This is an optimization exercise on Yosys and OpenROAD, whose aim is small area, not a production implementation.
The RTL was checked by simulation tests, not by an equivalence proof against the original design.
The series may have gaps, and a smaller design here may also do less where the tests do not look.
Power figures rest on the tool's default switching activity, not on a simulated workload.

--- config.mk ---
export PLATFORM = sky130hd
export DESIGN_NAME = npu_core
export DESIGN_NICKNAME = npu_core
export VERILOG_FILES = /design/flow/design.v
export SDC_FILE = /design/flow/constraint.sdc
export NUM_CORES = 8
export LEC_CHECK = 0
export CAP_MARGIN = 20
export CORE_MARGIN = 2
export CORE_UTILIZATION = 40
export PLACE_DENSITY = 0.6
export SLEW_MARGIN = 20
export SYNTH_HIERARCHICAL = 1
--- design.v ---
`timescale 1ns/1ps
module fa (input a, input b, input c, output s, output co);
  assign s = a ^ b ^ c;
  assign co = (a & b) | (a & c) | (b & c);
endmodule
module ha (input a, input b, output s, output co);
  assign s = a ^ b;
  assign co = a & b;
endmodule
module gxor (input a, input b, output y);
  assign y = a ^ b;
endmodule
module gxnor (input a, input b, output y);
  assign y = ~(a ^ b);
endmodule
module gor (input a, input b, output y);
  assign y = a | b;
endmodule
module gnand (input a, input b, output y);
  assign y = ~(a & b);
endmodule
module go22a (input a1, input a2, input b1, input b2, output y);
  assign y = (a1 | a2) & (b1 | b2);
endmodule
module go22ai (input a1, input a2, input b1, input b2, output y);
  assign y = ~((a1 | a2) & (b1 | b2));
endmodule
module go21ai (input a1, input a2, input b1, output y);
  assign y = ~((a1 | a2) & b1);
endmodule
module pe_tree (input [31:0] x1n, input [31:0] x3n, input [31:0] w, input [31:0] acc,
                input [2:0] pc, output [31:0] y, output [2:0] pco);
  wire [15:0] s1n, s2n, s3n;
  genvar j;
  generate for (j = 0; j < 16; j = j + 1) begin : dig
    assign s1n[j] = w[2*j+1] | ~w[2*j];
    assign s2n[j] = ~w[2*j+1] | w[2*j];
    assign s3n[j] = ~(w[2*j+1] & w[2*j]);
  end endgenerate
  wire p1;
  wire p2;
  wire q3;
  wire p4;
  wire q5;
  wire p6;
  wire q7;
  wire p8;
  wire q9;
  wire p10;
  wire q11;
  wire p12;
  wire q13;
  wire p14;
  wire q15;
  wire p16;
  wire q17;
  wire p18;
  wire q19;
  wire p20;
  wire q21;
  wire p22;
  wire q23;
  wire p24;
  wire q25;
  wire p26;
  wire q27;
  wire p28;
  wire q29;
  wire p30;
  wire q31;
  wire p32;
  wire q33;
  wire p34;
  wire q35;
  wire p36;
  wire q37;
  wire p38;
  wire q39;
  wire p40;
  wire q41;
  wire p42;
  wire q43;
  wire p44;
  wire q45;
  wire p46;
  wire q47;
  wire p48;
  wire q49;
  wire p50;
  wire q51;
  wire p52;
  wire q53;
  wire p54;
  wire q55;
  wire p56;
  wire q57;
  wire p58;
  wire q59;
  wire p60;
  wire q61;
  wire p62;
  wire q63;
  wire p64;
  wire p65;
  wire q66;
  wire p67;
  wire q68;
  wire p69;
  wire q70;
  wire p71;
  wire q72;
  wire p73;
  wire q74;
  wire p75;
  wire q76;
  wire p77;
  wire q78;
  wire p79;
  wire q80;
  wire p81;
  wire q82;
  wire p83;
  wire q84;
  wire p85;
  wire q86;
  wire p87;
  wire q88;
  wire p89;
  wire q90;
  wire p91;
  wire q92;
  wire p93;
  wire q94;
  wire p95;
  wire q96;
  wire p97;
  wire q98;
  wire p99;
  wire q100;
  wire p101;
  wire q102;
  wire p103;
  wire q104;
  wire p105;
  wire q106;
  wire p107;
  wire q108;
  wire p109;
  wire q110;
  wire p111;
  wire q112;
  wire p113;
  wire q114;
  wire p115;
  wire q116;
  wire p117;
  wire q118;
  wire p119;
  wire q120;
  wire p121;
  wire q122;
  wire p123;
  wire p124;
  wire q125;
  wire p126;
  wire q127;
  wire p128;
  wire q129;
  wire p130;
  wire q131;
  wire p132;
  wire q133;
  wire p134;
  wire q135;
  wire p136;
  wire q137;
  wire p138;
  wire q139;
  wire p140;
  wire q141;
  wire p142;
  wire q143;
  wire p144;
  wire q145;
  wire p146;
  wire q147;
  wire p148;
  wire q149;
  wire p150;
  wire q151;
  wire p152;
  wire q153;
  wire p154;
  wire q155;
  wire p156;
  wire q157;
  wire p158;
  wire q159;
  wire p160;
  wire q161;
  wire p162;
  wire q163;
  wire p164;
  wire q165;
  wire p166;
  wire q167;
  wire p168;
  wire q169;
  wire p170;
  wire q171;
  wire p172;
  wire q173;
  wire p174;
  wire q175;
  wire p176;
  wire q177;
  wire p178;
  wire p179;
  wire q180;
  wire p181;
  wire q182;
  wire p183;
  wire q184;
  wire p185;
  wire q186;
  wire p187;
  wire q188;
  wire p189;
  wire q190;
  wire p191;
  wire q192;
  wire p193;
  wire q194;
  wire p195;
  wire q196;
  wire p197;
  wire q198;
  wire p199;
  wire q200;
  wire p201;
  wire q202;
  wire p203;
  wire q204;
  wire p205;
  wire q206;
  wire p207;
  wire q208;
  wire p209;
  wire q210;
  wire p211;
  wire q212;
  wire p213;
  wire q214;
  wire p215;
  wire q216;
  wire p217;
  wire q218;
  wire p219;
  wire q220;
  wire p221;
  wire q222;
  wire p223;
  wire q224;
  wire p225;
  wire q226;
  wire p227;
  wire q228;
  wire p229;
  wire p230;
  wire q231;
  wire p232;
  wire q233;
  wire p234;
  wire q235;
  wire p236;
  wire q237;
  wire p238;
  wire q239;
  wire p240;
  wire q241;
  wire p242;
  wire q243;
  wire p244;
  wire q245;
  wire p246;
  wire q247;
  wire p248;
  wire q249;
  wire p250;
  wire q251;
  wire p252;
  wire q253;
  wire p254;
  wire q255;
  wire p256;
  wire q257;
  wire p258;
  wire q259;
  wire p260;
  wire q261;
  wire p262;
  wire q263;
  wire p264;
  wire q265;
  wire p266;
  wire q267;
  wire p268;
  wire q269;
  wire p270;
  wire q271;
  wire p272;
  wire q273;
  wire p274;
  wire q275;
  wire p276;
  wire p277;
  wire q278;
  wire p279;
  wire q280;
  wire p281;
  wire q282;
  wire p283;
  wire q284;
  wire p285;
  wire q286;
  wire p287;
  wire q288;
  wire p289;
  wire q290;
  wire p291;
  wire q292;
  wire p293;
  wire q294;
  wire p295;
  wire q296;
  wire p297;
  wire q298;
  wire p299;
  wire q300;
  wire p301;
  wire q302;
  wire p303;
  wire q304;
  wire p305;
  wire q306;
  wire p307;
  wire q308;
  wire p309;
  wire q310;
  wire p311;
  wire q312;
  wire p313;
  wire q314;
  wire p315;
  wire q316;
  wire p317;
  wire q318;
  wire p319;
  wire p320;
  wire q321;
  wire p322;
  wire q323;
  wire p324;
  wire q325;
  wire p326;
  wire q327;
  wire p328;
  wire q329;
  wire p330;
  wire q331;
  wire p332;
  wire q333;
  wire p334;
  wire q335;
  wire p336;
  wire q337;
  wire p338;
  wire q339;
  wire p340;
  wire q341;
  wire p342;
  wire q343;
  wire p344;
  wire q345;
  wire p346;
  wire q347;
  wire p348;
  wire q349;
  wire p350;
  wire q351;
  wire p352;
  wire q353;
  wire p354;
  wire q355;
  wire p356;
  wire q357;
  wire p358;
  wire p359;
  wire q360;
  wire p361;
  wire q362;
  wire p363;
  wire q364;
  wire p365;
  wire q366;
  wire p367;
  wire q368;
  wire p369;
  wire q370;
  wire p371;
  wire q372;
  wire p373;
  wire q374;
  wire p375;
  wire q376;
  wire p377;
  wire q378;
  wire p379;
  wire q380;
  wire p381;
  wire q382;
  wire p383;
  wire q384;
  wire p385;
  wire q386;
  wire p387;
  wire q388;
  wire p389;
  wire q390;
  wire p391;
  wire q392;
  wire p393;
  wire p394;
  wire q395;
  wire p396;
  wire q397;
  wire p398;
  wire q399;
  wire p400;
  wire q401;
  wire p402;
  wire q403;
  wire p404;
  wire q405;
  wire p406;
  wire q407;
  wire p408;
  wire q409;
  wire p410;
  wire q411;
  wire p412;
  wire q413;
  wire p414;
  wire q415;
  wire p416;
  wire q417;
  wire p418;
  wire q419;
  wire p420;
  wire q421;
  wire p422;
  wire q423;
  wire p424;
  wire p425;
  wire q426;
  wire p427;
  wire q428;
  wire p429;
  wire q430;
  wire p431;
  wire q432;
  wire p433;
  wire q434;
  wire p435;
  wire q436;
  wire p437;
  wire q438;
  wire p439;
  wire q440;
  wire p441;
  wire q442;
  wire p443;
  wire q444;
  wire p445;
  wire q446;
  wire p447;
  wire q448;
  wire p449;
  wire q450;
  wire p451;
  wire p452;
  wire q453;
  wire p454;
  wire q455;
  wire p456;
  wire q457;
  wire p458;
  wire q459;
  wire p460;
  wire q461;
  wire p462;
  wire q463;
  wire p464;
  wire q465;
  wire p466;
  wire q467;
  wire p468;
  wire q469;
  wire p470;
  wire q471;
  wire p472;
  wire q473;
  wire p474;
  wire p475;
  wire q476;
  wire p477;
  wire q478;
  wire p479;
  wire q480;
  wire p481;
  wire q482;
  wire p483;
  wire q484;
  wire p485;
  wire q486;
  wire p487;
  wire q488;
  wire p489;
  wire q490;
  wire p491;
  wire q492;
  wire p493;
  wire p494;
  wire q495;
  wire p496;
  wire q497;
  wire p498;
  wire q499;
  wire p500;
  wire q501;
  wire p502;
  wire q503;
  wire p504;
  wire q505;
  wire p506;
  wire q507;
  wire p508;
  wire p509;
  wire q510;
  wire p511;
  wire q512;
  wire p513;
  wire q514;
  wire p515;
  wire q516;
  wire p517;
  wire q518;
  wire p519;
  wire p520;
  wire q521;
  wire p522;
  wire q523;
  wire p524;
  wire q525;
  wire p526;
  wire p527;
  wire q528;
  wire s529;
  wire c530;
  wire s531;
  wire c532;
  wire s533;
  wire c534;
  wire s535;
  wire c536;
  wire s537;
  wire c538;
  wire s539;
  wire c540;
  wire s541;
  wire c542;
  wire s543;
  wire c544;
  wire s545;
  wire c546;
  wire s547;
  wire c548;
  wire s549;
  wire c550;
  wire s551;
  wire c552;
  wire s553;
  wire c554;
  wire s555;
  wire c556;
  wire s557;
  wire c558;
  wire s559;
  wire c560;
  wire t561;
  wire s562;
  wire t563;
  wire s564;
  wire t565;
  wire s566;
  wire t567;
  wire s568;
  wire s569;
  wire c570;
  wire s571;
  wire c572;
  wire s573;
  wire c574;
  wire s575;
  wire c576;
  wire s577;
  wire c578;
  wire s579;
  wire c580;
  wire s581;
  wire c582;
  wire s583;
  wire c584;
  wire s585;
  wire c586;
  wire s587;
  wire c588;
  wire s589;
  wire c590;
  wire s591;
  wire c592;
  wire s593;
  wire c594;
  wire s595;
  wire c596;
  wire s597;
  wire c598;
  wire s599;
  wire c600;
  wire s601;
  wire c602;
  wire s603;
  wire c604;
  wire s605;
  wire c606;
  wire s607;
  wire c608;
  wire s609;
  wire c610;
  wire s611;
  wire c612;
  wire s613;
  wire c614;
  wire s615;
  wire c616;
  wire s617;
  wire c618;
  wire s619;
  wire c620;
  wire s621;
  wire c622;
  wire s623;
  wire c624;
  wire s625;
  wire c626;
  wire s627;
  wire c628;
  wire s629;
  wire c630;
  wire s631;
  wire c632;
  wire s633;
  wire c634;
  wire s635;
  wire c636;
  wire s637;
  wire c638;
  wire s639;
  wire c640;
  wire s641;
  wire c642;
  wire s643;
  wire c644;
  wire s645;
  wire c646;
  wire s647;
  wire c648;
  wire s649;
  wire c650;
  wire s651;
  wire c652;
  wire s653;
  wire c654;
  wire s655;
  wire c656;
  wire s657;
  wire c658;
  wire s659;
  wire c660;
  wire s661;
  wire c662;
  wire s663;
  wire c664;
  wire t665;
  wire s666;
  wire t667;
  wire s668;
  wire t669;
  wire s670;
  wire t671;
  wire s672;
  wire s673;
  wire c674;
  wire s675;
  wire c676;
  wire s677;
  wire c678;
  wire s679;
  wire c680;
  wire s681;
  wire c682;
  wire s683;
  wire c684;
  wire s685;
  wire c686;
  wire s687;
  wire c688;
  wire s689;
  wire c690;
  wire s691;
  wire c692;
  wire s693;
  wire c694;
  wire s695;
  wire c696;
  wire s697;
  wire c698;
  wire s699;
  wire c700;
  wire s701;
  wire c702;
  wire s703;
  wire c704;
  wire s705;
  wire c706;
  wire s707;
  wire c708;
  wire s709;
  wire c710;
  wire s711;
  wire c712;
  wire s713;
  wire c714;
  wire s715;
  wire c716;
  wire s717;
  wire c718;
  wire s719;
  wire c720;
  wire s721;
  wire c722;
  wire s723;
  wire c724;
  wire s725;
  wire c726;
  wire s727;
  wire c728;
  wire s729;
  wire c730;
  wire s731;
  wire c732;
  wire s733;
  wire c734;
  wire s735;
  wire c736;
  wire s737;
  wire c738;
  wire s739;
  wire c740;
  wire s741;
  wire c742;
  wire s743;
  wire c744;
  wire s745;
  wire c746;
  wire s747;
  wire c748;
  wire s749;
  wire c750;
  wire s751;
  wire c752;
  wire s753;
  wire c754;
  wire s755;
  wire c756;
  wire s757;
  wire c758;
  wire s759;
  wire c760;
  wire s761;
  wire c762;
  wire s763;
  wire c764;
  wire s765;
  wire c766;
  wire s767;
  wire c768;
  wire s769;
  wire c770;
  wire s771;
  wire c772;
  wire s773;
  wire c774;
  wire s775;
  wire c776;
  wire s777;
  wire c778;
  wire s779;
  wire c780;
  wire s781;
  wire c782;
  wire s783;
  wire c784;
  wire s785;
  wire c786;
  wire s787;
  wire c788;
  wire s789;
  wire c790;
  wire t791;
  wire s792;
  wire t793;
  wire s794;
  wire t795;
  wire s796;
  wire s797;
  wire c798;
  wire s799;
  wire c800;
  wire s801;
  wire c802;
  wire s803;
  wire c804;
  wire s805;
  wire c806;
  wire s807;
  wire c808;
  wire s809;
  wire c810;
  wire s811;
  wire c812;
  wire s813;
  wire c814;
  wire s815;
  wire c816;
  wire s817;
  wire c818;
  wire s819;
  wire c820;
  wire s821;
  wire c822;
  wire s823;
  wire c824;
  wire s825;
  wire c826;
  wire s827;
  wire c828;
  wire s829;
  wire c830;
  wire s831;
  wire c832;
  wire s833;
  wire c834;
  wire s835;
  wire c836;
  wire s837;
  wire c838;
  wire s839;
  wire c840;
  wire s841;
  wire c842;
  wire s843;
  wire c844;
  wire s845;
  wire c846;
  wire s847;
  wire c848;
  wire s849;
  wire c850;
  wire s851;
  wire c852;
  wire s853;
  wire c854;
  wire s855;
  wire c856;
  wire s857;
  wire c858;
  wire s859;
  wire c860;
  wire s861;
  wire c862;
  wire s863;
  wire c864;
  wire s865;
  wire c866;
  wire s867;
  wire c868;
  wire s869;
  wire c870;
  wire s871;
  wire c872;
  wire s873;
  wire c874;
  wire s875;
  wire c876;
  wire s877;
  wire c878;
  wire s879;
  wire c880;
  wire s881;
  wire c882;
  wire s883;
  wire c884;
  wire s885;
  wire c886;
  wire s887;
  wire c888;
  wire s889;
  wire c890;
  wire s891;
  wire c892;
  wire t893;
  wire s894;
  wire t895;
  wire s896;
  wire s897;
  wire c898;
  wire s899;
  wire c900;
  wire s901;
  wire c902;
  wire s903;
  wire c904;
  wire s905;
  wire c906;
  wire s907;
  wire c908;
  wire s909;
  wire c910;
  wire s911;
  wire c912;
  wire s913;
  wire c914;
  wire s915;
  wire c916;
  wire s917;
  wire c918;
  wire s919;
  wire c920;
  wire s921;
  wire c922;
  wire s923;
  wire c924;
  wire s925;
  wire c926;
  wire s927;
  wire c928;
  wire s929;
  wire c930;
  wire s931;
  wire c932;
  wire s933;
  wire c934;
  wire s935;
  wire c936;
  wire s937;
  wire c938;
  wire s939;
  wire c940;
  wire s941;
  wire c942;
  wire s943;
  wire c944;
  wire s945;
  wire c946;
  wire s947;
  wire c948;
  wire s949;
  wire c950;
  wire t951;
  wire s952;
  wire s953;
  wire c954;
  wire s955;
  wire c956;
  wire s957;
  wire c958;
  wire s959;
  wire c960;
  wire s961;
  wire c962;
  wire s963;
  wire c964;
  wire s965;
  wire c966;
  wire s967;
  wire c968;
  wire s969;
  wire c970;
  wire s971;
  wire c972;
  wire s973;
  wire c974;
  wire s975;
  wire c976;
  wire s977;
  wire c978;
  wire s979;
  wire c980;
  wire s981;
  wire c982;
  wire s983;
  wire c984;
  wire s985;
  wire c986;
  wire s987;
  wire c988;
  wire s989;
  wire c990;
  wire s991;
  wire c992;
  wire s993;
  wire c994;
  wire s995;
  wire c996;
  wire s997;
  wire c998;
  wire s999;
  wire c1000;
  wire s1001;
  wire c1002;
  wire s1003;
  wire c1004;
  wire s1005;
  wire c1006;
  wire s1007;
  wire c1008;
  wire s1009;
  wire c1010;
  wire t1011;
  wire s1012;
  wire s1013;
  wire c1014;
  wire s1015;
  wire c1016;
  wire s1017;
  wire c1018;
  wire s1019;
  wire c1020;
  wire s1021;
  wire c1022;
  wire s1023;
  wire c1024;
  wire s1025;
  wire c1026;
  wire s1027;
  wire c1028;
  wire s1029;
  wire c1030;
  wire s1031;
  wire c1032;
  wire s1033;
  wire c1034;
  wire s1035;
  wire c1036;
  wire s1037;
  wire c1038;
  wire s1039;
  wire c1040;
  wire s1041;
  wire c1042;
  wire s1043;
  wire c1044;
  wire s1045;
  wire c1046;
  wire s1047;
  wire c1048;
  wire s1049;
  wire c1050;
  wire s1051;
  wire c1052;
  wire s1053;
  wire c1054;
  wire s1055;
  wire c1056;
  wire s1057;
  wire c1058;
  wire s1059;
  wire c1060;
  wire s1061;
  wire c1062;
  wire s1063;
  wire c1064;
  wire s1065;
  wire c1066;
  wire s1067;
  wire c1068;
  wire s1069;
  wire c1070;
  wire s1071;
  wire c1072;
  wire s1073;
  wire c1074;
  wire t1075;
  wire s1076;
  go22ai u1 (.a1(s3n[0]), .a2(x3n[0]), .b1(s1n[0]), .b2(x1n[0]), .y(p1));
  go22a u3a (.a1(s1n[0]), .a2(x1n[1]), .b1(s2n[0]), .b2(x1n[0]), .y(q3));
  go21ai u3b (.a1(s3n[0]), .a2(x3n[1]), .b1(q3), .y(p2));
  go22a u5a (.a1(s1n[0]), .a2(x1n[2]), .b1(s2n[0]), .b2(x1n[1]), .y(q5));
  go21ai u5b (.a1(s3n[0]), .a2(x3n[2]), .b1(q5), .y(p4));
  go22a u7a (.a1(s1n[0]), .a2(x1n[3]), .b1(s2n[0]), .b2(x1n[2]), .y(q7));
  go21ai u7b (.a1(s3n[0]), .a2(x3n[3]), .b1(q7), .y(p6));
  go22a u9a (.a1(s1n[0]), .a2(x1n[4]), .b1(s2n[0]), .b2(x1n[3]), .y(q9));
  go21ai u9b (.a1(s3n[0]), .a2(x3n[4]), .b1(q9), .y(p8));
  go22a u11a (.a1(s1n[0]), .a2(x1n[5]), .b1(s2n[0]), .b2(x1n[4]), .y(q11));
  go21ai u11b (.a1(s3n[0]), .a2(x3n[5]), .b1(q11), .y(p10));
  go22a u13a (.a1(s1n[0]), .a2(x1n[6]), .b1(s2n[0]), .b2(x1n[5]), .y(q13));
  go21ai u13b (.a1(s3n[0]), .a2(x3n[6]), .b1(q13), .y(p12));
  go22a u15a (.a1(s1n[0]), .a2(x1n[7]), .b1(s2n[0]), .b2(x1n[6]), .y(q15));
  go21ai u15b (.a1(s3n[0]), .a2(x3n[7]), .b1(q15), .y(p14));
  go22a u17a (.a1(s1n[0]), .a2(x1n[8]), .b1(s2n[0]), .b2(x1n[7]), .y(q17));
  go21ai u17b (.a1(s3n[0]), .a2(x3n[8]), .b1(q17), .y(p16));
  go22a u19a (.a1(s1n[0]), .a2(x1n[9]), .b1(s2n[0]), .b2(x1n[8]), .y(q19));
  go21ai u19b (.a1(s3n[0]), .a2(x3n[9]), .b1(q19), .y(p18));
  go22a u21a (.a1(s1n[0]), .a2(x1n[10]), .b1(s2n[0]), .b2(x1n[9]), .y(q21));
  go21ai u21b (.a1(s3n[0]), .a2(x3n[10]), .b1(q21), .y(p20));
  go22a u23a (.a1(s1n[0]), .a2(x1n[11]), .b1(s2n[0]), .b2(x1n[10]), .y(q23));
  go21ai u23b (.a1(s3n[0]), .a2(x3n[11]), .b1(q23), .y(p22));
  go22a u25a (.a1(s1n[0]), .a2(x1n[12]), .b1(s2n[0]), .b2(x1n[11]), .y(q25));
  go21ai u25b (.a1(s3n[0]), .a2(x3n[12]), .b1(q25), .y(p24));
  go22a u27a (.a1(s1n[0]), .a2(x1n[13]), .b1(s2n[0]), .b2(x1n[12]), .y(q27));
  go21ai u27b (.a1(s3n[0]), .a2(x3n[13]), .b1(q27), .y(p26));
  go22a u29a (.a1(s1n[0]), .a2(x1n[14]), .b1(s2n[0]), .b2(x1n[13]), .y(q29));
  go21ai u29b (.a1(s3n[0]), .a2(x3n[14]), .b1(q29), .y(p28));
  go22a u31a (.a1(s1n[0]), .a2(x1n[15]), .b1(s2n[0]), .b2(x1n[14]), .y(q31));
  go21ai u31b (.a1(s3n[0]), .a2(x3n[15]), .b1(q31), .y(p30));
  go22a u33a (.a1(s1n[0]), .a2(x1n[16]), .b1(s2n[0]), .b2(x1n[15]), .y(q33));
  go21ai u33b (.a1(s3n[0]), .a2(x3n[16]), .b1(q33), .y(p32));
  go22a u35a (.a1(s1n[0]), .a2(x1n[17]), .b1(s2n[0]), .b2(x1n[16]), .y(q35));
  go21ai u35b (.a1(s3n[0]), .a2(x3n[17]), .b1(q35), .y(p34));
  go22a u37a (.a1(s1n[0]), .a2(x1n[18]), .b1(s2n[0]), .b2(x1n[17]), .y(q37));
  go21ai u37b (.a1(s3n[0]), .a2(x3n[18]), .b1(q37), .y(p36));
  go22a u39a (.a1(s1n[0]), .a2(x1n[19]), .b1(s2n[0]), .b2(x1n[18]), .y(q39));
  go21ai u39b (.a1(s3n[0]), .a2(x3n[19]), .b1(q39), .y(p38));
  go22a u41a (.a1(s1n[0]), .a2(x1n[20]), .b1(s2n[0]), .b2(x1n[19]), .y(q41));
  go21ai u41b (.a1(s3n[0]), .a2(x3n[20]), .b1(q41), .y(p40));
  go22a u43a (.a1(s1n[0]), .a2(x1n[21]), .b1(s2n[0]), .b2(x1n[20]), .y(q43));
  go21ai u43b (.a1(s3n[0]), .a2(x3n[21]), .b1(q43), .y(p42));
  go22a u45a (.a1(s1n[0]), .a2(x1n[22]), .b1(s2n[0]), .b2(x1n[21]), .y(q45));
  go21ai u45b (.a1(s3n[0]), .a2(x3n[22]), .b1(q45), .y(p44));
  go22a u47a (.a1(s1n[0]), .a2(x1n[23]), .b1(s2n[0]), .b2(x1n[22]), .y(q47));
  go21ai u47b (.a1(s3n[0]), .a2(x3n[23]), .b1(q47), .y(p46));
  go22a u49a (.a1(s1n[0]), .a2(x1n[24]), .b1(s2n[0]), .b2(x1n[23]), .y(q49));
  go21ai u49b (.a1(s3n[0]), .a2(x3n[24]), .b1(q49), .y(p48));
  go22a u51a (.a1(s1n[0]), .a2(x1n[25]), .b1(s2n[0]), .b2(x1n[24]), .y(q51));
  go21ai u51b (.a1(s3n[0]), .a2(x3n[25]), .b1(q51), .y(p50));
  go22a u53a (.a1(s1n[0]), .a2(x1n[26]), .b1(s2n[0]), .b2(x1n[25]), .y(q53));
  go21ai u53b (.a1(s3n[0]), .a2(x3n[26]), .b1(q53), .y(p52));
  go22a u55a (.a1(s1n[0]), .a2(x1n[27]), .b1(s2n[0]), .b2(x1n[26]), .y(q55));
  go21ai u55b (.a1(s3n[0]), .a2(x3n[27]), .b1(q55), .y(p54));
  go22a u57a (.a1(s1n[0]), .a2(x1n[28]), .b1(s2n[0]), .b2(x1n[27]), .y(q57));
  go21ai u57b (.a1(s3n[0]), .a2(x3n[28]), .b1(q57), .y(p56));
  go22a u59a (.a1(s1n[0]), .a2(x1n[29]), .b1(s2n[0]), .b2(x1n[28]), .y(q59));
  go21ai u59b (.a1(s3n[0]), .a2(x3n[29]), .b1(q59), .y(p58));
  go22a u61a (.a1(s1n[0]), .a2(x1n[30]), .b1(s2n[0]), .b2(x1n[29]), .y(q61));
  go21ai u61b (.a1(s3n[0]), .a2(x3n[30]), .b1(q61), .y(p60));
  go22a u63a (.a1(s1n[0]), .a2(x1n[31]), .b1(s2n[0]), .b2(x1n[30]), .y(q63));
  go21ai u63b (.a1(s3n[0]), .a2(x3n[31]), .b1(q63), .y(p62));
  go22ai u64 (.a1(s3n[1]), .a2(x3n[0]), .b1(s1n[1]), .b2(x1n[0]), .y(p64));
  go22a u66a (.a1(s1n[1]), .a2(x1n[1]), .b1(s2n[1]), .b2(x1n[0]), .y(q66));
  go21ai u66b (.a1(s3n[1]), .a2(x3n[1]), .b1(q66), .y(p65));
  go22a u68a (.a1(s1n[1]), .a2(x1n[2]), .b1(s2n[1]), .b2(x1n[1]), .y(q68));
  go21ai u68b (.a1(s3n[1]), .a2(x3n[2]), .b1(q68), .y(p67));
  go22a u70a (.a1(s1n[1]), .a2(x1n[3]), .b1(s2n[1]), .b2(x1n[2]), .y(q70));
  go21ai u70b (.a1(s3n[1]), .a2(x3n[3]), .b1(q70), .y(p69));
  go22a u72a (.a1(s1n[1]), .a2(x1n[4]), .b1(s2n[1]), .b2(x1n[3]), .y(q72));
  go21ai u72b (.a1(s3n[1]), .a2(x3n[4]), .b1(q72), .y(p71));
  go22a u74a (.a1(s1n[1]), .a2(x1n[5]), .b1(s2n[1]), .b2(x1n[4]), .y(q74));
  go21ai u74b (.a1(s3n[1]), .a2(x3n[5]), .b1(q74), .y(p73));
  go22a u76a (.a1(s1n[1]), .a2(x1n[6]), .b1(s2n[1]), .b2(x1n[5]), .y(q76));
  go21ai u76b (.a1(s3n[1]), .a2(x3n[6]), .b1(q76), .y(p75));
  go22a u78a (.a1(s1n[1]), .a2(x1n[7]), .b1(s2n[1]), .b2(x1n[6]), .y(q78));
  go21ai u78b (.a1(s3n[1]), .a2(x3n[7]), .b1(q78), .y(p77));
  go22a u80a (.a1(s1n[1]), .a2(x1n[8]), .b1(s2n[1]), .b2(x1n[7]), .y(q80));
  go21ai u80b (.a1(s3n[1]), .a2(x3n[8]), .b1(q80), .y(p79));
  go22a u82a (.a1(s1n[1]), .a2(x1n[9]), .b1(s2n[1]), .b2(x1n[8]), .y(q82));
  go21ai u82b (.a1(s3n[1]), .a2(x3n[9]), .b1(q82), .y(p81));
  go22a u84a (.a1(s1n[1]), .a2(x1n[10]), .b1(s2n[1]), .b2(x1n[9]), .y(q84));
  go21ai u84b (.a1(s3n[1]), .a2(x3n[10]), .b1(q84), .y(p83));
  go22a u86a (.a1(s1n[1]), .a2(x1n[11]), .b1(s2n[1]), .b2(x1n[10]), .y(q86));
  go21ai u86b (.a1(s3n[1]), .a2(x3n[11]), .b1(q86), .y(p85));
  go22a u88a (.a1(s1n[1]), .a2(x1n[12]), .b1(s2n[1]), .b2(x1n[11]), .y(q88));
  go21ai u88b (.a1(s3n[1]), .a2(x3n[12]), .b1(q88), .y(p87));
  go22a u90a (.a1(s1n[1]), .a2(x1n[13]), .b1(s2n[1]), .b2(x1n[12]), .y(q90));
  go21ai u90b (.a1(s3n[1]), .a2(x3n[13]), .b1(q90), .y(p89));
  go22a u92a (.a1(s1n[1]), .a2(x1n[14]), .b1(s2n[1]), .b2(x1n[13]), .y(q92));
  go21ai u92b (.a1(s3n[1]), .a2(x3n[14]), .b1(q92), .y(p91));
  go22a u94a (.a1(s1n[1]), .a2(x1n[15]), .b1(s2n[1]), .b2(x1n[14]), .y(q94));
  go21ai u94b (.a1(s3n[1]), .a2(x3n[15]), .b1(q94), .y(p93));
  go22a u96a (.a1(s1n[1]), .a2(x1n[16]), .b1(s2n[1]), .b2(x1n[15]), .y(q96));
  go21ai u96b (.a1(s3n[1]), .a2(x3n[16]), .b1(q96), .y(p95));
  go22a u98a (.a1(s1n[1]), .a2(x1n[17]), .b1(s2n[1]), .b2(x1n[16]), .y(q98));
  go21ai u98b (.a1(s3n[1]), .a2(x3n[17]), .b1(q98), .y(p97));
  go22a u100a (.a1(s1n[1]), .a2(x1n[18]), .b1(s2n[1]), .b2(x1n[17]), .y(q100));
  go21ai u100b (.a1(s3n[1]), .a2(x3n[18]), .b1(q100), .y(p99));
  go22a u102a (.a1(s1n[1]), .a2(x1n[19]), .b1(s2n[1]), .b2(x1n[18]), .y(q102));
  go21ai u102b (.a1(s3n[1]), .a2(x3n[19]), .b1(q102), .y(p101));
  go22a u104a (.a1(s1n[1]), .a2(x1n[20]), .b1(s2n[1]), .b2(x1n[19]), .y(q104));
  go21ai u104b (.a1(s3n[1]), .a2(x3n[20]), .b1(q104), .y(p103));
  go22a u106a (.a1(s1n[1]), .a2(x1n[21]), .b1(s2n[1]), .b2(x1n[20]), .y(q106));
  go21ai u106b (.a1(s3n[1]), .a2(x3n[21]), .b1(q106), .y(p105));
  go22a u108a (.a1(s1n[1]), .a2(x1n[22]), .b1(s2n[1]), .b2(x1n[21]), .y(q108));
  go21ai u108b (.a1(s3n[1]), .a2(x3n[22]), .b1(q108), .y(p107));
  go22a u110a (.a1(s1n[1]), .a2(x1n[23]), .b1(s2n[1]), .b2(x1n[22]), .y(q110));
  go21ai u110b (.a1(s3n[1]), .a2(x3n[23]), .b1(q110), .y(p109));
  go22a u112a (.a1(s1n[1]), .a2(x1n[24]), .b1(s2n[1]), .b2(x1n[23]), .y(q112));
  go21ai u112b (.a1(s3n[1]), .a2(x3n[24]), .b1(q112), .y(p111));
  go22a u114a (.a1(s1n[1]), .a2(x1n[25]), .b1(s2n[1]), .b2(x1n[24]), .y(q114));
  go21ai u114b (.a1(s3n[1]), .a2(x3n[25]), .b1(q114), .y(p113));
  go22a u116a (.a1(s1n[1]), .a2(x1n[26]), .b1(s2n[1]), .b2(x1n[25]), .y(q116));
  go21ai u116b (.a1(s3n[1]), .a2(x3n[26]), .b1(q116), .y(p115));
  go22a u118a (.a1(s1n[1]), .a2(x1n[27]), .b1(s2n[1]), .b2(x1n[26]), .y(q118));
  go21ai u118b (.a1(s3n[1]), .a2(x3n[27]), .b1(q118), .y(p117));
  go22a u120a (.a1(s1n[1]), .a2(x1n[28]), .b1(s2n[1]), .b2(x1n[27]), .y(q120));
  go21ai u120b (.a1(s3n[1]), .a2(x3n[28]), .b1(q120), .y(p119));
  go22a u122a (.a1(s1n[1]), .a2(x1n[29]), .b1(s2n[1]), .b2(x1n[28]), .y(q122));
  go21ai u122b (.a1(s3n[1]), .a2(x3n[29]), .b1(q122), .y(p121));
  go22ai u123 (.a1(s3n[2]), .a2(x3n[0]), .b1(s1n[2]), .b2(x1n[0]), .y(p123));
  go22a u125a (.a1(s1n[2]), .a2(x1n[1]), .b1(s2n[2]), .b2(x1n[0]), .y(q125));
  go21ai u125b (.a1(s3n[2]), .a2(x3n[1]), .b1(q125), .y(p124));
  go22a u127a (.a1(s1n[2]), .a2(x1n[2]), .b1(s2n[2]), .b2(x1n[1]), .y(q127));
  go21ai u127b (.a1(s3n[2]), .a2(x3n[2]), .b1(q127), .y(p126));
  go22a u129a (.a1(s1n[2]), .a2(x1n[3]), .b1(s2n[2]), .b2(x1n[2]), .y(q129));
  go21ai u129b (.a1(s3n[2]), .a2(x3n[3]), .b1(q129), .y(p128));
  go22a u131a (.a1(s1n[2]), .a2(x1n[4]), .b1(s2n[2]), .b2(x1n[3]), .y(q131));
  go21ai u131b (.a1(s3n[2]), .a2(x3n[4]), .b1(q131), .y(p130));
  go22a u133a (.a1(s1n[2]), .a2(x1n[5]), .b1(s2n[2]), .b2(x1n[4]), .y(q133));
  go21ai u133b (.a1(s3n[2]), .a2(x3n[5]), .b1(q133), .y(p132));
  go22a u135a (.a1(s1n[2]), .a2(x1n[6]), .b1(s2n[2]), .b2(x1n[5]), .y(q135));
  go21ai u135b (.a1(s3n[2]), .a2(x3n[6]), .b1(q135), .y(p134));
  go22a u137a (.a1(s1n[2]), .a2(x1n[7]), .b1(s2n[2]), .b2(x1n[6]), .y(q137));
  go21ai u137b (.a1(s3n[2]), .a2(x3n[7]), .b1(q137), .y(p136));
  go22a u139a (.a1(s1n[2]), .a2(x1n[8]), .b1(s2n[2]), .b2(x1n[7]), .y(q139));
  go21ai u139b (.a1(s3n[2]), .a2(x3n[8]), .b1(q139), .y(p138));
  go22a u141a (.a1(s1n[2]), .a2(x1n[9]), .b1(s2n[2]), .b2(x1n[8]), .y(q141));
  go21ai u141b (.a1(s3n[2]), .a2(x3n[9]), .b1(q141), .y(p140));
  go22a u143a (.a1(s1n[2]), .a2(x1n[10]), .b1(s2n[2]), .b2(x1n[9]), .y(q143));
  go21ai u143b (.a1(s3n[2]), .a2(x3n[10]), .b1(q143), .y(p142));
  go22a u145a (.a1(s1n[2]), .a2(x1n[11]), .b1(s2n[2]), .b2(x1n[10]), .y(q145));
  go21ai u145b (.a1(s3n[2]), .a2(x3n[11]), .b1(q145), .y(p144));
  go22a u147a (.a1(s1n[2]), .a2(x1n[12]), .b1(s2n[2]), .b2(x1n[11]), .y(q147));
  go21ai u147b (.a1(s3n[2]), .a2(x3n[12]), .b1(q147), .y(p146));
  go22a u149a (.a1(s1n[2]), .a2(x1n[13]), .b1(s2n[2]), .b2(x1n[12]), .y(q149));
  go21ai u149b (.a1(s3n[2]), .a2(x3n[13]), .b1(q149), .y(p148));
  go22a u151a (.a1(s1n[2]), .a2(x1n[14]), .b1(s2n[2]), .b2(x1n[13]), .y(q151));
  go21ai u151b (.a1(s3n[2]), .a2(x3n[14]), .b1(q151), .y(p150));
  go22a u153a (.a1(s1n[2]), .a2(x1n[15]), .b1(s2n[2]), .b2(x1n[14]), .y(q153));
  go21ai u153b (.a1(s3n[2]), .a2(x3n[15]), .b1(q153), .y(p152));
  go22a u155a (.a1(s1n[2]), .a2(x1n[16]), .b1(s2n[2]), .b2(x1n[15]), .y(q155));
  go21ai u155b (.a1(s3n[2]), .a2(x3n[16]), .b1(q155), .y(p154));
  go22a u157a (.a1(s1n[2]), .a2(x1n[17]), .b1(s2n[2]), .b2(x1n[16]), .y(q157));
  go21ai u157b (.a1(s3n[2]), .a2(x3n[17]), .b1(q157), .y(p156));
  go22a u159a (.a1(s1n[2]), .a2(x1n[18]), .b1(s2n[2]), .b2(x1n[17]), .y(q159));
  go21ai u159b (.a1(s3n[2]), .a2(x3n[18]), .b1(q159), .y(p158));
  go22a u161a (.a1(s1n[2]), .a2(x1n[19]), .b1(s2n[2]), .b2(x1n[18]), .y(q161));
  go21ai u161b (.a1(s3n[2]), .a2(x3n[19]), .b1(q161), .y(p160));
  go22a u163a (.a1(s1n[2]), .a2(x1n[20]), .b1(s2n[2]), .b2(x1n[19]), .y(q163));
  go21ai u163b (.a1(s3n[2]), .a2(x3n[20]), .b1(q163), .y(p162));
  go22a u165a (.a1(s1n[2]), .a2(x1n[21]), .b1(s2n[2]), .b2(x1n[20]), .y(q165));
  go21ai u165b (.a1(s3n[2]), .a2(x3n[21]), .b1(q165), .y(p164));
  go22a u167a (.a1(s1n[2]), .a2(x1n[22]), .b1(s2n[2]), .b2(x1n[21]), .y(q167));
  go21ai u167b (.a1(s3n[2]), .a2(x3n[22]), .b1(q167), .y(p166));
  go22a u169a (.a1(s1n[2]), .a2(x1n[23]), .b1(s2n[2]), .b2(x1n[22]), .y(q169));
  go21ai u169b (.a1(s3n[2]), .a2(x3n[23]), .b1(q169), .y(p168));
  go22a u171a (.a1(s1n[2]), .a2(x1n[24]), .b1(s2n[2]), .b2(x1n[23]), .y(q171));
  go21ai u171b (.a1(s3n[2]), .a2(x3n[24]), .b1(q171), .y(p170));
  go22a u173a (.a1(s1n[2]), .a2(x1n[25]), .b1(s2n[2]), .b2(x1n[24]), .y(q173));
  go21ai u173b (.a1(s3n[2]), .a2(x3n[25]), .b1(q173), .y(p172));
  go22a u175a (.a1(s1n[2]), .a2(x1n[26]), .b1(s2n[2]), .b2(x1n[25]), .y(q175));
  go21ai u175b (.a1(s3n[2]), .a2(x3n[26]), .b1(q175), .y(p174));
  go22a u177a (.a1(s1n[2]), .a2(x1n[27]), .b1(s2n[2]), .b2(x1n[26]), .y(q177));
  go21ai u177b (.a1(s3n[2]), .a2(x3n[27]), .b1(q177), .y(p176));
  go22ai u178 (.a1(s3n[3]), .a2(x3n[0]), .b1(s1n[3]), .b2(x1n[0]), .y(p178));
  go22a u180a (.a1(s1n[3]), .a2(x1n[1]), .b1(s2n[3]), .b2(x1n[0]), .y(q180));
  go21ai u180b (.a1(s3n[3]), .a2(x3n[1]), .b1(q180), .y(p179));
  go22a u182a (.a1(s1n[3]), .a2(x1n[2]), .b1(s2n[3]), .b2(x1n[1]), .y(q182));
  go21ai u182b (.a1(s3n[3]), .a2(x3n[2]), .b1(q182), .y(p181));
  go22a u184a (.a1(s1n[3]), .a2(x1n[3]), .b1(s2n[3]), .b2(x1n[2]), .y(q184));
  go21ai u184b (.a1(s3n[3]), .a2(x3n[3]), .b1(q184), .y(p183));
  go22a u186a (.a1(s1n[3]), .a2(x1n[4]), .b1(s2n[3]), .b2(x1n[3]), .y(q186));
  go21ai u186b (.a1(s3n[3]), .a2(x3n[4]), .b1(q186), .y(p185));
  go22a u188a (.a1(s1n[3]), .a2(x1n[5]), .b1(s2n[3]), .b2(x1n[4]), .y(q188));
  go21ai u188b (.a1(s3n[3]), .a2(x3n[5]), .b1(q188), .y(p187));
  go22a u190a (.a1(s1n[3]), .a2(x1n[6]), .b1(s2n[3]), .b2(x1n[5]), .y(q190));
  go21ai u190b (.a1(s3n[3]), .a2(x3n[6]), .b1(q190), .y(p189));
  go22a u192a (.a1(s1n[3]), .a2(x1n[7]), .b1(s2n[3]), .b2(x1n[6]), .y(q192));
  go21ai u192b (.a1(s3n[3]), .a2(x3n[7]), .b1(q192), .y(p191));
  go22a u194a (.a1(s1n[3]), .a2(x1n[8]), .b1(s2n[3]), .b2(x1n[7]), .y(q194));
  go21ai u194b (.a1(s3n[3]), .a2(x3n[8]), .b1(q194), .y(p193));
  go22a u196a (.a1(s1n[3]), .a2(x1n[9]), .b1(s2n[3]), .b2(x1n[8]), .y(q196));
  go21ai u196b (.a1(s3n[3]), .a2(x3n[9]), .b1(q196), .y(p195));
  go22a u198a (.a1(s1n[3]), .a2(x1n[10]), .b1(s2n[3]), .b2(x1n[9]), .y(q198));
  go21ai u198b (.a1(s3n[3]), .a2(x3n[10]), .b1(q198), .y(p197));
  go22a u200a (.a1(s1n[3]), .a2(x1n[11]), .b1(s2n[3]), .b2(x1n[10]), .y(q200));
  go21ai u200b (.a1(s3n[3]), .a2(x3n[11]), .b1(q200), .y(p199));
  go22a u202a (.a1(s1n[3]), .a2(x1n[12]), .b1(s2n[3]), .b2(x1n[11]), .y(q202));
  go21ai u202b (.a1(s3n[3]), .a2(x3n[12]), .b1(q202), .y(p201));
  go22a u204a (.a1(s1n[3]), .a2(x1n[13]), .b1(s2n[3]), .b2(x1n[12]), .y(q204));
  go21ai u204b (.a1(s3n[3]), .a2(x3n[13]), .b1(q204), .y(p203));
  go22a u206a (.a1(s1n[3]), .a2(x1n[14]), .b1(s2n[3]), .b2(x1n[13]), .y(q206));
  go21ai u206b (.a1(s3n[3]), .a2(x3n[14]), .b1(q206), .y(p205));
  go22a u208a (.a1(s1n[3]), .a2(x1n[15]), .b1(s2n[3]), .b2(x1n[14]), .y(q208));
  go21ai u208b (.a1(s3n[3]), .a2(x3n[15]), .b1(q208), .y(p207));
  go22a u210a (.a1(s1n[3]), .a2(x1n[16]), .b1(s2n[3]), .b2(x1n[15]), .y(q210));
  go21ai u210b (.a1(s3n[3]), .a2(x3n[16]), .b1(q210), .y(p209));
  go22a u212a (.a1(s1n[3]), .a2(x1n[17]), .b1(s2n[3]), .b2(x1n[16]), .y(q212));
  go21ai u212b (.a1(s3n[3]), .a2(x3n[17]), .b1(q212), .y(p211));
  go22a u214a (.a1(s1n[3]), .a2(x1n[18]), .b1(s2n[3]), .b2(x1n[17]), .y(q214));
  go21ai u214b (.a1(s3n[3]), .a2(x3n[18]), .b1(q214), .y(p213));
  go22a u216a (.a1(s1n[3]), .a2(x1n[19]), .b1(s2n[3]), .b2(x1n[18]), .y(q216));
  go21ai u216b (.a1(s3n[3]), .a2(x3n[19]), .b1(q216), .y(p215));
  go22a u218a (.a1(s1n[3]), .a2(x1n[20]), .b1(s2n[3]), .b2(x1n[19]), .y(q218));
  go21ai u218b (.a1(s3n[3]), .a2(x3n[20]), .b1(q218), .y(p217));
  go22a u220a (.a1(s1n[3]), .a2(x1n[21]), .b1(s2n[3]), .b2(x1n[20]), .y(q220));
  go21ai u220b (.a1(s3n[3]), .a2(x3n[21]), .b1(q220), .y(p219));
  go22a u222a (.a1(s1n[3]), .a2(x1n[22]), .b1(s2n[3]), .b2(x1n[21]), .y(q222));
  go21ai u222b (.a1(s3n[3]), .a2(x3n[22]), .b1(q222), .y(p221));
  go22a u224a (.a1(s1n[3]), .a2(x1n[23]), .b1(s2n[3]), .b2(x1n[22]), .y(q224));
  go21ai u224b (.a1(s3n[3]), .a2(x3n[23]), .b1(q224), .y(p223));
  go22a u226a (.a1(s1n[3]), .a2(x1n[24]), .b1(s2n[3]), .b2(x1n[23]), .y(q226));
  go21ai u226b (.a1(s3n[3]), .a2(x3n[24]), .b1(q226), .y(p225));
  go22a u228a (.a1(s1n[3]), .a2(x1n[25]), .b1(s2n[3]), .b2(x1n[24]), .y(q228));
  go21ai u228b (.a1(s3n[3]), .a2(x3n[25]), .b1(q228), .y(p227));
  go22ai u229 (.a1(s3n[4]), .a2(x3n[0]), .b1(s1n[4]), .b2(x1n[0]), .y(p229));
  go22a u231a (.a1(s1n[4]), .a2(x1n[1]), .b1(s2n[4]), .b2(x1n[0]), .y(q231));
  go21ai u231b (.a1(s3n[4]), .a2(x3n[1]), .b1(q231), .y(p230));
  go22a u233a (.a1(s1n[4]), .a2(x1n[2]), .b1(s2n[4]), .b2(x1n[1]), .y(q233));
  go21ai u233b (.a1(s3n[4]), .a2(x3n[2]), .b1(q233), .y(p232));
  go22a u235a (.a1(s1n[4]), .a2(x1n[3]), .b1(s2n[4]), .b2(x1n[2]), .y(q235));
  go21ai u235b (.a1(s3n[4]), .a2(x3n[3]), .b1(q235), .y(p234));
  go22a u237a (.a1(s1n[4]), .a2(x1n[4]), .b1(s2n[4]), .b2(x1n[3]), .y(q237));
  go21ai u237b (.a1(s3n[4]), .a2(x3n[4]), .b1(q237), .y(p236));
  go22a u239a (.a1(s1n[4]), .a2(x1n[5]), .b1(s2n[4]), .b2(x1n[4]), .y(q239));
  go21ai u239b (.a1(s3n[4]), .a2(x3n[5]), .b1(q239), .y(p238));
  go22a u241a (.a1(s1n[4]), .a2(x1n[6]), .b1(s2n[4]), .b2(x1n[5]), .y(q241));
  go21ai u241b (.a1(s3n[4]), .a2(x3n[6]), .b1(q241), .y(p240));
  go22a u243a (.a1(s1n[4]), .a2(x1n[7]), .b1(s2n[4]), .b2(x1n[6]), .y(q243));
  go21ai u243b (.a1(s3n[4]), .a2(x3n[7]), .b1(q243), .y(p242));
  go22a u245a (.a1(s1n[4]), .a2(x1n[8]), .b1(s2n[4]), .b2(x1n[7]), .y(q245));
  go21ai u245b (.a1(s3n[4]), .a2(x3n[8]), .b1(q245), .y(p244));
  go22a u247a (.a1(s1n[4]), .a2(x1n[9]), .b1(s2n[4]), .b2(x1n[8]), .y(q247));
  go21ai u247b (.a1(s3n[4]), .a2(x3n[9]), .b1(q247), .y(p246));
  go22a u249a (.a1(s1n[4]), .a2(x1n[10]), .b1(s2n[4]), .b2(x1n[9]), .y(q249));
  go21ai u249b (.a1(s3n[4]), .a2(x3n[10]), .b1(q249), .y(p248));
  go22a u251a (.a1(s1n[4]), .a2(x1n[11]), .b1(s2n[4]), .b2(x1n[10]), .y(q251));
  go21ai u251b (.a1(s3n[4]), .a2(x3n[11]), .b1(q251), .y(p250));
  go22a u253a (.a1(s1n[4]), .a2(x1n[12]), .b1(s2n[4]), .b2(x1n[11]), .y(q253));
  go21ai u253b (.a1(s3n[4]), .a2(x3n[12]), .b1(q253), .y(p252));
  go22a u255a (.a1(s1n[4]), .a2(x1n[13]), .b1(s2n[4]), .b2(x1n[12]), .y(q255));
  go21ai u255b (.a1(s3n[4]), .a2(x3n[13]), .b1(q255), .y(p254));
  go22a u257a (.a1(s1n[4]), .a2(x1n[14]), .b1(s2n[4]), .b2(x1n[13]), .y(q257));
  go21ai u257b (.a1(s3n[4]), .a2(x3n[14]), .b1(q257), .y(p256));
  go22a u259a (.a1(s1n[4]), .a2(x1n[15]), .b1(s2n[4]), .b2(x1n[14]), .y(q259));
  go21ai u259b (.a1(s3n[4]), .a2(x3n[15]), .b1(q259), .y(p258));
  go22a u261a (.a1(s1n[4]), .a2(x1n[16]), .b1(s2n[4]), .b2(x1n[15]), .y(q261));
  go21ai u261b (.a1(s3n[4]), .a2(x3n[16]), .b1(q261), .y(p260));
  go22a u263a (.a1(s1n[4]), .a2(x1n[17]), .b1(s2n[4]), .b2(x1n[16]), .y(q263));
  go21ai u263b (.a1(s3n[4]), .a2(x3n[17]), .b1(q263), .y(p262));
  go22a u265a (.a1(s1n[4]), .a2(x1n[18]), .b1(s2n[4]), .b2(x1n[17]), .y(q265));
  go21ai u265b (.a1(s3n[4]), .a2(x3n[18]), .b1(q265), .y(p264));
  go22a u267a (.a1(s1n[4]), .a2(x1n[19]), .b1(s2n[4]), .b2(x1n[18]), .y(q267));
  go21ai u267b (.a1(s3n[4]), .a2(x3n[19]), .b1(q267), .y(p266));
  go22a u269a (.a1(s1n[4]), .a2(x1n[20]), .b1(s2n[4]), .b2(x1n[19]), .y(q269));
  go21ai u269b (.a1(s3n[4]), .a2(x3n[20]), .b1(q269), .y(p268));
  go22a u271a (.a1(s1n[4]), .a2(x1n[21]), .b1(s2n[4]), .b2(x1n[20]), .y(q271));
  go21ai u271b (.a1(s3n[4]), .a2(x3n[21]), .b1(q271), .y(p270));
  go22a u273a (.a1(s1n[4]), .a2(x1n[22]), .b1(s2n[4]), .b2(x1n[21]), .y(q273));
  go21ai u273b (.a1(s3n[4]), .a2(x3n[22]), .b1(q273), .y(p272));
  go22a u275a (.a1(s1n[4]), .a2(x1n[23]), .b1(s2n[4]), .b2(x1n[22]), .y(q275));
  go21ai u275b (.a1(s3n[4]), .a2(x3n[23]), .b1(q275), .y(p274));
  go22ai u276 (.a1(s3n[5]), .a2(x3n[0]), .b1(s1n[5]), .b2(x1n[0]), .y(p276));
  go22a u278a (.a1(s1n[5]), .a2(x1n[1]), .b1(s2n[5]), .b2(x1n[0]), .y(q278));
  go21ai u278b (.a1(s3n[5]), .a2(x3n[1]), .b1(q278), .y(p277));
  go22a u280a (.a1(s1n[5]), .a2(x1n[2]), .b1(s2n[5]), .b2(x1n[1]), .y(q280));
  go21ai u280b (.a1(s3n[5]), .a2(x3n[2]), .b1(q280), .y(p279));
  go22a u282a (.a1(s1n[5]), .a2(x1n[3]), .b1(s2n[5]), .b2(x1n[2]), .y(q282));
  go21ai u282b (.a1(s3n[5]), .a2(x3n[3]), .b1(q282), .y(p281));
  go22a u284a (.a1(s1n[5]), .a2(x1n[4]), .b1(s2n[5]), .b2(x1n[3]), .y(q284));
  go21ai u284b (.a1(s3n[5]), .a2(x3n[4]), .b1(q284), .y(p283));
  go22a u286a (.a1(s1n[5]), .a2(x1n[5]), .b1(s2n[5]), .b2(x1n[4]), .y(q286));
  go21ai u286b (.a1(s3n[5]), .a2(x3n[5]), .b1(q286), .y(p285));
  go22a u288a (.a1(s1n[5]), .a2(x1n[6]), .b1(s2n[5]), .b2(x1n[5]), .y(q288));
  go21ai u288b (.a1(s3n[5]), .a2(x3n[6]), .b1(q288), .y(p287));
  go22a u290a (.a1(s1n[5]), .a2(x1n[7]), .b1(s2n[5]), .b2(x1n[6]), .y(q290));
  go21ai u290b (.a1(s3n[5]), .a2(x3n[7]), .b1(q290), .y(p289));
  go22a u292a (.a1(s1n[5]), .a2(x1n[8]), .b1(s2n[5]), .b2(x1n[7]), .y(q292));
  go21ai u292b (.a1(s3n[5]), .a2(x3n[8]), .b1(q292), .y(p291));
  go22a u294a (.a1(s1n[5]), .a2(x1n[9]), .b1(s2n[5]), .b2(x1n[8]), .y(q294));
  go21ai u294b (.a1(s3n[5]), .a2(x3n[9]), .b1(q294), .y(p293));
  go22a u296a (.a1(s1n[5]), .a2(x1n[10]), .b1(s2n[5]), .b2(x1n[9]), .y(q296));
  go21ai u296b (.a1(s3n[5]), .a2(x3n[10]), .b1(q296), .y(p295));
  go22a u298a (.a1(s1n[5]), .a2(x1n[11]), .b1(s2n[5]), .b2(x1n[10]), .y(q298));
  go21ai u298b (.a1(s3n[5]), .a2(x3n[11]), .b1(q298), .y(p297));
  go22a u300a (.a1(s1n[5]), .a2(x1n[12]), .b1(s2n[5]), .b2(x1n[11]), .y(q300));
  go21ai u300b (.a1(s3n[5]), .a2(x3n[12]), .b1(q300), .y(p299));
  go22a u302a (.a1(s1n[5]), .a2(x1n[13]), .b1(s2n[5]), .b2(x1n[12]), .y(q302));
  go21ai u302b (.a1(s3n[5]), .a2(x3n[13]), .b1(q302), .y(p301));
  go22a u304a (.a1(s1n[5]), .a2(x1n[14]), .b1(s2n[5]), .b2(x1n[13]), .y(q304));
  go21ai u304b (.a1(s3n[5]), .a2(x3n[14]), .b1(q304), .y(p303));
  go22a u306a (.a1(s1n[5]), .a2(x1n[15]), .b1(s2n[5]), .b2(x1n[14]), .y(q306));
  go21ai u306b (.a1(s3n[5]), .a2(x3n[15]), .b1(q306), .y(p305));
  go22a u308a (.a1(s1n[5]), .a2(x1n[16]), .b1(s2n[5]), .b2(x1n[15]), .y(q308));
  go21ai u308b (.a1(s3n[5]), .a2(x3n[16]), .b1(q308), .y(p307));
  go22a u310a (.a1(s1n[5]), .a2(x1n[17]), .b1(s2n[5]), .b2(x1n[16]), .y(q310));
  go21ai u310b (.a1(s3n[5]), .a2(x3n[17]), .b1(q310), .y(p309));
  go22a u312a (.a1(s1n[5]), .a2(x1n[18]), .b1(s2n[5]), .b2(x1n[17]), .y(q312));
  go21ai u312b (.a1(s3n[5]), .a2(x3n[18]), .b1(q312), .y(p311));
  go22a u314a (.a1(s1n[5]), .a2(x1n[19]), .b1(s2n[5]), .b2(x1n[18]), .y(q314));
  go21ai u314b (.a1(s3n[5]), .a2(x3n[19]), .b1(q314), .y(p313));
  go22a u316a (.a1(s1n[5]), .a2(x1n[20]), .b1(s2n[5]), .b2(x1n[19]), .y(q316));
  go21ai u316b (.a1(s3n[5]), .a2(x3n[20]), .b1(q316), .y(p315));
  go22a u318a (.a1(s1n[5]), .a2(x1n[21]), .b1(s2n[5]), .b2(x1n[20]), .y(q318));
  go21ai u318b (.a1(s3n[5]), .a2(x3n[21]), .b1(q318), .y(p317));
  go22ai u319 (.a1(s3n[6]), .a2(x3n[0]), .b1(s1n[6]), .b2(x1n[0]), .y(p319));
  go22a u321a (.a1(s1n[6]), .a2(x1n[1]), .b1(s2n[6]), .b2(x1n[0]), .y(q321));
  go21ai u321b (.a1(s3n[6]), .a2(x3n[1]), .b1(q321), .y(p320));
  go22a u323a (.a1(s1n[6]), .a2(x1n[2]), .b1(s2n[6]), .b2(x1n[1]), .y(q323));
  go21ai u323b (.a1(s3n[6]), .a2(x3n[2]), .b1(q323), .y(p322));
  go22a u325a (.a1(s1n[6]), .a2(x1n[3]), .b1(s2n[6]), .b2(x1n[2]), .y(q325));
  go21ai u325b (.a1(s3n[6]), .a2(x3n[3]), .b1(q325), .y(p324));
  go22a u327a (.a1(s1n[6]), .a2(x1n[4]), .b1(s2n[6]), .b2(x1n[3]), .y(q327));
  go21ai u327b (.a1(s3n[6]), .a2(x3n[4]), .b1(q327), .y(p326));
  go22a u329a (.a1(s1n[6]), .a2(x1n[5]), .b1(s2n[6]), .b2(x1n[4]), .y(q329));
  go21ai u329b (.a1(s3n[6]), .a2(x3n[5]), .b1(q329), .y(p328));
  go22a u331a (.a1(s1n[6]), .a2(x1n[6]), .b1(s2n[6]), .b2(x1n[5]), .y(q331));
  go21ai u331b (.a1(s3n[6]), .a2(x3n[6]), .b1(q331), .y(p330));
  go22a u333a (.a1(s1n[6]), .a2(x1n[7]), .b1(s2n[6]), .b2(x1n[6]), .y(q333));
  go21ai u333b (.a1(s3n[6]), .a2(x3n[7]), .b1(q333), .y(p332));
  go22a u335a (.a1(s1n[6]), .a2(x1n[8]), .b1(s2n[6]), .b2(x1n[7]), .y(q335));
  go21ai u335b (.a1(s3n[6]), .a2(x3n[8]), .b1(q335), .y(p334));
  go22a u337a (.a1(s1n[6]), .a2(x1n[9]), .b1(s2n[6]), .b2(x1n[8]), .y(q337));
  go21ai u337b (.a1(s3n[6]), .a2(x3n[9]), .b1(q337), .y(p336));
  go22a u339a (.a1(s1n[6]), .a2(x1n[10]), .b1(s2n[6]), .b2(x1n[9]), .y(q339));
  go21ai u339b (.a1(s3n[6]), .a2(x3n[10]), .b1(q339), .y(p338));
  go22a u341a (.a1(s1n[6]), .a2(x1n[11]), .b1(s2n[6]), .b2(x1n[10]), .y(q341));
  go21ai u341b (.a1(s3n[6]), .a2(x3n[11]), .b1(q341), .y(p340));
  go22a u343a (.a1(s1n[6]), .a2(x1n[12]), .b1(s2n[6]), .b2(x1n[11]), .y(q343));
  go21ai u343b (.a1(s3n[6]), .a2(x3n[12]), .b1(q343), .y(p342));
  go22a u345a (.a1(s1n[6]), .a2(x1n[13]), .b1(s2n[6]), .b2(x1n[12]), .y(q345));
  go21ai u345b (.a1(s3n[6]), .a2(x3n[13]), .b1(q345), .y(p344));
  go22a u347a (.a1(s1n[6]), .a2(x1n[14]), .b1(s2n[6]), .b2(x1n[13]), .y(q347));
  go21ai u347b (.a1(s3n[6]), .a2(x3n[14]), .b1(q347), .y(p346));
  go22a u349a (.a1(s1n[6]), .a2(x1n[15]), .b1(s2n[6]), .b2(x1n[14]), .y(q349));
  go21ai u349b (.a1(s3n[6]), .a2(x3n[15]), .b1(q349), .y(p348));
  go22a u351a (.a1(s1n[6]), .a2(x1n[16]), .b1(s2n[6]), .b2(x1n[15]), .y(q351));
  go21ai u351b (.a1(s3n[6]), .a2(x3n[16]), .b1(q351), .y(p350));
  go22a u353a (.a1(s1n[6]), .a2(x1n[17]), .b1(s2n[6]), .b2(x1n[16]), .y(q353));
  go21ai u353b (.a1(s3n[6]), .a2(x3n[17]), .b1(q353), .y(p352));
  go22a u355a (.a1(s1n[6]), .a2(x1n[18]), .b1(s2n[6]), .b2(x1n[17]), .y(q355));
  go21ai u355b (.a1(s3n[6]), .a2(x3n[18]), .b1(q355), .y(p354));
  go22a u357a (.a1(s1n[6]), .a2(x1n[19]), .b1(s2n[6]), .b2(x1n[18]), .y(q357));
  go21ai u357b (.a1(s3n[6]), .a2(x3n[19]), .b1(q357), .y(p356));
  go22ai u358 (.a1(s3n[7]), .a2(x3n[0]), .b1(s1n[7]), .b2(x1n[0]), .y(p358));
  go22a u360a (.a1(s1n[7]), .a2(x1n[1]), .b1(s2n[7]), .b2(x1n[0]), .y(q360));
  go21ai u360b (.a1(s3n[7]), .a2(x3n[1]), .b1(q360), .y(p359));
  go22a u362a (.a1(s1n[7]), .a2(x1n[2]), .b1(s2n[7]), .b2(x1n[1]), .y(q362));
  go21ai u362b (.a1(s3n[7]), .a2(x3n[2]), .b1(q362), .y(p361));
  go22a u364a (.a1(s1n[7]), .a2(x1n[3]), .b1(s2n[7]), .b2(x1n[2]), .y(q364));
  go21ai u364b (.a1(s3n[7]), .a2(x3n[3]), .b1(q364), .y(p363));
  go22a u366a (.a1(s1n[7]), .a2(x1n[4]), .b1(s2n[7]), .b2(x1n[3]), .y(q366));
  go21ai u366b (.a1(s3n[7]), .a2(x3n[4]), .b1(q366), .y(p365));
  go22a u368a (.a1(s1n[7]), .a2(x1n[5]), .b1(s2n[7]), .b2(x1n[4]), .y(q368));
  go21ai u368b (.a1(s3n[7]), .a2(x3n[5]), .b1(q368), .y(p367));
  go22a u370a (.a1(s1n[7]), .a2(x1n[6]), .b1(s2n[7]), .b2(x1n[5]), .y(q370));
  go21ai u370b (.a1(s3n[7]), .a2(x3n[6]), .b1(q370), .y(p369));
  go22a u372a (.a1(s1n[7]), .a2(x1n[7]), .b1(s2n[7]), .b2(x1n[6]), .y(q372));
  go21ai u372b (.a1(s3n[7]), .a2(x3n[7]), .b1(q372), .y(p371));
  go22a u374a (.a1(s1n[7]), .a2(x1n[8]), .b1(s2n[7]), .b2(x1n[7]), .y(q374));
  go21ai u374b (.a1(s3n[7]), .a2(x3n[8]), .b1(q374), .y(p373));
  go22a u376a (.a1(s1n[7]), .a2(x1n[9]), .b1(s2n[7]), .b2(x1n[8]), .y(q376));
  go21ai u376b (.a1(s3n[7]), .a2(x3n[9]), .b1(q376), .y(p375));
  go22a u378a (.a1(s1n[7]), .a2(x1n[10]), .b1(s2n[7]), .b2(x1n[9]), .y(q378));
  go21ai u378b (.a1(s3n[7]), .a2(x3n[10]), .b1(q378), .y(p377));
  go22a u380a (.a1(s1n[7]), .a2(x1n[11]), .b1(s2n[7]), .b2(x1n[10]), .y(q380));
  go21ai u380b (.a1(s3n[7]), .a2(x3n[11]), .b1(q380), .y(p379));
  go22a u382a (.a1(s1n[7]), .a2(x1n[12]), .b1(s2n[7]), .b2(x1n[11]), .y(q382));
  go21ai u382b (.a1(s3n[7]), .a2(x3n[12]), .b1(q382), .y(p381));
  go22a u384a (.a1(s1n[7]), .a2(x1n[13]), .b1(s2n[7]), .b2(x1n[12]), .y(q384));
  go21ai u384b (.a1(s3n[7]), .a2(x3n[13]), .b1(q384), .y(p383));
  go22a u386a (.a1(s1n[7]), .a2(x1n[14]), .b1(s2n[7]), .b2(x1n[13]), .y(q386));
  go21ai u386b (.a1(s3n[7]), .a2(x3n[14]), .b1(q386), .y(p385));
  go22a u388a (.a1(s1n[7]), .a2(x1n[15]), .b1(s2n[7]), .b2(x1n[14]), .y(q388));
  go21ai u388b (.a1(s3n[7]), .a2(x3n[15]), .b1(q388), .y(p387));
  go22a u390a (.a1(s1n[7]), .a2(x1n[16]), .b1(s2n[7]), .b2(x1n[15]), .y(q390));
  go21ai u390b (.a1(s3n[7]), .a2(x3n[16]), .b1(q390), .y(p389));
  go22a u392a (.a1(s1n[7]), .a2(x1n[17]), .b1(s2n[7]), .b2(x1n[16]), .y(q392));
  go21ai u392b (.a1(s3n[7]), .a2(x3n[17]), .b1(q392), .y(p391));
  go22ai u393 (.a1(s3n[8]), .a2(x3n[0]), .b1(s1n[8]), .b2(x1n[0]), .y(p393));
  go22a u395a (.a1(s1n[8]), .a2(x1n[1]), .b1(s2n[8]), .b2(x1n[0]), .y(q395));
  go21ai u395b (.a1(s3n[8]), .a2(x3n[1]), .b1(q395), .y(p394));
  go22a u397a (.a1(s1n[8]), .a2(x1n[2]), .b1(s2n[8]), .b2(x1n[1]), .y(q397));
  go21ai u397b (.a1(s3n[8]), .a2(x3n[2]), .b1(q397), .y(p396));
  go22a u399a (.a1(s1n[8]), .a2(x1n[3]), .b1(s2n[8]), .b2(x1n[2]), .y(q399));
  go21ai u399b (.a1(s3n[8]), .a2(x3n[3]), .b1(q399), .y(p398));
  go22a u401a (.a1(s1n[8]), .a2(x1n[4]), .b1(s2n[8]), .b2(x1n[3]), .y(q401));
  go21ai u401b (.a1(s3n[8]), .a2(x3n[4]), .b1(q401), .y(p400));
  go22a u403a (.a1(s1n[8]), .a2(x1n[5]), .b1(s2n[8]), .b2(x1n[4]), .y(q403));
  go21ai u403b (.a1(s3n[8]), .a2(x3n[5]), .b1(q403), .y(p402));
  go22a u405a (.a1(s1n[8]), .a2(x1n[6]), .b1(s2n[8]), .b2(x1n[5]), .y(q405));
  go21ai u405b (.a1(s3n[8]), .a2(x3n[6]), .b1(q405), .y(p404));
  go22a u407a (.a1(s1n[8]), .a2(x1n[7]), .b1(s2n[8]), .b2(x1n[6]), .y(q407));
  go21ai u407b (.a1(s3n[8]), .a2(x3n[7]), .b1(q407), .y(p406));
  go22a u409a (.a1(s1n[8]), .a2(x1n[8]), .b1(s2n[8]), .b2(x1n[7]), .y(q409));
  go21ai u409b (.a1(s3n[8]), .a2(x3n[8]), .b1(q409), .y(p408));
  go22a u411a (.a1(s1n[8]), .a2(x1n[9]), .b1(s2n[8]), .b2(x1n[8]), .y(q411));
  go21ai u411b (.a1(s3n[8]), .a2(x3n[9]), .b1(q411), .y(p410));
  go22a u413a (.a1(s1n[8]), .a2(x1n[10]), .b1(s2n[8]), .b2(x1n[9]), .y(q413));
  go21ai u413b (.a1(s3n[8]), .a2(x3n[10]), .b1(q413), .y(p412));
  go22a u415a (.a1(s1n[8]), .a2(x1n[11]), .b1(s2n[8]), .b2(x1n[10]), .y(q415));
  go21ai u415b (.a1(s3n[8]), .a2(x3n[11]), .b1(q415), .y(p414));
  go22a u417a (.a1(s1n[8]), .a2(x1n[12]), .b1(s2n[8]), .b2(x1n[11]), .y(q417));
  go21ai u417b (.a1(s3n[8]), .a2(x3n[12]), .b1(q417), .y(p416));
  go22a u419a (.a1(s1n[8]), .a2(x1n[13]), .b1(s2n[8]), .b2(x1n[12]), .y(q419));
  go21ai u419b (.a1(s3n[8]), .a2(x3n[13]), .b1(q419), .y(p418));
  go22a u421a (.a1(s1n[8]), .a2(x1n[14]), .b1(s2n[8]), .b2(x1n[13]), .y(q421));
  go21ai u421b (.a1(s3n[8]), .a2(x3n[14]), .b1(q421), .y(p420));
  go22a u423a (.a1(s1n[8]), .a2(x1n[15]), .b1(s2n[8]), .b2(x1n[14]), .y(q423));
  go21ai u423b (.a1(s3n[8]), .a2(x3n[15]), .b1(q423), .y(p422));
  go22ai u424 (.a1(s3n[9]), .a2(x3n[0]), .b1(s1n[9]), .b2(x1n[0]), .y(p424));
  go22a u426a (.a1(s1n[9]), .a2(x1n[1]), .b1(s2n[9]), .b2(x1n[0]), .y(q426));
  go21ai u426b (.a1(s3n[9]), .a2(x3n[1]), .b1(q426), .y(p425));
  go22a u428a (.a1(s1n[9]), .a2(x1n[2]), .b1(s2n[9]), .b2(x1n[1]), .y(q428));
  go21ai u428b (.a1(s3n[9]), .a2(x3n[2]), .b1(q428), .y(p427));
  go22a u430a (.a1(s1n[9]), .a2(x1n[3]), .b1(s2n[9]), .b2(x1n[2]), .y(q430));
  go21ai u430b (.a1(s3n[9]), .a2(x3n[3]), .b1(q430), .y(p429));
  go22a u432a (.a1(s1n[9]), .a2(x1n[4]), .b1(s2n[9]), .b2(x1n[3]), .y(q432));
  go21ai u432b (.a1(s3n[9]), .a2(x3n[4]), .b1(q432), .y(p431));
  go22a u434a (.a1(s1n[9]), .a2(x1n[5]), .b1(s2n[9]), .b2(x1n[4]), .y(q434));
  go21ai u434b (.a1(s3n[9]), .a2(x3n[5]), .b1(q434), .y(p433));
  go22a u436a (.a1(s1n[9]), .a2(x1n[6]), .b1(s2n[9]), .b2(x1n[5]), .y(q436));
  go21ai u436b (.a1(s3n[9]), .a2(x3n[6]), .b1(q436), .y(p435));
  go22a u438a (.a1(s1n[9]), .a2(x1n[7]), .b1(s2n[9]), .b2(x1n[6]), .y(q438));
  go21ai u438b (.a1(s3n[9]), .a2(x3n[7]), .b1(q438), .y(p437));
  go22a u440a (.a1(s1n[9]), .a2(x1n[8]), .b1(s2n[9]), .b2(x1n[7]), .y(q440));
  go21ai u440b (.a1(s3n[9]), .a2(x3n[8]), .b1(q440), .y(p439));
  go22a u442a (.a1(s1n[9]), .a2(x1n[9]), .b1(s2n[9]), .b2(x1n[8]), .y(q442));
  go21ai u442b (.a1(s3n[9]), .a2(x3n[9]), .b1(q442), .y(p441));
  go22a u444a (.a1(s1n[9]), .a2(x1n[10]), .b1(s2n[9]), .b2(x1n[9]), .y(q444));
  go21ai u444b (.a1(s3n[9]), .a2(x3n[10]), .b1(q444), .y(p443));
  go22a u446a (.a1(s1n[9]), .a2(x1n[11]), .b1(s2n[9]), .b2(x1n[10]), .y(q446));
  go21ai u446b (.a1(s3n[9]), .a2(x3n[11]), .b1(q446), .y(p445));
  go22a u448a (.a1(s1n[9]), .a2(x1n[12]), .b1(s2n[9]), .b2(x1n[11]), .y(q448));
  go21ai u448b (.a1(s3n[9]), .a2(x3n[12]), .b1(q448), .y(p447));
  go22a u450a (.a1(s1n[9]), .a2(x1n[13]), .b1(s2n[9]), .b2(x1n[12]), .y(q450));
  go21ai u450b (.a1(s3n[9]), .a2(x3n[13]), .b1(q450), .y(p449));
  go22ai u451 (.a1(s3n[10]), .a2(x3n[0]), .b1(s1n[10]), .b2(x1n[0]), .y(p451));
  go22a u453a (.a1(s1n[10]), .a2(x1n[1]), .b1(s2n[10]), .b2(x1n[0]), .y(q453));
  go21ai u453b (.a1(s3n[10]), .a2(x3n[1]), .b1(q453), .y(p452));
  go22a u455a (.a1(s1n[10]), .a2(x1n[2]), .b1(s2n[10]), .b2(x1n[1]), .y(q455));
  go21ai u455b (.a1(s3n[10]), .a2(x3n[2]), .b1(q455), .y(p454));
  go22a u457a (.a1(s1n[10]), .a2(x1n[3]), .b1(s2n[10]), .b2(x1n[2]), .y(q457));
  go21ai u457b (.a1(s3n[10]), .a2(x3n[3]), .b1(q457), .y(p456));
  go22a u459a (.a1(s1n[10]), .a2(x1n[4]), .b1(s2n[10]), .b2(x1n[3]), .y(q459));
  go21ai u459b (.a1(s3n[10]), .a2(x3n[4]), .b1(q459), .y(p458));
  go22a u461a (.a1(s1n[10]), .a2(x1n[5]), .b1(s2n[10]), .b2(x1n[4]), .y(q461));
  go21ai u461b (.a1(s3n[10]), .a2(x3n[5]), .b1(q461), .y(p460));
  go22a u463a (.a1(s1n[10]), .a2(x1n[6]), .b1(s2n[10]), .b2(x1n[5]), .y(q463));
  go21ai u463b (.a1(s3n[10]), .a2(x3n[6]), .b1(q463), .y(p462));
  go22a u465a (.a1(s1n[10]), .a2(x1n[7]), .b1(s2n[10]), .b2(x1n[6]), .y(q465));
  go21ai u465b (.a1(s3n[10]), .a2(x3n[7]), .b1(q465), .y(p464));
  go22a u467a (.a1(s1n[10]), .a2(x1n[8]), .b1(s2n[10]), .b2(x1n[7]), .y(q467));
  go21ai u467b (.a1(s3n[10]), .a2(x3n[8]), .b1(q467), .y(p466));
  go22a u469a (.a1(s1n[10]), .a2(x1n[9]), .b1(s2n[10]), .b2(x1n[8]), .y(q469));
  go21ai u469b (.a1(s3n[10]), .a2(x3n[9]), .b1(q469), .y(p468));
  go22a u471a (.a1(s1n[10]), .a2(x1n[10]), .b1(s2n[10]), .b2(x1n[9]), .y(q471));
  go21ai u471b (.a1(s3n[10]), .a2(x3n[10]), .b1(q471), .y(p470));
  go22a u473a (.a1(s1n[10]), .a2(x1n[11]), .b1(s2n[10]), .b2(x1n[10]), .y(q473));
  go21ai u473b (.a1(s3n[10]), .a2(x3n[11]), .b1(q473), .y(p472));
  go22ai u474 (.a1(s3n[11]), .a2(x3n[0]), .b1(s1n[11]), .b2(x1n[0]), .y(p474));
  go22a u476a (.a1(s1n[11]), .a2(x1n[1]), .b1(s2n[11]), .b2(x1n[0]), .y(q476));
  go21ai u476b (.a1(s3n[11]), .a2(x3n[1]), .b1(q476), .y(p475));
  go22a u478a (.a1(s1n[11]), .a2(x1n[2]), .b1(s2n[11]), .b2(x1n[1]), .y(q478));
  go21ai u478b (.a1(s3n[11]), .a2(x3n[2]), .b1(q478), .y(p477));
  go22a u480a (.a1(s1n[11]), .a2(x1n[3]), .b1(s2n[11]), .b2(x1n[2]), .y(q480));
  go21ai u480b (.a1(s3n[11]), .a2(x3n[3]), .b1(q480), .y(p479));
  go22a u482a (.a1(s1n[11]), .a2(x1n[4]), .b1(s2n[11]), .b2(x1n[3]), .y(q482));
  go21ai u482b (.a1(s3n[11]), .a2(x3n[4]), .b1(q482), .y(p481));
  go22a u484a (.a1(s1n[11]), .a2(x1n[5]), .b1(s2n[11]), .b2(x1n[4]), .y(q484));
  go21ai u484b (.a1(s3n[11]), .a2(x3n[5]), .b1(q484), .y(p483));
  go22a u486a (.a1(s1n[11]), .a2(x1n[6]), .b1(s2n[11]), .b2(x1n[5]), .y(q486));
  go21ai u486b (.a1(s3n[11]), .a2(x3n[6]), .b1(q486), .y(p485));
  go22a u488a (.a1(s1n[11]), .a2(x1n[7]), .b1(s2n[11]), .b2(x1n[6]), .y(q488));
  go21ai u488b (.a1(s3n[11]), .a2(x3n[7]), .b1(q488), .y(p487));
  go22a u490a (.a1(s1n[11]), .a2(x1n[8]), .b1(s2n[11]), .b2(x1n[7]), .y(q490));
  go21ai u490b (.a1(s3n[11]), .a2(x3n[8]), .b1(q490), .y(p489));
  go22a u492a (.a1(s1n[11]), .a2(x1n[9]), .b1(s2n[11]), .b2(x1n[8]), .y(q492));
  go21ai u492b (.a1(s3n[11]), .a2(x3n[9]), .b1(q492), .y(p491));
  go22ai u493 (.a1(s3n[12]), .a2(x3n[0]), .b1(s1n[12]), .b2(x1n[0]), .y(p493));
  go22a u495a (.a1(s1n[12]), .a2(x1n[1]), .b1(s2n[12]), .b2(x1n[0]), .y(q495));
  go21ai u495b (.a1(s3n[12]), .a2(x3n[1]), .b1(q495), .y(p494));
  go22a u497a (.a1(s1n[12]), .a2(x1n[2]), .b1(s2n[12]), .b2(x1n[1]), .y(q497));
  go21ai u497b (.a1(s3n[12]), .a2(x3n[2]), .b1(q497), .y(p496));
  go22a u499a (.a1(s1n[12]), .a2(x1n[3]), .b1(s2n[12]), .b2(x1n[2]), .y(q499));
  go21ai u499b (.a1(s3n[12]), .a2(x3n[3]), .b1(q499), .y(p498));
  go22a u501a (.a1(s1n[12]), .a2(x1n[4]), .b1(s2n[12]), .b2(x1n[3]), .y(q501));
  go21ai u501b (.a1(s3n[12]), .a2(x3n[4]), .b1(q501), .y(p500));
  go22a u503a (.a1(s1n[12]), .a2(x1n[5]), .b1(s2n[12]), .b2(x1n[4]), .y(q503));
  go21ai u503b (.a1(s3n[12]), .a2(x3n[5]), .b1(q503), .y(p502));
  go22a u505a (.a1(s1n[12]), .a2(x1n[6]), .b1(s2n[12]), .b2(x1n[5]), .y(q505));
  go21ai u505b (.a1(s3n[12]), .a2(x3n[6]), .b1(q505), .y(p504));
  go22a u507a (.a1(s1n[12]), .a2(x1n[7]), .b1(s2n[12]), .b2(x1n[6]), .y(q507));
  go21ai u507b (.a1(s3n[12]), .a2(x3n[7]), .b1(q507), .y(p506));
  go22ai u508 (.a1(s3n[13]), .a2(x3n[0]), .b1(s1n[13]), .b2(x1n[0]), .y(p508));
  go22a u510a (.a1(s1n[13]), .a2(x1n[1]), .b1(s2n[13]), .b2(x1n[0]), .y(q510));
  go21ai u510b (.a1(s3n[13]), .a2(x3n[1]), .b1(q510), .y(p509));
  go22a u512a (.a1(s1n[13]), .a2(x1n[2]), .b1(s2n[13]), .b2(x1n[1]), .y(q512));
  go21ai u512b (.a1(s3n[13]), .a2(x3n[2]), .b1(q512), .y(p511));
  go22a u514a (.a1(s1n[13]), .a2(x1n[3]), .b1(s2n[13]), .b2(x1n[2]), .y(q514));
  go21ai u514b (.a1(s3n[13]), .a2(x3n[3]), .b1(q514), .y(p513));
  go22a u516a (.a1(s1n[13]), .a2(x1n[4]), .b1(s2n[13]), .b2(x1n[3]), .y(q516));
  go21ai u516b (.a1(s3n[13]), .a2(x3n[4]), .b1(q516), .y(p515));
  go22a u518a (.a1(s1n[13]), .a2(x1n[5]), .b1(s2n[13]), .b2(x1n[4]), .y(q518));
  go21ai u518b (.a1(s3n[13]), .a2(x3n[5]), .b1(q518), .y(p517));
  go22ai u519 (.a1(s3n[14]), .a2(x3n[0]), .b1(s1n[14]), .b2(x1n[0]), .y(p519));
  go22a u521a (.a1(s1n[14]), .a2(x1n[1]), .b1(s2n[14]), .b2(x1n[0]), .y(q521));
  go21ai u521b (.a1(s3n[14]), .a2(x3n[1]), .b1(q521), .y(p520));
  go22a u523a (.a1(s1n[14]), .a2(x1n[2]), .b1(s2n[14]), .b2(x1n[1]), .y(q523));
  go21ai u523b (.a1(s3n[14]), .a2(x3n[2]), .b1(q523), .y(p522));
  go22a u525a (.a1(s1n[14]), .a2(x1n[3]), .b1(s2n[14]), .b2(x1n[2]), .y(q525));
  go21ai u525b (.a1(s3n[14]), .a2(x3n[3]), .b1(q525), .y(p524));
  go22ai u526 (.a1(s3n[15]), .a2(x3n[0]), .b1(s1n[15]), .b2(x1n[0]), .y(p526));
  go22a u528a (.a1(s1n[15]), .a2(x1n[1]), .b1(s2n[15]), .b2(x1n[0]), .y(q528));
  go21ai u528b (.a1(s3n[15]), .a2(x3n[1]), .b1(q528), .y(p527));
  fa u530 (.a(p48), .b(p107), .c(p162), .s(s529), .co(c530));
  fa u532 (.a(p50), .b(p109), .c(p164), .s(s531), .co(c532));
  fa u534 (.a(p52), .b(p111), .c(p166), .s(s533), .co(c534));
  ha u536 (.a(p217), .b(p264), .s(s535), .co(c536));
  fa u538 (.a(p54), .b(p113), .c(p168), .s(s537), .co(c538));
  fa u540 (.a(p219), .b(p266), .c(p309), .s(s539), .co(c540));
  fa u542 (.a(p56), .b(p115), .c(p170), .s(s541), .co(c542));
  fa u544 (.a(p221), .b(p268), .c(p311), .s(s543), .co(c544));
  ha u546 (.a(p350), .b(p385), .s(s545), .co(c546));
  fa u548 (.a(p58), .b(p117), .c(p172), .s(s547), .co(c548));
  fa u550 (.a(p223), .b(p270), .c(p313), .s(s549), .co(c550));
  fa u552 (.a(p352), .b(p387), .c(p418), .s(s551), .co(c552));
  fa u554 (.a(p60), .b(p119), .c(p174), .s(s553), .co(c554));
  fa u556 (.a(p225), .b(p272), .c(p315), .s(s555), .co(c556));
  fa u558 (.a(p354), .b(p389), .c(p420), .s(s557), .co(c558));
  ha u560 (.a(p447), .b(p470), .s(s559), .co(c560));
  gxor u562a (.a(p62), .b(p121), .y(t561));
  gxor u562b (.a(t561), .b(p176), .y(s562));
  gxor u564a (.a(p227), .b(p274), .y(t563));
  gxor u564b (.a(t563), .b(p317), .y(s564));
  gxor u566a (.a(p356), .b(p391), .y(t565));
  gxor u566b (.a(t565), .b(p422), .y(s566));
  gxor u568a (.a(p449), .b(p472), .y(t567));
  gxor u568b (.a(t567), .b(p491), .y(s568));
  fa u570 (.a(p32), .b(p91), .c(p146), .s(s569), .co(c570));
  fa u572 (.a(p34), .b(p93), .c(p148), .s(s571), .co(c572));
  fa u574 (.a(p36), .b(p95), .c(p150), .s(s573), .co(c574));
  ha u576 (.a(p201), .b(p248), .s(s575), .co(c576));
  fa u578 (.a(p38), .b(p97), .c(p152), .s(s577), .co(c578));
  fa u580 (.a(p203), .b(p250), .c(p293), .s(s579), .co(c580));
  fa u582 (.a(p40), .b(p99), .c(p154), .s(s581), .co(c582));
  fa u584 (.a(p205), .b(p252), .c(p295), .s(s583), .co(c584));
  ha u586 (.a(p334), .b(p369), .s(s585), .co(c586));
  fa u588 (.a(p42), .b(p101), .c(p156), .s(s587), .co(c588));
  fa u590 (.a(p207), .b(p254), .c(p297), .s(s589), .co(c590));
  fa u592 (.a(p336), .b(p371), .c(p402), .s(s591), .co(c592));
  fa u594 (.a(p44), .b(p103), .c(p158), .s(s593), .co(c594));
  fa u596 (.a(p209), .b(p256), .c(p299), .s(s595), .co(c596));
  fa u598 (.a(p338), .b(p373), .c(p404), .s(s597), .co(c598));
  ha u600 (.a(p431), .b(p454), .s(s599), .co(c600));
  fa u602 (.a(p46), .b(p105), .c(p160), .s(s601), .co(c602));
  fa u604 (.a(p211), .b(p258), .c(p301), .s(s603), .co(c604));
  fa u606 (.a(p340), .b(p375), .c(p406), .s(s605), .co(c606));
  fa u608 (.a(p433), .b(p456), .c(p475), .s(s607), .co(c608));
  fa u610 (.a(p213), .b(p260), .c(p303), .s(s609), .co(c610));
  fa u612 (.a(p342), .b(p377), .c(p408), .s(s611), .co(c612));
  fa u614 (.a(p435), .b(p458), .c(p477), .s(s613), .co(c614));
  fa u616 (.a(p493), .b(acc[24]), .c(pc[2]), .s(s615), .co(c616));
  fa u618 (.a(p215), .b(p262), .c(p305), .s(s617), .co(c618));
  fa u620 (.a(p344), .b(p379), .c(p410), .s(s619), .co(c620));
  fa u622 (.a(p437), .b(p460), .c(p479), .s(s621), .co(c622));
  fa u624 (.a(p494), .b(acc[25]), .c(s531), .s(s623), .co(c624));
  fa u626 (.a(p307), .b(p346), .c(p381), .s(s625), .co(c626));
  fa u628 (.a(p412), .b(p439), .c(p462), .s(s627), .co(c628));
  fa u630 (.a(p481), .b(p496), .c(p508), .s(s629), .co(c630));
  fa u632 (.a(acc[26]), .b(s533), .c(s535), .s(s631), .co(c632));
  fa u634 (.a(p348), .b(p383), .c(p414), .s(s633), .co(c634));
  fa u636 (.a(p441), .b(p464), .c(p483), .s(s635), .co(c636));
  fa u638 (.a(p498), .b(p509), .c(acc[27]), .s(s637), .co(c638));
  fa u640 (.a(s537), .b(s539), .c(c534), .s(s639), .co(c640));
  fa u642 (.a(p416), .b(p443), .c(p466), .s(s641), .co(c642));
  fa u644 (.a(p485), .b(p500), .c(p511), .s(s643), .co(c644));
  fa u646 (.a(p519), .b(acc[28]), .c(s541), .s(s645), .co(c646));
  fa u648 (.a(s543), .b(s545), .c(c538), .s(s647), .co(c648));
  fa u650 (.a(p445), .b(p468), .c(p487), .s(s649), .co(c650));
  fa u652 (.a(p502), .b(p513), .c(p520), .s(s651), .co(c652));
  fa u654 (.a(acc[29]), .b(s547), .c(s549), .s(s653), .co(c654));
  fa u656 (.a(s551), .b(c542), .c(c544), .s(s655), .co(c656));
  fa u658 (.a(p489), .b(p504), .c(p515), .s(s657), .co(c658));
  fa u660 (.a(p522), .b(p526), .c(acc[30]), .s(s659), .co(c660));
  fa u662 (.a(s553), .b(s555), .c(s557), .s(s661), .co(c662));
  fa u664 (.a(s559), .b(c548), .c(c550), .s(s663), .co(c664));
  gxor u666a (.a(p506), .b(p517), .y(t665));
  gxor u666b (.a(t665), .b(p524), .y(s666));
  gxor u668a (.a(p527), .b(acc[31]), .y(t667));
  gxor u668b (.a(t667), .b(s562), .y(s668));
  gxor u670a (.a(s564), .b(s566), .y(t669));
  gxor u670b (.a(t669), .b(s568), .y(s670));
  gxor u672a (.a(c554), .b(c556), .y(t671));
  gxor u672b (.a(t671), .b(c558), .y(s672));
  ha u674 (.a(p16), .b(p75), .s(s673), .co(c674));
  ha u676 (.a(p18), .b(p77), .s(s675), .co(c676));
  fa u678 (.a(p20), .b(p79), .c(p134), .s(s677), .co(c678));
  fa u680 (.a(p22), .b(p81), .c(p136), .s(s679), .co(c680));
  fa u682 (.a(p24), .b(p83), .c(p138), .s(s681), .co(c682));
  ha u684 (.a(p189), .b(p236), .s(s683), .co(c684));
  fa u686 (.a(p26), .b(p85), .c(p140), .s(s685), .co(c686));
  fa u688 (.a(p191), .b(p238), .c(p281), .s(s687), .co(c688));
  fa u690 (.a(p28), .b(p87), .c(p142), .s(s689), .co(c690));
  fa u692 (.a(p193), .b(p240), .c(p283), .s(s691), .co(c692));
  ha u694 (.a(p322), .b(p358), .s(s693), .co(c694));
  fa u696 (.a(p30), .b(p89), .c(p144), .s(s695), .co(c696));
  fa u698 (.a(p195), .b(p242), .c(p285), .s(s697), .co(c698));
  fa u700 (.a(p324), .b(p359), .c(acc[15]), .s(s699), .co(c700));
  fa u702 (.a(p197), .b(p244), .c(p287), .s(s701), .co(c702));
  fa u704 (.a(p326), .b(p361), .c(p393), .s(s703), .co(c704));
  fa u706 (.a(acc[16]), .b(pc[1]), .c(s569), .s(s705), .co(c706));
  fa u708 (.a(p199), .b(p246), .c(p289), .s(s707), .co(c708));
  fa u710 (.a(p328), .b(p363), .c(p394), .s(s709), .co(c710));
  fa u712 (.a(acc[17]), .b(s571), .c(c570), .s(s711), .co(c712));
  fa u714 (.a(p291), .b(p330), .c(p365), .s(s713), .co(c714));
  fa u716 (.a(p396), .b(p424), .c(acc[18]), .s(s715), .co(c716));
  fa u718 (.a(s573), .b(s575), .c(c572), .s(s717), .co(c718));
  fa u720 (.a(p332), .b(p367), .c(p398), .s(s719), .co(c720));
  fa u722 (.a(p425), .b(acc[19]), .c(s577), .s(s721), .co(c722));
  fa u724 (.a(s579), .b(c574), .c(c576), .s(s723), .co(c724));
  fa u726 (.a(p400), .b(p427), .c(p451), .s(s725), .co(c726));
  fa u728 (.a(acc[20]), .b(s581), .c(s583), .s(s727), .co(c728));
  fa u730 (.a(s585), .b(c578), .c(c580), .s(s729), .co(c730));
  fa u732 (.a(p429), .b(p452), .c(acc[21]), .s(s731), .co(c732));
  fa u734 (.a(s587), .b(s589), .c(s591), .s(s733), .co(c734));
  fa u736 (.a(c582), .b(c584), .c(c586), .s(s735), .co(c736));
  fa u738 (.a(p474), .b(acc[22]), .c(s593), .s(s737), .co(c738));
  fa u740 (.a(s595), .b(s597), .c(s599), .s(s739), .co(c740));
  fa u742 (.a(c588), .b(c590), .c(c592), .s(s741), .co(c742));
  fa u744 (.a(acc[23]), .b(s601), .c(s603), .s(s743), .co(c744));
  fa u746 (.a(s605), .b(s607), .c(c594), .s(s745), .co(c746));
  fa u748 (.a(c596), .b(c598), .c(c600), .s(s747), .co(c748));
  fa u750 (.a(s529), .b(s609), .c(s611), .s(s749), .co(c750));
  fa u752 (.a(s613), .b(s615), .c(c602), .s(s751), .co(c752));
  fa u754 (.a(c604), .b(c606), .c(c608), .s(s753), .co(c754));
  fa u756 (.a(c530), .b(s617), .c(s619), .s(s755), .co(c756));
  fa u758 (.a(s621), .b(s623), .c(c610), .s(s757), .co(c758));
  fa u760 (.a(c612), .b(c614), .c(c616), .s(s759), .co(c760));
  fa u762 (.a(c532), .b(s625), .c(s627), .s(s761), .co(c762));
  fa u764 (.a(s629), .b(s631), .c(c618), .s(s763), .co(c764));
  fa u766 (.a(c620), .b(c622), .c(c624), .s(s765), .co(c766));
  fa u768 (.a(c536), .b(s633), .c(s635), .s(s767), .co(c768));
  fa u770 (.a(s637), .b(s639), .c(c626), .s(s769), .co(c770));
  fa u772 (.a(c628), .b(c630), .c(c632), .s(s771), .co(c772));
  fa u774 (.a(c540), .b(s641), .c(s643), .s(s773), .co(c774));
  fa u776 (.a(s645), .b(s647), .c(c634), .s(s775), .co(c776));
  fa u778 (.a(c636), .b(c638), .c(c640), .s(s777), .co(c778));
  fa u780 (.a(c546), .b(s649), .c(s651), .s(s779), .co(c780));
  fa u782 (.a(s653), .b(s655), .c(c642), .s(s781), .co(c782));
  fa u784 (.a(c644), .b(c646), .c(c648), .s(s783), .co(c784));
  fa u786 (.a(c552), .b(s657), .c(s659), .s(s785), .co(c786));
  fa u788 (.a(s661), .b(s663), .c(c650), .s(s787), .co(c788));
  fa u790 (.a(c652), .b(c654), .c(c656), .s(s789), .co(c790));
  gxor u792a (.a(c560), .b(s666), .y(t791));
  gxor u792b (.a(t791), .b(s668), .y(s792));
  gxor u794a (.a(s670), .b(s672), .y(t793));
  gxor u794b (.a(t793), .b(c658), .y(s794));
  gxor u796a (.a(c660), .b(c662), .y(t795));
  gxor u796b (.a(t795), .b(c664), .y(s796));
  ha u798 (.a(p12), .b(p71), .s(s797), .co(c798));
  fa u800 (.a(p14), .b(p73), .c(p128), .s(s799), .co(c800));
  fa u802 (.a(p130), .b(p181), .c(p229), .s(s801), .co(c802));
  ha u804 (.a(acc[8]), .b(pc[0]), .s(s803), .co(c804));
  fa u806 (.a(p132), .b(p183), .c(p230), .s(s805), .co(c806));
  fa u808 (.a(acc[9]), .b(s675), .c(c674), .s(s807), .co(c808));
  fa u810 (.a(p185), .b(p232), .c(p276), .s(s809), .co(c810));
  fa u812 (.a(acc[10]), .b(s677), .c(c676), .s(s811), .co(c812));
  fa u814 (.a(p187), .b(p234), .c(p277), .s(s813), .co(c814));
  fa u816 (.a(acc[11]), .b(s679), .c(c678), .s(s815), .co(c816));
  fa u818 (.a(p279), .b(p319), .c(acc[12]), .s(s817), .co(c818));
  fa u820 (.a(s681), .b(s683), .c(c680), .s(s819), .co(c820));
  fa u822 (.a(p320), .b(acc[13]), .c(s685), .s(s821), .co(c822));
  fa u824 (.a(s687), .b(c682), .c(c684), .s(s823), .co(c824));
  fa u826 (.a(acc[14]), .b(s689), .c(s691), .s(s825), .co(c826));
  fa u828 (.a(s693), .b(c686), .c(c688), .s(s827), .co(c828));
  fa u830 (.a(s695), .b(s697), .c(s699), .s(s829), .co(c830));
  fa u832 (.a(c690), .b(c692), .c(c694), .s(s831), .co(c832));
  fa u834 (.a(s701), .b(s703), .c(s705), .s(s833), .co(c834));
  fa u836 (.a(c696), .b(c698), .c(c700), .s(s835), .co(c836));
  fa u838 (.a(s707), .b(s709), .c(s711), .s(s837), .co(c838));
  fa u840 (.a(c702), .b(c704), .c(c706), .s(s839), .co(c840));
  fa u842 (.a(s713), .b(s715), .c(s717), .s(s841), .co(c842));
  fa u844 (.a(c708), .b(c710), .c(c712), .s(s843), .co(c844));
  fa u846 (.a(s719), .b(s721), .c(s723), .s(s845), .co(c846));
  fa u848 (.a(c714), .b(c716), .c(c718), .s(s847), .co(c848));
  fa u850 (.a(s725), .b(s727), .c(s729), .s(s849), .co(c850));
  fa u852 (.a(c720), .b(c722), .c(c724), .s(s851), .co(c852));
  fa u854 (.a(s731), .b(s733), .c(s735), .s(s853), .co(c854));
  fa u856 (.a(c726), .b(c728), .c(c730), .s(s855), .co(c856));
  fa u858 (.a(s737), .b(s739), .c(s741), .s(s857), .co(c858));
  fa u860 (.a(c732), .b(c734), .c(c736), .s(s859), .co(c860));
  fa u862 (.a(s743), .b(s745), .c(s747), .s(s861), .co(c862));
  fa u864 (.a(c738), .b(c740), .c(c742), .s(s863), .co(c864));
  fa u866 (.a(s749), .b(s751), .c(s753), .s(s865), .co(c866));
  fa u868 (.a(c744), .b(c746), .c(c748), .s(s867), .co(c868));
  fa u870 (.a(s755), .b(s757), .c(s759), .s(s869), .co(c870));
  fa u872 (.a(c750), .b(c752), .c(c754), .s(s871), .co(c872));
  fa u874 (.a(s761), .b(s763), .c(s765), .s(s873), .co(c874));
  fa u876 (.a(c756), .b(c758), .c(c760), .s(s875), .co(c876));
  fa u878 (.a(s767), .b(s769), .c(s771), .s(s877), .co(c878));
  fa u880 (.a(c762), .b(c764), .c(c766), .s(s879), .co(c880));
  fa u882 (.a(s773), .b(s775), .c(s777), .s(s881), .co(c882));
  fa u884 (.a(c768), .b(c770), .c(c772), .s(s883), .co(c884));
  fa u886 (.a(s779), .b(s781), .c(s783), .s(s885), .co(c886));
  fa u888 (.a(c774), .b(c776), .c(c778), .s(s887), .co(c888));
  fa u890 (.a(s785), .b(s787), .c(s789), .s(s889), .co(c890));
  fa u892 (.a(c780), .b(c782), .c(c784), .s(s891), .co(c892));
  gxor u894a (.a(s792), .b(s794), .y(t893));
  gxor u894b (.a(t893), .b(s796), .y(s894));
  gxor u896a (.a(c786), .b(c788), .y(t895));
  gxor u896b (.a(t895), .b(c790), .y(s896));
  ha u898 (.a(p8), .b(p67), .s(s897), .co(c898));
  fa u900 (.a(p10), .b(p69), .c(p124), .s(s899), .co(c900));
  fa u902 (.a(p126), .b(p178), .c(acc[6]), .s(s901), .co(c902));
  fa u904 (.a(p179), .b(acc[7]), .c(s799), .s(s903), .co(c904));
  fa u906 (.a(s673), .b(s801), .c(s803), .s(s905), .co(c906));
  fa u908 (.a(s805), .b(s807), .c(c802), .s(s907), .co(c908));
  fa u910 (.a(s809), .b(s811), .c(c806), .s(s909), .co(c910));
  fa u912 (.a(s813), .b(s815), .c(c810), .s(s911), .co(c912));
  fa u914 (.a(s817), .b(s819), .c(c814), .s(s913), .co(c914));
  fa u916 (.a(s821), .b(s823), .c(c818), .s(s915), .co(c916));
  fa u918 (.a(s825), .b(s827), .c(c822), .s(s917), .co(c918));
  fa u920 (.a(s829), .b(s831), .c(c826), .s(s919), .co(c920));
  fa u922 (.a(s833), .b(s835), .c(c830), .s(s921), .co(c922));
  fa u924 (.a(s837), .b(s839), .c(c834), .s(s923), .co(c924));
  fa u926 (.a(s841), .b(s843), .c(c838), .s(s925), .co(c926));
  fa u928 (.a(s845), .b(s847), .c(c842), .s(s927), .co(c928));
  fa u930 (.a(s849), .b(s851), .c(c846), .s(s929), .co(c930));
  fa u932 (.a(s853), .b(s855), .c(c850), .s(s931), .co(c932));
  fa u934 (.a(s857), .b(s859), .c(c854), .s(s933), .co(c934));
  fa u936 (.a(s861), .b(s863), .c(c858), .s(s935), .co(c936));
  fa u938 (.a(s865), .b(s867), .c(c862), .s(s937), .co(c938));
  fa u940 (.a(s869), .b(s871), .c(c866), .s(s939), .co(c940));
  fa u942 (.a(s873), .b(s875), .c(c870), .s(s941), .co(c942));
  fa u944 (.a(s877), .b(s879), .c(c874), .s(s943), .co(c944));
  fa u946 (.a(s881), .b(s883), .c(c878), .s(s945), .co(c946));
  fa u948 (.a(s885), .b(s887), .c(c882), .s(s947), .co(c948));
  fa u950 (.a(s889), .b(s891), .c(c886), .s(s949), .co(c950));
  gxor u952a (.a(s894), .b(s896), .y(t951));
  gxor u952b (.a(t951), .b(c890), .y(s952));
  ha u954 (.a(p4), .b(p64), .s(s953), .co(c954));
  fa u956 (.a(p6), .b(p65), .c(acc[3]), .s(s955), .co(c956));
  fa u958 (.a(p123), .b(acc[4]), .c(s897), .s(s957), .co(c958));
  fa u960 (.a(acc[5]), .b(s899), .c(c898), .s(s959), .co(c960));
  fa u962 (.a(s797), .b(s901), .c(c900), .s(s961), .co(c962));
  fa u964 (.a(c798), .b(s903), .c(c902), .s(s963), .co(c964));
  fa u966 (.a(c800), .b(s905), .c(c904), .s(s965), .co(c966));
  fa u968 (.a(c804), .b(s907), .c(c906), .s(s967), .co(c968));
  fa u970 (.a(c808), .b(s909), .c(c908), .s(s969), .co(c970));
  fa u972 (.a(c812), .b(s911), .c(c910), .s(s971), .co(c972));
  fa u974 (.a(c816), .b(s913), .c(c912), .s(s973), .co(c974));
  fa u976 (.a(c820), .b(s915), .c(c914), .s(s975), .co(c976));
  fa u978 (.a(c824), .b(s917), .c(c916), .s(s977), .co(c978));
  fa u980 (.a(c828), .b(s919), .c(c918), .s(s979), .co(c980));
  fa u982 (.a(c832), .b(s921), .c(c920), .s(s981), .co(c982));
  fa u984 (.a(c836), .b(s923), .c(c922), .s(s983), .co(c984));
  fa u986 (.a(c840), .b(s925), .c(c924), .s(s985), .co(c986));
  fa u988 (.a(c844), .b(s927), .c(c926), .s(s987), .co(c988));
  fa u990 (.a(c848), .b(s929), .c(c928), .s(s989), .co(c990));
  fa u992 (.a(c852), .b(s931), .c(c930), .s(s991), .co(c992));
  fa u994 (.a(c856), .b(s933), .c(c932), .s(s993), .co(c994));
  fa u996 (.a(c860), .b(s935), .c(c934), .s(s995), .co(c996));
  fa u998 (.a(c864), .b(s937), .c(c936), .s(s997), .co(c998));
  fa u1000 (.a(c868), .b(s939), .c(c938), .s(s999), .co(c1000));
  fa u1002 (.a(c872), .b(s941), .c(c940), .s(s1001), .co(c1002));
  fa u1004 (.a(c876), .b(s943), .c(c942), .s(s1003), .co(c1004));
  fa u1006 (.a(c880), .b(s945), .c(c944), .s(s1005), .co(c1006));
  fa u1008 (.a(c884), .b(s947), .c(c946), .s(s1007), .co(c1008));
  fa u1010 (.a(c888), .b(s949), .c(c948), .s(s1009), .co(c1010));
  gxor u1012a (.a(c892), .b(s952), .y(t1011));
  gxor u1012b (.a(t1011), .b(c950), .y(s1012));
  ha u1014 (.a(p1), .b(acc[0]), .s(s1013), .co(c1014));
  fa u1016 (.a(p2), .b(acc[1]), .c(c1014), .s(s1015), .co(c1016));
  fa u1018 (.a(acc[2]), .b(s953), .c(c1016), .s(s1017), .co(c1018));
  fa u1020 (.a(s955), .b(c954), .c(c1018), .s(s1019), .co(c1020));
  fa u1022 (.a(s957), .b(c956), .c(c1020), .s(s1021), .co(c1022));
  fa u1024 (.a(s959), .b(c958), .c(c1022), .s(s1023), .co(c1024));
  fa u1026 (.a(s961), .b(c960), .c(c1024), .s(s1025), .co(c1026));
  fa u1028 (.a(s963), .b(c962), .c(c1026), .s(s1027), .co(c1028));
  ha u1030 (.a(s965), .b(c964), .s(s1029), .co(c1030));
  fa u1032 (.a(s967), .b(c966), .c(c1030), .s(s1031), .co(c1032));
  fa u1034 (.a(s969), .b(c968), .c(c1032), .s(s1033), .co(c1034));
  fa u1036 (.a(s971), .b(c970), .c(c1034), .s(s1035), .co(c1036));
  fa u1038 (.a(s973), .b(c972), .c(c1036), .s(s1037), .co(c1038));
  fa u1040 (.a(s975), .b(c974), .c(c1038), .s(s1039), .co(c1040));
  fa u1042 (.a(s977), .b(c976), .c(c1040), .s(s1041), .co(c1042));
  fa u1044 (.a(s979), .b(c978), .c(c1042), .s(s1043), .co(c1044));
  ha u1046 (.a(s981), .b(c980), .s(s1045), .co(c1046));
  fa u1048 (.a(s983), .b(c982), .c(c1046), .s(s1047), .co(c1048));
  fa u1050 (.a(s985), .b(c984), .c(c1048), .s(s1049), .co(c1050));
  fa u1052 (.a(s987), .b(c986), .c(c1050), .s(s1051), .co(c1052));
  fa u1054 (.a(s989), .b(c988), .c(c1052), .s(s1053), .co(c1054));
  fa u1056 (.a(s991), .b(c990), .c(c1054), .s(s1055), .co(c1056));
  fa u1058 (.a(s993), .b(c992), .c(c1056), .s(s1057), .co(c1058));
  fa u1060 (.a(s995), .b(c994), .c(c1058), .s(s1059), .co(c1060));
  ha u1062 (.a(s997), .b(c996), .s(s1061), .co(c1062));
  fa u1064 (.a(s999), .b(c998), .c(c1062), .s(s1063), .co(c1064));
  fa u1066 (.a(s1001), .b(c1000), .c(c1064), .s(s1065), .co(c1066));
  fa u1068 (.a(s1003), .b(c1002), .c(c1066), .s(s1067), .co(c1068));
  fa u1070 (.a(s1005), .b(c1004), .c(c1068), .s(s1069), .co(c1070));
  fa u1072 (.a(s1007), .b(c1006), .c(c1070), .s(s1071), .co(c1072));
  fa u1074 (.a(s1009), .b(c1008), .c(c1072), .s(s1073), .co(c1074));
  gxor u1076a (.a(s1012), .b(c1010), .y(t1075));
  gxor u1076b (.a(t1075), .b(c1074), .y(s1076));
  assign y[0] = s1013;
  assign y[1] = s1015;
  assign y[2] = s1017;
  assign y[3] = s1019;
  assign y[4] = s1021;
  assign y[5] = s1023;
  assign y[6] = s1025;
  assign y[7] = s1027;
  assign y[8] = s1029;
  assign y[9] = s1031;
  assign y[10] = s1033;
  assign y[11] = s1035;
  assign y[12] = s1037;
  assign y[13] = s1039;
  assign y[14] = s1041;
  assign y[15] = s1043;
  assign y[16] = s1045;
  assign y[17] = s1047;
  assign y[18] = s1049;
  assign y[19] = s1051;
  assign y[20] = s1053;
  assign y[21] = s1055;
  assign y[22] = s1057;
  assign y[23] = s1059;
  assign y[24] = s1061;
  assign y[25] = s1063;
  assign y[26] = s1065;
  assign y[27] = s1067;
  assign y[28] = s1069;
  assign y[29] = s1071;
  assign y[30] = s1073;
  assign y[31] = s1076;
  assign pco[0] = c1028;
  assign pco[1] = c1044;
  assign pco[2] = c1060;
endmodule
module mul_unit (input [10:0] a, input [10:0] b, input [14:0] r, output [14:0] y);
  wire [14:0] rn = ~r;
  wire p1;
  wire p2;
  wire p3;
  wire p4;
  wire p5;
  wire p6;
  wire p7;
  wire p8;
  wire p9;
  wire p10;
  wire p11;
  wire p12;
  wire p13;
  wire p14;
  wire p15;
  wire p16;
  wire p17;
  wire p18;
  wire p19;
  wire p20;
  wire p21;
  wire p22;
  wire p23;
  wire p24;
  wire p25;
  wire p26;
  wire p27;
  wire p28;
  wire p29;
  wire p30;
  wire p31;
  wire p32;
  wire p33;
  wire p34;
  wire p35;
  wire p36;
  wire p37;
  wire p38;
  wire p39;
  wire p40;
  wire p41;
  wire p42;
  wire p43;
  wire p44;
  wire p45;
  wire p46;
  wire p47;
  wire p48;
  wire p49;
  wire p50;
  wire p51;
  wire p52;
  wire p53;
  wire p54;
  wire p55;
  wire p56;
  wire p57;
  wire p58;
  wire p59;
  wire p60;
  wire p61;
  wire p62;
  wire p63;
  wire p64;
  wire p65;
  wire p66;
  wire p67;
  wire p68;
  wire p69;
  wire p70;
  wire p71;
  wire p72;
  wire p73;
  wire p74;
  wire p75;
  wire p76;
  wire p77;
  wire p78;
  wire p79;
  wire p80;
  wire p81;
  wire p82;
  wire p83;
  wire p84;
  wire p85;
  wire p86;
  wire p87;
  wire p88;
  wire p89;
  wire p90;
  wire p91;
  wire p92;
  wire p93;
  wire p94;
  wire p95;
  wire p96;
  wire p97;
  wire p98;
  wire p99;
  wire p100;
  wire s101;
  wire c102;
  wire s103;
  wire c104;
  wire s105;
  wire c106;
  wire s107;
  wire c108;
  wire s109;
  wire c110;
  wire s111;
  wire c112;
  wire s113;
  wire c114;
  wire s115;
  wire c116;
  wire s117;
  wire c118;
  wire s119;
  wire c120;
  wire s121;
  wire c122;
  wire s123;
  wire c124;
  wire s125;
  wire c126;
  wire s127;
  wire c128;
  wire s129;
  wire c130;
  wire s131;
  wire c132;
  wire s133;
  wire c134;
  wire s135;
  wire c136;
  wire s137;
  wire c138;
  wire s139;
  wire c140;
  wire s141;
  wire c142;
  wire s143;
  wire c144;
  wire s145;
  wire c146;
  wire s147;
  wire c148;
  wire s149;
  wire c150;
  wire s151;
  wire c152;
  wire s153;
  wire c154;
  wire s155;
  wire c156;
  wire s157;
  wire c158;
  wire s159;
  wire c160;
  wire s161;
  wire c162;
  wire s163;
  wire c164;
  wire s165;
  wire c166;
  wire s167;
  wire c168;
  wire s169;
  wire c170;
  wire s171;
  wire c172;
  wire t173;
  wire s174;
  wire t175;
  wire s176;
  wire t177;
  wire s178;
  wire s179;
  wire c180;
  wire s181;
  wire c182;
  wire s183;
  wire c184;
  wire s185;
  wire c186;
  wire s187;
  wire c188;
  wire s189;
  wire c190;
  wire s191;
  wire c192;
  wire s193;
  wire c194;
  wire s195;
  wire c196;
  wire s197;
  wire c198;
  wire s199;
  wire c200;
  wire s201;
  wire c202;
  wire s203;
  wire c204;
  wire s205;
  wire c206;
  wire s207;
  wire c208;
  wire s209;
  wire c210;
  wire s211;
  wire c212;
  wire s213;
  wire c214;
  wire s215;
  wire c216;
  wire s217;
  wire c218;
  wire s219;
  wire c220;
  wire t221;
  wire s222;
  wire t223;
  wire s224;
  wire s225;
  wire c226;
  wire s227;
  wire c228;
  wire s229;
  wire c230;
  wire s231;
  wire c232;
  wire s233;
  wire c234;
  wire s235;
  wire c236;
  wire s237;
  wire c238;
  wire s239;
  wire c240;
  wire s241;
  wire c242;
  wire s243;
  wire c244;
  wire s245;
  wire c246;
  wire s247;
  wire c248;
  wire t249;
  wire s250;
  wire s251;
  wire c252;
  wire s253;
  wire c254;
  wire s255;
  wire c256;
  wire s257;
  wire c258;
  wire s259;
  wire c260;
  wire s261;
  wire c262;
  wire s263;
  wire c264;
  wire s265;
  wire c266;
  wire s267;
  wire c268;
  wire s269;
  wire c270;
  wire s271;
  wire c272;
  wire s273;
  wire c274;
  wire s275;
  wire c276;
  wire t277;
  wire s278;
  wire s279;
  wire c280;
  wire s281;
  wire c282;
  wire s283;
  wire c284;
  wire s285;
  wire c286;
  wire s287;
  wire c288;
  wire s289;
  wire c290;
  wire s291;
  wire c292;
  wire s293;
  wire c294;
  wire s295;
  wire c296;
  wire s297;
  wire c298;
  wire s299;
  wire c300;
  wire s301;
  wire c302;
  wire s303;
  wire c304;
  wire s305;
  wire c306;
  wire t307;
  wire s308;
  gnand u1 (.a(a[0]), .b(b[0]), .y(p1));
  gnand u2 (.a(a[0]), .b(b[1]), .y(p2));
  gnand u3 (.a(a[0]), .b(b[2]), .y(p3));
  gnand u4 (.a(a[0]), .b(b[3]), .y(p4));
  gnand u5 (.a(a[0]), .b(b[4]), .y(p5));
  gnand u6 (.a(a[0]), .b(b[5]), .y(p6));
  gnand u7 (.a(a[0]), .b(b[6]), .y(p7));
  gnand u8 (.a(a[0]), .b(b[7]), .y(p8));
  gnand u9 (.a(a[0]), .b(b[8]), .y(p9));
  gnand u10 (.a(a[0]), .b(b[9]), .y(p10));
  gnand u11 (.a(a[0]), .b(b[10]), .y(p11));
  gnand u12 (.a(a[1]), .b(b[0]), .y(p12));
  gnand u13 (.a(a[1]), .b(b[1]), .y(p13));
  gnand u14 (.a(a[1]), .b(b[2]), .y(p14));
  gnand u15 (.a(a[1]), .b(b[3]), .y(p15));
  gnand u16 (.a(a[1]), .b(b[4]), .y(p16));
  gnand u17 (.a(a[1]), .b(b[5]), .y(p17));
  gnand u18 (.a(a[1]), .b(b[6]), .y(p18));
  gnand u19 (.a(a[1]), .b(b[7]), .y(p19));
  gnand u20 (.a(a[1]), .b(b[8]), .y(p20));
  gnand u21 (.a(a[1]), .b(b[9]), .y(p21));
  gnand u22 (.a(a[1]), .b(b[10]), .y(p22));
  gnand u23 (.a(a[2]), .b(b[0]), .y(p23));
  gnand u24 (.a(a[2]), .b(b[1]), .y(p24));
  gnand u25 (.a(a[2]), .b(b[2]), .y(p25));
  gnand u26 (.a(a[2]), .b(b[3]), .y(p26));
  gnand u27 (.a(a[2]), .b(b[4]), .y(p27));
  gnand u28 (.a(a[2]), .b(b[5]), .y(p28));
  gnand u29 (.a(a[2]), .b(b[6]), .y(p29));
  gnand u30 (.a(a[2]), .b(b[7]), .y(p30));
  gnand u31 (.a(a[2]), .b(b[8]), .y(p31));
  gnand u32 (.a(a[2]), .b(b[9]), .y(p32));
  gnand u33 (.a(a[2]), .b(b[10]), .y(p33));
  gnand u34 (.a(a[3]), .b(b[0]), .y(p34));
  gnand u35 (.a(a[3]), .b(b[1]), .y(p35));
  gnand u36 (.a(a[3]), .b(b[2]), .y(p36));
  gnand u37 (.a(a[3]), .b(b[3]), .y(p37));
  gnand u38 (.a(a[3]), .b(b[4]), .y(p38));
  gnand u39 (.a(a[3]), .b(b[5]), .y(p39));
  gnand u40 (.a(a[3]), .b(b[6]), .y(p40));
  gnand u41 (.a(a[3]), .b(b[7]), .y(p41));
  gnand u42 (.a(a[3]), .b(b[8]), .y(p42));
  gnand u43 (.a(a[3]), .b(b[9]), .y(p43));
  gnand u44 (.a(a[3]), .b(b[10]), .y(p44));
  gnand u45 (.a(a[4]), .b(b[0]), .y(p45));
  gnand u46 (.a(a[4]), .b(b[1]), .y(p46));
  gnand u47 (.a(a[4]), .b(b[2]), .y(p47));
  gnand u48 (.a(a[4]), .b(b[3]), .y(p48));
  gnand u49 (.a(a[4]), .b(b[4]), .y(p49));
  gnand u50 (.a(a[4]), .b(b[5]), .y(p50));
  gnand u51 (.a(a[4]), .b(b[6]), .y(p51));
  gnand u52 (.a(a[4]), .b(b[7]), .y(p52));
  gnand u53 (.a(a[4]), .b(b[8]), .y(p53));
  gnand u54 (.a(a[4]), .b(b[9]), .y(p54));
  gnand u55 (.a(a[4]), .b(b[10]), .y(p55));
  gnand u56 (.a(a[5]), .b(b[0]), .y(p56));
  gnand u57 (.a(a[5]), .b(b[1]), .y(p57));
  gnand u58 (.a(a[5]), .b(b[2]), .y(p58));
  gnand u59 (.a(a[5]), .b(b[3]), .y(p59));
  gnand u60 (.a(a[5]), .b(b[4]), .y(p60));
  gnand u61 (.a(a[5]), .b(b[5]), .y(p61));
  gnand u62 (.a(a[5]), .b(b[6]), .y(p62));
  gnand u63 (.a(a[5]), .b(b[7]), .y(p63));
  gnand u64 (.a(a[5]), .b(b[8]), .y(p64));
  gnand u65 (.a(a[5]), .b(b[9]), .y(p65));
  gnand u66 (.a(a[6]), .b(b[0]), .y(p66));
  gnand u67 (.a(a[6]), .b(b[1]), .y(p67));
  gnand u68 (.a(a[6]), .b(b[2]), .y(p68));
  gnand u69 (.a(a[6]), .b(b[3]), .y(p69));
  gnand u70 (.a(a[6]), .b(b[4]), .y(p70));
  gnand u71 (.a(a[6]), .b(b[5]), .y(p71));
  gnand u72 (.a(a[6]), .b(b[6]), .y(p72));
  gnand u73 (.a(a[6]), .b(b[7]), .y(p73));
  gnand u74 (.a(a[6]), .b(b[8]), .y(p74));
  gnand u75 (.a(a[7]), .b(b[0]), .y(p75));
  gnand u76 (.a(a[7]), .b(b[1]), .y(p76));
  gnand u77 (.a(a[7]), .b(b[2]), .y(p77));
  gnand u78 (.a(a[7]), .b(b[3]), .y(p78));
  gnand u79 (.a(a[7]), .b(b[4]), .y(p79));
  gnand u80 (.a(a[7]), .b(b[5]), .y(p80));
  gnand u81 (.a(a[7]), .b(b[6]), .y(p81));
  gnand u82 (.a(a[7]), .b(b[7]), .y(p82));
  gnand u83 (.a(a[8]), .b(b[0]), .y(p83));
  gnand u84 (.a(a[8]), .b(b[1]), .y(p84));
  gnand u85 (.a(a[8]), .b(b[2]), .y(p85));
  gnand u86 (.a(a[8]), .b(b[3]), .y(p86));
  gnand u87 (.a(a[8]), .b(b[4]), .y(p87));
  gnand u88 (.a(a[8]), .b(b[5]), .y(p88));
  gnand u89 (.a(a[8]), .b(b[6]), .y(p89));
  gnand u90 (.a(a[9]), .b(b[0]), .y(p90));
  gnand u91 (.a(a[9]), .b(b[1]), .y(p91));
  gnand u92 (.a(a[9]), .b(b[2]), .y(p92));
  gnand u93 (.a(a[9]), .b(b[3]), .y(p93));
  gnand u94 (.a(a[9]), .b(b[4]), .y(p94));
  gnand u95 (.a(a[9]), .b(b[5]), .y(p95));
  gnand u96 (.a(a[10]), .b(b[0]), .y(p96));
  gnand u97 (.a(a[10]), .b(b[1]), .y(p97));
  gnand u98 (.a(a[10]), .b(b[2]), .y(p98));
  gnand u99 (.a(a[10]), .b(b[3]), .y(p99));
  gnand u100 (.a(a[10]), .b(b[4]), .y(p100));
  gxnor u102x (.a(p9), .b(p19), .y(s101));
  gor u102o (.a(p9), .b(p19), .y(c102));
  fa u104 (.a(p10), .b(p20), .c(p30), .s(s103), .co(c104));
  gxnor u106x (.a(p40), .b(p50), .y(s105));
  gor u106o (.a(p40), .b(p50), .y(c106));
  fa u108 (.a(p11), .b(p21), .c(p31), .s(s107), .co(c108));
  fa u110 (.a(p41), .b(p51), .c(p61), .s(s109), .co(c110));
  gxnor u112x (.a(p70), .b(p78), .y(s111));
  gor u112o (.a(p70), .b(p78), .y(c112));
  fa u114 (.a(p22), .b(p32), .c(p42), .s(s113), .co(c114));
  fa u116 (.a(p52), .b(p62), .c(p71), .s(s115), .co(c116));
  gxnor u118x (.a(p79), .b(p86), .y(s117));
  gor u118o (.a(p79), .b(p86), .y(c118));
  fa u120 (.a(p33), .b(p43), .c(p53), .s(s119), .co(c120));
  fa u122 (.a(p63), .b(p72), .c(p80), .s(s121), .co(c122));
  fa u124 (.a(p44), .b(p54), .c(p64), .s(s123), .co(c124));
  gxnor u126x (.a(p6), .b(p16), .y(s125));
  gor u126o (.a(p6), .b(p16), .y(c126));
  fa u128 (.a(p7), .b(p17), .c(p27), .s(s127), .co(c128));
  gxnor u130x (.a(p37), .b(p47), .y(s129));
  gor u130o (.a(p37), .b(p47), .y(c130));
  fa u132 (.a(p8), .b(p18), .c(p28), .s(s131), .co(c132));
  fa u134 (.a(p38), .b(p48), .c(p58), .s(s133), .co(c134));
  gxnor u136x (.a(p67), .b(p75), .y(s135));
  gor u136o (.a(p67), .b(p75), .y(c136));
  fa u138 (.a(p29), .b(p39), .c(p49), .s(s137), .co(c138));
  fa u140 (.a(p59), .b(p68), .c(p76), .s(s139), .co(c140));
  fa u142 (.a(p83), .b(rn[8]), .c(s101), .s(s141), .co(c142));
  fa u144 (.a(p60), .b(p69), .c(p77), .s(s143), .co(c144));
  fa u146 (.a(p84), .b(p90), .c(rn[9]), .s(s145), .co(c146));
  fa u148 (.a(s103), .b(s105), .c(c102), .s(s147), .co(c148));
  fa u150 (.a(p85), .b(p91), .c(p96), .s(s149), .co(c150));
  fa u152 (.a(rn[10]), .b(s107), .c(s109), .s(s151), .co(c152));
  fa u154 (.a(s111), .b(c104), .c(c106), .s(s153), .co(c154));
  fa u156 (.a(p92), .b(p97), .c(rn[11]), .s(s155), .co(c156));
  fa u158 (.a(s113), .b(s115), .c(s117), .s(s157), .co(c158));
  fa u160 (.a(c108), .b(c110), .c(c112), .s(s159), .co(c160));
  fa u162 (.a(p87), .b(p93), .c(p98), .s(s161), .co(c162));
  fa u164 (.a(rn[12]), .b(s119), .c(s121), .s(s163), .co(c164));
  fa u166 (.a(c114), .b(c116), .c(c118), .s(s165), .co(c166));
  fa u168 (.a(p73), .b(p81), .c(p88), .s(s167), .co(c168));
  fa u170 (.a(p94), .b(p99), .c(rn[13]), .s(s169), .co(c170));
  fa u172 (.a(s123), .b(c120), .c(c122), .s(s171), .co(c172));
  gxor u174a (.a(p55), .b(p65), .y(t173));
  gxor u174b (.a(t173), .b(p74), .y(s174));
  gxor u176a (.a(p82), .b(p89), .y(t175));
  gxor u176b (.a(t175), .b(p95), .y(s176));
  gxor u178a (.a(p100), .b(rn[14]), .y(t177));
  gxor u178b (.a(t177), .b(c124), .y(s178));
  gxnor u180x (.a(p4), .b(p14), .y(s179));
  gor u180o (.a(p4), .b(p14), .y(c180));
  fa u182 (.a(p5), .b(p15), .c(p25), .s(s181), .co(c182));
  gxnor u184x (.a(p35), .b(p45), .y(s183));
  gor u184o (.a(p35), .b(p45), .y(c184));
  fa u186 (.a(p26), .b(p36), .c(p46), .s(s185), .co(c186));
  fa u188 (.a(p56), .b(rn[5]), .c(s125), .s(s187), .co(c188));
  fa u190 (.a(p57), .b(p66), .c(rn[6]), .s(s189), .co(c190));
  fa u192 (.a(s127), .b(s129), .c(c126), .s(s191), .co(c192));
  fa u194 (.a(rn[7]), .b(s131), .c(s133), .s(s193), .co(c194));
  fa u196 (.a(s135), .b(c128), .c(c130), .s(s195), .co(c196));
  fa u198 (.a(s137), .b(s139), .c(s141), .s(s197), .co(c198));
  fa u200 (.a(c132), .b(c134), .c(c136), .s(s199), .co(c200));
  fa u202 (.a(s143), .b(s145), .c(s147), .s(s201), .co(c202));
  fa u204 (.a(c138), .b(c140), .c(c142), .s(s203), .co(c204));
  fa u206 (.a(s149), .b(s151), .c(s153), .s(s205), .co(c206));
  fa u208 (.a(c144), .b(c146), .c(c148), .s(s207), .co(c208));
  fa u210 (.a(s155), .b(s157), .c(s159), .s(s209), .co(c210));
  fa u212 (.a(c150), .b(c152), .c(c154), .s(s211), .co(c212));
  fa u214 (.a(s161), .b(s163), .c(s165), .s(s213), .co(c214));
  fa u216 (.a(c156), .b(c158), .c(c160), .s(s215), .co(c216));
  fa u218 (.a(s167), .b(s169), .c(s171), .s(s217), .co(c218));
  fa u220 (.a(c162), .b(c164), .c(c166), .s(s219), .co(c220));
  gxor u222a (.a(s174), .b(s176), .y(t221));
  gxor u222b (.a(t221), .b(s178), .y(s222));
  gxor u224a (.a(c168), .b(c170), .y(t223));
  gxor u224b (.a(t223), .b(c172), .y(s224));
  gxnor u226x (.a(p3), .b(p13), .y(s225));
  gor u226o (.a(p3), .b(p13), .y(c226));
  fa u228 (.a(p24), .b(p34), .c(rn[3]), .s(s227), .co(c228));
  fa u230 (.a(rn[4]), .b(s181), .c(s183), .s(s229), .co(c230));
  fa u232 (.a(s185), .b(s187), .c(c182), .s(s231), .co(c232));
  fa u234 (.a(s189), .b(s191), .c(c186), .s(s233), .co(c234));
  fa u236 (.a(s193), .b(s195), .c(c190), .s(s235), .co(c236));
  fa u238 (.a(s197), .b(s199), .c(c194), .s(s237), .co(c238));
  fa u240 (.a(s201), .b(s203), .c(c198), .s(s239), .co(c240));
  fa u242 (.a(s205), .b(s207), .c(c202), .s(s241), .co(c242));
  fa u244 (.a(s209), .b(s211), .c(c206), .s(s243), .co(c244));
  fa u246 (.a(s213), .b(s215), .c(c210), .s(s245), .co(c246));
  fa u248 (.a(s217), .b(s219), .c(c214), .s(s247), .co(c248));
  gxor u250a (.a(s222), .b(s224), .y(t249));
  gxor u250b (.a(t249), .b(c218), .y(s250));
  gxnor u252x (.a(p2), .b(p12), .y(s251));
  gor u252o (.a(p2), .b(p12), .y(c252));
  fa u254 (.a(p23), .b(rn[2]), .c(s225), .s(s253), .co(c254));
  fa u256 (.a(s179), .b(s227), .c(c226), .s(s255), .co(c256));
  fa u258 (.a(c180), .b(s229), .c(c228), .s(s257), .co(c258));
  fa u260 (.a(c184), .b(s231), .c(c230), .s(s259), .co(c260));
  fa u262 (.a(c188), .b(s233), .c(c232), .s(s261), .co(c262));
  fa u264 (.a(c192), .b(s235), .c(c234), .s(s263), .co(c264));
  fa u266 (.a(c196), .b(s237), .c(c236), .s(s265), .co(c266));
  fa u268 (.a(c200), .b(s239), .c(c238), .s(s267), .co(c268));
  fa u270 (.a(c204), .b(s241), .c(c240), .s(s269), .co(c270));
  fa u272 (.a(c208), .b(s243), .c(c242), .s(s271), .co(c272));
  fa u274 (.a(c212), .b(s245), .c(c244), .s(s273), .co(c274));
  fa u276 (.a(c216), .b(s247), .c(c246), .s(s275), .co(c276));
  gxor u278a (.a(c220), .b(s250), .y(t277));
  gxor u278b (.a(t277), .b(c248), .y(s278));
  gxnor u280x (.a(p1), .b(rn[0]), .y(s279));
  gor u280o (.a(p1), .b(rn[0]), .y(c280));
  fa u282 (.a(rn[1]), .b(s251), .c(c280), .s(s281), .co(c282));
  fa u284 (.a(s253), .b(c252), .c(c282), .s(s283), .co(c284));
  fa u286 (.a(s255), .b(c254), .c(c284), .s(s285), .co(c286));
  fa u288 (.a(s257), .b(c256), .c(c286), .s(s287), .co(c288));
  fa u290 (.a(s259), .b(c258), .c(c288), .s(s289), .co(c290));
  fa u292 (.a(s261), .b(c260), .c(c290), .s(s291), .co(c292));
  fa u294 (.a(s263), .b(c262), .c(c292), .s(s293), .co(c294));
  fa u296 (.a(s265), .b(c264), .c(c294), .s(s295), .co(c296));
  fa u298 (.a(s267), .b(c266), .c(c296), .s(s297), .co(c298));
  fa u300 (.a(s269), .b(c268), .c(c298), .s(s299), .co(c300));
  fa u302 (.a(s271), .b(c270), .c(c300), .s(s301), .co(c302));
  fa u304 (.a(s273), .b(c272), .c(c302), .s(s303), .co(c304));
  fa u306 (.a(s275), .b(c274), .c(c304), .s(s305), .co(c306));
  gxor u308a (.a(s278), .b(c276), .y(t307));
  gxor u308b (.a(t307), .b(c306), .y(s308));
  assign y[0] = ~s279;
  assign y[1] = ~s281;
  assign y[2] = ~s283;
  assign y[3] = ~s285;
  assign y[4] = ~s287;
  assign y[5] = ~s289;
  assign y[6] = ~s291;
  assign y[7] = ~s293;
  assign y[8] = ~s295;
  assign y[9] = ~s297;
  assign y[10] = ~s299;
  assign y[11] = ~s301;
  assign y[12] = ~s303;
  assign y[13] = ~s305;
  assign y[14] = ~s308;
endmodule
module add_rc #(parameter W = 15, parameter N = 15) (
    input  [W-1:0] a,
    input  [N-1:0] b,
    input          ci,
    output [W-1:0] s
);
    wire [W:0] c;
    assign c[0] = ci;
    genvar i;
    generate
        for (i = 0; i < W; i = i + 1) begin : bits
            if (i < N) begin : f
                fa u (.a(a[i]), .b(b[i]), .c(c[i]), .s(s[i]), .co(c[i+1]));
            end
            else begin : h
                ha u (.a(a[i]), .b(c[i]), .s(s[i]), .co(c[i+1]));
            end
        end
    endgenerate
endmodule
module sub_rc #(parameter W = 10, parameter N = 4) (
    input  [W-1:0] a,
    input  [N-1:0] b,
    output [W-1:0] s,
    output         nb
);
    wire [W:0] c;
    assign c[0] = 1'b1;
    genvar i;
    generate
        for (i = 0; i < W; i = i + 1) begin : bits
            if (i < N) begin : f
                wire bn = ~b[i];
                fa u (.a(a[i]), .b(bn), .c(c[i]), .s(s[i]), .co(c[i+1]));
            end
            else begin : d
                gxnor ux (.a(a[i]), .b(c[i]), .y(s[i]));
                gor   uo (.a(a[i]), .b(c[i]), .y(c[i+1]));
            end
        end
    endgenerate
    assign nb = ~c[W];
endmodule
module inc_rc #(parameter W = 10) (
    input  [W-1:0] a,
    output [W-1:0] s
);
    wire [W:0] c;
    assign s[0] = ~a[0];
    assign c[1] = a[0];
    genvar i;
    generate
        for (i = 1; i < W; i = i + 1) begin : bits
            ha u (.a(a[i]), .b(c[i]), .s(s[i]), .co(c[i+1]));
        end
    endgenerate
endmodule
module dec_rc #(parameter W = 10) (
    input  [W-1:0] a,
    output [W-1:0] s
);
    wire [W:0] c;    
    assign s[0] = ~a[0];
    assign c[1] = a[0];
    genvar i;
    generate
        for (i = 1; i < W; i = i + 1) begin : bits
            gxnor ux (.a(a[i]), .b(c[i]), .y(s[i]));
            gor   uo (.a(a[i]), .b(c[i]), .y(c[i+1]));
        end
    endgenerate
endmodule
`timescale 1ns/1ps
module npu_core (
    input  wire                  start,
    input  wire [31:0]    kernel_baseaddr,
    input  wire [31:0]    feature_baseaddr,
    input  wire [31:0]    output_baseaddr,
    input  wire [31:0]    feature_width,
    input  wire [31:0]    feature_height,
    input  wire [31:0]    feature_chin,
    input  wire [31:0]    feature_chout,
    input  wire [31:0]    output_width,
    input  wire [31:0]    output_height,
    input  wire [7:0]            kernel_size,
    input  wire [7:0]            stride,
    input  wire                  has_bias,
    input  wire                  has_relu,
    input  wire                  conv_mode,
    output wire                  busy,
    output wire [14:0] fram_raddr,
    input  wire [31:0]      fram_rdata,
    output wire [14:0] fram_waddr,
    output wire [31:0]      fram_wdata,
    output wire                    fram_we,
    output wire [9:0]     kram_raddr,
    output wire                            kram_slot,
    input  wire [8*32-1:0]  kram_rdata,
    output wire                  compute_done,
    output wire                  exception,
    input  wire                  clk,
    input  wire                  rst_n
);
localparam IG_IDLE = 2'd0, IG_INIT = 2'd1, IG_EXEC = 2'd2, IG_DONE = 2'd3;
localparam D_IDLE = 3'd0, D_DECODE = 3'd1, D_MAC = 3'd2, D_BIAS = 3'd3,
           D_RELU = 3'd4, D_OUTPUT = 3'd5, D_FLUSH = 3'd6;
reg [1:0] ig_st;
reg [2:0] d_st;
wire start_acc = start & (ig_st == IG_IDLE);
wire ig_init   = (ig_st == IG_INIT);
wire d_idle    = (d_st == D_IDLE);
wire accept    = d_idle & (ig_st == IG_EXEC);
wire d_mac     = (d_st == D_MAC);
wire d_flush   = (d_st == D_FLUSH);
assign busy = (ig_st != IG_IDLE);
wire [3:0] kh_in = conv_mode ? kernel_size[3:0] : 4'd1;
wire [9:0] fwk_in, ey0_in;
wire       fwk_nb, ey0_nb;
sub_rc #(.W(10), .N(4)) u_fwk (.a(feature_width[9:0]),  .b(kernel_size[3:0]), .s(fwk_in), .nb(fwk_nb));
sub_rc #(.W(10), .N(4)) u_ey0 (.a(feature_height[9:0]), .b(kh_in),            .s(ey0_in), .nb(ey0_nb));
reg [3:0]  c_s, c_kw, c_kh;
reg [9:0]  c_fwk, c_kbase;
reg [10:0] c_chin;
reg        c_bias, c_relu, c_slot;
reg [3:0]  c_cl;                  
reg [14:0] c_choff;               
reg [14:0] c_dcm1;                
reg [14:0] c_sfw;                 
reg        m2, m3;                
wire [14:0] mu_y;
wire        mu_c1 = ig_init;
mul_unit u_mul (
    .a (mu_c1 ? c_choff[10:0] : c_sfw[10:0]),
    .b (mu_c1 ? c_dcm1[10:0] : m2 ? {1'b0, ey} : {7'd0, c_s}),
    .r (m2 ? {5'd0, c_fwk} : 15'd0),
    .y (mu_y)
);
always @(posedge clk) begin
    if (start_acc) begin
        c_s     <= stride[3:0];
        c_kw    <= kernel_size[3:0];
        c_kh    <= kh_in;
        c_fwk   <= fwk_in;
        c_chin  <= feature_chin[10:0];
        c_kbase <= kernel_baseaddr[11:2];
        c_slot  <= kernel_baseaddr[17];
        c_bias  <= has_bias;
        c_relu  <= has_relu;
        c_cl    <= (feature_chout[10:3] != 8'd0) ? 4'd11 : {1'b0, feature_chout[2:0]} + 4'd3;
    end
    if (start_acc)  c_choff <= {4'd0, output_width[10:0]};
    else if (mu_c1) c_choff <= mu_y;
    if (start_acc)  c_dcm1  <= {4'd0, output_height[10:0]};
    else if (m2)    c_dcm1  <= mu_y;
    if (start_acc)  c_sfw   <= {4'd0, feature_width[10:0]};
    else if (m3)    c_sfw   <= mu_y;
end
reg [9:0]  ex, ey;
reg [14:0] f_win, f_row;
wire [9:0]  exs, eys;
wire        wrapx, wrapy;
sub_rc #(.W(10), .N(4)) u_exs (.a(ex), .b(c_s), .s(exs), .nb(wrapx));
sub_rc #(.W(10), .N(4)) u_eys (.a(ey), .b(c_s), .s(eys), .nb(wrapy));
wire conv_done = wrapx & wrapy;
wire [14:0] fwin_s, frow_s;
add_rc #(.W(15), .N(4))  u_fwin (.a(f_win), .b(c_s),   .ci(1'b0), .s(fwin_s));
add_rc #(.W(15), .N(15)) u_frow (.a(f_row), .b(c_sfw), .ci(1'b0), .s(frow_s));
always @(posedge clk) begin
    if (start_acc) begin
        ex    <= fwk_in;
        ey    <= ey0_in;
        f_win <= feature_baseaddr[16:2];
        f_row <= feature_baseaddr[16:2];
    end
    else if (d_flush) begin
        if (wrapx) begin
            ex    <= c_fwk;
            ey    <= eys;
            f_win <= frow_s;
            f_row <= frow_s;
        end
        else begin
            ex    <= exs;
            f_win <= fwin_s;
        end
    end
end
always @(posedge clk or negedge rst_n) begin
    if (!rst_n) begin
        ig_st <= IG_IDLE;
        m2    <= 1'b0;
        m3    <= 1'b0;
    end
    else begin
        m2 <= ig_init;
        m3 <= m2;
        case (ig_st)
            IG_IDLE: if (start) ig_st <= IG_INIT;
            IG_INIT: ig_st <= IG_EXEC;
            IG_EXEC: if (d_idle & conv_done) ig_st <= IG_DONE;
            default: if (d_idle) ig_st <= IG_IDLE;
        endcase
    end
end
reg [3:0]  colr, rowr;
reg [10:0] chr;
reg [14:0] f;
reg [9:0]  kaddr;
reg        slot_d, tlast_d;
wire col_end  = (colr == 4'd1);
wire row_end  = (rowr == 4'd1);
wire last_mac = col_end & row_end & (chr == 11'd1);
reg [3:0] cnt;
wire wb_busy = (cnt != 4'd0);
always @(posedge clk or negedge rst_n) begin
    if (!rst_n) begin
        d_st <= D_IDLE;
    end
    else begin
        case (d_st)
            D_IDLE:   if (ig_st == IG_EXEC) d_st <= D_DECODE;
            D_DECODE: d_st <= D_MAC;
            D_MAC:    if (last_mac) d_st <= c_bias ? D_BIAS : c_relu ? D_RELU : D_OUTPUT;
            D_BIAS:   d_st <= c_relu ? D_RELU : D_OUTPUT;
            D_RELU:   d_st <= D_OUTPUT;
            D_OUTPUT: if (!wb_busy) d_st <= D_FLUSH;
            default:  d_st <= D_IDLE;
        endcase
    end
end
wire [10:0] chr_m1;
dec_rc #(.W(11)) u_chr (.a(chr), .s(chr_m1));
always @(posedge clk) begin
    if (accept) begin
        colr <= c_kw;
        rowr <= c_kh;
        chr  <= c_chin;
    end
    else if (d_mac) begin
        if (col_end) begin
            colr <= c_kw;
            if (row_end) begin
                rowr <= c_kh;
                chr  <= chr_m1;
            end
            else begin
                rowr <= rowr - 4'd1;
            end
        end
        else begin
            colr <= colr - 4'd1;
        end
    end
end
wire [14:0] f_step = !col_end ? 15'd0 : !row_end ? {5'd0, c_fwk} : c_dcm1;
wire [14:0] f_s;
wire [9:0]  kaddr_s;
add_rc #(.W(15), .N(15)) u_f (.a(f), .b(f_step), .ci(1'b1), .s(f_s));
inc_rc #(.W(10)) u_kaddr (.a(kaddr), .s(kaddr_s));
always @(posedge clk or negedge rst_n) begin
    if (!rst_n) begin
        f       <= '0;
        kaddr   <= '0;
        slot_d  <= 1'b0;
        tlast_d <= 1'b0;
    end
    else begin
        if (accept | d_flush) begin
            f     <= f_win;
            kaddr <= c_kbase;
        end
        else if (d_mac) begin
            f     <= f_s;
            kaddr <= kaddr_s;
        end
        if (accept) begin
            slot_d  <= c_slot;
            tlast_d <= conv_done;
        end
    end
end
assign fram_raddr = f;
assign kram_raddr = kaddr;
assign kram_slot  = slot_d;
reg mac_d, mac_dd, bias_d;
always @(posedge clk or negedge rst_n) begin
    if (!rst_n) begin
        mac_d  <= 1'b0;
        mac_dd <= 1'b0;
        bias_d <= 1'b0;
    end
    else begin
        mac_d  <= d_mac;
        mac_dd <= mac_d;
        bias_d <= (d_st == D_BIAS);
    end
end
wire first = mac_d & ~mac_dd;
wire [31:0] x1 = mac_d ? fram_rdata : {31'd0, bias_d};
wire [31:0] x3 = x1 + {x1[30:0], 1'b0};
wire [31:0] x1n = ~x1;
wire [31:0] x3n = ~x3;
reg [31:0] acc [0:8-1];    
reg [2:0]  pc  [0:8-1];    
genvar gi;
generate
    for (gi = 0; gi < 8; gi = gi + 1) begin : pe_array
        wire [31:0] y;
        wire [2:0]  pco;
        pe_tree u_tree (
            .x1n (x1n),
            .x3n (x3n),
            .w   (kram_rdata[gi*32 +: 32]),
            .acc (acc[gi] & {32{~first}}),
            .pc  (pc[gi] & {3{~first}}),
            .y   (y),
            .pco (pco)
        );
        always @(posedge clk) begin
            acc[gi] <= y;
            pc[gi]  <= pco;
        end
    end
endgenerate
reg [14:0] wbc, wa, choff_w;
reg [3:0]  cl_w;
reg        relu_w, tlast_w, done_r;
reg [31:0] dout;
reg [31:0] wbuf [0:5];
wire we = cnt[3] | cnt[2];
wire cnt_end = (cnt == cl_w);
wire [14:0] wbc_s, wa_s;
inc_rc #(.W(15)) u_wbc (.a(wbc), .s(wbc_s));
add_rc #(.W(15), .N(15)) u_wa (.a(wa), .b(choff_w), .ci(1'b0), .s(wa_s));
always @(posedge clk or negedge rst_n) begin
    if (!rst_n) begin
        cnt     <= 4'd0;
        done_r  <= 1'b0;
        cl_w    <= 4'd0;
        tlast_w <= 1'b0;
    end
    else begin
        if (d_flush)
            cnt <= 4'd1;
        else if (wb_busy)
            cnt <= cnt_end ? 4'd0 : cnt + 4'd1;
        done_r <= cnt_end & tlast_w & wb_busy;
        if (d_flush) begin
            cl_w    <= c_cl;
            tlast_w <= tlast_d;
        end
    end
end
always @(posedge clk) begin
    if (start_acc)
        wbc <= output_baseaddr[16:2];
    else if (d_flush)
        wbc <= wbc_s;
    if (d_flush) begin
        wa      <= wbc;
        choff_w <= c_choff;
        relu_w  <= c_relu;
    end
    else if (we) begin
        wa <= wa_s;
    end
    if (cnt == 4'd3)
        dout <= acc[0];
    else if (cnt == 4'd4)
        dout <= acc[1];
    else
        dout <= wbuf[0];
end
integer bi;
always @(posedge clk) begin
    for (bi = 0; bi < 5; bi = bi + 1) begin
        if (cnt == 4'd4)
            wbuf[bi] <= acc[bi + 2];
        else
            wbuf[bi] <= wbuf[bi + 1];
    end
    wbuf[5] <= acc[7];
end
wire relu_zero = relu_w & dout[31];
assign fram_wdata   = dout & {32{~relu_zero}};
assign fram_waddr   = wa;
assign fram_we      = we;
assign compute_done = done_r;
assign exception    = we & (f[14:13] == wa[14:13]);
endmodule
--- constraint.sdc ---
create_clock -name core_clock -period 13.0 [get_ports {clk}]
set_input_delay 2.6000 -clock core_clock [delete_from_list [all_inputs] [get_ports {clk}]]
set_output_delay 2.6000 -clock core_clock [all_outputs]
set_load 0.01 [all_outputs]
--- run.sh ---
#!/bin/bash
# synth_recipe.tcl (not shown) runs the flow's synth.tcl, then flattens the netlist and writes it again
# the make line also repeats each setting of config.mk as NAME=value (left out here)
make -C /OpenROAD-flow-scripts/flow DESIGN_CONFIG=/design/flow/config.mk WORK_HOME=/design/flow/orfs CLKGATE_MAP_FILE= SYNTH_SCRIPT=/design/flow/synth_recipe.tcl finish
Fig. 1: run 1, congestion heat map
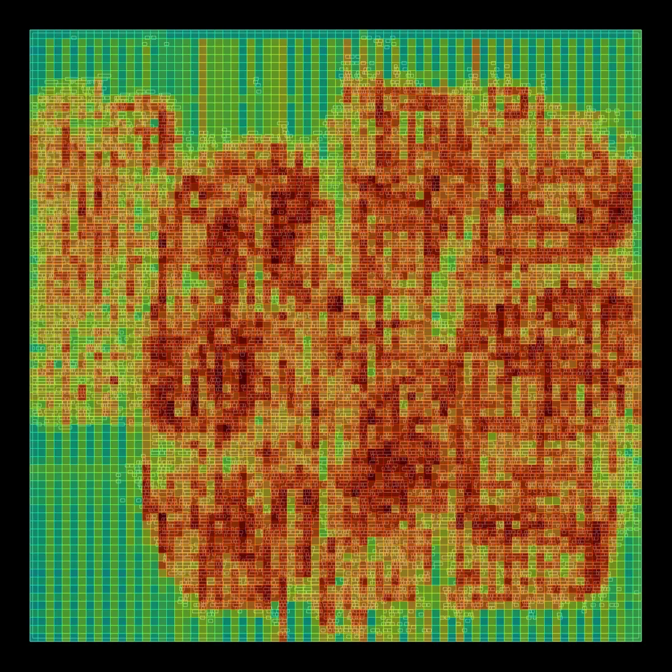
met2 Use GR: 52.2%
M3 GR Usage: 11.8%
drt wl/cell: 33.7 µm
Top Usage Layer GRT: met2
Util after Layout: 45.7%

Fig. 2: run 1, nets reached from selected ports
Drawn at 1 px/µm.
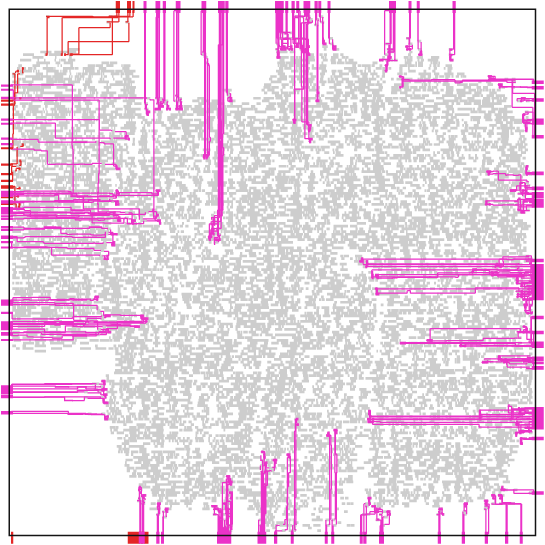
port	colour	direction	end cells	buffers	wire
output_baseaddr	red	input	15	15	801 µm
kram_rdata	magenta	input	384	256	22.4 mm
I/O pin count: 675
PortBufs: 484

Fig. 3: run 1, met1 routing
Drawn at 1 px/µm. Cells faint in the background.
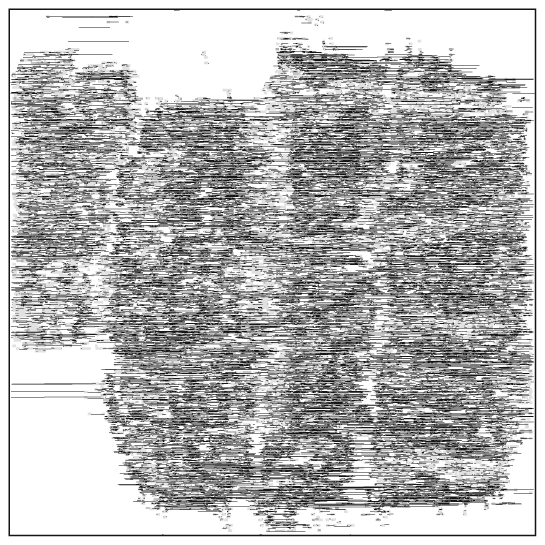
main direction	horizontal
share of all routed wire	36%
nets with wire on the layer	12,284
wire length on this layer	174 mm
met1 Resource Use GR: 41.8%
via count: 96.9k
WL final: 484,000 µm

==> results by group, run 1 <==
Setup path
  • Worst path depth: 27
  • Crit Path Class: in -> reg
  • WP data required: 13.63 ns
  • FF-to-FF path depth: 26
  • CP Launch Type: primary input
  • Crit-path max cell delay: 0.67 ns
  • CP max-delay cell: clkdlybuf4s50_1

Global routing
  • Vias in the first global route: 102k
  • Initial antenna violation count: 54
  • Global-route wire length before repair: 706,000 µm

CTS
  • # Post-CTS Setup Buffers: 0
  • Worst-Skew Late Latency: 0.82 ns
  • CTS Buffer Depth: 3
  • CTS clk-pin slew, worst paths: 0.07 ns
  • H-tree depth: 3

Die
  • Die Wd: 525 µm
  • Starting density of the core: 40.1%
  • CORE AREA: 270,000 µm²
  • Row count: 191

Detailed routing
  • Met2 routed WL: 213,000 µm
  • Number of remaining DRC errors: 0
  • Final antenna-violating net count: 0
  • Initial DRC Count: 12.6k
  • Post-DR vias/cell: 6.74
  • Routed wl met3: 60,300 µm
  • Top Layer Used: met5

Finish
  • Non-Filler Instances: 14.4k
  • Layout cells sized above 1: 9.59%
  • Number of fill cells: 25.0k
  • Fin nets: 13.6k

Timing
  • Clk_skew: 0.0821 ns
  • Final Critical Period: 11.23 ns
  • Final Cycle Share: 86.4%
  • Max Fclk: 0.0891 GHz
  • WHS: 0.346 ns
  • Unrepaired setup endpoints after global routing: false

Place
  • Post-DP HPWL: 327,000 µm
  • Final RePlAce weighted congestion: 0.953

Min path
  • Hold crit path type: reg -> reg
  • Min-Delay Path Depth: 0

Outcome
  • Status: no timing/DRC/antenna violations

Power and ir drop
  • Seq pwr share: 14.1%
  • Worst vdd ir: 0.383 mV
  • Overall power: 0.0383 W
  • Net Switching: 0.0197 W

Synthesis
  • Ys Warns: 10
  • Syn avg cell area: 10.7 µm²
  • Mapped cell area: 108,000 µm²
==> run 1: flip-flops by register name, indices dropped and copies added (netlist names), 15 cells and up <==
register / cells
wa: 15
f: 15
c_sfw: 15
wbuf: 192
f_win: 15
dout: 32
f_row: 15
choff_w: 15
pc: 24
c_dcm1: 15
wbc: 15
acc: 256
c_choff: 15
==> run 1: power groups by stage <==
stage,registers [W],logic (W),clock network [W]
floorplan,0.00482,0.0264,0
global placement,0.00537,0.0288,0
detailed placement,0.00538,0.0294,0
CTS,0.00535,0.0298,0.00292
global route,0.00546,0.0332,0.00301
finish,0.00539,0.0300,0.00289
==> run 1: cells in the final DEF (no fill, tap or decap), types with 15 or more instances in the layout <==
| master | instances |
|---|---|
| a21o_1 | 15 |
| a21oi_1 | 34 |
| and2_1 | 336 |
| buf_12 | 66 |
| buf_4 | 344 |
| clkbuf_1 | 18 |
| clkbuf_16 | 94 |
| clkdlybuf4s50_1 | 483 |
| dfrtp_1 | 46 |
| dfxtp_1 | 516 |
| diode_2 | 29 |
| edfxtp_1 | 198 |
| fa_1 | 1874 |
| fa_2 | 195 |
| ha_1 | 181 |
| ha_2 | 16 |
| inv_1 | 82 |
| mux2_2 | 184 |
| mux2i_1 | 91 |
| nand2_1 | 634 |
| nand2_4 | 34 |
| nand2b_1 | 270 |
| nand3_1 | 17 |
| nor2_1 | 41 |
| nor2b_1 | 18 |
| o21ai_0 | 107 |
| o21ai_1 | 2052 |
| o22a_1 | 2048 |
| o22ai_1 | 138 |
| or2_1 | 44 |
| xnor2_1 | 65 |
| xor2_1 | 289 |
==> run 1: through the flow <==
step                      worst slack [ns]  utilization (%)  instance area (µm²)
final                                 1.77             45.7               124000
after global routing                  1.42             45.7               123000
after CTS                             1.89             45.7               123000
after detailed placement              1.07             44.4               120000
after global placement                1.14             44.4               120000
after floorplan                      -1.17                -               109000
==> run 1: per-layer routing <==
metal,vias to the layer above,global-route usage (%)
met5,-,0
met4,60,22.0
met1,48164,41.8
met3,1941,11.8
met2,7785,52.2
li1,38988,-
==> run 1: path summary, 6_finish.rpt <==
check | from | end | slack [ns]
max in group asynchronous | rst_n | mac_d | 10.52
min in group asynchronous | rst_n | f[12] | 1.92
min | acc[7][19] | wbuf[5][19] | 0.35
min reg2reg | acc[7][19] | wbuf[5][19] | 0.35
max | fram_rdata[1] | acc[6][31] | 1.77
max reg2reg | mac_d | acc[6][31] | 2.99
==> run 1: layout make-up <==
| type | count | area (µm²) | share of cell area [%] |
|---|---|---|---|
| inverters | 85 | 330 | 0.267 |
| clock inverters | 58 | 763 | 0.618 |
| well taps | 3570 | 4470 | 3.62 |
| multi-input cells | 8860 | 89200 | 72.2 |
| repair buffers | 894 | 8740 | 7.08 |
| flip-flops and latches | 761 | 17500 | 14.1 |
| diodes | 29 | 72.6 | 0.0588 |
| clock buffers | 119 | 2520 | 2.04 |
Fig. 4: run 1, register map, names as in the netlist
Drawn at 1.5 px/µm. Other sequential cells in the stronger grey, the rest of the logic in the fainter grey.
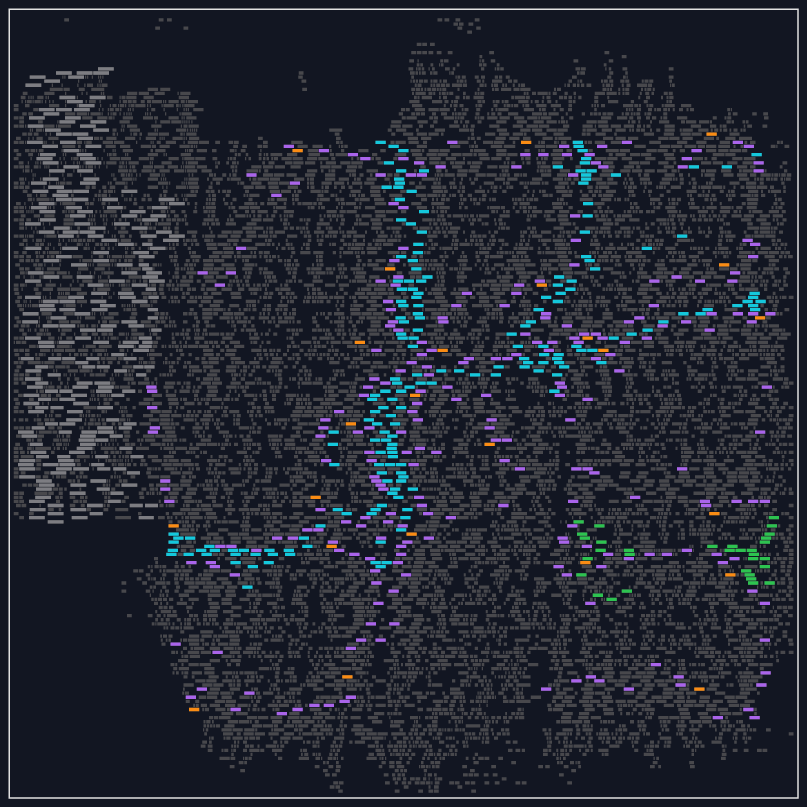

==> run 2: changes to the inputs <==
--- a/config.mk
+++ b/config.mk
@@ -7,7 +7,8 @@
 export LEC_CHECK = 0
 export CAP_MARGIN = 20
 export CORE_MARGIN = 2
-export CORE_UTILIZATION = 40
-export PLACE_DENSITY = 0.6
+export CORE_UTILIZATION = 55
+export CTS_BUF_LIST = sky130_fd_sc_hd__clkbuf_4 sky130_fd_sc_hd__clkbuf_8
+export PLACE_DENSITY = 0.65
 export SLEW_MARGIN = 20
 export SYNTH_HIERARCHICAL = 1
Fig. 5: run 2, register map, names as in the netlist
Drawn at 1.5 px/µm. Other sequential cells in the stronger grey, the rest of the logic in the fainter grey.
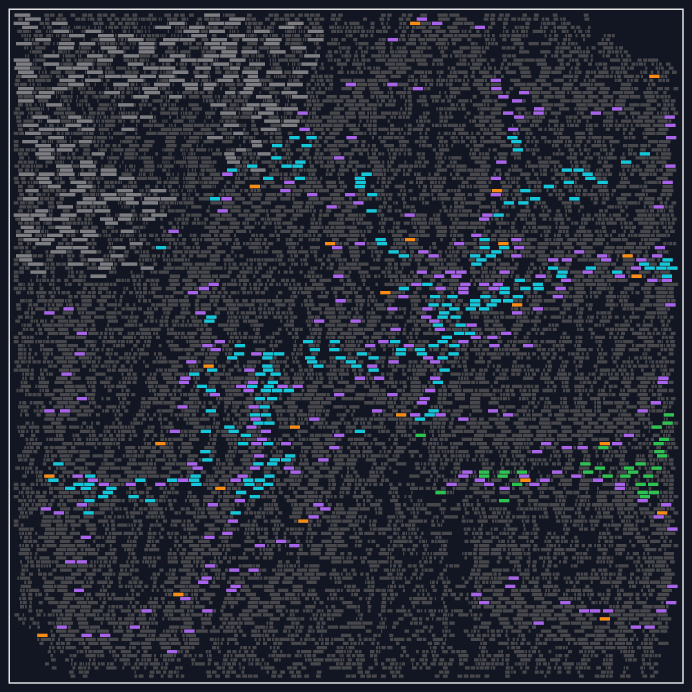
signal	colour	flops
pc	orange	24
wbuf	cyan	192
dout	green	32
acc	purple	256
Seq. cell area: 17,500 µm²
sequential power: 0.00536 W
Util after Layout: 62.3%
Seq/total area: 14.2%

Fig. 6: run 2, congestion heat map
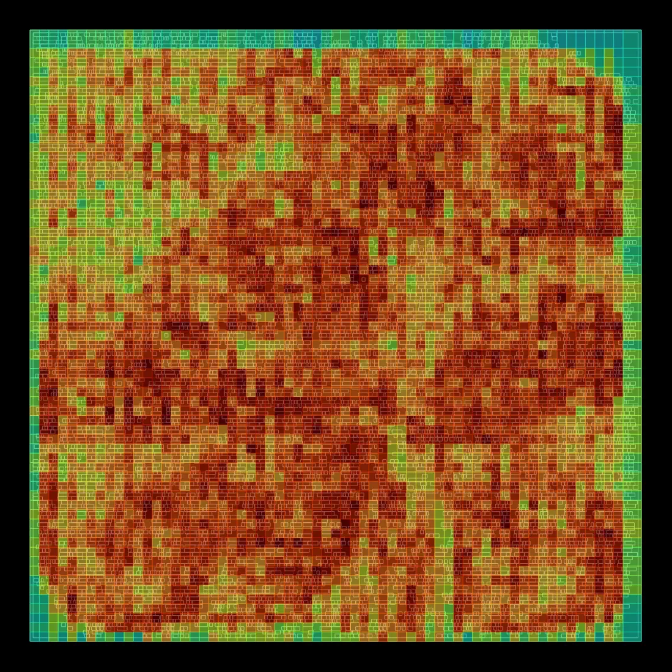
met2 Use GR: 67.5%
drt wl/cell: 34.4 µm

==> results by group, run 2 <==
Place
  • # placed instances: 13.2k
  • PortBufs: 484
  • Post-DP HPWL: 309,000 µm

Finish
  • Non-Filler Instances: 13.5k
  • Fin nets: 13.6k
  • Most flops, register: acc
  • Layout cells sized above 1: 10.6%
  • Top flop regs: acc: 256 flops, wbuf: 192 flops, dout: 32 flops
  • Commonest non-fill, non-tap cell in the layout: o21ai_1
  • Number of fill cells: 16.4k

CTS
  • CTS clk-pin slew, worst paths: 0.06 ns
  • # Post-CTS Setup Buffers: 0
  • H-tree depth: 4
  • CTS Buffer Depth: 3

Detailed routing
  • Post-DR vias/cell: 7.25
  • Number of remaining DRC errors: 0
  • Via count: 98.2k
  • Final antenna-violating net count: 0
  • WL final: 465,000 µm
  • Initial DRC Count: 13.7k

Die
  • Die Wd: 448 µm
  • Row count: 163
  • CORE AREA: 197,000 µm²
  • Starting density of the core: 55.2%

Outcome
  • Status: no timing/DRC/antenna violations

Global routing
  • Initial antenna violation count: 37
  • Pin count of the biggest net entering global routing: 134
  • Vias in the first global route: 103k

Timing
  • Clk_skew: 0.0719 ns
  • Unrepaired setup endpoints after global routing: false
  • Max Fclk: 0.0886 GHz
  • WHS: 0.343 ns
  • Final Critical Period: 11.28 ns

Setup path
  • Crit Path Class: in -> reg
  • WP data required: 13.85 ns
  • Crit-path max cell delay: 0.86 ns
  • CP max-delay cell: clkdlybuf4s50_1
  • CP Launch Type: primary input

Synthesis
  • Syn avg cell area: 10.7 µm²
  • Mapped cell area: 108,000 µm²

Min path
  • Hold crit path type: reg -> reg

Power and ir drop
  • Worst vdd ir: 0.339 mV
-- run 2: metal layers --
metal / routed length, µm / global-route usage, % / up-vias
met4: 41700 / 35.3 / 34
met1: 161000 / 55.7 / 48491
li1: - / - / 39089
met5: 286 / 0.337 / -
met2: 201000 / 67.5 / 8337
met3: 61400 / 16.3 / 2238
-- run 2: critical path: cells and delay by family --
family / cells / cell delay (ns)
fa+ha+maj: 13 / 5.59
compound gates: 5 / 1.77
buf+inv: 4 / 1.56
xor+xnor: 3 / 0.52
simple gates: 1 / 0.06
-- run 2: stage by stage --
step	power [W]	setup WS (ns)	area, µm²
2_1_floorplan	0.0312	-1.17	109000
3_3_place_gp	0.0332	0.867	119000
3_5_place_dp	0.0340	0.861	119000
4_1_cts	0.0373	1.87	122000
5_1_grt	0.0411	1.39	123000
6_report	0.0378	1.72	123000
-- run 2: layout make-up --
class,instances,area [µm²],area share (%)
Sequential cell,761,17500,14.2
Tap cell,2640,3300,2.70
Antenna cell,27,67.6,0.0551
Timing Repair Buffer,901,8690,7.09
Clock buffer,210,2710,2.21
Multi-Input combinational cell,8860,89200,72.8
Inverter,85,329,0.269
Clock inverter,65,810,0.661
-- run 2: where the power goes --
part	internal [W]	switching (W)	total [W]
logic	0.0125	0.0169	0.0295
registers	0.00440	0.000955	0.00536
clock network	0.00164	0.00132	0.00296
total	0.0186	0.0192	0.0378
-- run 2: path summary, 6_finish.rpt --
kind / from / end / slack, ns / cells after the start
setup / recovery: fram_rdata[2] / acc[0][31] / 1.72 / 26
hold / removal: acc[7][12] / wbuf[5][12] / 0.34 / 0
setup reg to reg: mac_d / acc[0][31] / 3.13 / 25
hold reg to reg: acc[7][12] / wbuf[5][12] / 0.34 / 0
max in group asynchronous: rst_n / mac_d / 10.69 / 2
min in group asynchronous: rst_n / slot_d / 1.73 / 2
Fig. 7: run 2, met4 routing
Drawn at 1 px/µm.
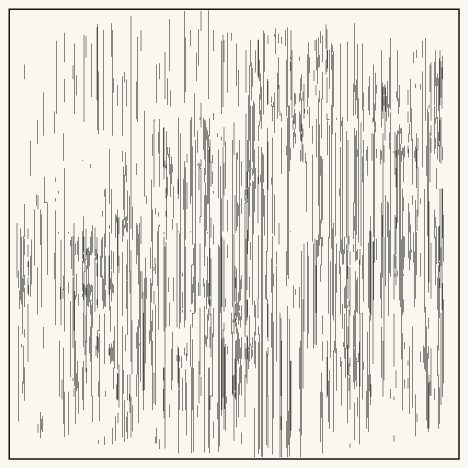

==> run 3: changes to the inputs <==
==> flow/run.sh (new file) <==
#!/bin/bash
# The standard layout (standard.sh: the standard flow's own ORFS run), with two changes:
# the port buffers are the smallest buffer cell, and after global routing the
# resizer gives back drive strength that timing does not need.
export BUFFER_PORTS_ARGS="-buffer_cell sky130_fd_sc_hd__buf_1"
export RECOVER_POWER=100
bash standard.sh > standard.log 2>&1
==> standard.sh (new file) <==
#!/bin/bash
# synth_recipe.tcl (not shown) runs the flow's synth.tcl, then flattens the netlist and writes it again
# the make line also repeats each setting of config.mk as NAME=value (left out here)
make -C /OpenROAD-flow-scripts/flow DESIGN_CONFIG=/design/flow/config.mk WORK_HOME=/design/flow/orfs CLKGATE_MAP_FILE= SYNTH_SCRIPT=/design/flow/synth_recipe.tcl "${@:-finish}"
--- a/config.mk
+++ b/config.mk
@@ -7,8 +7,9 @@
 export LEC_CHECK = 0
 export CAP_MARGIN = 20
 export CORE_MARGIN = 2
-export CORE_UTILIZATION = 55
-export CTS_BUF_LIST = sky130_fd_sc_hd__clkbuf_4 sky130_fd_sc_hd__clkbuf_8
-export PLACE_DENSITY = 0.65
+export CORE_UTILIZATION = 40
+export CTS_CLUSTER_DIAMETER = 60
+export CTS_CLUSTER_SIZE = 30
+export PLACE_DENSITY = 0.6
 export SLEW_MARGIN = 20
 export SYNTH_HIERARCHICAL = 1
removed: run.sh
Fig. 8: run 3, met4 routing
Drawn at 1 px/µm.
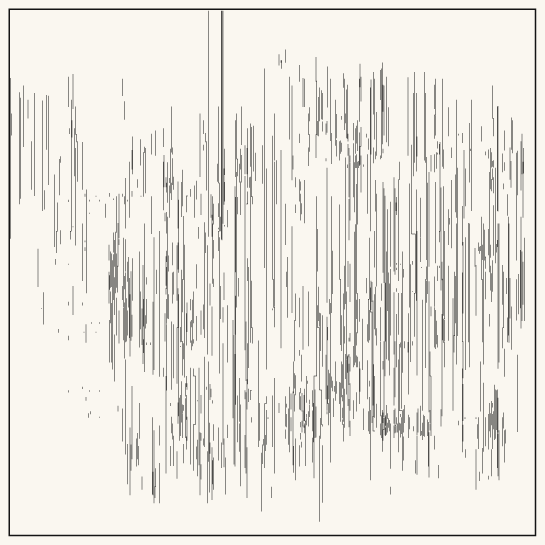
nets with wire on the layer	474
main direction	vertical
wire length on this layer	36.3 mm
longest straight run	229 µm
WL final: 483,000 µm
via count: 97.6k

==> results by group, run 3 <==
Timing
  • Unrepaired setup endpoints after global routing: false
  • Final Critical Period: 11.86 ns
  • Final Cycle Share: 91.2%
  • Final Max Slew Viols: 875
  • Clk_skew: 0.0700 ns
  • WHS: 0.344 ns
  • Max Fclk: 0.0843 GHz

Job
  • MaxCap Viol Count: 20

Die
  • Row count: 191
  • Starting density of the core: 40.1%
  • Die Wd: 525 µm
  • I/O pin count: 675

Synthesis
  • Syn avg cell area: 10.7 µm²
  • Mapped cell area: 108,000 µm²
  • Ys Warns: 10

CTS
  • H-tree depth: 3
  • CTS Buffer Depth: 3
  • Worst-Skew Late Latency: 0.82 ns
  • Sink Count: 761
  • CTS clk-pin slew, worst paths: 0.09 ns

Detailed routing
  • Final antenna-violating net count: 0
  • Post-DR vias/cell: 6.80
  • Number of remaining DRC errors: 0
  • Drt wl/cell: 33.6 µm
  • Initial DRC Count: 13.6k

Finish
  • Most flops, register: acc
  • Multi-input gate area: 88,900 µm²
  • Fin nets: 13.5k
  • Commonest non-fill, non-tap cell in the layout: o22a_1
  • Number of fill cells: 25.4k
  • Most frequent cells in the layout: 2,048 x o22a_1, 2,023 x o21ai_1, 1,975 x fa_1
  • Layout cells sized above 1: 7.67%
  • Top flop regs: acc: 256 flops, wbuf: 192 flops, dout: 32 flops

Place
  • Final RePlAce weighted congestion: 0.950
  • Post-DP HPWL: 324,000 µm
  • PortBufs: 484

Global routing
  • Global-route wire length before repair: 706,000 µm
  • Vias in the first global route: 102k
  • Initial antenna violation count: 83
  • Pin count of the biggest net entering global routing: 101

Setup path
  • Crit Path Class: reg -> reg
  • CP Launch Type: flop
  • WP data required: 13.75 ns
  • R2R Setup Slk: 1.14 ns

Outcome
  • Status: complete, but fails checks
  • Layout violations: max-capacitance violations, max-slew violations

Power and ir drop
  • Leakage power: 47.4 nW
  • Worst vdd ir: 0.484 mV

Min path
  • Hold crit path type: reg -> reg
Fig. 9: run 3, register map, names as in the netlist
Drawn at 1.5 px/µm. Other sequential cells in the stronger grey, the rest of the logic in the fainter grey.
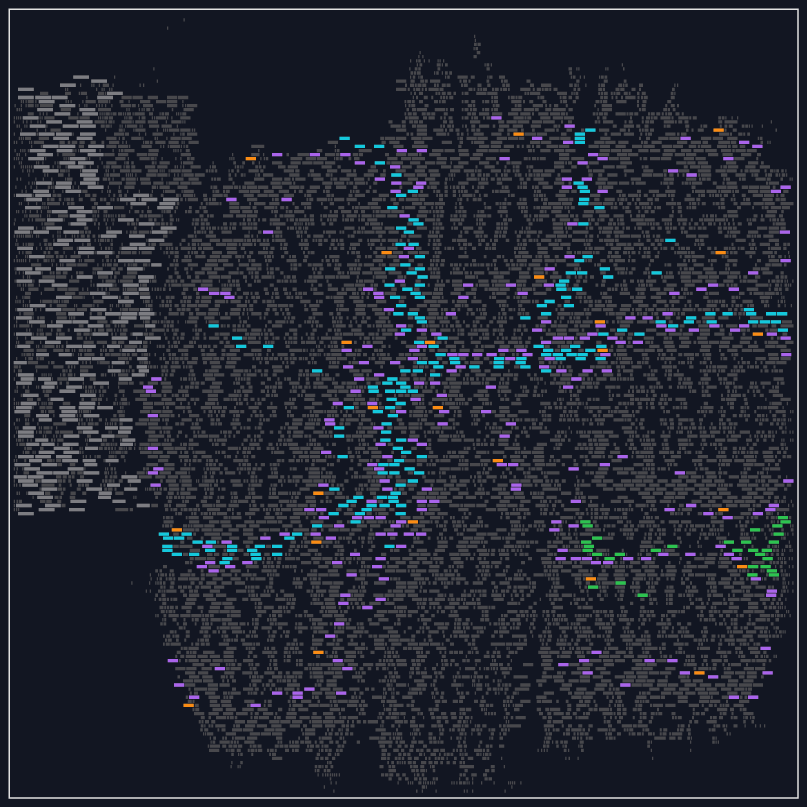
signal	colour	flops
pc	orange	24
acc	purple	256
dout	green	32
wbuf	cyan	192
not coloured	257
Util after Layout: 44.4%
Seq/total area: 14.5%
Seq. cell area: 17,500 µm²
sequential power: 0.00535 W

==> run 3: stage by stage <==
stage | setup WS, ns | cells | power [W] | TNS, ns | instance area, µm²
finish | 1.14 | 14347 | 0.0377 | 0 | 120000
detailed placement | 1.36 | 14146 | 0.0344 | 0 | 117000
global placement | 1.43 | 14145 | 0.0338 | 0 | 117000
CTS | 2.18 | 14314 | 0.0379 | 0 | 120000
global route | 0.835 | 14328 | 0.0412 | 0 | 120000
floorplan | -1.17 | 10133 | 0.0312 | -54.47 | 109000
==> run 3: layout make-up <==
class / instances / share of cell area (%)
antenna: 32 / 0.0667
clock buffer: 93 / 1.90
clock inverter: 75 / 1.01
inverter: 85 / 0.272
multi-input combinational: 8860 / 74.0
sequential: 761 / 14.5
tap: 3570 / 3.72
timing repair buffer: 871 / 4.47
==> run 3: per-layer routing <==
metal	wire, µm	global-route usage [%]	vias up	share of wire (%)
li1	-	-	38887	-
met1	174000	42.2	48725	36
met2	211000	51.8	7926	44
met3	60800	11.5	1955	13
met4	36300	21.9	84	7.5
met5	555	0	-	0.12
==> run 3: worst max-delay path, cell delays in order, from the launching register on <==
cell,delay (ns)
dfrtp_1,1.36
buf_4,0.69
inv_1,0.34
nor2_1,0.19
ha_1,0.31
inv_1,0.08
a211oi_1,0.79
a211oi_1,0.37
or3_1,0.51
nand3_4,0.27
buf_12,0.41
clkbuf_1,0.88
o21ai_0,0.34
fa_1,0.52
fa_1,0.58
fa_1,0.45
fa_1,0.48
ha_1,0.23
fa_1,0.40
fa_1,0.43
fa_1,0.40
fa_1,0.42
fa_2,0.37
fa_2,0.35
fa_2,0.52
==> run 3: worst paths after layout <==
path,start,end,cells after the start
max,mac_d,acc[3][23],24
min,acc[7][1],wbuf[5][1],0
max reg2reg,mac_d,acc[3][23],24
min reg2reg,acc[7][1],wbuf[5][1],0
max in group asynchronous,rst_n,mac_dd,2
min in group asynchronous,rst_n,kaddr[2],2
==> run 3: power breakdown <==
group	leakage (nW)	total [W]	internal, W	switching (W)
sequential	6.77	0.00535	0.00441	0.000945
clock	1.67	0.00295	0.00145	0.00150
combinational	38.9	0.0294	0.0121	0.0173
Fig. 10: run 3, met1 routing
Drawn at 1 px/µm. Cells faint in the background.
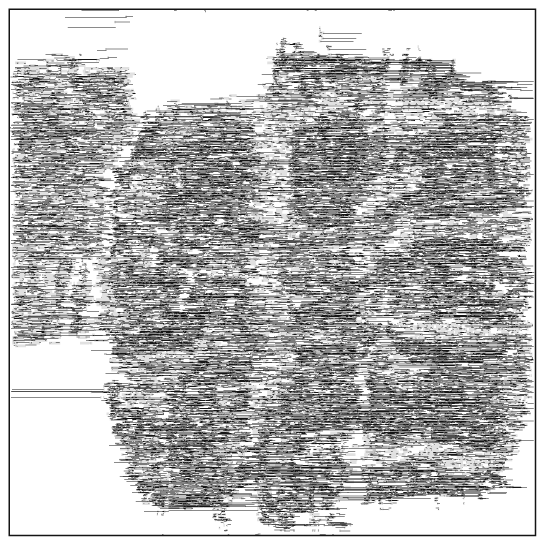

==> run 4: changes to the inputs <==
==> flow/run.sh (replaced) <==
#!/bin/bash
# The standard layout (standard.sh: the standard flow's own ORFS run), with two changes:
# the port buffers are the smallest buffer cell, and the floorplan step drops
# synthesis buffers instead of upsizing cells on unplaced timing.
export BUFFER_PORTS_ARGS="-buffer_cell sky130_fd_sc_hd__buf_1"
export REMOVE_ABC_BUFFERS=1
bash standard.sh > standard.log 2>&1
--- a/config.mk
+++ b/config.mk
@@ -8,8 +8,8 @@
 export CAP_MARGIN = 20
 export CORE_MARGIN = 2
 export CORE_UTILIZATION = 40
-export CTS_CLUSTER_DIAMETER = 60
-export CTS_CLUSTER_SIZE = 30
+export CTS_CLUSTER_DIAMETER = 80
+export CTS_CLUSTER_SIZE = 35
 export PLACE_DENSITY = 0.6
 export SLEW_MARGIN = 20
 export SYNTH_HIERARCHICAL = 1
Fig. 11: run 4, met1 routing
Drawn at 1 px/µm. Cells faint in the background.
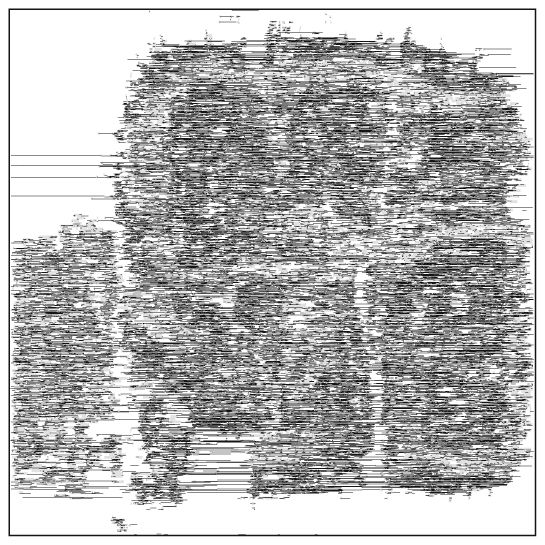
wire length on this layer	177 mm
main direction	horizontal
share of all routed wire	36%
longest straight run	109 µm
nets with wire on the layer	12,277
via count: 98.0k
met1 Resource Use GR: 42.7%
WL final: 495,000 µm

Fig. 12: run 4, register map, names as in the netlist
Drawn at 1.5 px/µm. Other sequential cells in the stronger grey, the rest of the logic in the fainter grey.
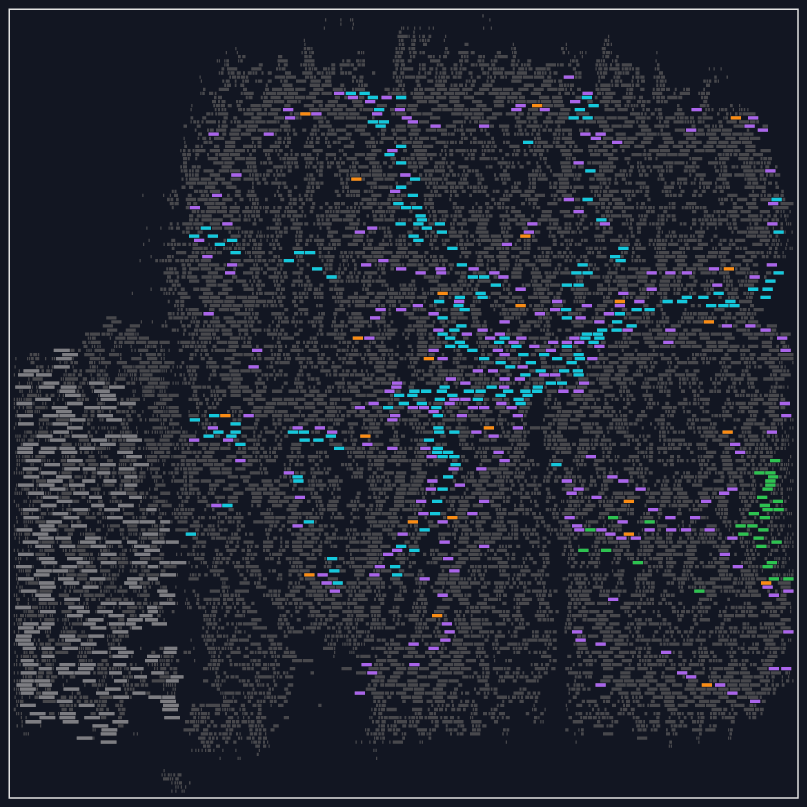
signal	colour	flops
wbuf	cyan	192
pc	orange	24
acc	purple	256
dout	green	32
not coloured	257
Util after Layout: 44.2%
Seq/total area: 14.6%
sequential power: 0.00525 W

==> results by group, run 4 <==
Outcome
  • Status: no timing/DRC/antenna violations

Setup path
  • FF-to-FF Start: mac_d
  • WP data required: 13.62 ns
  • Crit-path max cell delay: 0.59 ns
  • Crit Path Class: in -> reg
  • Top cell family by delay on the critical path: adder cells

Power and ir drop
  • Leakage power: 47.4 nW
  • Worst vdd ir: 0.499 mV
  • Overall power: 0.0368 W

Timing
  • Clk_skew: 0.0467 ns
  • Unrepaired setup endpoints after global routing: false
  • WHS: 0.341 ns
  • Final Cycle Share: 86.3%
  • Final Max Slew Viols: 0

Finish
  • Most flops, register: acc
  • Layout cells sized above 1: 7.50%
  • Non-Filler Instances: 14.3k
  • Most frequent cells in the layout: 2,069 x fa_1, 2,054 x o21ai_1, 2,048 x o22a_1
  • Design area: 119,000 µm²
  • Commonest non-fill, non-tap cell in the layout: fa_1

Detailed routing
  • Initial DRC Count: 13.1k
  • Post-DR vias/cell: 6.84
  • Final antenna-violating net count: 0

Global routing
  • Vias in the first global route: 103k
  • Top Usage Layer GRT: met2

Die
  • CORE AREA: 270,000 µm²
  • I/O pin count: 675

Place
  • # placed instances: 14.2k
  • Post-DP HPWL: 329,000 µm

Min path
  • Min-delay src: acc[7][17]

CTS
  • CTS Buffer Depth: 3
  • H-tree depth: 3
  • Sink Count: 761

Job
  • MaxCap Viol Count: 0

Synthesis
  • Syn avg cell area: 10.7 µm²
  • Ys Warns: 10
run 4: path summary, 6_finish.rpt:
| path | endpoint | slack, ns | cells after the start |
|---|---|---|---|
| max reg2reg | acc[5][31] | 2.83 | 23 |
| max in group asynchronous | mac_d | 10.52 | 2 |
| max | acc[5][31] | 1.78 | 26 |
| min in group asynchronous | slot_d | 1.95 | 2 |
| min | wbuf[5][17] | 0.34 | 0 |
| min reg2reg | wbuf[5][17] | 0.34 | 0 |
run 4: stage by stage:
step / worst slack [ns] / setup TNS (ns)
2_1_floorplan: -12.05 / -2793.10
3_3_place_gp: 1.21 / 0
3_5_place_dp: 1.12 / 0
4_1_cts: 1.91 / 0
5_1_grt: 1.39 / 0
6_report: 1.78 / 0
run 4: routing by layer:
metal,up-vias,part of all wire (%)
li1,38887,-
met1,48972,36
met2,8079,43
met3,1981,14
met4,114,6.8
met5,-,0.16
run 4: worst reg2reg max path: cells and delay by family (launching register included):
family / cells / cell delay, ns
xor+xnor: 2 / 0.36
buf+inv: 2 / 1.35
compound gates: 3 / 0.78
fa+ha+maj: 12 / 5.22
flops: 1 / 0.77
simple gates: 4 / 1.55
run 4: cell type report:
type,instances,area [µm²],area share [%]
clock buffers,72,1770,1.48
inverters,85,329,0.276
repair buffers,897,5740,4.81
diodes,22,55.1,0.0461
multi-input cells,8860,88600,74.2
well taps,3570,4470,3.74
flip-flops and latches,761,17500,14.6
clock inverters,57,940,0.787
run 4: power breakdown:
group          internal (W)  switching [W]  leakage (nW)
Clock               0.00115        0.00136          1.29
Sequential          0.00439       0.000859          6.77
Combinational        0.0118         0.0172          39.4
Fig. 13: run 4, congestion heat map
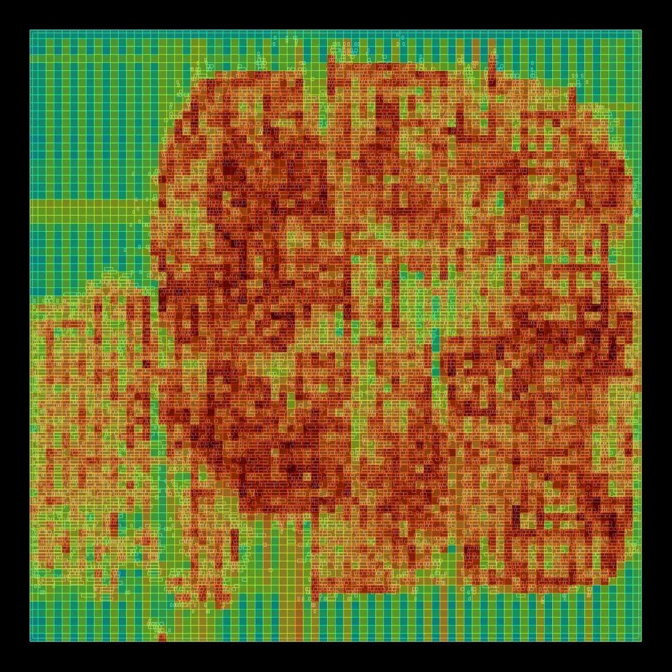

==> run 5: changes to the inputs <==
==> flow/run.sh (replaced) <==
#!/bin/bash
# The standard layout (standard.sh: the standard flow's own ORFS run, standard synthesis
# included), with three changes made through ORFS's own variables:
# * the port buffers are the smallest buffer cell (every port still gets one);
# * the floorplan step drops synthesis buffers instead of upsizing cells on
#   unplaced timing;
# * after global routing the resizer gives back drive strength that timing
#   does not need.
# Each tool's output is in orfs/logs/; make's own output goes to standard.log.
export BUFFER_PORTS_ARGS="-buffer_cell sky130_fd_sc_hd__buf_1"
export REMOVE_ABC_BUFFERS=1
export RECOVER_POWER=100
bash standard.sh > standard.log 2>&1
Fig. 14: run 5, congestion heat map
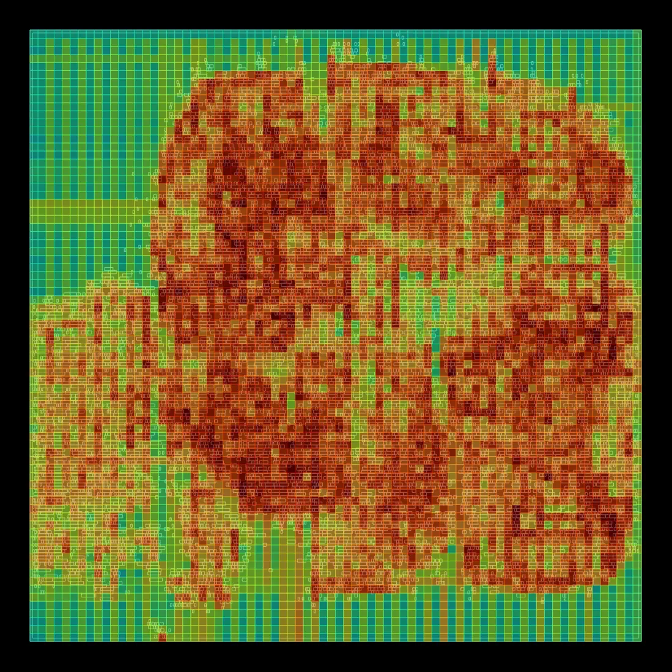
drt wl/cell: 34.6 µm
M3 GR Usage: 15.0%
GRT Util Overall: 35.1%
met2 Use GR: 52.1%
Util after Layout: 44.1%

==> results by group, run 5 <==
Min path
  • Min-delay src: acc[7][17]

Finish
  • Most frequent cells in the layout: 2,069 x fa_1, 2,048 x o22a_1, 2,014 x o21ai_1
  • Layout cells sized above 1: 6.66%
  • Fin nets: 13.5k
  • Number of fill cells: 25.4k

Die
  • Die Wd: 525 µm
  • I/O pin count: 675
  • CORE AREA: 270,000 µm²

Global routing
  • Pin count of the biggest net entering global routing: 128
  • Vias in the first global route: 103k
  • Global-route wire length before repair: 717,000 µm
  • Initial antenna violation count: 90

Setup path
  • FF-to-FF Start: cnt[0]
  • WP data required: 13.59 ns
  • CP Launch Type: primary input

CTS
  • # Post-CTS Setup Buffers: 0
  • H-tree depth: 3
  • CTS Buffer Depth: 3
  • Worst-Skew Late Latency: 0.76 ns
  • CTS clk-pin slew, worst paths: 0.09 ns

Detailed routing
  • Initial DRC Count: 13.8k
  • Final antenna-violating net count: 0
  • Post-DR vias/cell: 6.85
  • Metal1 wirelength: 178,000 µm
  • Via count: 98.1k
  • Met2 routed WL: 212,000 µm
  • Top Layer Used: met5
  • WL final: 495,000 µm

Outcome
  • Status: complete, but fails checks
  • Layout violations: max-capacitance violations, max-slew violations

Timing
  • Clk_skew: 0.0451 ns
  • Final Max Slew Viols: 762
  • Unrepaired setup endpoints after global routing: false
  • Final Cycle Share: 92.3%
  • Max Fclk: 0.0833 GHz
  • Sum Neg Setup Slack: 0 ns

Synthesis
  • Ys Warns: 10
  • Syn avg cell area: 10.7 µm²

Power and ir drop
  • Sw Ratio: 52.8%
  • Worst vdd ir: 0.499 mV
  • Net Switching: 0.0194 W
  • Comb power frac: 78.9%

Job
  • MaxCap Viol Count: 18
Fig. 15: run 5, nets reached from selected ports
Drawn at 1 px/µm.
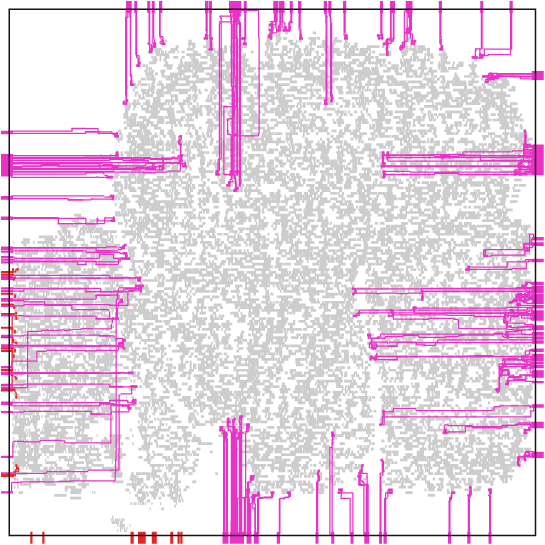
port	colour	direction	end cells	buffers	wire
kram_rdata	magenta	input	384	256	23.0 mm
output_baseaddr	red	input	15	15	225 µm

run 5: cell type report:
cell class	instances	area, µm²	area share, %
clock inverters	57	940	0.788
multi-input cells	8860	88600	74.3
clock buffers	72	1770	1.48
flip-flops and latches	761	17500	14.6
well taps	3570	4470	3.74
inverters	85	325	0.273
diodes	25	62.6	0.0524
repair buffers	897	5680	4.76
run 5: power by group through the flow:
stage / clock network (W) / logic, W / registers (W)
6_report: 0.00251 / 0.0290 / 0.00526
3_3_place_gp: 0 / 0.0277 / 0.00524
5_1_grt: 0.00262 / 0.0323 / 0.00535
3_5_place_dp: 0 / 0.0284 / 0.00526
4_1_cts: 0.00254 / 0.0287 / 0.00522
2_1_floorplan: 0 / 0.0198 / 0.00482
run 5: worst max-delay path, stage by stage:
cell,delay (ns)
buf_1,0.13
mux2i_1,1.65
a21o_1,1.79
buf_12,0.35
clkbuf_1,0.54
o21ai_0,0.33
fa_1,0.61
fa_1,0.46
fa_1,0.55
fa_1,0.48
ha_1,0.22
fa_1,0.38
fa_1,0.41
fa_1,0.39
fa_1,0.41
fa_1,0.39
fa_1,0.39
fa_1,0.43
run 5: worst paths after layout:
path	slack (ns)	end	cells past startpoint
setup / recovery	1.0	pc[5][2]	18
hold / removal	0.34	wbuf[5][17]	0
setup reg to reg	1.39	dout[24]	7
hold reg to reg	0.34	wbuf[5][17]	0
max in group asynchronous	8.34	m3	2
min in group asynchronous	2.92	slot_d	2
run 5: metal layers:
| metal | global-route usage, % | vias up |
|---|---|---|
| li1 | - | 38893 |
| met3 | 15.0 | 1950 |
| met5 | 0.225 | - |
| met1 | 42.7 | 49043 |
| met4 | 19.9 | 114 |
| met2 | 52.1 | 8124 |
run 5: stage by stage:
step,utilization [%],hold slack (ns),instances,setup WS (ns),power (W)
detailed placement,43.1,0.330,14173,1.12,0.0336
global route,44.1,0.342,14310,0.788,0.0402
floorplan,-,0.323,9706,-12.05,0.0246
global placement,43.1,0.330,14173,1.21,0.0330
finish,44.1,0.339,14327,0.997,0.0368
CTS,44.2,0.338,14302,1.91,0.0365
Fig. 16: run 5, met4 routing
Drawn at 1 px/µm.
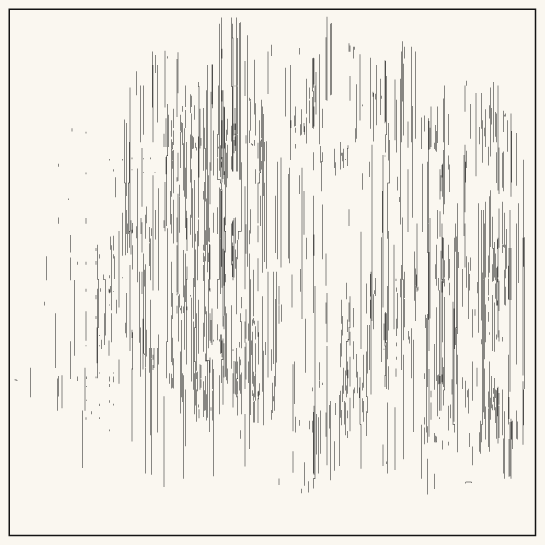

## Run 6: large edit since run 5, in outline
design.v: 2909 -> 2908 lines; modules unchanged: 14
  ga22o: new, 3 lines
  pe_tree: edited, 1939 -> 1932 lines
  npu_core: edited, 317 -> 320 lines
==> module npu_core as of run 6 <==
module npu_core (
    input  wire                  start,
    input  wire [31:0]    kernel_baseaddr,
    input  wire [31:0]    feature_baseaddr,
    input  wire [31:0]    output_baseaddr,
    input  wire [31:0]    feature_width,
    input  wire [31:0]    feature_height,
    input  wire [31:0]    feature_chin,
    input  wire [31:0]    feature_chout,
    input  wire [31:0]    output_width,
    input  wire [31:0]    output_height,
    input  wire [7:0]            kernel_size,
    input  wire [7:0]            stride,
    input  wire                  has_bias,
    input  wire                  has_relu,
    input  wire                  conv_mode,
    output wire                  busy,
    output wire [14:0] fram_raddr,
    input  wire [31:0]      fram_rdata,
    output wire [14:0] fram_waddr,
    output wire [31:0]      fram_wdata,
    output wire                    fram_we,
    output wire [9:0]     kram_raddr,
    output wire                            kram_slot,
    input  wire [8*32-1:0]  kram_rdata,
    output wire                  compute_done,
    output wire                  exception,
    input  wire                  clk,
    input  wire                  rst_n
);
localparam IG_IDLE = 2'd0, IG_INIT = 2'd1, IG_EXEC = 2'd2, IG_DONE = 2'd3;
localparam D_IDLE = 3'd0, D_DECODE = 3'd1, D_MAC = 3'd2, D_BIAS = 3'd3,
           D_RELU = 3'd4, D_OUTPUT = 3'd5, D_FLUSH = 3'd6;
reg [1:0] ig_st;
reg [2:0] d_st;
wire start_acc = start & (ig_st == IG_IDLE);
wire ig_init   = (ig_st == IG_INIT);
wire d_idle    = (d_st == D_IDLE);
wire accept    = d_idle & (ig_st == IG_EXEC);
wire d_mac     = (d_st == D_MAC);
wire d_flush   = (d_st == D_FLUSH);
assign busy = (ig_st != IG_IDLE);
wire [3:0] kh_in = conv_mode ? kernel_size[3:0] : 4'd1;
wire [9:0] fwk_in, ey0_in;
wire       fwk_nb, ey0_nb;
sub_rc #(.W(10), .N(4)) u_fwk (.a(feature_width[9:0]),  .b(kernel_size[3:0]), .s(fwk_in), .nb(fwk_nb));
sub_rc #(.W(10), .N(4)) u_ey0 (.a(feature_height[9:0]), .b(kh_in),            .s(ey0_in), .nb(ey0_nb));
reg [3:0]  c_s, c_kw, c_kh;
reg [9:0]  c_fwk, c_kbase;
reg [10:0] c_chin;
reg        c_bias, c_relu, c_slot;
reg [3:0]  c_cl;                  
reg [14:0] c_choff;               
reg [14:0] c_dcm1;                
reg [14:0] c_sfw;                 
reg        m2, m3;                
wire [14:0] mu_y;
wire        mu_c1 = ig_init;
mul_unit u_mul (
    .a (mu_c1 ? c_choff[10:0] : c_sfw[10:0]),
    .b (mu_c1 ? c_dcm1[10:0] : m2 ? {1'b0, ey} : {7'd0, c_s}),
    .r (m2 ? {5'd0, c_fwk} : 15'd0),
    .y (mu_y)
);
always @(posedge clk) begin
    if (start_acc) begin
        c_s     <= stride[3:0];
        c_kw    <= kernel_size[3:0];
        c_kh    <= kh_in;
        c_fwk   <= fwk_in;
        c_chin  <= feature_chin[10:0];
        c_kbase <= kernel_baseaddr[11:2];
        c_slot  <= kernel_baseaddr[17];
        c_bias  <= has_bias;
        c_relu  <= has_relu;
        c_cl    <= (feature_chout[10:3] != 8'd0) ? 4'd11 : {1'b0, feature_chout[2:0]} + 4'd3;
    end
    if (start_acc)  c_choff <= {4'd0, output_width[10:0]};
    else if (mu_c1) c_choff <= mu_y;
    if (start_acc)  c_dcm1  <= {4'd0, output_height[10:0]};
    else if (m2)    c_dcm1  <= mu_y;
    if (start_acc)  c_sfw   <= {4'd0, feature_width[10:0]};
    else if (m3)    c_sfw   <= mu_y;
end
reg [9:0]  ex, ey;
reg [14:0] f_win, f_row;
wire [9:0]  exs, eys;
wire        wrapx, wrapy;
sub_rc #(.W(10), .N(4)) u_exs (.a(ex), .b(c_s), .s(exs), .nb(wrapx));
sub_rc #(.W(10), .N(4)) u_eys (.a(ey), .b(c_s), .s(eys), .nb(wrapy));
wire conv_done = wrapx & wrapy;
wire [14:0] fwin_s, frow_s;
add_rc #(.W(15), .N(4))  u_fwin (.a(f_win), .b(c_s),   .ci(1'b0), .s(fwin_s));
add_rc #(.W(15), .N(15)) u_frow (.a(f_row), .b(c_sfw), .ci(1'b0), .s(frow_s));
always @(posedge clk) begin
    if (start_acc) begin
        ex    <= fwk_in;
        ey    <= ey0_in;
        f_win <= feature_baseaddr[16:2];
        f_row <= feature_baseaddr[16:2];
    end
    else if (d_flush) begin
        if (wrapx) begin
            ex    <= c_fwk;
            ey    <= eys;
            f_win <= frow_s;
            f_row <= frow_s;
        end
        else begin
            ex    <= exs;
            f_win <= fwin_s;
        end
    end
end
always @(posedge clk or negedge rst_n) begin
    if (!rst_n) begin
        ig_st <= IG_IDLE;
        m2    <= 1'b0;
        m3    <= 1'b0;
    end
    else begin
        m2 <= ig_init;
        m3 <= m2;
        case (ig_st)
            IG_IDLE: if (start) ig_st <= IG_INIT;
            IG_INIT: ig_st <= IG_EXEC;
            IG_EXEC: if (d_idle & conv_done) ig_st <= IG_DONE;
            default: if (d_idle) ig_st <= IG_IDLE;
        endcase
    end
end
reg [3:0]  colr, rowr;
reg [10:0] chr;
reg [14:0] f;
reg [9:0]  kaddr;
reg        slot_d, tlast_d;
wire col_end  = (colr == 4'd1);
wire row_end  = (rowr == 4'd1);
wire last_mac = col_end & row_end & (chr == 11'd1);
reg [3:0] cnt;
wire wb_busy = (cnt != 4'd0);
always @(posedge clk or negedge rst_n) begin
    if (!rst_n) begin
        d_st <= D_IDLE;
    end
    else begin
        case (d_st)
            D_IDLE:   if (ig_st == IG_EXEC) d_st <= D_DECODE;
            D_DECODE: d_st <= D_MAC;
            D_MAC:    if (last_mac) d_st <= c_bias ? D_BIAS : c_relu ? D_RELU : D_OUTPUT;
            D_BIAS:   d_st <= c_relu ? D_RELU : D_OUTPUT;
            D_RELU:   d_st <= D_OUTPUT;
            D_OUTPUT: if (!wb_busy) d_st <= D_FLUSH;
            default:  d_st <= D_IDLE;
        endcase
    end
end
wire [10:0] chr_m1;
dec_rc #(.W(11)) u_chr (.a(chr), .s(chr_m1));
always @(posedge clk) begin
    if (accept) begin
        colr <= c_kw;
        rowr <= c_kh;
        chr  <= c_chin;
    end
    else if (d_mac) begin
        if (col_end) begin
            colr <= c_kw;
            if (row_end) begin
                rowr <= c_kh;
                chr  <= chr_m1;
            end
            else begin
                rowr <= rowr - 4'd1;
            end
        end
        else begin
            colr <= colr - 4'd1;
        end
    end
end
wire [14:0] f_step = !col_end ? 15'd0 : !row_end ? {5'd0, c_fwk} : c_dcm1;
wire [14:0] f_s;
wire [9:0]  kaddr_s;
add_rc #(.W(15), .N(15)) u_f (.a(f), .b(f_step), .ci(1'b1), .s(f_s));
inc_rc #(.W(10)) u_kaddr (.a(kaddr), .s(kaddr_s));
always @(posedge clk or negedge rst_n) begin
    if (!rst_n) begin
        f       <= '0;
        kaddr   <= '0;
        slot_d  <= 1'b0;
        tlast_d <= 1'b0;
    end
    else begin
        if (accept | d_flush) begin
            f     <= f_win;
            kaddr <= c_kbase;
        end
        else if (d_mac) begin
            f     <= f_s;
            kaddr <= kaddr_s;
        end
        if (accept) begin
            slot_d  <= c_slot;
            tlast_d <= conv_done;
        end
    end
end
assign fram_raddr = f;
assign kram_raddr = kaddr;
assign kram_slot  = slot_d;
reg mac_d, mac_dd, bias_d;
always @(posedge clk or negedge rst_n) begin
    if (!rst_n) begin
        mac_d  <= 1'b0;
        mac_dd <= 1'b0;
        bias_d <= 1'b0;
    end
    else begin
        mac_d  <= d_mac;
        mac_dd <= mac_d;
        bias_d <= (d_st == D_BIAS);
    end
end
wire first = mac_d & ~mac_dd;
wire [31:0] x1 = mac_d ? fram_rdata : {31'd0, bias_d};
wire [31:0] x3 = x1 + {x1[30:0], 1'b0};
wire [31:0] x1n = ~x1;
wire [31:0] x3n = ~x3;
reg [31:0] acc [0:8-1];    
reg [1:0]  pc  [0:8-1];    
genvar gi;
generate
    for (gi = 0; gi < 8; gi = gi + 1) begin : pe_array
        wire [31:0] y;
        wire [1:0]  pco;
        pe_tree u_tree (
            .x1n (x1n),
            .x3n (x3n),
            .w   (kram_rdata[gi*32 +: 32]),
            .acc (acc[gi] & {32{~first}}),
            .pc  (pc[gi] & {2{~first}}),
            .y   (y),
            .pco (pco)
        );
        always @(posedge clk) begin
            acc[gi] <= y;
            pc[gi]  <= pco;
        end
    end
endgenerate
reg [14:0] wbc, wa, choff_w;
reg [3:0]  cl_w;
reg        relu_w, tlast_w, done_r;
reg [31:0] dout;
reg [31:0] wbuf [0:5];
wire we = cnt[3] | cnt[2];
wire cnt_end = (cnt == cl_w);
wire [14:0] wbc_s, wa_s;
inc_rc #(.W(15)) u_wbc (.a(wbc), .s(wbc_s));
add_rc #(.W(15), .N(15)) u_wa (.a(wa), .b(choff_w), .ci(1'b0), .s(wa_s));
always @(posedge clk or negedge rst_n) begin
    if (!rst_n) begin
        cnt     <= 4'd0;
        done_r  <= 1'b0;
        cl_w    <= 4'd0;
        tlast_w <= 1'b0;
    end
    else begin
        if (d_flush)
            cnt <= 4'd1;
        else if (wb_busy)
            cnt <= cnt_end ? 4'd0 : cnt + 4'd1;
        done_r <= cnt_end & tlast_w & wb_busy;
        if (d_flush) begin
            cl_w    <= c_cl;
            tlast_w <= tlast_d;
        end
    end
end
always @(posedge clk) begin
    if (start_acc)
        wbc <= output_baseaddr[16:2];
    else if (d_flush)
        wbc <= wbc_s;
    if (d_flush) begin
        wa      <= wbc;
        choff_w <= c_choff;
        relu_w  <= c_relu;
    end
    else if (we) begin
        wa <= wa_s;
    end
    if (cnt == 4'd3)
        dout <= acc[0];
    else if (cnt == 4'd4)
        dout <= acc[1];
    else
        dout <= wbuf[0];
end
wire wb_ld  = (cnt == 4'd4);
wire wb_ldn = ~wb_ld;
genvar bj, bk;
generate
    for (bj = 0; bj < 5; bj = bj + 1) begin : wbs
        for (bk = 0; bk < 32; bk = bk + 1) begin : b
            wire d;
            ga22o u_mux (.a1(wb_ld), .a2(acc[bj + 2][bk]), .b1(wb_ldn), .b2(wbuf[bj + 1][bk]), .y(d));
            always @(posedge clk) wbuf[bj][bk] <= d;
        end
    end
endgenerate
always @(posedge clk) wbuf[5] <= acc[7];
wire relu_zero = relu_w & dout[31];
assign fram_wdata   = dout & {32{~relu_zero}};
assign fram_waddr   = wa;
assign fram_we      = we;
assign compute_done = done_r;
assign exception    = we & (f[14:13] == wa[14:13]);
endmodule
==> module ga22o as of run 6 <==
module ga22o (input a1, input a2, input b1, input b2, output y);
  assign y = (a1 & a2) | (b1 & b2);
endmodule
==> flow/run.sh (replaced) <==
#!/bin/bash
# The standard layout (standard.sh: the standard flow's own ORFS run, standard synthesis
# included), with two changes made through ORFS's own variables:
# * the port buffers are the smallest buffer cell (every port still gets one);
# * the floorplan step drops synthesis buffers instead of upsizing cells on
#   unplaced timing.
# Each tool's output is in orfs/logs/; make's own output goes to standard.log.
export BUFFER_PORTS_ARGS="-buffer_cell sky130_fd_sc_hd__buf_1"
export REMOVE_ABC_BUFFERS=1
bash standard.sh > standard.log 2>&1
Fig. 17: run 6, met4 routing
Drawn at 1 px/µm.
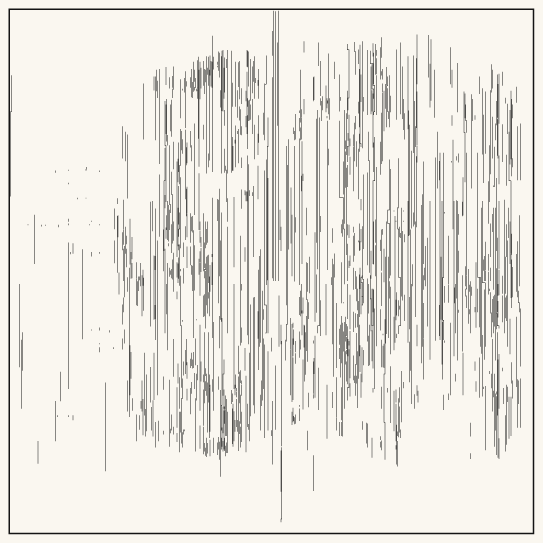
share of all routed wire	7.8%
wire length on this layer	38.1 mm
main direction	vertical
WL final: 490,000 µm
via count: 98.0k

==> results by group, run 6 <==
Timing
  • Clk_skew: 0.0838 ns
  • Final Cycle Share: 80.8%
  • Final Max Slew Viols: 0
  • Final Critical Period: 10.50 ns

Min path
  • Min-Delay Path Depth: 0
  • Hold crit path type: reg -> reg

CTS
  • # Post-CTS Setup Buffers: 0
  • Worst-Skew Late Latency: 0.82 ns
  • CTS Buffer Depth: 3
  • H-tree depth: 2
  • Sink Count: 753
  • CTS clk-pin slew, worst paths: 0.10 ns

Place
  • # placed instances: 14.1k
  • Pre-CTS WS: 1.75 ns
  • Post-DP HPWL: 315,000 µm

Finish
  • Number of flip-flops in the largest register: 256
  • Most flops, register: acc
  • Layout cells sized above 1: 5.25%
  • Number of fill cells: 25.5k
  • Multi-input gate area: 88,000 µm²
  • Design area: 118,000 µm²

Detailed routing
  • Post-DR vias/cell: 6.90
  • Drt wl/cell: 34.5 µm
  • Final antenna-violating net count: 0
  • Initial DRC Count: 13.7k
  • Number of remaining DRC errors: 0

Synthesis
  • Mapped cell area: 108,000 µm²
  • Syn avg cell area: 10.7 µm²

Global routing
  • Pin count of the biggest net entering global routing: 153
  • GRT Util Overall: 35.2%

Die
  • CORE AREA: 268,000 µm²
  • Row count: 190

Job
  • MaxCap Viol Count: 0

Setup path
  • FF-to-FF path depth: 25
  • CP Launch Type: primary input

Outcome
  • Status: no timing/DRC/antenna violations

Power and ir drop
  • Worst vdd ir: 0.448 mV
Fig. 18: run 6, register map, names as in the netlist
Drawn at 1.5 px/µm. Other sequential cells in the stronger grey, the rest of the logic in the fainter grey.
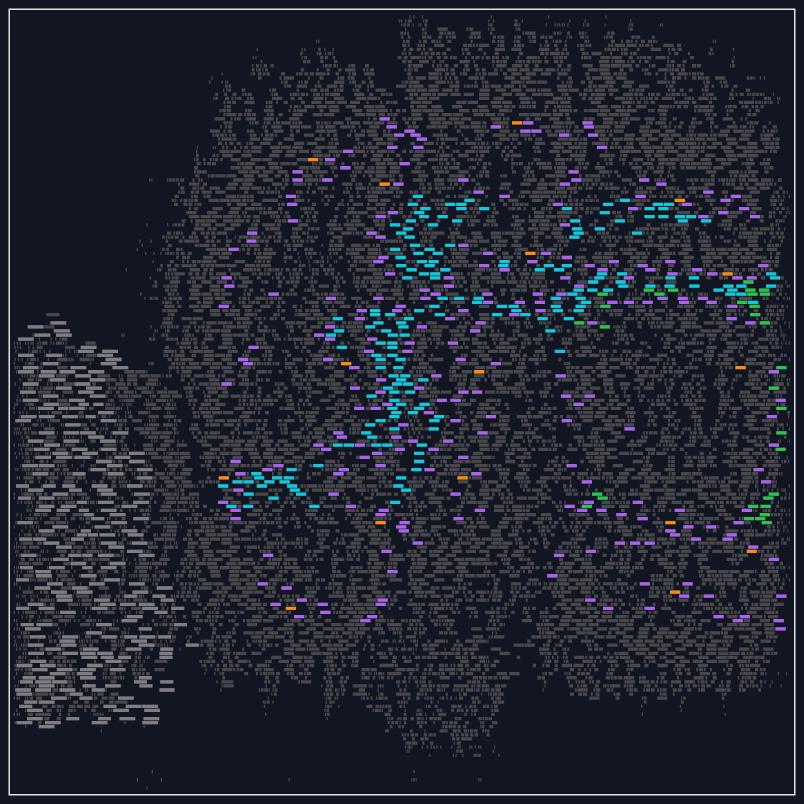
signal	colour	flops
dout	green	32
acc	purple	256
pc	orange	16
wbuf	cyan	192
not coloured	257
Seq/total area: 14.7%
sequential power: 0.00511 W
Util after Layout: 44.0%
Seq. cell area: 17,300 µm²

[run 6: worst max-delay path: stages]
cell and delay, ns:
buf_1 0.55, nand2b_1 0.23, or4b_2 0.64, a21oi_1 0.39, nor2b_1 0.15, a21oi_1 0.26
xnor2_1 0.20, nand2_4 0.59, buf_4 0.45, o21ai_1 0.21, fa_1 0.49, fa_1 0.43
fa_1 0.51, fa_1 0.42, ha_1 0.21, fa_1 0.40, ha_1 0.21, fa_1 0.36
ha_1 0.20, fa_1 0.37, ha_1 0.21, fa_1 0.38, ha_1 0.20, fa_1 0.42
[run 6: final cells by class]
cell class                      instances  area share (%)
Multi-Input combinational cell       8842            74.8
Antenna cell                           37          0.0787
Timing Repair Buffer                  824            4.25
Tap cell                             3552            3.78
Clock inverter                         50           0.876
Sequential cell                       753            14.7
Inverter                               90           0.299
Clock buffer                           60            1.25
[run 6: path summary, 6_finish.rpt]
check | end | start | slack (ns)
worst min-delay path | wbuf[5][0] | acc[7][0] | 0.30
min in group asynchronous | f[0] | rst_n | 1.90
worst max register to register | acc[2][23] | mac_d | 3.43
worst min register to register | wbuf[5][0] | acc[7][0] | 0.30
max in group asynchronous | mac_d | rst_n | 10.56
worst max-delay path | acc[2][23] | fram_rdata[5] | 2.50
[run 6: through the flow]
step / total power [W] / TNS (ns)
floorplan: 0.0263 / -2630.82
global placement: 0.0356 / 0
detailed placement: 0.0364 / 0
CTS: 0.0391 / 0
global route: 0.0435 / 0
finish: 0.0396 / 0
[run 6: layer usage]
metal / global-route usage (%) / up-vias / wire length (µm)
met5: 0.491 / - / 524
met4: 23.5 / 62 / 38100
met3: 12.5 / 2163 / 66400
met2: 52.5 / 8360 / 212000
met1: 42.7 / 48672 / 173000
li1: - / 38764 / -
[run 6: power by group]
part,internal [W],switching [W],leakage [nW]
Sequential,0.00431,0.000798,6.60
Combinational,0.0147,0.0175,35.0
Clock,0.000977,0.00132,1.15
Fig. 19: run 6, nets reached from selected ports
Drawn at 1 px/µm.
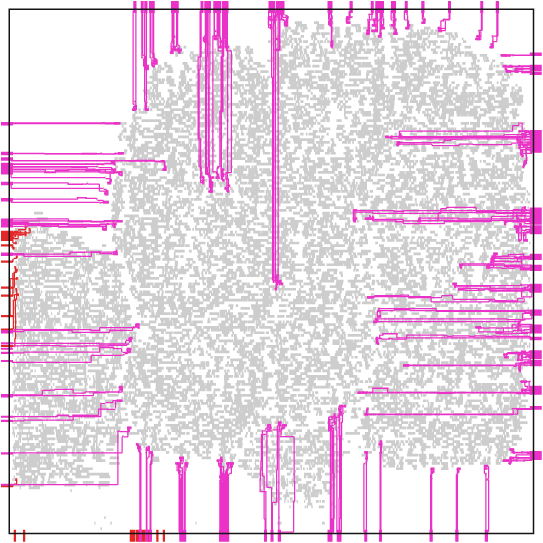

==> run 7: changes to the inputs <==
==> run.sh (new file) <==
#!/bin/bash
# synth_recipe.tcl (not shown) runs the flow's synth.tcl, then flattens the netlist and writes it again
# the make line also repeats each setting of config.mk as NAME=value (left out here)
make -C /OpenROAD-flow-scripts/flow DESIGN_CONFIG=/design/flow/config.mk WORK_HOME=/design/flow/orfs CLKGATE_MAP_FILE= SYNTH_SCRIPT=/design/flow/synth_recipe.tcl finish
--- a/config.mk
+++ b/config.mk
@@ -8,8 +8,6 @@
 export CAP_MARGIN = 20
 export CORE_MARGIN = 2
 export CORE_UTILIZATION = 40
-export CTS_CLUSTER_DIAMETER = 80
-export CTS_CLUSTER_SIZE = 35
 export PLACE_DENSITY = 0.6
 export SLEW_MARGIN = 20
 export SYNTH_HIERARCHICAL = 1
removed: flow/run.sh
removed: standard.sh
Fig. 20: run 7, nets reached from selected ports
Drawn at 1 px/µm.
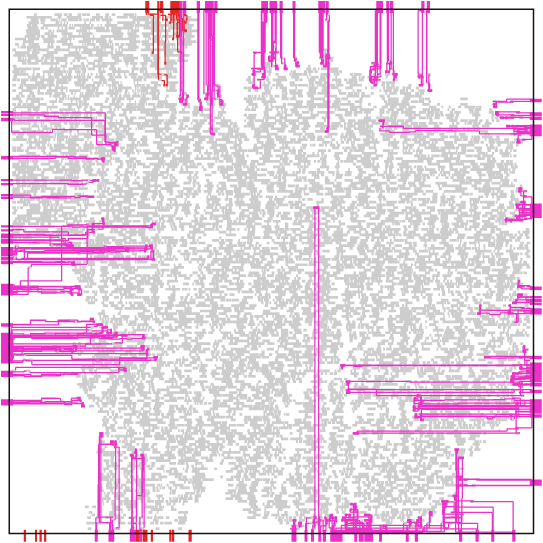
port	colour	direction	end cells	buffers	wire
kram_rdata	magenta	input	384	256	21.6 mm
output_baseaddr	red	input	15	15	527 µm

==> results by group, run 7 <==
Power and ir drop
  • Internal power: 0.0228 W
  • Seq pwr share: 11.5%
  • Comb power frac: 81.9%
  • Sw Ratio: 47.3%
  • Leakage power: 44.2 nW
  • Clk pwr share: 6.6%
  • Net Switching: 0.0204 W

Finish
  • Top flop regs: acc: 256 flops, wbuf: 192 flops, dout: 32 flops
  • Number of flip-flops in the largest register: 256
  • Most frequent cells in the layout: 2,055 x o21ai_1, 2,053 x o22a_1, 1,891 x fa_1
  • Non-Filler Instances: 14.3k
  • Layout cells sized above 1: 8.59%
  • Most flops, register: acc
  • Fin nets: 13.5k
  • Commonest non-fill, non-tap cell in the layout: o21ai_1

Timing
  • Final WS setup: 2.34 ns
  • Max Fclk: 0.0938 GHz
  • Clk_skew: 0.0874 ns
  • Final Cycle Share: 82.0%

Die
  • CORE AREA: 268,000 µm²
  • I/O pin count: 675
  • Die Wd: 523 µm

Place
  • PortBufs: 484
  • Pre-CTS WS: 1.69 ns
  • Post-DP HPWL: 325,000 µm
  • Final RePlAce weighted congestion: 0.953

Setup path
  • CP max-delay cell: clkdlybuf4s50_1
  • FF-to-FF path depth: 23
  • RR Endpoint: acc[0][31]
  • Worst path cell trace: clkdlybuf4s50_1, nand2b_1, or4b_2, a21oi_1, nor2b_1, a21oi_1, xnor2_1, nand2_4, buf_4, o21ai_1, fa_1, fa_1, fa_1, fa_1, ha_2, fa_2, ha_2, fa_2, ha_2, fa_2, ha_2, fa_2, ha_4, fa_2
  • Crit Path Class: in -> reg
  • Most frequent cell on the critical path: fa_2
  • WP data required: 13.70 ns
  • CP Launch Type: primary input
  • Top cell family by delay on the critical path: adder cells
  • Buffers and inverters on the worst path: 2

Min path
  • Min-delay src: acc[7][16]
  • Hold EP: wbuf[5][16]
  • Hold crit path type: reg -> reg
  • Min-Delay Path Depth: 0

Global routing
  • Vias in the first global route: 103k
  • Pin count of the biggest net entering global routing: 137
  • Initial antenna violation count: 62
  • GRT Util Overall: 35.8%
  • Global-route wire length before repair: 722,000 µm

Detailed routing
  • Final antenna-violating net count: 0
  • Number of remaining DRC errors: 0
  • Drt wl/cell: 34.9 µm
  • Post-DR vias/cell: 6.95
  • Initial DRC Count: 14.2k

CTS
  • H-tree depth: 3
  • CTS Buffer Depth: 3
  • Sink Count: 753
  • # Post-CTS Setup Buffers: 0
  • CTS clk-pin slew, worst paths: 0.06 ns

Synthesis
  • Ys Warns: 13

Outcome
  • Status: no timing/DRC/antenna violations

Job
  • MaxCap Viol Count: 0
Fig. 21: run 7, met4 routing
Drawn at 1 px/µm.
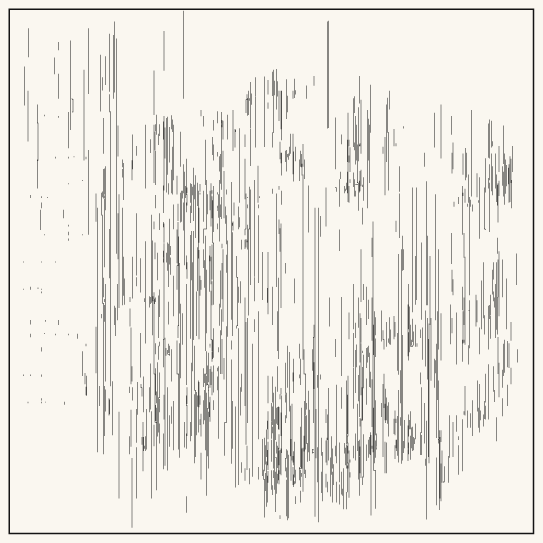
main direction	vertical
nets with wire on the layer	467
share of all routed wire	6.4%
longest straight run	314 µm
wire length on this layer	31.9 mm
WL final: 497,000 µm
via count: 99.2k

==> run 7: worst reg2reg max path: stages, from the launching register on <==
cell	delay [ns]
dfrtp_4	0.51
buf_4	0.61
buf_4	0.77
nand2_2	0.74
inv_1	0.28
ha_1	0.41
a21o_1	0.24
a31oi_1	0.18
nand2_1	0.08
o21ai_1	0.41
xor2_4	0.17
buf_4	0.64
o21ai_1	0.26
fa_1	0.59
fa_1	0.46
fa_1	0.51
fa_1	0.56
fa_1	0.45
ha_2	0.20
fa_2	0.32
ha_2	0.19
fa_2	0.36
ha_4	0.17
xor2_1	0.23
==> run 7: worst max-delay path by stage <==
stage	startpoint	to	depth (start not counted)
final	fram_rdata[5]	acc[2][23]	24
after global routing	fram_rdata[5]	acc[2][23]	24
after global placement	fram_rdata[5]	acc[2][23]	24
after floorplan	fram_rdata[0]	acc[6][23]	17
after CTS	fram_rdata[5]	acc[2][23]	24
after detailed placement	fram_rdata[5]	acc[2][23]	24
==> run 7: area by class of cell <==
| class | count | area (µm²) |
|---|---|---|
| fillers | 24963 | 145000 |
| multi-input cells | 8842 | 89000 |
| flip-flops and latches | 753 | 17300 |
| repair buffers | 833 | 8210 |
| well taps | 3552 | 4440 |
| clock buffers | 122 | 2600 |
| clock inverters | 54 | 688 |
| inverters | 90 | 350 |
| diodes | 27 | 67.6 |
==> run 7: layer usage <==
layer / vias to the layer above / global-route usage, % / wire [µm]
met5: - / 0.123 / 478
met4: 76 / 19.6 / 31900
met3: 2089 / 14.7 / 69300
met2: 8416 / 52.2 / 212000
met1: 49721 / 44.9 / 184000
li1: 38888 / - / -
==> run 7: power by group through the flow <==
stage | registers [W] | clock network, W | logic (W)
floorplan | 0.00465 | 0 | 0.0396
finish | 0.00498 | 0.00284 | 0.0354
detailed placement | 0.00498 | 0 | 0.0342
CTS | 0.00494 | 0.00287 | 0.0349
global route | 0.00501 | 0.00296 | 0.0395
global placement | 0.00497 | 0 | 0.0337
==> run 7: per-stage QoR <==
stage	power (W)	util (%)	hold WS [ns]	TNS (ns)	cell area [µm²]
5_1_grt	0.0474	45.8	0.351	0	123000
3_5_place_dp	0.0392	44.6	0.329	0	119000
2_1_floorplan	0.0443	-	0.323	-11.51	109000
3_3_place_gp	0.0386	44.6	0.330	0	119000
4_1_cts	0.0427	45.8	0.346	0	123000
6_report	0.0432	45.8	0.345	0	123000
Fig. 22: run 7, register map, names as in the netlist
Drawn at 1.5 px/µm. Other sequential cells in the stronger grey, the rest of the logic in the fainter grey.
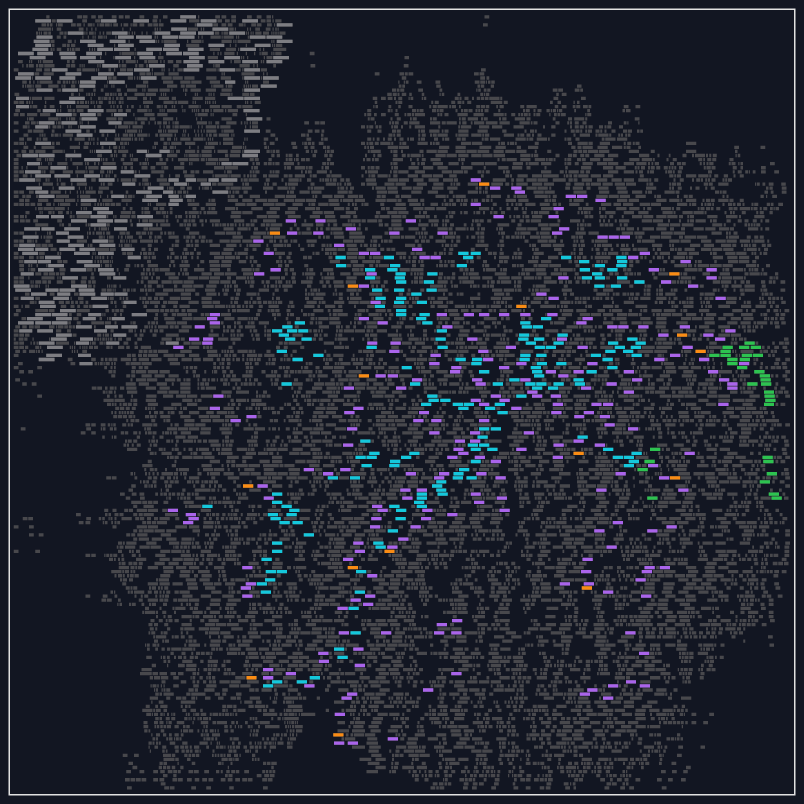

==> run 8: changes to the inputs <==
--- a/design.v
+++ b/design.v
@@ -19,6 +19,12 @@
 module gnand (input a, input b, output y);
   assign y = ~(a & b);
 endmodule
+module ga21o (input a1, input a2, input b1, output y);
+  assign y = (a1 & a2) | b1;
+endmodule
+module gand (input a, input b, output y);
+  assign y = a & b;
+endmodule
 module ga22o (input a1, input a2, input b1, input b2, output y);
   assign y = (a1 & a2) | (b1 & b2);
 endmodule
@@ -1963,6 +1969,223 @@
   assign pco[0] = c1036;
   assign pco[1] = c1056;
 endmodule
+module add3x (input [31:0] x, output [31:0] y);
+  wire [31:1] p, g;
+  genvar i;
+  generate for (i = 1; i < 32; i = i + 1) begin : pg
+    ha u (.a(x[i]), .b(x[i-1]), .s(p[i]), .co(g[i]));
+  end endgenerate
+  wire gg1;
+  ga21o u1g (.a1(p[2]), .a2(g[1]), .b1(g[2]), .y(gg1));
+  wire pp1;
+  gand u1p (.a(p[2]), .b(p[1]), .y(pp1));
+  wire gg2;
+  ga21o u2g (.a1(p[4]), .a2(g[3]), .b1(g[4]), .y(gg2));
+  wire pp2;
+  gand u2p (.a(p[4]), .b(p[3]), .y(pp2));
+  wire gg3;
+  ga21o u3g (.a1(p[6]), .a2(g[5]), .b1(g[6]), .y(gg3));
+  wire pp3;
+  gand u3p (.a(p[6]), .b(p[5]), .y(pp3));
+  wire gg4;
+  ga21o u4g (.a1(p[8]), .a2(g[7]), .b1(g[8]), .y(gg4));
+  wire pp4;
+  gand u4p (.a(p[8]), .b(p[7]), .y(pp4));
+  wire gg5;
+  ga21o u5g (.a1(p[10]), .a2(g[9]), .b1(g[10]), .y(gg5));
+  wire pp5;
+  gand u5p (.a(p[10]), .b(p[9]), .y(pp5));
+  wire gg6;
+  ga21o u6g (.a1(p[12]), .a2(g[11]), .b1(g[12]), .y(gg6));
+  wire pp6;
+  gand u6p (.a(p[12]), .b(p[11]), .y(pp6));
+  wire gg7;
+  ga21o u7g (.a1(p[14]), .a2(g[13]), .b1(g[14]), .y(gg7));
+  wire pp7;
+  gand u7p (.a(p[14]), .b(p[13]), .y(pp7));
+  wire gg8;
+  ga21o u8g (.a1(p[16]), .a2(g[15]), .b1(g[16]), .y(gg8));
+  wire pp8;
+  gand u8p (.a(p[16]), .b(p[15]), .y(pp8));
+  wire gg9;
+  ga21o u9g (.a1(p[18]), .a2(g[17]), .b1(g[18]), .y(gg9));
+  wire pp9;
+  gand u9p (.a(p[18]), .b(p[17]), .y(pp9));
+  wire gg10;
+  ga21o u10g (.a1(p[20]), .a2(g[19]), .b1(g[20]), .y(gg10));
+  wire pp10;
+  gand u10p (.a(p[20]), .b(p[19]), .y(pp10));
+  wire gg11;
+  ga21o u11g (.a1(p[22]), .a2(g[21]), .b1(g[22]), .y(gg11));
+  wire pp11;
+  gand u11p (.a(p[22]), .b(p[21]), .y(pp11));
+  wire gg12;
+  ga21o u12g (.a1(p[24]), .a2(g[23]), .b1(g[24]), .y(gg12));
+  wire pp12;
+  gand u12p (.a(p[24]), .b(p[23]), .y(pp12));
+  wire gg13;
+  ga21o u13g (.a1(p[26]), .a2(g[25]), .b1(g[26]), .y(gg13));
+  wire pp13;
+  gand u13p (.a(p[26]), .b(p[25]), .y(pp13));
+  wire gg14;
+  ga21o u14g (.a1(p[28]), .a2(g[27]), .b1(g[28]), .y(gg14));
+  wire pp14;
+  gand u14p (.a(p[28]), .b(p[27]), .y(pp14));
+  wire gg15;
+  ga21o u15g (.a1(p[30]), .a2(g[29]), .b1(g[30]), .y(gg15));
+  wire pp15;
+  gand u15p (.a(p[30]), .b(p[29]), .y(pp15));
+  wire gg16;
+  ga21o u16g (.a1(pp2), .a2(gg1), .b1(gg2), .y(gg16));
+  wire pp16;
+  gand u16p (.a(pp2), .b(pp1), .y(pp16));
+  wire gg17;
+  ga21o u17g (.a1(pp4), .a2(gg3), .b1(gg4), .y(gg17));
+  wire pp17;
+  gand u17p (.a(pp4), .b(pp3), .y(pp17));
+  wire gg18;
+  ga21o u18g (.a1(pp6), .a2(gg5), .b1(gg6), .y(gg18));
+  wire pp18;
+  gand u18p (.a(pp6), .b(pp5), .y(pp18));
+  wire gg19;
+  ga21o u19g (.a1(pp8), .a2(gg7), .b1(gg8), .y(gg19));
+  wire pp19;
+  gand u19p (.a(pp8), .b(pp7), .y(pp19));
+  wire gg20;
+  ga21o u20g (.a1(pp10), .a2(gg9), .b1(gg10), .y(gg20));
+  wire pp20;
+  gand u20p (.a(pp10), .b(pp9), .y(pp20));
+  wire gg21;
+  ga21o u21g (.a1(pp12), .a2(gg11), .b1(gg12), .y(gg21));
+  wire pp21;
+  gand u21p (.a(pp12), .b(pp11), .y(pp21));
+  wire gg22;
+  ga21o u22g (.a1(pp14), .a2(gg13), .b1(gg14), .y(gg22));
+  wire pp22;
+  gand u22p (.a(pp14), .b(pp13), .y(pp22));
+  wire gg23;
+  ga21o u23g (.a1(pp17), .a2(gg16), .b1(gg17), .y(gg23));
+  wire pp23;
+  gand u23p (.a(pp17), .b(pp16), .y(pp23));
+  wire gg24;
+  ga21o u24g (.a1(pp19), .a2(gg18), .b1(gg19), .y(gg24));
+  wire pp24;
+  gand u24p (.a(pp19), .b(pp18), .y(pp24));
+  wire gg25;
+  ga21o u25g (.a1(pp21), .a2(gg20), .b1(gg21), .y(gg25));
+  wire pp25;
+  gand u25p (.a(pp21), .b(pp20), .y(pp25));
+  wire gg26;
+  ga21o u26g (.a1(pp24), .a2(gg23), .b1(gg24), .y(gg26));
+  wire pp26;
+  gand u26p (.a(pp24), .b(pp23), .y(pp26));
+  wire gg27;
+  ga21o u27g (.a1(pp25), .a2(gg26), .b1(gg25), .y(gg27));
+  wire pp27;
+  gand u27p (.a(pp25), .b(pp26), .y(pp27));
+  wire gg28;
+  ga21o u28g (.a1(pp18), .a2(gg23), .b1(gg18), .y(gg28));
+  wire pp28;
+  gand u28p (.a(pp18), .b(pp23), .y(pp28));
+  wire gg29;
+  ga21o u29g (.a1(pp20), .a2(gg26), .b1(gg20), .y(gg29));
+  wire pp29;
+  gand u29p (.a(pp20), .b(pp26), .y(pp29));
+  wire gg30;
+  ga21o u30g (.a1(pp22), .a2(gg27), .b1(gg22), .y(gg30));
+  wire pp30;
+  gand u30p (.a(pp22), .b(pp27), .y(pp30));
+  wire gg31;
+  ga21o u31g (.a1(pp3), .a2(gg16), .b1(gg3), .y(gg31));
+  wire pp31;
+  gand u31p (.a(pp3), .b(pp16), .y(pp31));
+  wire gg32;
+  ga21o u32g (.a1(pp5), .a2(gg23), .b1(gg5), .y(gg32));
+  wire pp32;
+  gand u32p (.a(pp5), .b(pp23), .y(pp32));
+  wire gg33;
+  ga21o u33g (.a1(pp7), .a2(gg28), .b1(gg7), .y(gg33));
+  wire pp33;
+  gand u33p (.a(pp7), .b(pp28), .y(pp33));
+  wire gg34;
+  ga21o u34g (.a1(pp9), .a2(gg26), .b1(gg9), .y(gg34));
+  wire pp34;
+  gand u34p (.a(pp9), .b(pp26), .y(pp34));
+  wire gg35;
+  ga21o u35g (.a1(pp11), .a2(gg29), .b1(gg11), .y(gg35));
+  wire pp35;
+  gand u35p (.a(pp11), .b(pp29), .y(pp35));
+  wire gg36;
+  ga21o u36g (.a1(pp13), .a2(gg27), .b1(gg13), .y(gg36));
+  wire pp36;
+  gand u36p (.a(pp13), .b(pp27), .y(pp36));
+  wire gg37;
+  ga21o u37g (.a1(pp15), .a2(gg30), .b1(gg15), .y(gg37));
+  wire pp37;
+  gand u37p (.a(pp15), .b(pp30), .y(pp37));
+  wire gg38;
+  ga21o u38g (.a1(p[3]), .a2(gg1), .b1(g[3]), .y(gg38));
+  wire gg39;
+  ga21o u39g (.a1(p[5]), .a2(gg16), .b1(g[5]), .y(gg39));
+  wire gg40;
+  ga21o u40g (.a1(p[7]), .a2(gg31), .b1(g[7]), .y(gg40));
+  wire gg41;
+  ga21o u41g (.a1(p[9]), .a2(gg23), .b1(g[9]), .y(gg41));
+  wire gg42;
+  ga21o u42g (.a1(p[11]), .a2(gg32), .b1(g[11]), .y(gg42));
+  wire gg43;
+  ga21o u43g (.a1(p[13]), .a2(gg28), .b1(g[13]), .y(gg43));
+  wire gg44;
+  ga21o u44g (.a1(p[15]), .a2(gg33), .b1(g[15]), .y(gg44));
+  wire gg45;
+  ga21o u45g (.a1(p[17]), .a2(gg26), .b1(g[17]), .y(gg45));
+  wire gg46;
+  ga21o u46g (.a1(p[19]), .a2(gg34), .b1(g[19]), .y(gg46));
+  wire gg47;
+  ga21o u47g (.a1(p[21]), .a2(gg29), .b1(g[21]), .y(gg47));
+  wire gg48;
+  ga21o u48g (.a1(p[23]), .a2(gg35), .b1(g[23]), .y(gg48));
+  wire gg49;
+  ga21o u49g (.a1(p[25]), .a2(gg27), .b1(g[25]), .y(gg49));
+  wire gg50;
+  ga21o u50g (.a1(p[27]), .a2(gg36), .b1(g[27]), .y(gg50));
+  wire gg51;
+  ga21o u51g (.a1(p[29]), .a2(gg30), .b1(g[29]), .y(gg51));
+  wire gg52;
+  ga21o u52g (.a1(p[31]), .a2(gg37), .b1(g[31]), .y(gg52));
+  assign y[0] = x[0];
+  assign y[1] = p[1];
+  gxor us2 (.a(p[2]), .b(g[1]), .y(y[2]));
+  gxor us3 (.a(p[3]), .b(gg1), .y(y[3]));
+  gxor us4 (.a(p[4]), .b(gg38), .y(y[4]));
+  gxor us5 (.a(p[5]), .b(gg16), .y(y[5]));
+  gxor us6 (.a(p[6]), .b(gg39), .y(y[6]));
+  gxor us7 (.a(p[7]), .b(gg31), .y(y[7]));
+  gxor us8 (.a(p[8]), .b(gg40), .y(y[8]));
+  gxor us9 (.a(p[9]), .b(gg23), .y(y[9]));
+  gxor us10 (.a(p[10]), .b(gg41), .y(y[10]));
+  gxor us11 (.a(p[11]), .b(gg32), .y(y[11]));
+  gxor us12 (.a(p[12]), .b(gg42), .y(y[12]));
+  gxor us13 (.a(p[13]), .b(gg28), .y(y[13]));
+  gxor us14 (.a(p[14]), .b(gg43), .y(y[14]));
+  gxor us15 (.a(p[15]), .b(gg33), .y(y[15]));
+  gxor us16 (.a(p[16]), .b(gg44), .y(y[16]));
+  gxor us17 (.a(p[17]), .b(gg26), .y(y[17]));
+  gxor us18 (.a(p[18]), .b(gg45), .y(y[18]));
+  gxor us19 (.a(p[19]), .b(gg34), .y(y[19]));
+  gxor us20 (.a(p[20]), .b(gg46), .y(y[20]));
+  gxor us21 (.a(p[21]), .b(gg29), .y(y[21]));
+  gxor us22 (.a(p[22]), .b(gg47), .y(y[22]));
+  gxor us23 (.a(p[23]), .b(gg35), .y(y[23]));
+  gxor us24 (.a(p[24]), .b(gg48), .y(y[24]));
+  gxor us25 (.a(p[25]), .b(gg27), .y(y[25]));
+  gxor us26 (.a(p[26]), .b(gg49), .y(y[26]));
+  gxor us27 (.a(p[27]), .b(gg36), .y(y[27]));
+  gxor us28 (.a(p[28]), .b(gg50), .y(y[28]));
+  gxor us29 (.a(p[29]), .b(gg30), .y(y[29]));
+  gxor us30 (.a(p[30]), .b(gg51), .y(y[30]));
+  gxor us31 (.a(p[31]), .b(gg37), .y(y[31]));
+endmodule
 module mul_unit (input [10:0] a, input [10:0] b, input [14:0] r, output [14:0] y);
   wire [14:0] rn = ~r;
   wire p1;
@@ -2812,7 +3035,8 @@
 end
 wire first = mac_d & ~mac_dd;
 wire [31:0] x1 = mac_d ? fram_rdata : {31'd0, bias_d};
-wire [31:0] x3 = x1 + {x1[30:0], 1'b0};
+wire [31:0] x3;
+add3x u_x3 (.x(x1), .y(x3));
 wire [31:0] x1n = ~x1;
 wire [31:0] x3n = ~x3;
 reg [31:0] acc [0:8-1];    
==> flow/run.sh (new file) <==
#!/bin/bash
# The standard layout (standard.sh: the standard flow's own ORFS run, standard synthesis
# included), with two changes made through ORFS's own variables:
# * the port buffers are the smallest buffer cell (every port still gets one);
# * the floorplan step drops synthesis buffers instead of upsizing cells on
#   unplaced timing.
# Each tool's output is in orfs/logs/; make's own output goes to standard.log.
export BUFFER_PORTS_ARGS="-buffer_cell sky130_fd_sc_hd__buf_1"
export REMOVE_ABC_BUFFERS=1
bash standard.sh > standard.log 2>&1
==> standard.sh (new file) <==
#!/bin/bash
# synth_recipe.tcl (not shown) runs the flow's synth.tcl, then flattens the netlist and writes it again
# the make line also repeats each setting of config.mk as NAME=value (left out here)
make -C /OpenROAD-flow-scripts/flow DESIGN_CONFIG=/design/flow/config.mk WORK_HOME=/design/flow/orfs CLKGATE_MAP_FILE= SYNTH_SCRIPT=/design/flow/synth_recipe.tcl "${@:-finish}"
--- a/config.mk
+++ b/config.mk
@@ -8,6 +8,8 @@
 export CAP_MARGIN = 20
 export CORE_MARGIN = 2
 export CORE_UTILIZATION = 40
+export CTS_CLUSTER_DIAMETER = 60
+export CTS_CLUSTER_SIZE = 30
 export PLACE_DENSITY = 0.6
 export SLEW_MARGIN = 20
 export SYNTH_HIERARCHICAL = 1
removed: run.sh
Fig. 23: run 8, register map, names as in the netlist
Drawn at 1.5 px/µm. Other sequential cells in the stronger grey, the rest of the logic in the fainter grey.
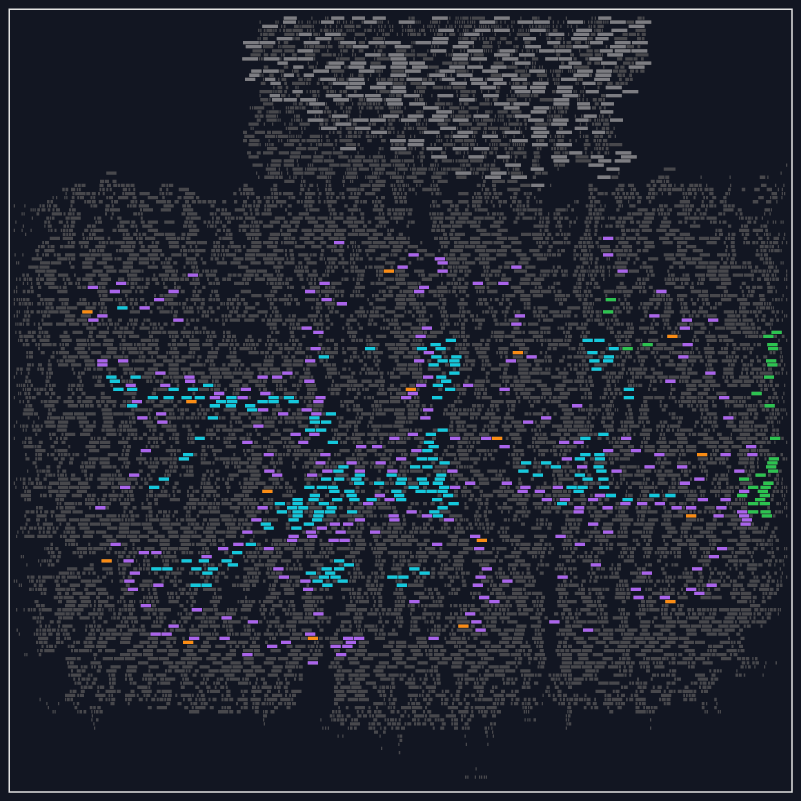
signal	colour	flops
dout	green	32
acc	purple	256
pc	orange	16
wbuf	cyan	192
sequential power: 0.00504 W
Util after Layout: 44.4%
Seq/total area: 14.7%

Fig. 24: run 8, congestion heat map
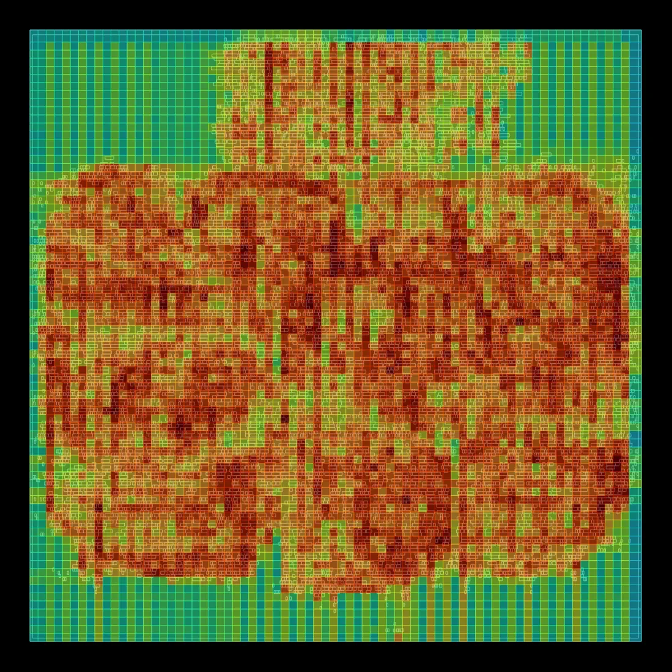
drt wl/cell: 34.5 µm
GRT Util Overall: 35.2%
met2 Use GR: 51.0%
met1 Resource Use GR: 45.0%

==> results by group, run 8 <==
Place
  • # placed instances: 13.9k
  • PortBufs: 484
  • Final RePlAce weighted congestion: 0.967
  • Post-DP HPWL: 323,000 µm
  • Pre-CTS WS: 1.83 ns

Detailed routing
  • Via count: 97.2k
  • Number of remaining DRC errors: 0
  • Post-DR vias/cell: 6.87
  • Initial DRC Count: 14.3k
  • Final antenna-violating net count: 0

Setup path
  • RR Endpoint: acc[2][23]
  • FF-to-FF path depth: 25
  • FF-to-FF Start: mac_d
  • WP data required: 13.63 ns
  • Crit Path Class: in -> reg
  • CP Launch Type: primary input

CTS
  • Worst-Skew Late Latency: 0.79 ns
  • Num CTS Buffers: 95
  • H-tree depth: 3
  • # Post-CTS Setup Buffers: 0
  • CTS clk-pin slew, worst paths: 0.09 ns
  • CTS Buffer Depth: 3

Die
  • Starting density of the core: 40.3%
  • I/O pin count: 675
  • CORE AREA: 265,000 µm²
  • Die Wd: 521 µm
  • Row count: 189

Global routing
  • Vias in the first global route: 101k
  • Pin count of the biggest net entering global routing: 126
  • Initial antenna violation count: 75

Finish
  • Non-Filler Instances: 14.2k
  • Layout cells sized above 1: 6.04%
  • Most flops, register: acc
  • Fin nets: 13.4k
  • Most frequent cells in the layout: 2,069 x fa_1, 2,051 x o21ai_1, 2,048 x o22a_1
  • Top flop regs: acc: 256 flops, wbuf: 192 flops, dout: 32 flops
  • Number of fill cells: 25.1k
  • Commonest non-fill, non-tap cell in the layout: fa_1
  • Number of flip-flops in the largest register: 256

Timing
  • Final Max Slew Viols: 0
  • Final WS setup: 2.39 ns
  • Max Fclk: 0.0942 GHz
  • Final Critical Period: 10.61 ns
  • Clk_skew: 0.0463 ns
  • Sum Neg Setup Slack: 0 ns
  • Final Cycle Share: 81.6%
  • Unrepaired setup endpoints after global routing: false

Synthesis
  • Mapped Cells: 9,909
  • Syn avg cell area: 10.8 µm²
  • Mapped cell area: 107,000 µm²
  • Ys Warns: 13

Job
  • MaxCap Viol Count: 0

Min path
  • Hold crit path type: reg -> reg
  • Min-Delay Path Depth: 0
  • Hold EP: wbuf[5][8]
  • Min-delay src: acc[7][8]

Power and ir drop
  • Worst vdd ir: 0.454 mV
  • Overall power: 0.0426 W
  • Leakage power: 43.5 nW

Outcome
  • Status: no timing/DRC/antenna violations
[run 8: final cells by class]
class	count	area [µm²]	share of cell area (%)
Antenna cell	42	105	0.0892
Clock buffer	96	2380	2.02
Clock inverter	82	1270	1.08
Inverter	132	563	0.478
Multi-Input combinational cell	8665	86900	73.7
Sequential cell	753	17300	14.7
Tap cell	3533	4420	3.75
Timing Repair Buffer	847	4920	4.17
[run 8: how the worst max path moves through the flow]
stage,start,endpoint,slack [ns],depth (start not counted)
after floorplan,fram_rdata[0],acc[0][23],-7.56,24
after global placement,fram_rdata[2],acc[0][31],1.90,26
after detailed placement,fram_rdata[2],acc[2][23],1.83,26
after CTS,fram_rdata[2],acc[2][23],2.65,26
after global routing,fram_rdata[2],acc[2][23],2.23,26
final,fram_rdata[2],acc[2][23],2.39,26
[run 8: power by group]
group	switching [W]	total (W)	internal (W)
combinational	0.0190	0.0345	0.0156
sequential	0.000677	0.00504	0.00437
clock	0.00153	0.00308	0.00155
total	0.0212	0.0426	0.0215
[run 8: critical path: stages]
cell	delay, ns
buf_1	0.10
nand2_4	0.39
inv_1	0.14
ha_1	0.35
a21o_1	0.23
a21o_1	0.21
a21o_1	0.24
a21o_1	0.22
a21o_1	0.17
xor2_1	0.45
clkinv_2	0.60
buf_12	0.43
o21ai_1	0.23
fa_1	0.47
fa_1	0.45
fa_1	0.51
fa_1	0.45
fa_1	0.47
ha_1	0.23
fa_1	0.36
ha_1	0.22
fa_1	0.41
ha_1	0.21
fa_1	0.37
ha_1	0.22
fa_1	0.43
[run 8: per-stage QoR]
stage | hold slack [ns] | instance area [µm²]
3_5_place_dp | 0.330 | 114000
4_1_cts | 0.310 | 118000
2_1_floorplan | 0.323 | 104000
5_1_grt | 0.310 | 118000
3_3_place_gp | 0.332 | 114000
6_report | 0.313 | 118000
[run 8: layer usage]
layer	global-route usage (%)	wire length (µm)
met5	0	401
met4	18.9	30800
met3	14.2	71200
met2	51.0	207000
met1	45.0	180000
==> run 9: changes to the inputs <==
--- a/config.mk
+++ b/config.mk
@@ -9,7 +9,7 @@
 export CORE_MARGIN = 2
 export CORE_UTILIZATION = 40
 export CTS_CLUSTER_DIAMETER = 60
-export CTS_CLUSTER_SIZE = 30
+export CTS_CLUSTER_SIZE = 40
 export PLACE_DENSITY = 0.6
 export SLEW_MARGIN = 20
 export SYNTH_HIERARCHICAL = 1
Fig. 25: run 9, nets reached from selected ports
Drawn at 1 px/µm.
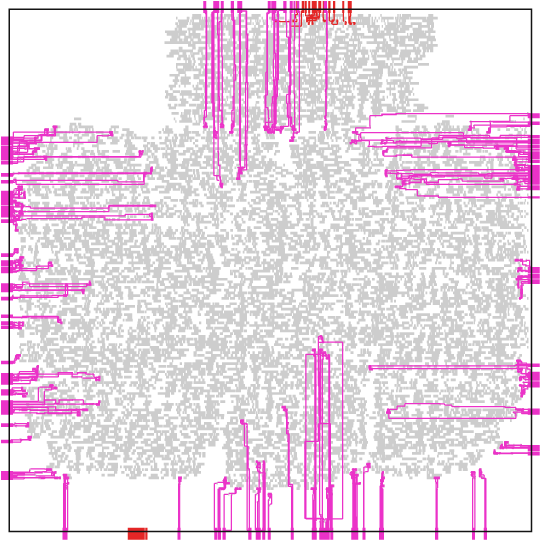
port	colour	direction	end cells	buffers	wire
output_baseaddr	red	input	15	15	290 µm
kram_rdata	magenta	input	384	256	19,300 µm

==> results by group, run 9 <==
Detailed routing
  • Final antenna-violating net count: 0
  • Number of remaining DRC errors: 0
  • Post-DR vias/cell: 6.87

Synthesis
  • Mapped cell area: 107,000 µm²
  • Mapped Cells: 9,909
  • Ys Warns: 13

CTS
  • Num CTS Buffers: 95
  • CTS Buffer Depth: 3
  • CTS clk-pin slew, worst paths: 0.09 ns
  • Worst-Skew Late Latency: 0.79 ns
  • # Post-CTS Setup Buffers: 0

Die
  • I/O pin count: 675
  • CORE AREA: 265,000 µm²
  • Die Wd: 521 µm
  • Row count: 189
  • Starting density of the core: 40.3%

Finish
  • Number of flip-flops in the largest register: 256
  • Most flops, register: acc
  • Most frequent cells in the layout: 2,069 x fa_1, 2,051 x o21ai_1, 2,048 x o22a_1
  • Util after Layout: 44.4%
  • Fin nets: 13.4k

Place
  • Post-DP HPWL: 323,000 µm
  • Final RePlAce weighted congestion: 0.967

Outcome
  • Status: no timing/DRC/antenna violations

Timing
  • Final Cycle Share: 81.6%
  • Clk_skew: 0.0463 ns
  • Final Critical Period: 10.61 ns
  • Unrepaired setup endpoints after global routing: false

Global routing
  • GRT Util Overall: 35.2%
  • Pin count of the biggest net entering global routing: 126

Min path
  • Hold crit path type: reg -> reg

Power and ir drop
  • Leakage power: 43.5 nW

Setup path
  • Crit-path max cell delay: 0.60 ns
  • Most frequent cell on the critical path: fa_1
Fig. 26: run 9, met4 routing
Drawn at 1 px/µm.
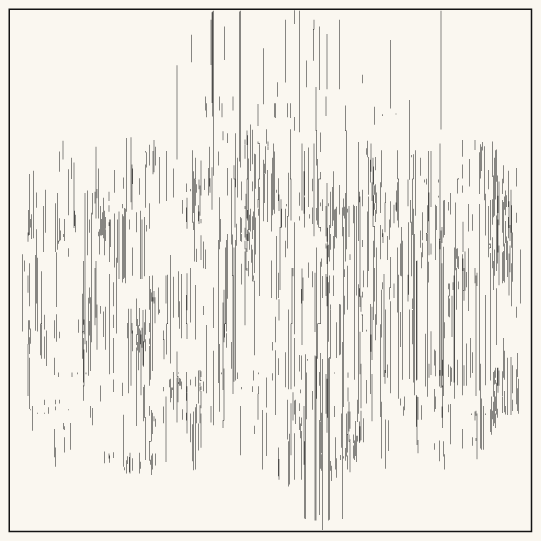
longest straight run	190 µm
wire length on this layer	30.8 mm
via count: 97.2k
WL final: 489,000 µm

-- run 9: report_power, final --
group	internal [W]	total [W]	leakage [nW]	switching [W]
Combinational	0.0156	0.0345	35.1	0.0190
Sequential	0.00437	0.00504	6.60	0.000677
Clock	0.00155	0.00308	1.75	0.00153
Total	0.0215	0.0426	43.5	0.0212
-- run 9: critical path, delay by kind of cell --
kind                     cells  cell delay, ns
adder cells (fa/ha/maj)     14            5.15
AND/OR/NAND/NOR              1            0.39
XOR/XNOR                     1            0.45
AO/OA/AOI/OAI                6            1.30
buffers and inverters        4            1.27
-- run 9: final timing paths --
| check | start | slack, ns | to | depth (start not counted) |
|---|---|---|---|---|
| hold / removal | acc[7][8] | 0.31 | wbuf[5][8] | 0 |
| max in group asynchronous | rst_n | 10.43 | mac_d | 2 |
| setup / recovery | fram_rdata[2] | 2.39 | acc[2][23] | 26 |
| hold reg to reg | acc[7][8] | 0.31 | wbuf[5][8] | 0 |
| min in group asynchronous | rst_n | 1.95 | f[14] | 2 |
| setup reg to reg | mac_d | 3.14 | acc[2][23] | 25 |
-- run 9: area by class of cell --
class / instances / area, µm² / area share, %
multi-input cells: 8665 / 86900 / 73.7
well taps: 3533 / 4420 / 3.75
clock inverters: 82 / 1270 / 1.08
inverters: 132 / 563 / 0.478
flip-flops and latches: 753 / 17300 / 14.7
diodes: 42 / 105 / 0.0892
clock buffers: 96 / 2380 / 2.02
repair buffers: 847 / 4920 / 4.17
-- run 9: routing by layer --
layer  track usage, %  vias to the layer above  part of all wire, %
li1                 -                    38346                    -
met1             45.0                    48585                   37
met2             51.0                     8355                   42
met3             14.2                     1903                   15
met4             18.9                       48                  6.3
met5                0                        -                0.082
-- run 9: through the flow --
| step | total power [W] | hold slack, ns | area (µm²) | setup WS (ns) | cells |
|---|---|---|---|---|---|
| 6_report | 0.0426 | 0.313 | 118000 | 2.39 | 14150 |
| 5_1_grt | 0.0465 | 0.310 | 118000 | 2.23 | 14125 |
| 4_1_cts | 0.0420 | 0.310 | 118000 | 2.65 | 14108 |
| 3_5_place_dp | 0.0384 | 0.330 | 114000 | 1.83 | 13930 |
| 3_3_place_gp | 0.0379 | 0.332 | 114000 | 1.90 | 13929 |
| 2_1_floorplan | 0.0273 | 0.323 | 104000 | -7.56 | 9550 |
Fig. 27: run 9, met1 routing
Drawn at 1 px/µm. Cells faint in the background.
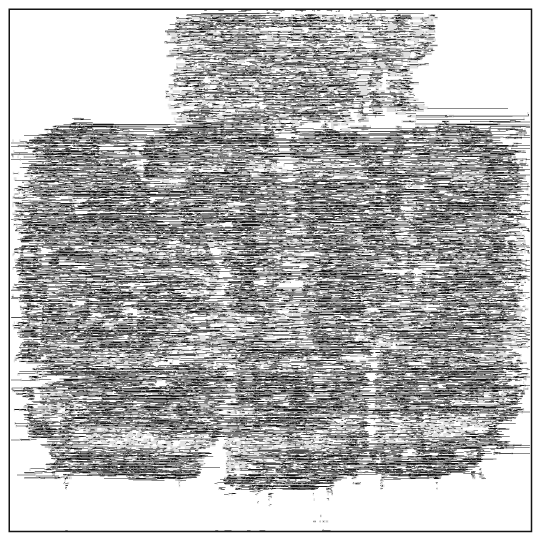

==> run 10: changes to the inputs <==
--- a/config.mk
+++ b/config.mk
@@ -8,8 +8,8 @@
 export CAP_MARGIN = 20
 export CORE_MARGIN = 2
 export CORE_UTILIZATION = 40
-export CTS_CLUSTER_DIAMETER = 60
-export CTS_CLUSTER_SIZE = 40
+export CTS_CLUSTER_DIAMETER = 50
+export CTS_CLUSTER_SIZE = 50
 export PLACE_DENSITY = 0.6
 export SLEW_MARGIN = 20
 export SYNTH_HIERARCHICAL = 1
Fig. 28: run 10, met1 routing
Drawn at 1 px/µm. Cells faint in the background.
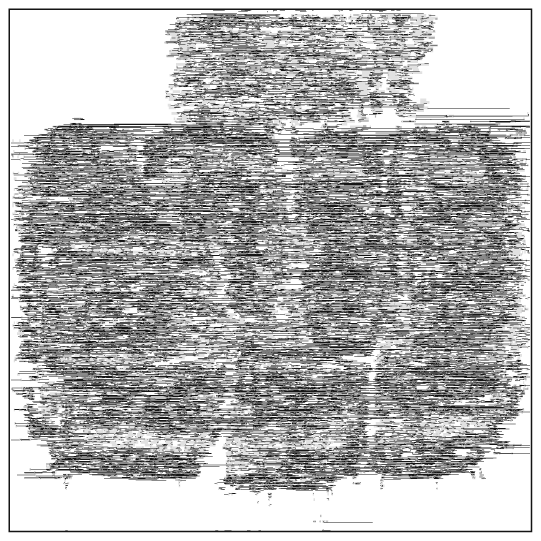
longest straight run	114 µm
nets with wire on the layer	12,151
wire length on this layer	181 mm
share of all routed wire	37%
main direction	horizontal
via count: 97.9k
met1 Resource Use GR: 44.8%

==> results by group, run 10 <==
Outcome
  • Status: no timing/DRC/antenna violations

Timing
  • Clk_skew: 0.114 ns
  • Final Critical Period: 10.65 ns
  • Final Max Slew Viols: 0
  • Max Fclk: 0.0939 GHz
  • Final WS setup: 2.35 ns
  • Unrepaired setup endpoints after global routing: false
  • Final Cycle Share: 82.0%

Detailed routing
  • Final antenna-violating net count: 0
  • Drt wl/cell: 34.5 µm
  • Initial DRC Count: 13.9k

Setup path
  • Buffers and inverters on the worst path: 4
  • Crit Path Class: in -> reg
  • CP Launch Type: primary input
  • Worst path depth: 26
  • WP data required: 13.63 ns
  • Crit-path max cell delay: 0.71 ns
  • Most frequent cell on the critical path: fa_1
  • Top cell family by delay on the critical path: adder cells

CTS
  • CTS clk-pin slew, worst paths: 0.06 ns
  • H-tree depth: 3
  • CTS Buffer Depth: 3
  • Num CTS Buffers: 110
  • # Post-CTS Setup Buffers: 0

Global routing
  • Global-route wire length before repair: 708,000 µm
  • Vias in the first global route: 101k
  • Pin count of the biggest net entering global routing: 126
  • GRT Util Overall: 35.2%

Synthesis
  • Syn avg cell area: 10.8 µm²
  • Ys Warns: 13
  • Mapped cell area: 107,000 µm²

Finish
  • Top flop regs: acc: 256 flops, wbuf: 192 flops, dout: 32 flops
  • Seq. cell area: 17,300 µm²
  • Number of fill cells: 25.1k
  • Fin nets: 13.4k

Die
  • I/O pin count: 675
  • Row count: 189
  • CORE AREA: 265,000 µm²
  • Starting density of the core: 40.3%

Place
  • Pre-CTS WS: 1.83 ns
  • # placed instances: 13.9k
  • PortBufs: 484
  • Final RePlAce weighted congestion: 0.967
  • Post-DP HPWL: 323,000 µm

Power and ir drop
  • Worst vdd ir: 0.440 mV
  • Leakage power: 43.7 nW

Min path
  • Hold crit path type: reg -> reg
Fig. 29: run 10, register map, names as in the netlist
Drawn at 1.5 px/µm. Other sequential cells in the stronger grey, the rest of the logic in the fainter grey.
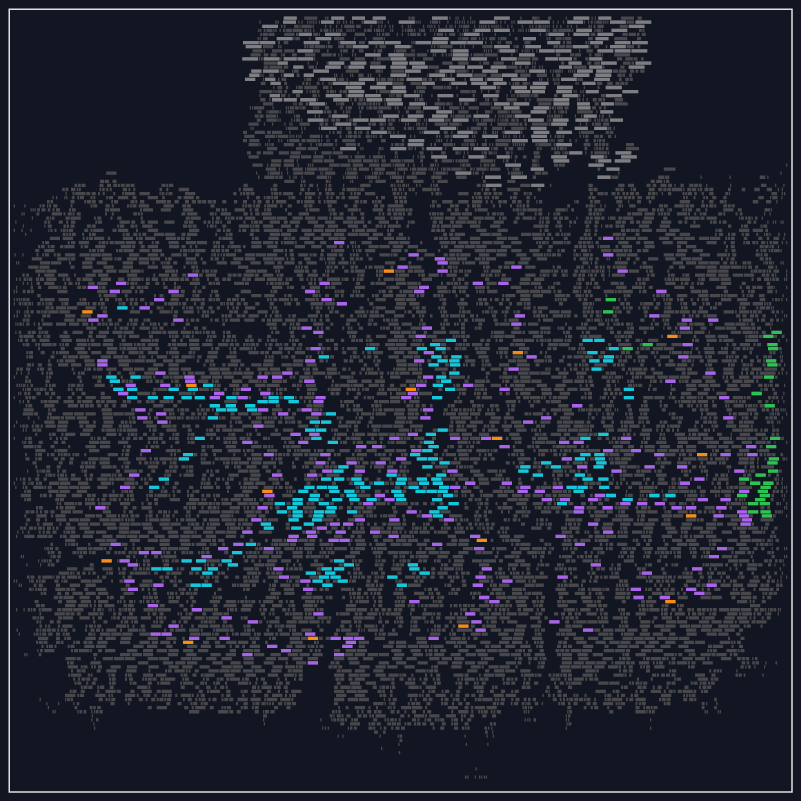
signal	colour	flops
dout	green	32
wbuf	cyan	192
acc	purple	256
pc	orange	16
Seq/total area: 14.6%
Util after Layout: 44.6%

run 10: per-stage QoR:
step / total power, W / hold WS (ns) / area [µm²] / TNS, ns
final: 0.0428 / 0.340 / 118000 / 0
after global routing: 0.0468 / 0.354 / 118000 / 0
after CTS: 0.0423 / 0.341 / 118000 / 0
after detailed placement: 0.0384 / 0.330 / 114000 / 0
after global placement: 0.0379 / 0.332 / 114000 / 0
after floorplan: 0.0273 / 0.323 / 104000 / -1587.59
run 10: per-layer routing:
| metal | global-route usage [%] | share of wire, % |
|---|---|---|
| met1 | 44.8 | 37 |
| met2 | 51.0 | 42 |
| met4 | 19.1 | 6.3 |
| met5 | 0 | 0.056 |
| met3 | 14.3 | 14 |
run 10: layout make-up:
| class | count | share of cell area (%) |
|---|---|---|
| inverters | 132 | 0.476 |
| clock buffers | 116 | 2.39 |
| diodes | 41 | 0.0867 |
| well taps | 3533 | 3.74 |
| flip-flops and latches | 753 | 14.6 |
| repair buffers | 847 | 4.16 |
| clock inverters | 92 | 1.10 |
| multi-input cells | 8665 | 73.4 |
run 10: path summary, 6_finish.rpt:
path	slack [ns]	endpoint	startpoint
setup reg to reg	3.12	acc[2][31]	mac_d
max in group asynchronous	10.40	mac_d	rst_n
setup / recovery	2.35	acc[2][31]	fram_rdata[2]
hold / removal	0.34	wbuf[5][8]	acc[7][8]
hold reg to reg	0.34	wbuf[5][8]	acc[7][8]
min in group asynchronous	1.95	f[12]	rst_n
run 10: worst reg2reg max path, delay by kind of cell, from the launching register on:
| family | cells | cell delay, ns |
|---|---|---|
| buffers and inverters | 3 | 1.41 |
| adder cells (fa/ha/maj) | 13 | 4.79 |
| flip-flops | 1 | 1.01 |
| XOR/XNOR | 2 | 0.61 |
| AND/OR/NAND/NOR | 1 | 0.60 |
| AO/OA/AOI/OAI | 6 | 1.39 |
run 10: report_power, final:
group	total [W]	switching, W	internal (W)
Combinational	0.0344	0.0189	0.0155
Clock	0.00334	0.00153	0.00181
Sequential	0.00504	0.000675	0.00437
Fig. 30: run 10, congestion heat map
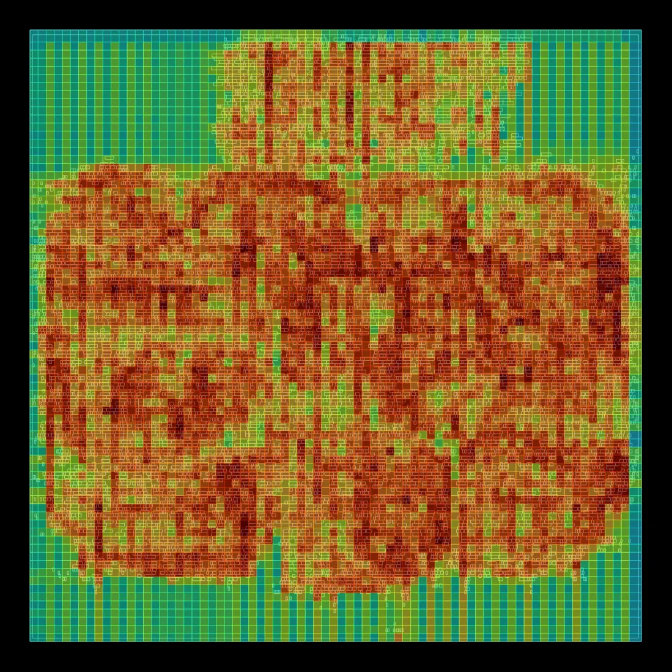

==> run 11: changes to the inputs <==
--- a/config.mk
+++ b/config.mk
@@ -8,8 +8,8 @@
 export CAP_MARGIN = 20
 export CORE_MARGIN = 2
 export CORE_UTILIZATION = 40
-export CTS_CLUSTER_DIAMETER = 50
-export CTS_CLUSTER_SIZE = 50
+export CTS_CLUSTER_DIAMETER = 80
+export CTS_CLUSTER_SIZE = 35
 export PLACE_DENSITY = 0.6
 export SLEW_MARGIN = 20
 export SYNTH_HIERARCHICAL = 1
Fig. 31: run 11, congestion heat map
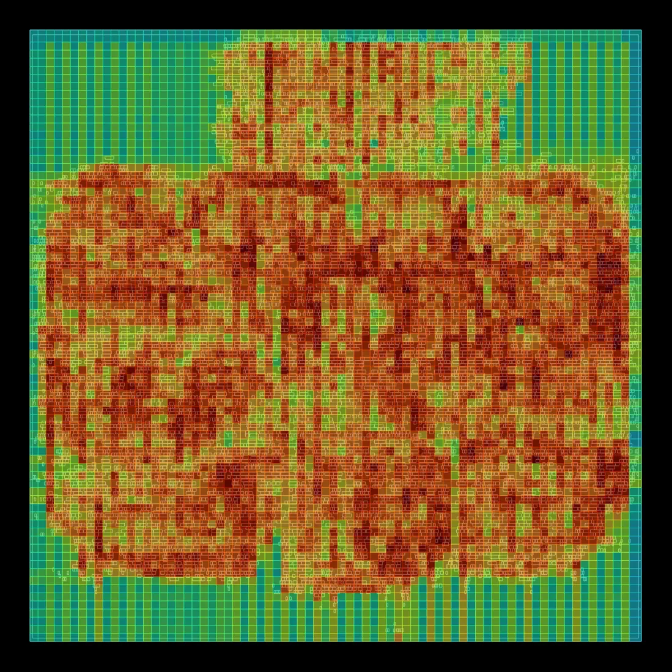
met2 Use GR: 51.0%
M3 GR Usage: 13.9%
GRT Util Overall: 35.2%

==> results by group, run 11 <==
Outcome
  • Status: no timing/DRC/antenna violations

CTS
  • H-tree depth: 3
  • Sink Count: 753
  • CTS clk-pin slew, worst paths: 0.10 ns
  • Num CTS Buffers: 71

Synthesis
  • Syn avg cell area: 10.8 µm²
  • Ys Warns: 13
  • Mapped cell area: 107,000 µm²

Setup path
  • FF-to-FF path depth: 25
  • CP max-delay cell: clkinv_2
  • Crit-path max cell delay: 0.70 ns
  • WP data required: 13.58 ns
  • Worst path depth: 26
  • Buffers and inverters on the worst path: 4
  • Most frequent cell on the critical path: fa_1
  • Crit Path Class: in -> reg

Min path
  • Min-delay src: acc[7][8]
  • Hold crit path type: reg -> reg
  • Hold EP: wbuf[5][8]
  • Min-Delay Path Depth: 0

Place
  • DP Area: 114,000 µm²
  • PortBufs: 484
  • Post-DP HPWL: 323,000 µm
  • Final RePlAce weighted congestion: 0.967

Timing
  • Final WS setup: 2.37 ns
  • Clk_skew: 0.0585 ns
  • Final Critical Period: 10.63 ns
  • Final Cycle Share: 81.8%

Detailed routing
  • Initial DRC Count: 14.1k
  • Drt wl/cell: 34.6 µm
  • Number of remaining DRC errors: 0

Finish
  • Most frequent cells in the layout: 2,069 x fa_1, 2,051 x o21ai_1, 2,048 x o22a_1
  • Commonest non-fill, non-tap cell in the layout: fa_1
  • Design area: 117,000 µm²
  • Number of flip-flops in the largest register: 256

Die
  • I/O pin count: 675
  • Die Wd: 521 µm
  • Row count: 189

Global routing
  • Vias in the first global route: 100k
  • Global-route wire length before repair: 706,000 µm

Power and ir drop
  • Worst vdd ir: 0.440 mV
  • Leakage power: 43.1 nW
  • Overall power: 0.0421 W

Job
  • MaxCap Viol Count: 0
Fig. 32: run 11, register map, names as in the netlist
Drawn at 1.5 px/µm. Other sequential cells in the stronger grey, the rest of the logic in the fainter grey.
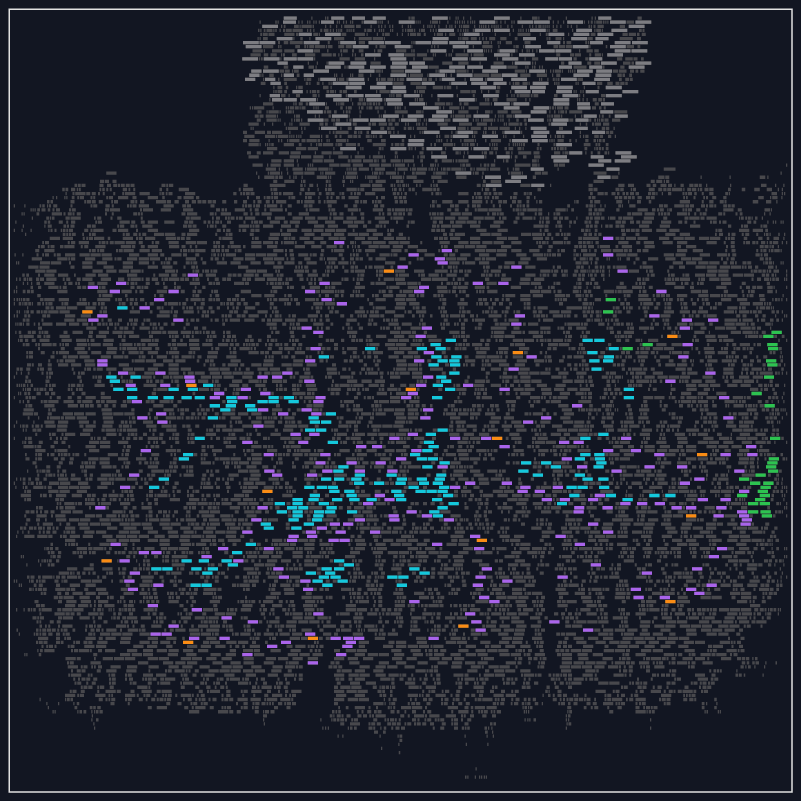
signal	colour	flops
acc	purple	256
pc	orange	16
dout	green	32
wbuf	cyan	192
Seq/total area: 14.8%
Util after Layout: 44.1%

-- run 11: per-stage QoR --
stage          std cells  hold slack [ns]  setup TNS (ns)
2_1_floorplan       9550            0.323        -1587.59
3_3_place_gp       13929            0.332               0
3_5_place_dp       13930            0.330               0
4_1_cts            14062            0.351               0
5_1_grt            14082            0.361               0
6_report           14107            0.350               0
-- run 11: final cells by class --
type | count | area [µm²]
diodes | 45 | 113
clock buffers | 73 | 1820
clock inverters | 59 | 1040
fillers | 25207 | 148000
inverters | 132 | 563
multi-input cells | 8665 | 86900
flip-flops and latches | 753 | 17300
well taps | 3533 | 4420
repair buffers | 847 | 4920
-- run 11: report_power, final --
part / internal (W) / switching [W]
clock: 0.00122 / 0.00137
combinational: 0.0155 / 0.0189
sequential: 0.00436 / 0.000673
total: 0.0211 / 0.0209
-- run 11: metal layers --
metal	share of wire (%)	track usage [%]	vias up	wire [µm]
li1	-	-	38247	-
met4	6.3	18.8	52	30500
met5	0.076	0	-	373
met1	37	44.9	48906	181000
met2	42	51.0	8410	206000
met3	14	13.9	1843	69600
-- run 11: worst max-delay path by stage --
stage                   from          to  slack (ns)
6_report       fram_rdata[2]  acc[1][31]        2.37
5_1_grt        fram_rdata[2]  acc[2][23]        2.22
4_1_cts        fram_rdata[2]  acc[2][23]        2.61
3_5_place_dp   fram_rdata[2]  acc[2][23]        1.83
3_3_place_gp   fram_rdata[2]  acc[0][31]        1.90
2_1_floorplan  fram_rdata[0]  acc[0][23]       -7.56
Fig. 33: run 11, met4 routing
Drawn at 1 px/µm.
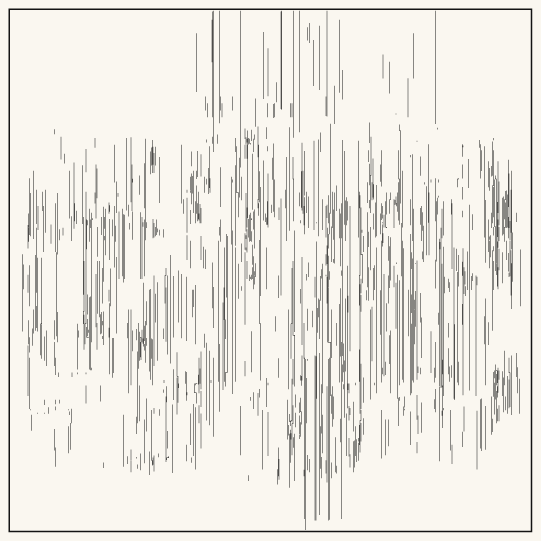

==> run 12: changes to the inputs <==
--- a/config.mk
+++ b/config.mk
@@ -5,11 +5,11 @@
 export SDC_FILE = /design/flow/constraint.sdc
 export NUM_CORES = 8
 export LEC_CHECK = 0
-export CAP_MARGIN = 20
+export CAP_MARGIN = 10
 export CORE_MARGIN = 2
 export CORE_UTILIZATION = 40
 export CTS_CLUSTER_DIAMETER = 80
 export CTS_CLUSTER_SIZE = 35
 export PLACE_DENSITY = 0.6
-export SLEW_MARGIN = 20
+export SLEW_MARGIN = 10
 export SYNTH_HIERARCHICAL = 1
Fig. 34: run 12, met4 routing
Drawn at 1 px/µm.
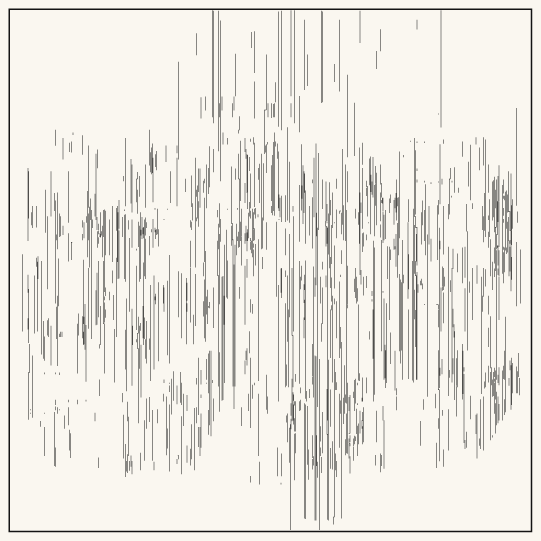
share of all routed wire	6.4%
longest straight run	193 µm
wire length on this layer	31.2 mm
nets with wire on the layer	509
main direction	vertical
WL final: 489,000 µm
via count: 97.7k

==> results by group, run 12 <==
Die
  • CORE AREA: 265,000 µm²
  • Row count: 189
  • Starting density of the core: 40.3%
  • I/O pin count: 675

Finish
  • Fin nets: 13.3k
  • Most frequent cells in the layout: 2,069 x fa_1, 2,052 x o21ai_1, 2,048 x o22a_1
  • Commonest non-fill, non-tap cell in the layout: fa_1
  • Number of flip-flops in the largest register: 256
  • Layout cells sized above 1: 5.64%
  • Most flops, register: acc
  • Design area: 117,000 µm²
  • Non-Filler Instances: 14.1k

CTS
  • CTS Buffer Depth: 3
  • Num CTS Buffers: 72
  • CTS clk-pin slew, worst paths: 0.09 ns
  • # Post-CTS Setup Buffers: 0

Timing
  • Max Fclk: 0.0933 GHz
  • Final Critical Period: 10.72 ns
  • Final Max Slew Viols: 0
  • Unrepaired setup endpoints after global routing: false

Detailed routing
  • Final antenna-violating net count: 0
  • Number of remaining DRC errors: 0
  • Initial DRC Count: 14.3k
  • Post-DR vias/cell: 6.93

Global routing
  • Initial antenna violation count: 68
  • Global-route wire length before repair: 708,000 µm

Setup path
  • CP Launch Type: primary input

Place
  • Final RePlAce weighted congestion: 0.967
  • Post-DP HPWL: 323,000 µm
  • DP Area: 114,000 µm²
  • # placed instances: 13.9k

Synthesis
  • Mapped Cells: 9,909
  • Syn avg cell area: 10.8 µm²
  • Mapped cell area: 107,000 µm²
  • Ys Warns: 13

Outcome
  • Status: no timing/DRC/antenna violations
Fig. 35: run 12, congestion heat map
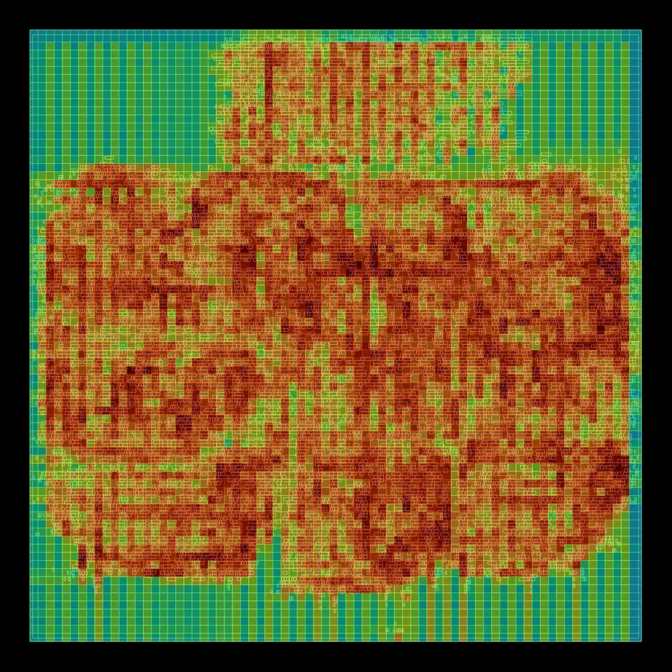
GRT Util Overall: 35.3%
met1 Resource Use GR: 44.8%
M3 GR Usage: 14.3%
drt wl/cell: 34.7 µm

[run 12: worst paths after layout]
kind / from / to / slack [ns] / cells after the start
max in group asynchronous: rst_n / mac_d / 10.44 / 2
min reg2reg: acc[7][1] / wbuf[5][1] / 0.35 / 0
min in group asynchronous: rst_n / f[9] / 1.94 / 2
max reg2reg: mac_d / acc[2][23] / 3.01 / 25
max: fram_rdata[2] / acc[2][23] / 2.28 / 26
min: acc[7][1] / wbuf[5][1] / 0.35 / 0
[run 12: area by class of cell]
class | instances | area (µm²)
fillers | 25134 | 148000
multi-input cells | 8665 | 86900
flip-flops and latches | 753 | 17300
repair buffers | 846 | 4900
well taps | 3533 | 4420
clock buffers | 73 | 1820
clock inverters | 61 | 1080
inverters | 132 | 563
diodes | 36 | 90.1
[run 12: per-stage QoR]
step	setup WS (ns)	TNS, ns	util [%]	power (W)
after floorplan	-7.56	-1587.59	-	0.0273
after global placement	1.90	0	43.0	0.0379
after detailed placement	1.80	0	43.0	0.0385
after CTS	2.57	0	44.1	0.0416
after global routing	2.07	0	44.1	0.0460
final	2.28	0	44.1	0.0421
[run 12: worst max-delay path, delay by kind of cell]
kind	cells	cell delay, ns
adder cells (fa/ha/maj)	14	5.11
buffers and inverters	4	1.34
AO/OA/AOI/OAI	6	1.29
XOR/XNOR	1	0.50
AND/OR/NAND/NOR	1	0.41
[run 12: report_power, final]
group	total (W)	leakage, nW	switching (W)	internal (W)
Clock	0.00261	1.37	0.00139	0.00122
Combinational	0.0344	35.1	0.0189	0.0155
Sequential	0.00504	6.60	0.000678	0.00436
[run 12: per-layer routing]
metal	wire length, µm	part of all wire (%)	track usage, %	vias up
met5	463	0.095	0.105	-
met4	31200	6.4	18.9	68
met3	70900	14	14.3	1922
met2	207000	42	51.1	8596
met1	180000	37	44.8	48899
li1	-	-	-	38236
==> run 13: changes to the inputs <==
--- a/config.mk
+++ b/config.mk
@@ -5,11 +5,11 @@
 export SDC_FILE = /design/flow/constraint.sdc
 export NUM_CORES = 8
 export LEC_CHECK = 0
-export CAP_MARGIN = 10
+export CAP_MARGIN = 0
 export CORE_MARGIN = 2
 export CORE_UTILIZATION = 40
 export CTS_CLUSTER_DIAMETER = 80
 export CTS_CLUSTER_SIZE = 35
 export PLACE_DENSITY = 0.6
-export SLEW_MARGIN = 10
+export SLEW_MARGIN = 0
 export SYNTH_HIERARCHICAL = 1
Fig. 36: run 13, register map, names as in the netlist
Drawn at 1.5 px/µm. Other sequential cells in the stronger grey, the rest of the logic in the fainter grey.
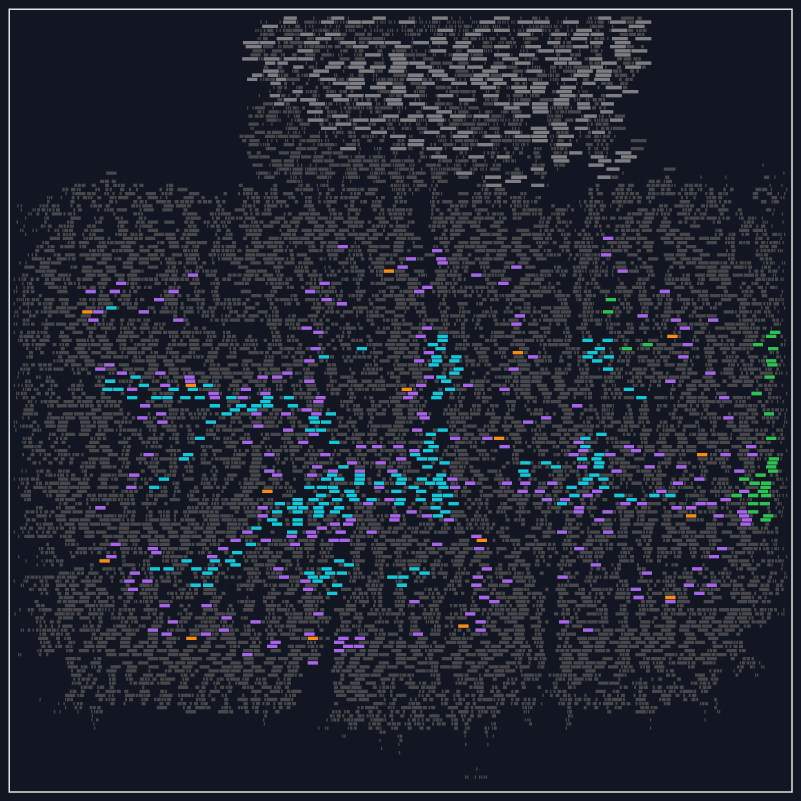
signal	colour	flops
pc	orange	16
dout	green	32
acc	purple	256
wbuf	cyan	192
Seq/total area: 14.8%
Util after Layout: 44.1%

==> results by group, run 13 <==
Global routing
  • Initial antenna violation count: 68
  • GRT Util Overall: 35.3%
  • Global-route wire length before repair: 708,000 µm
  • Vias in the first global route: 100k
  • Met1 Resource Use GR: 44.8%
  • M3 GR Usage: 14.3%

Finish
  • Number of flip-flops in the largest register: 256
  • Number of fill cells: 25.1k
  • Design area: 117,000 µm²
  • Top flop regs: acc: 256 flops, wbuf: 192 flops, dout: 32 flops
  • Multi-input gate area: 86,900 µm²
  • Commonest non-fill, non-tap cell in the layout: fa_1
  • Fin nets: 13.3k

Power and ir drop
  • Clk pwr share: 6.2%
  • Seq pwr share: 12.0%
  • Internal power: 0.0211 W
  • Overall power: 0.0421 W
  • Worst vdd ir: 0.434 mV
  • Comb power frac: 81.8%
  • Net Switching: 0.0210 W

Detailed routing
  • WL final: 489,000 µm
  • Number of remaining DRC errors: 0
  • Via count: 97.7k
  • Final antenna-violating net count: 0
  • Post-DR vias/cell: 6.93
  • Initial DRC Count: 14.3k

Outcome
  • Status: no timing/DRC/antenna violations

Setup path
  • CP endpoint: acc[2][23]
  • RR Endpoint: acc[2][23]
  • CP Launch Type: primary input
  • FF-to-FF Start: mac_d
  • FF-to-FF path depth: 25
  • R2R Setup Slk: 3.01 ns
  • Crit Path Class: in -> reg

Place
  • Post-DP HPWL: 323,000 µm
  • Final RePlAce weighted congestion: 0.967
  • DP Area: 114,000 µm²
  • PortBufs: 484

CTS
  • Num CTS Buffers: 72
  • Sink Count: 753
  • H-tree depth: 3
  • # Post-CTS Setup Buffers: 0
  • CTS clk-pin slew, worst paths: 0.09 ns
  • Worst-Skew Late Latency: 0.79 ns

Job
  • MaxCap Viol Count: 0

Die
  • I/O pin count: 675
  • Starting density of the core: 40.3%
  • CORE AREA: 265,000 µm²

Timing
  • Sum Neg Setup Slack: 0 ns
  • Final Critical Period: 10.72 ns
  • Max Fclk: 0.0933 GHz
  • Final Max Slew Viols: 0
  • Final Cycle Share: 82.5%

Synthesis
  • Ys Warns: 13
  • Mapped Cells: 9,909

Min path
  • Hold crit path type: reg -> reg
Fig. 37: run 13, nets reached from selected ports
Drawn at 1 px/µm.
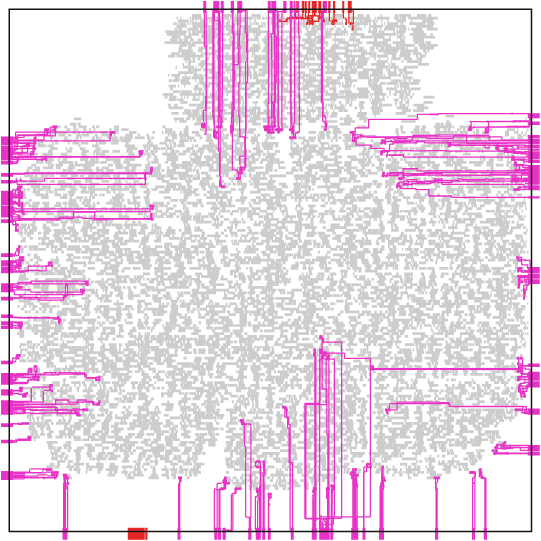
port	colour	direction	end cells	buffers	wire
kram_rdata	magenta	input	384	256	19,400 µm
output_baseaddr	red	input	15	15	305 µm

run 13: stage by stage:
| step | setup slack [ns] | instances | hold slack (ns) |
|---|---|---|---|
| global placement | 1.90 | 13929 | 0.332 |
| CTS | 2.57 | 14063 | 0.354 |
| detailed placement | 1.80 | 13929 | 0.336 |
| floorplan | -7.56 | 9550 | 0.323 |
| global route | 2.07 | 14079 | 0.359 |
| finish | 2.28 | 14099 | 0.354 |
run 13: worst min-delay path by stage:
stage	to	depth (start not counted)	start	slack, ns
2_1_floorplan	wbuf[5][0]	0	acc[7][0]	0.32
3_3_place_gp	wbuf[5][0]	0	acc[7][0]	0.33
3_5_place_dp	wbuf[5][0]	0	acc[7][0]	0.34
4_1_cts	wbuf[5][10]	0	acc[7][10]	0.35
5_1_grt	wbuf[5][1]	0	acc[7][1]	0.36
6_report	wbuf[5][1]	0	acc[7][1]	0.35
run 13: area by class of cell:
type | instances | share of cell area [%]
flip-flops and latches | 753 | 14.8
clock buffers | 73 | 1.55
repair buffers | 846 | 4.19
diodes | 36 | 0.0770
well taps | 3533 | 3.78
inverters | 132 | 0.481
multi-input cells | 8665 | 74.2
clock inverters | 61 | 0.923
run 13: critical path, stage by stage:
cell      delay [ns]
buf_1           0.10
nand2_4         0.41
inv_1           0.16
ha_1            0.36
a21o_1          0.23
a21o_1          0.21
a21o_1          0.24
a21o_1          0.22
a21o_1          0.17
xor2_1          0.50
clkinv_2        0.63
buf_12          0.45
o21ai_1         0.22
fa_1            0.46
fa_1            0.45
fa_1            0.51
fa_1            0.45
fa_1            0.46
ha_1            0.22
fa_1            0.36
ha_1            0.22
fa_1            0.41
ha_1            0.21
fa_1            0.37
ha_1            0.21
fa_1            0.42
run 13: power by group through the flow:
stage          Clock, W  Sequential [W]  Combinational (W)
2_1_floorplan         0         0.00465             0.0227
3_3_place_gp          0         0.00504             0.0329
3_5_place_dp          0         0.00505             0.0334
4_1_cts         0.00264         0.00500             0.0339
5_1_grt         0.00271         0.00508             0.0382
6_report        0.00261         0.00504             0.0344
run 13: metal layers:
layer	wire length (µm)	vias up
li1	-	38236
met1	180000	48899
met2	207000	8596
met3	70900	1922
met4	31200	68
met5	463	-

==> port drivers added, routing unchanged <==
The flow's constraints put no driver on any port. The routed layouts listed below were extracted and timed again, unchanged, in two steps.
Step 1 (the two cells are an assumption about what drives the block):
set clk [get_ports {clk}]
set_driving_cell -lib_cell sky130_fd_sc_hd__clkbuf_16 $clk
set_driving_cell -lib_cell sky130_fd_sc_hd__buf_2 [delete_from_list [all_inputs] $clk]
Step 2 also shifts input and output timing later by t, the mid clock arrival at the registers, as if the neighbouring blocks saw the same clock.
Slacks: no drivers / after step 1 / after step 2; pairs: no drivers / after step 1.
run	t (ns)	slack for setup (ns)	worst setup path after step 2	worst register clock-pin slew, ns
run 1	0.872	1.771 / 1.818 / 0.946	input to register	0.08 / 0.08
run 2	1.073	1.715 / 1.777 / 0.704	input to register	0.08 / 0.08
run 3	0.878	1.140 / 1.140 / 0.436	input to register	0.11 / 0.11
run 4	0.841	1.776 / 1.834 / 0.993	input to register	0.12 / 0.12
run 5	0.841	0.997 / 1.075 / 0.234	input to register	0.12 / 0.12
run 6	0.875	2.498 / 2.549 / 1.674	input to register	0.12 / 0.12
run 7	0.894	2.345 / 2.428 / 1.533	input to register	0.08 / 0.08
run 8	0.845	2.389 / 2.450 / 1.605	input to register	0.10 / 0.10
run 9	0.845	2.389 / 2.450 / 1.605	input to register	0.10 / 0.10
run 10	0.861	2.346 / 2.406 / 1.545	input to register	0.09 / 0.09
run 11	0.827	2.371 / 2.433 / 1.607	input to register	0.11 / 0.11
run 12	0.836	2.277 / 2.330 / 1.494	input to register	0.11 / 0.11
run 13	0.836	2.277 / 2.330 / 1.494	input to register	0.11 / 0.11
For run 2, which loses most, drivers alone change the setup slack by +0.062 ns; drivers and shift together by -1.011 ns.
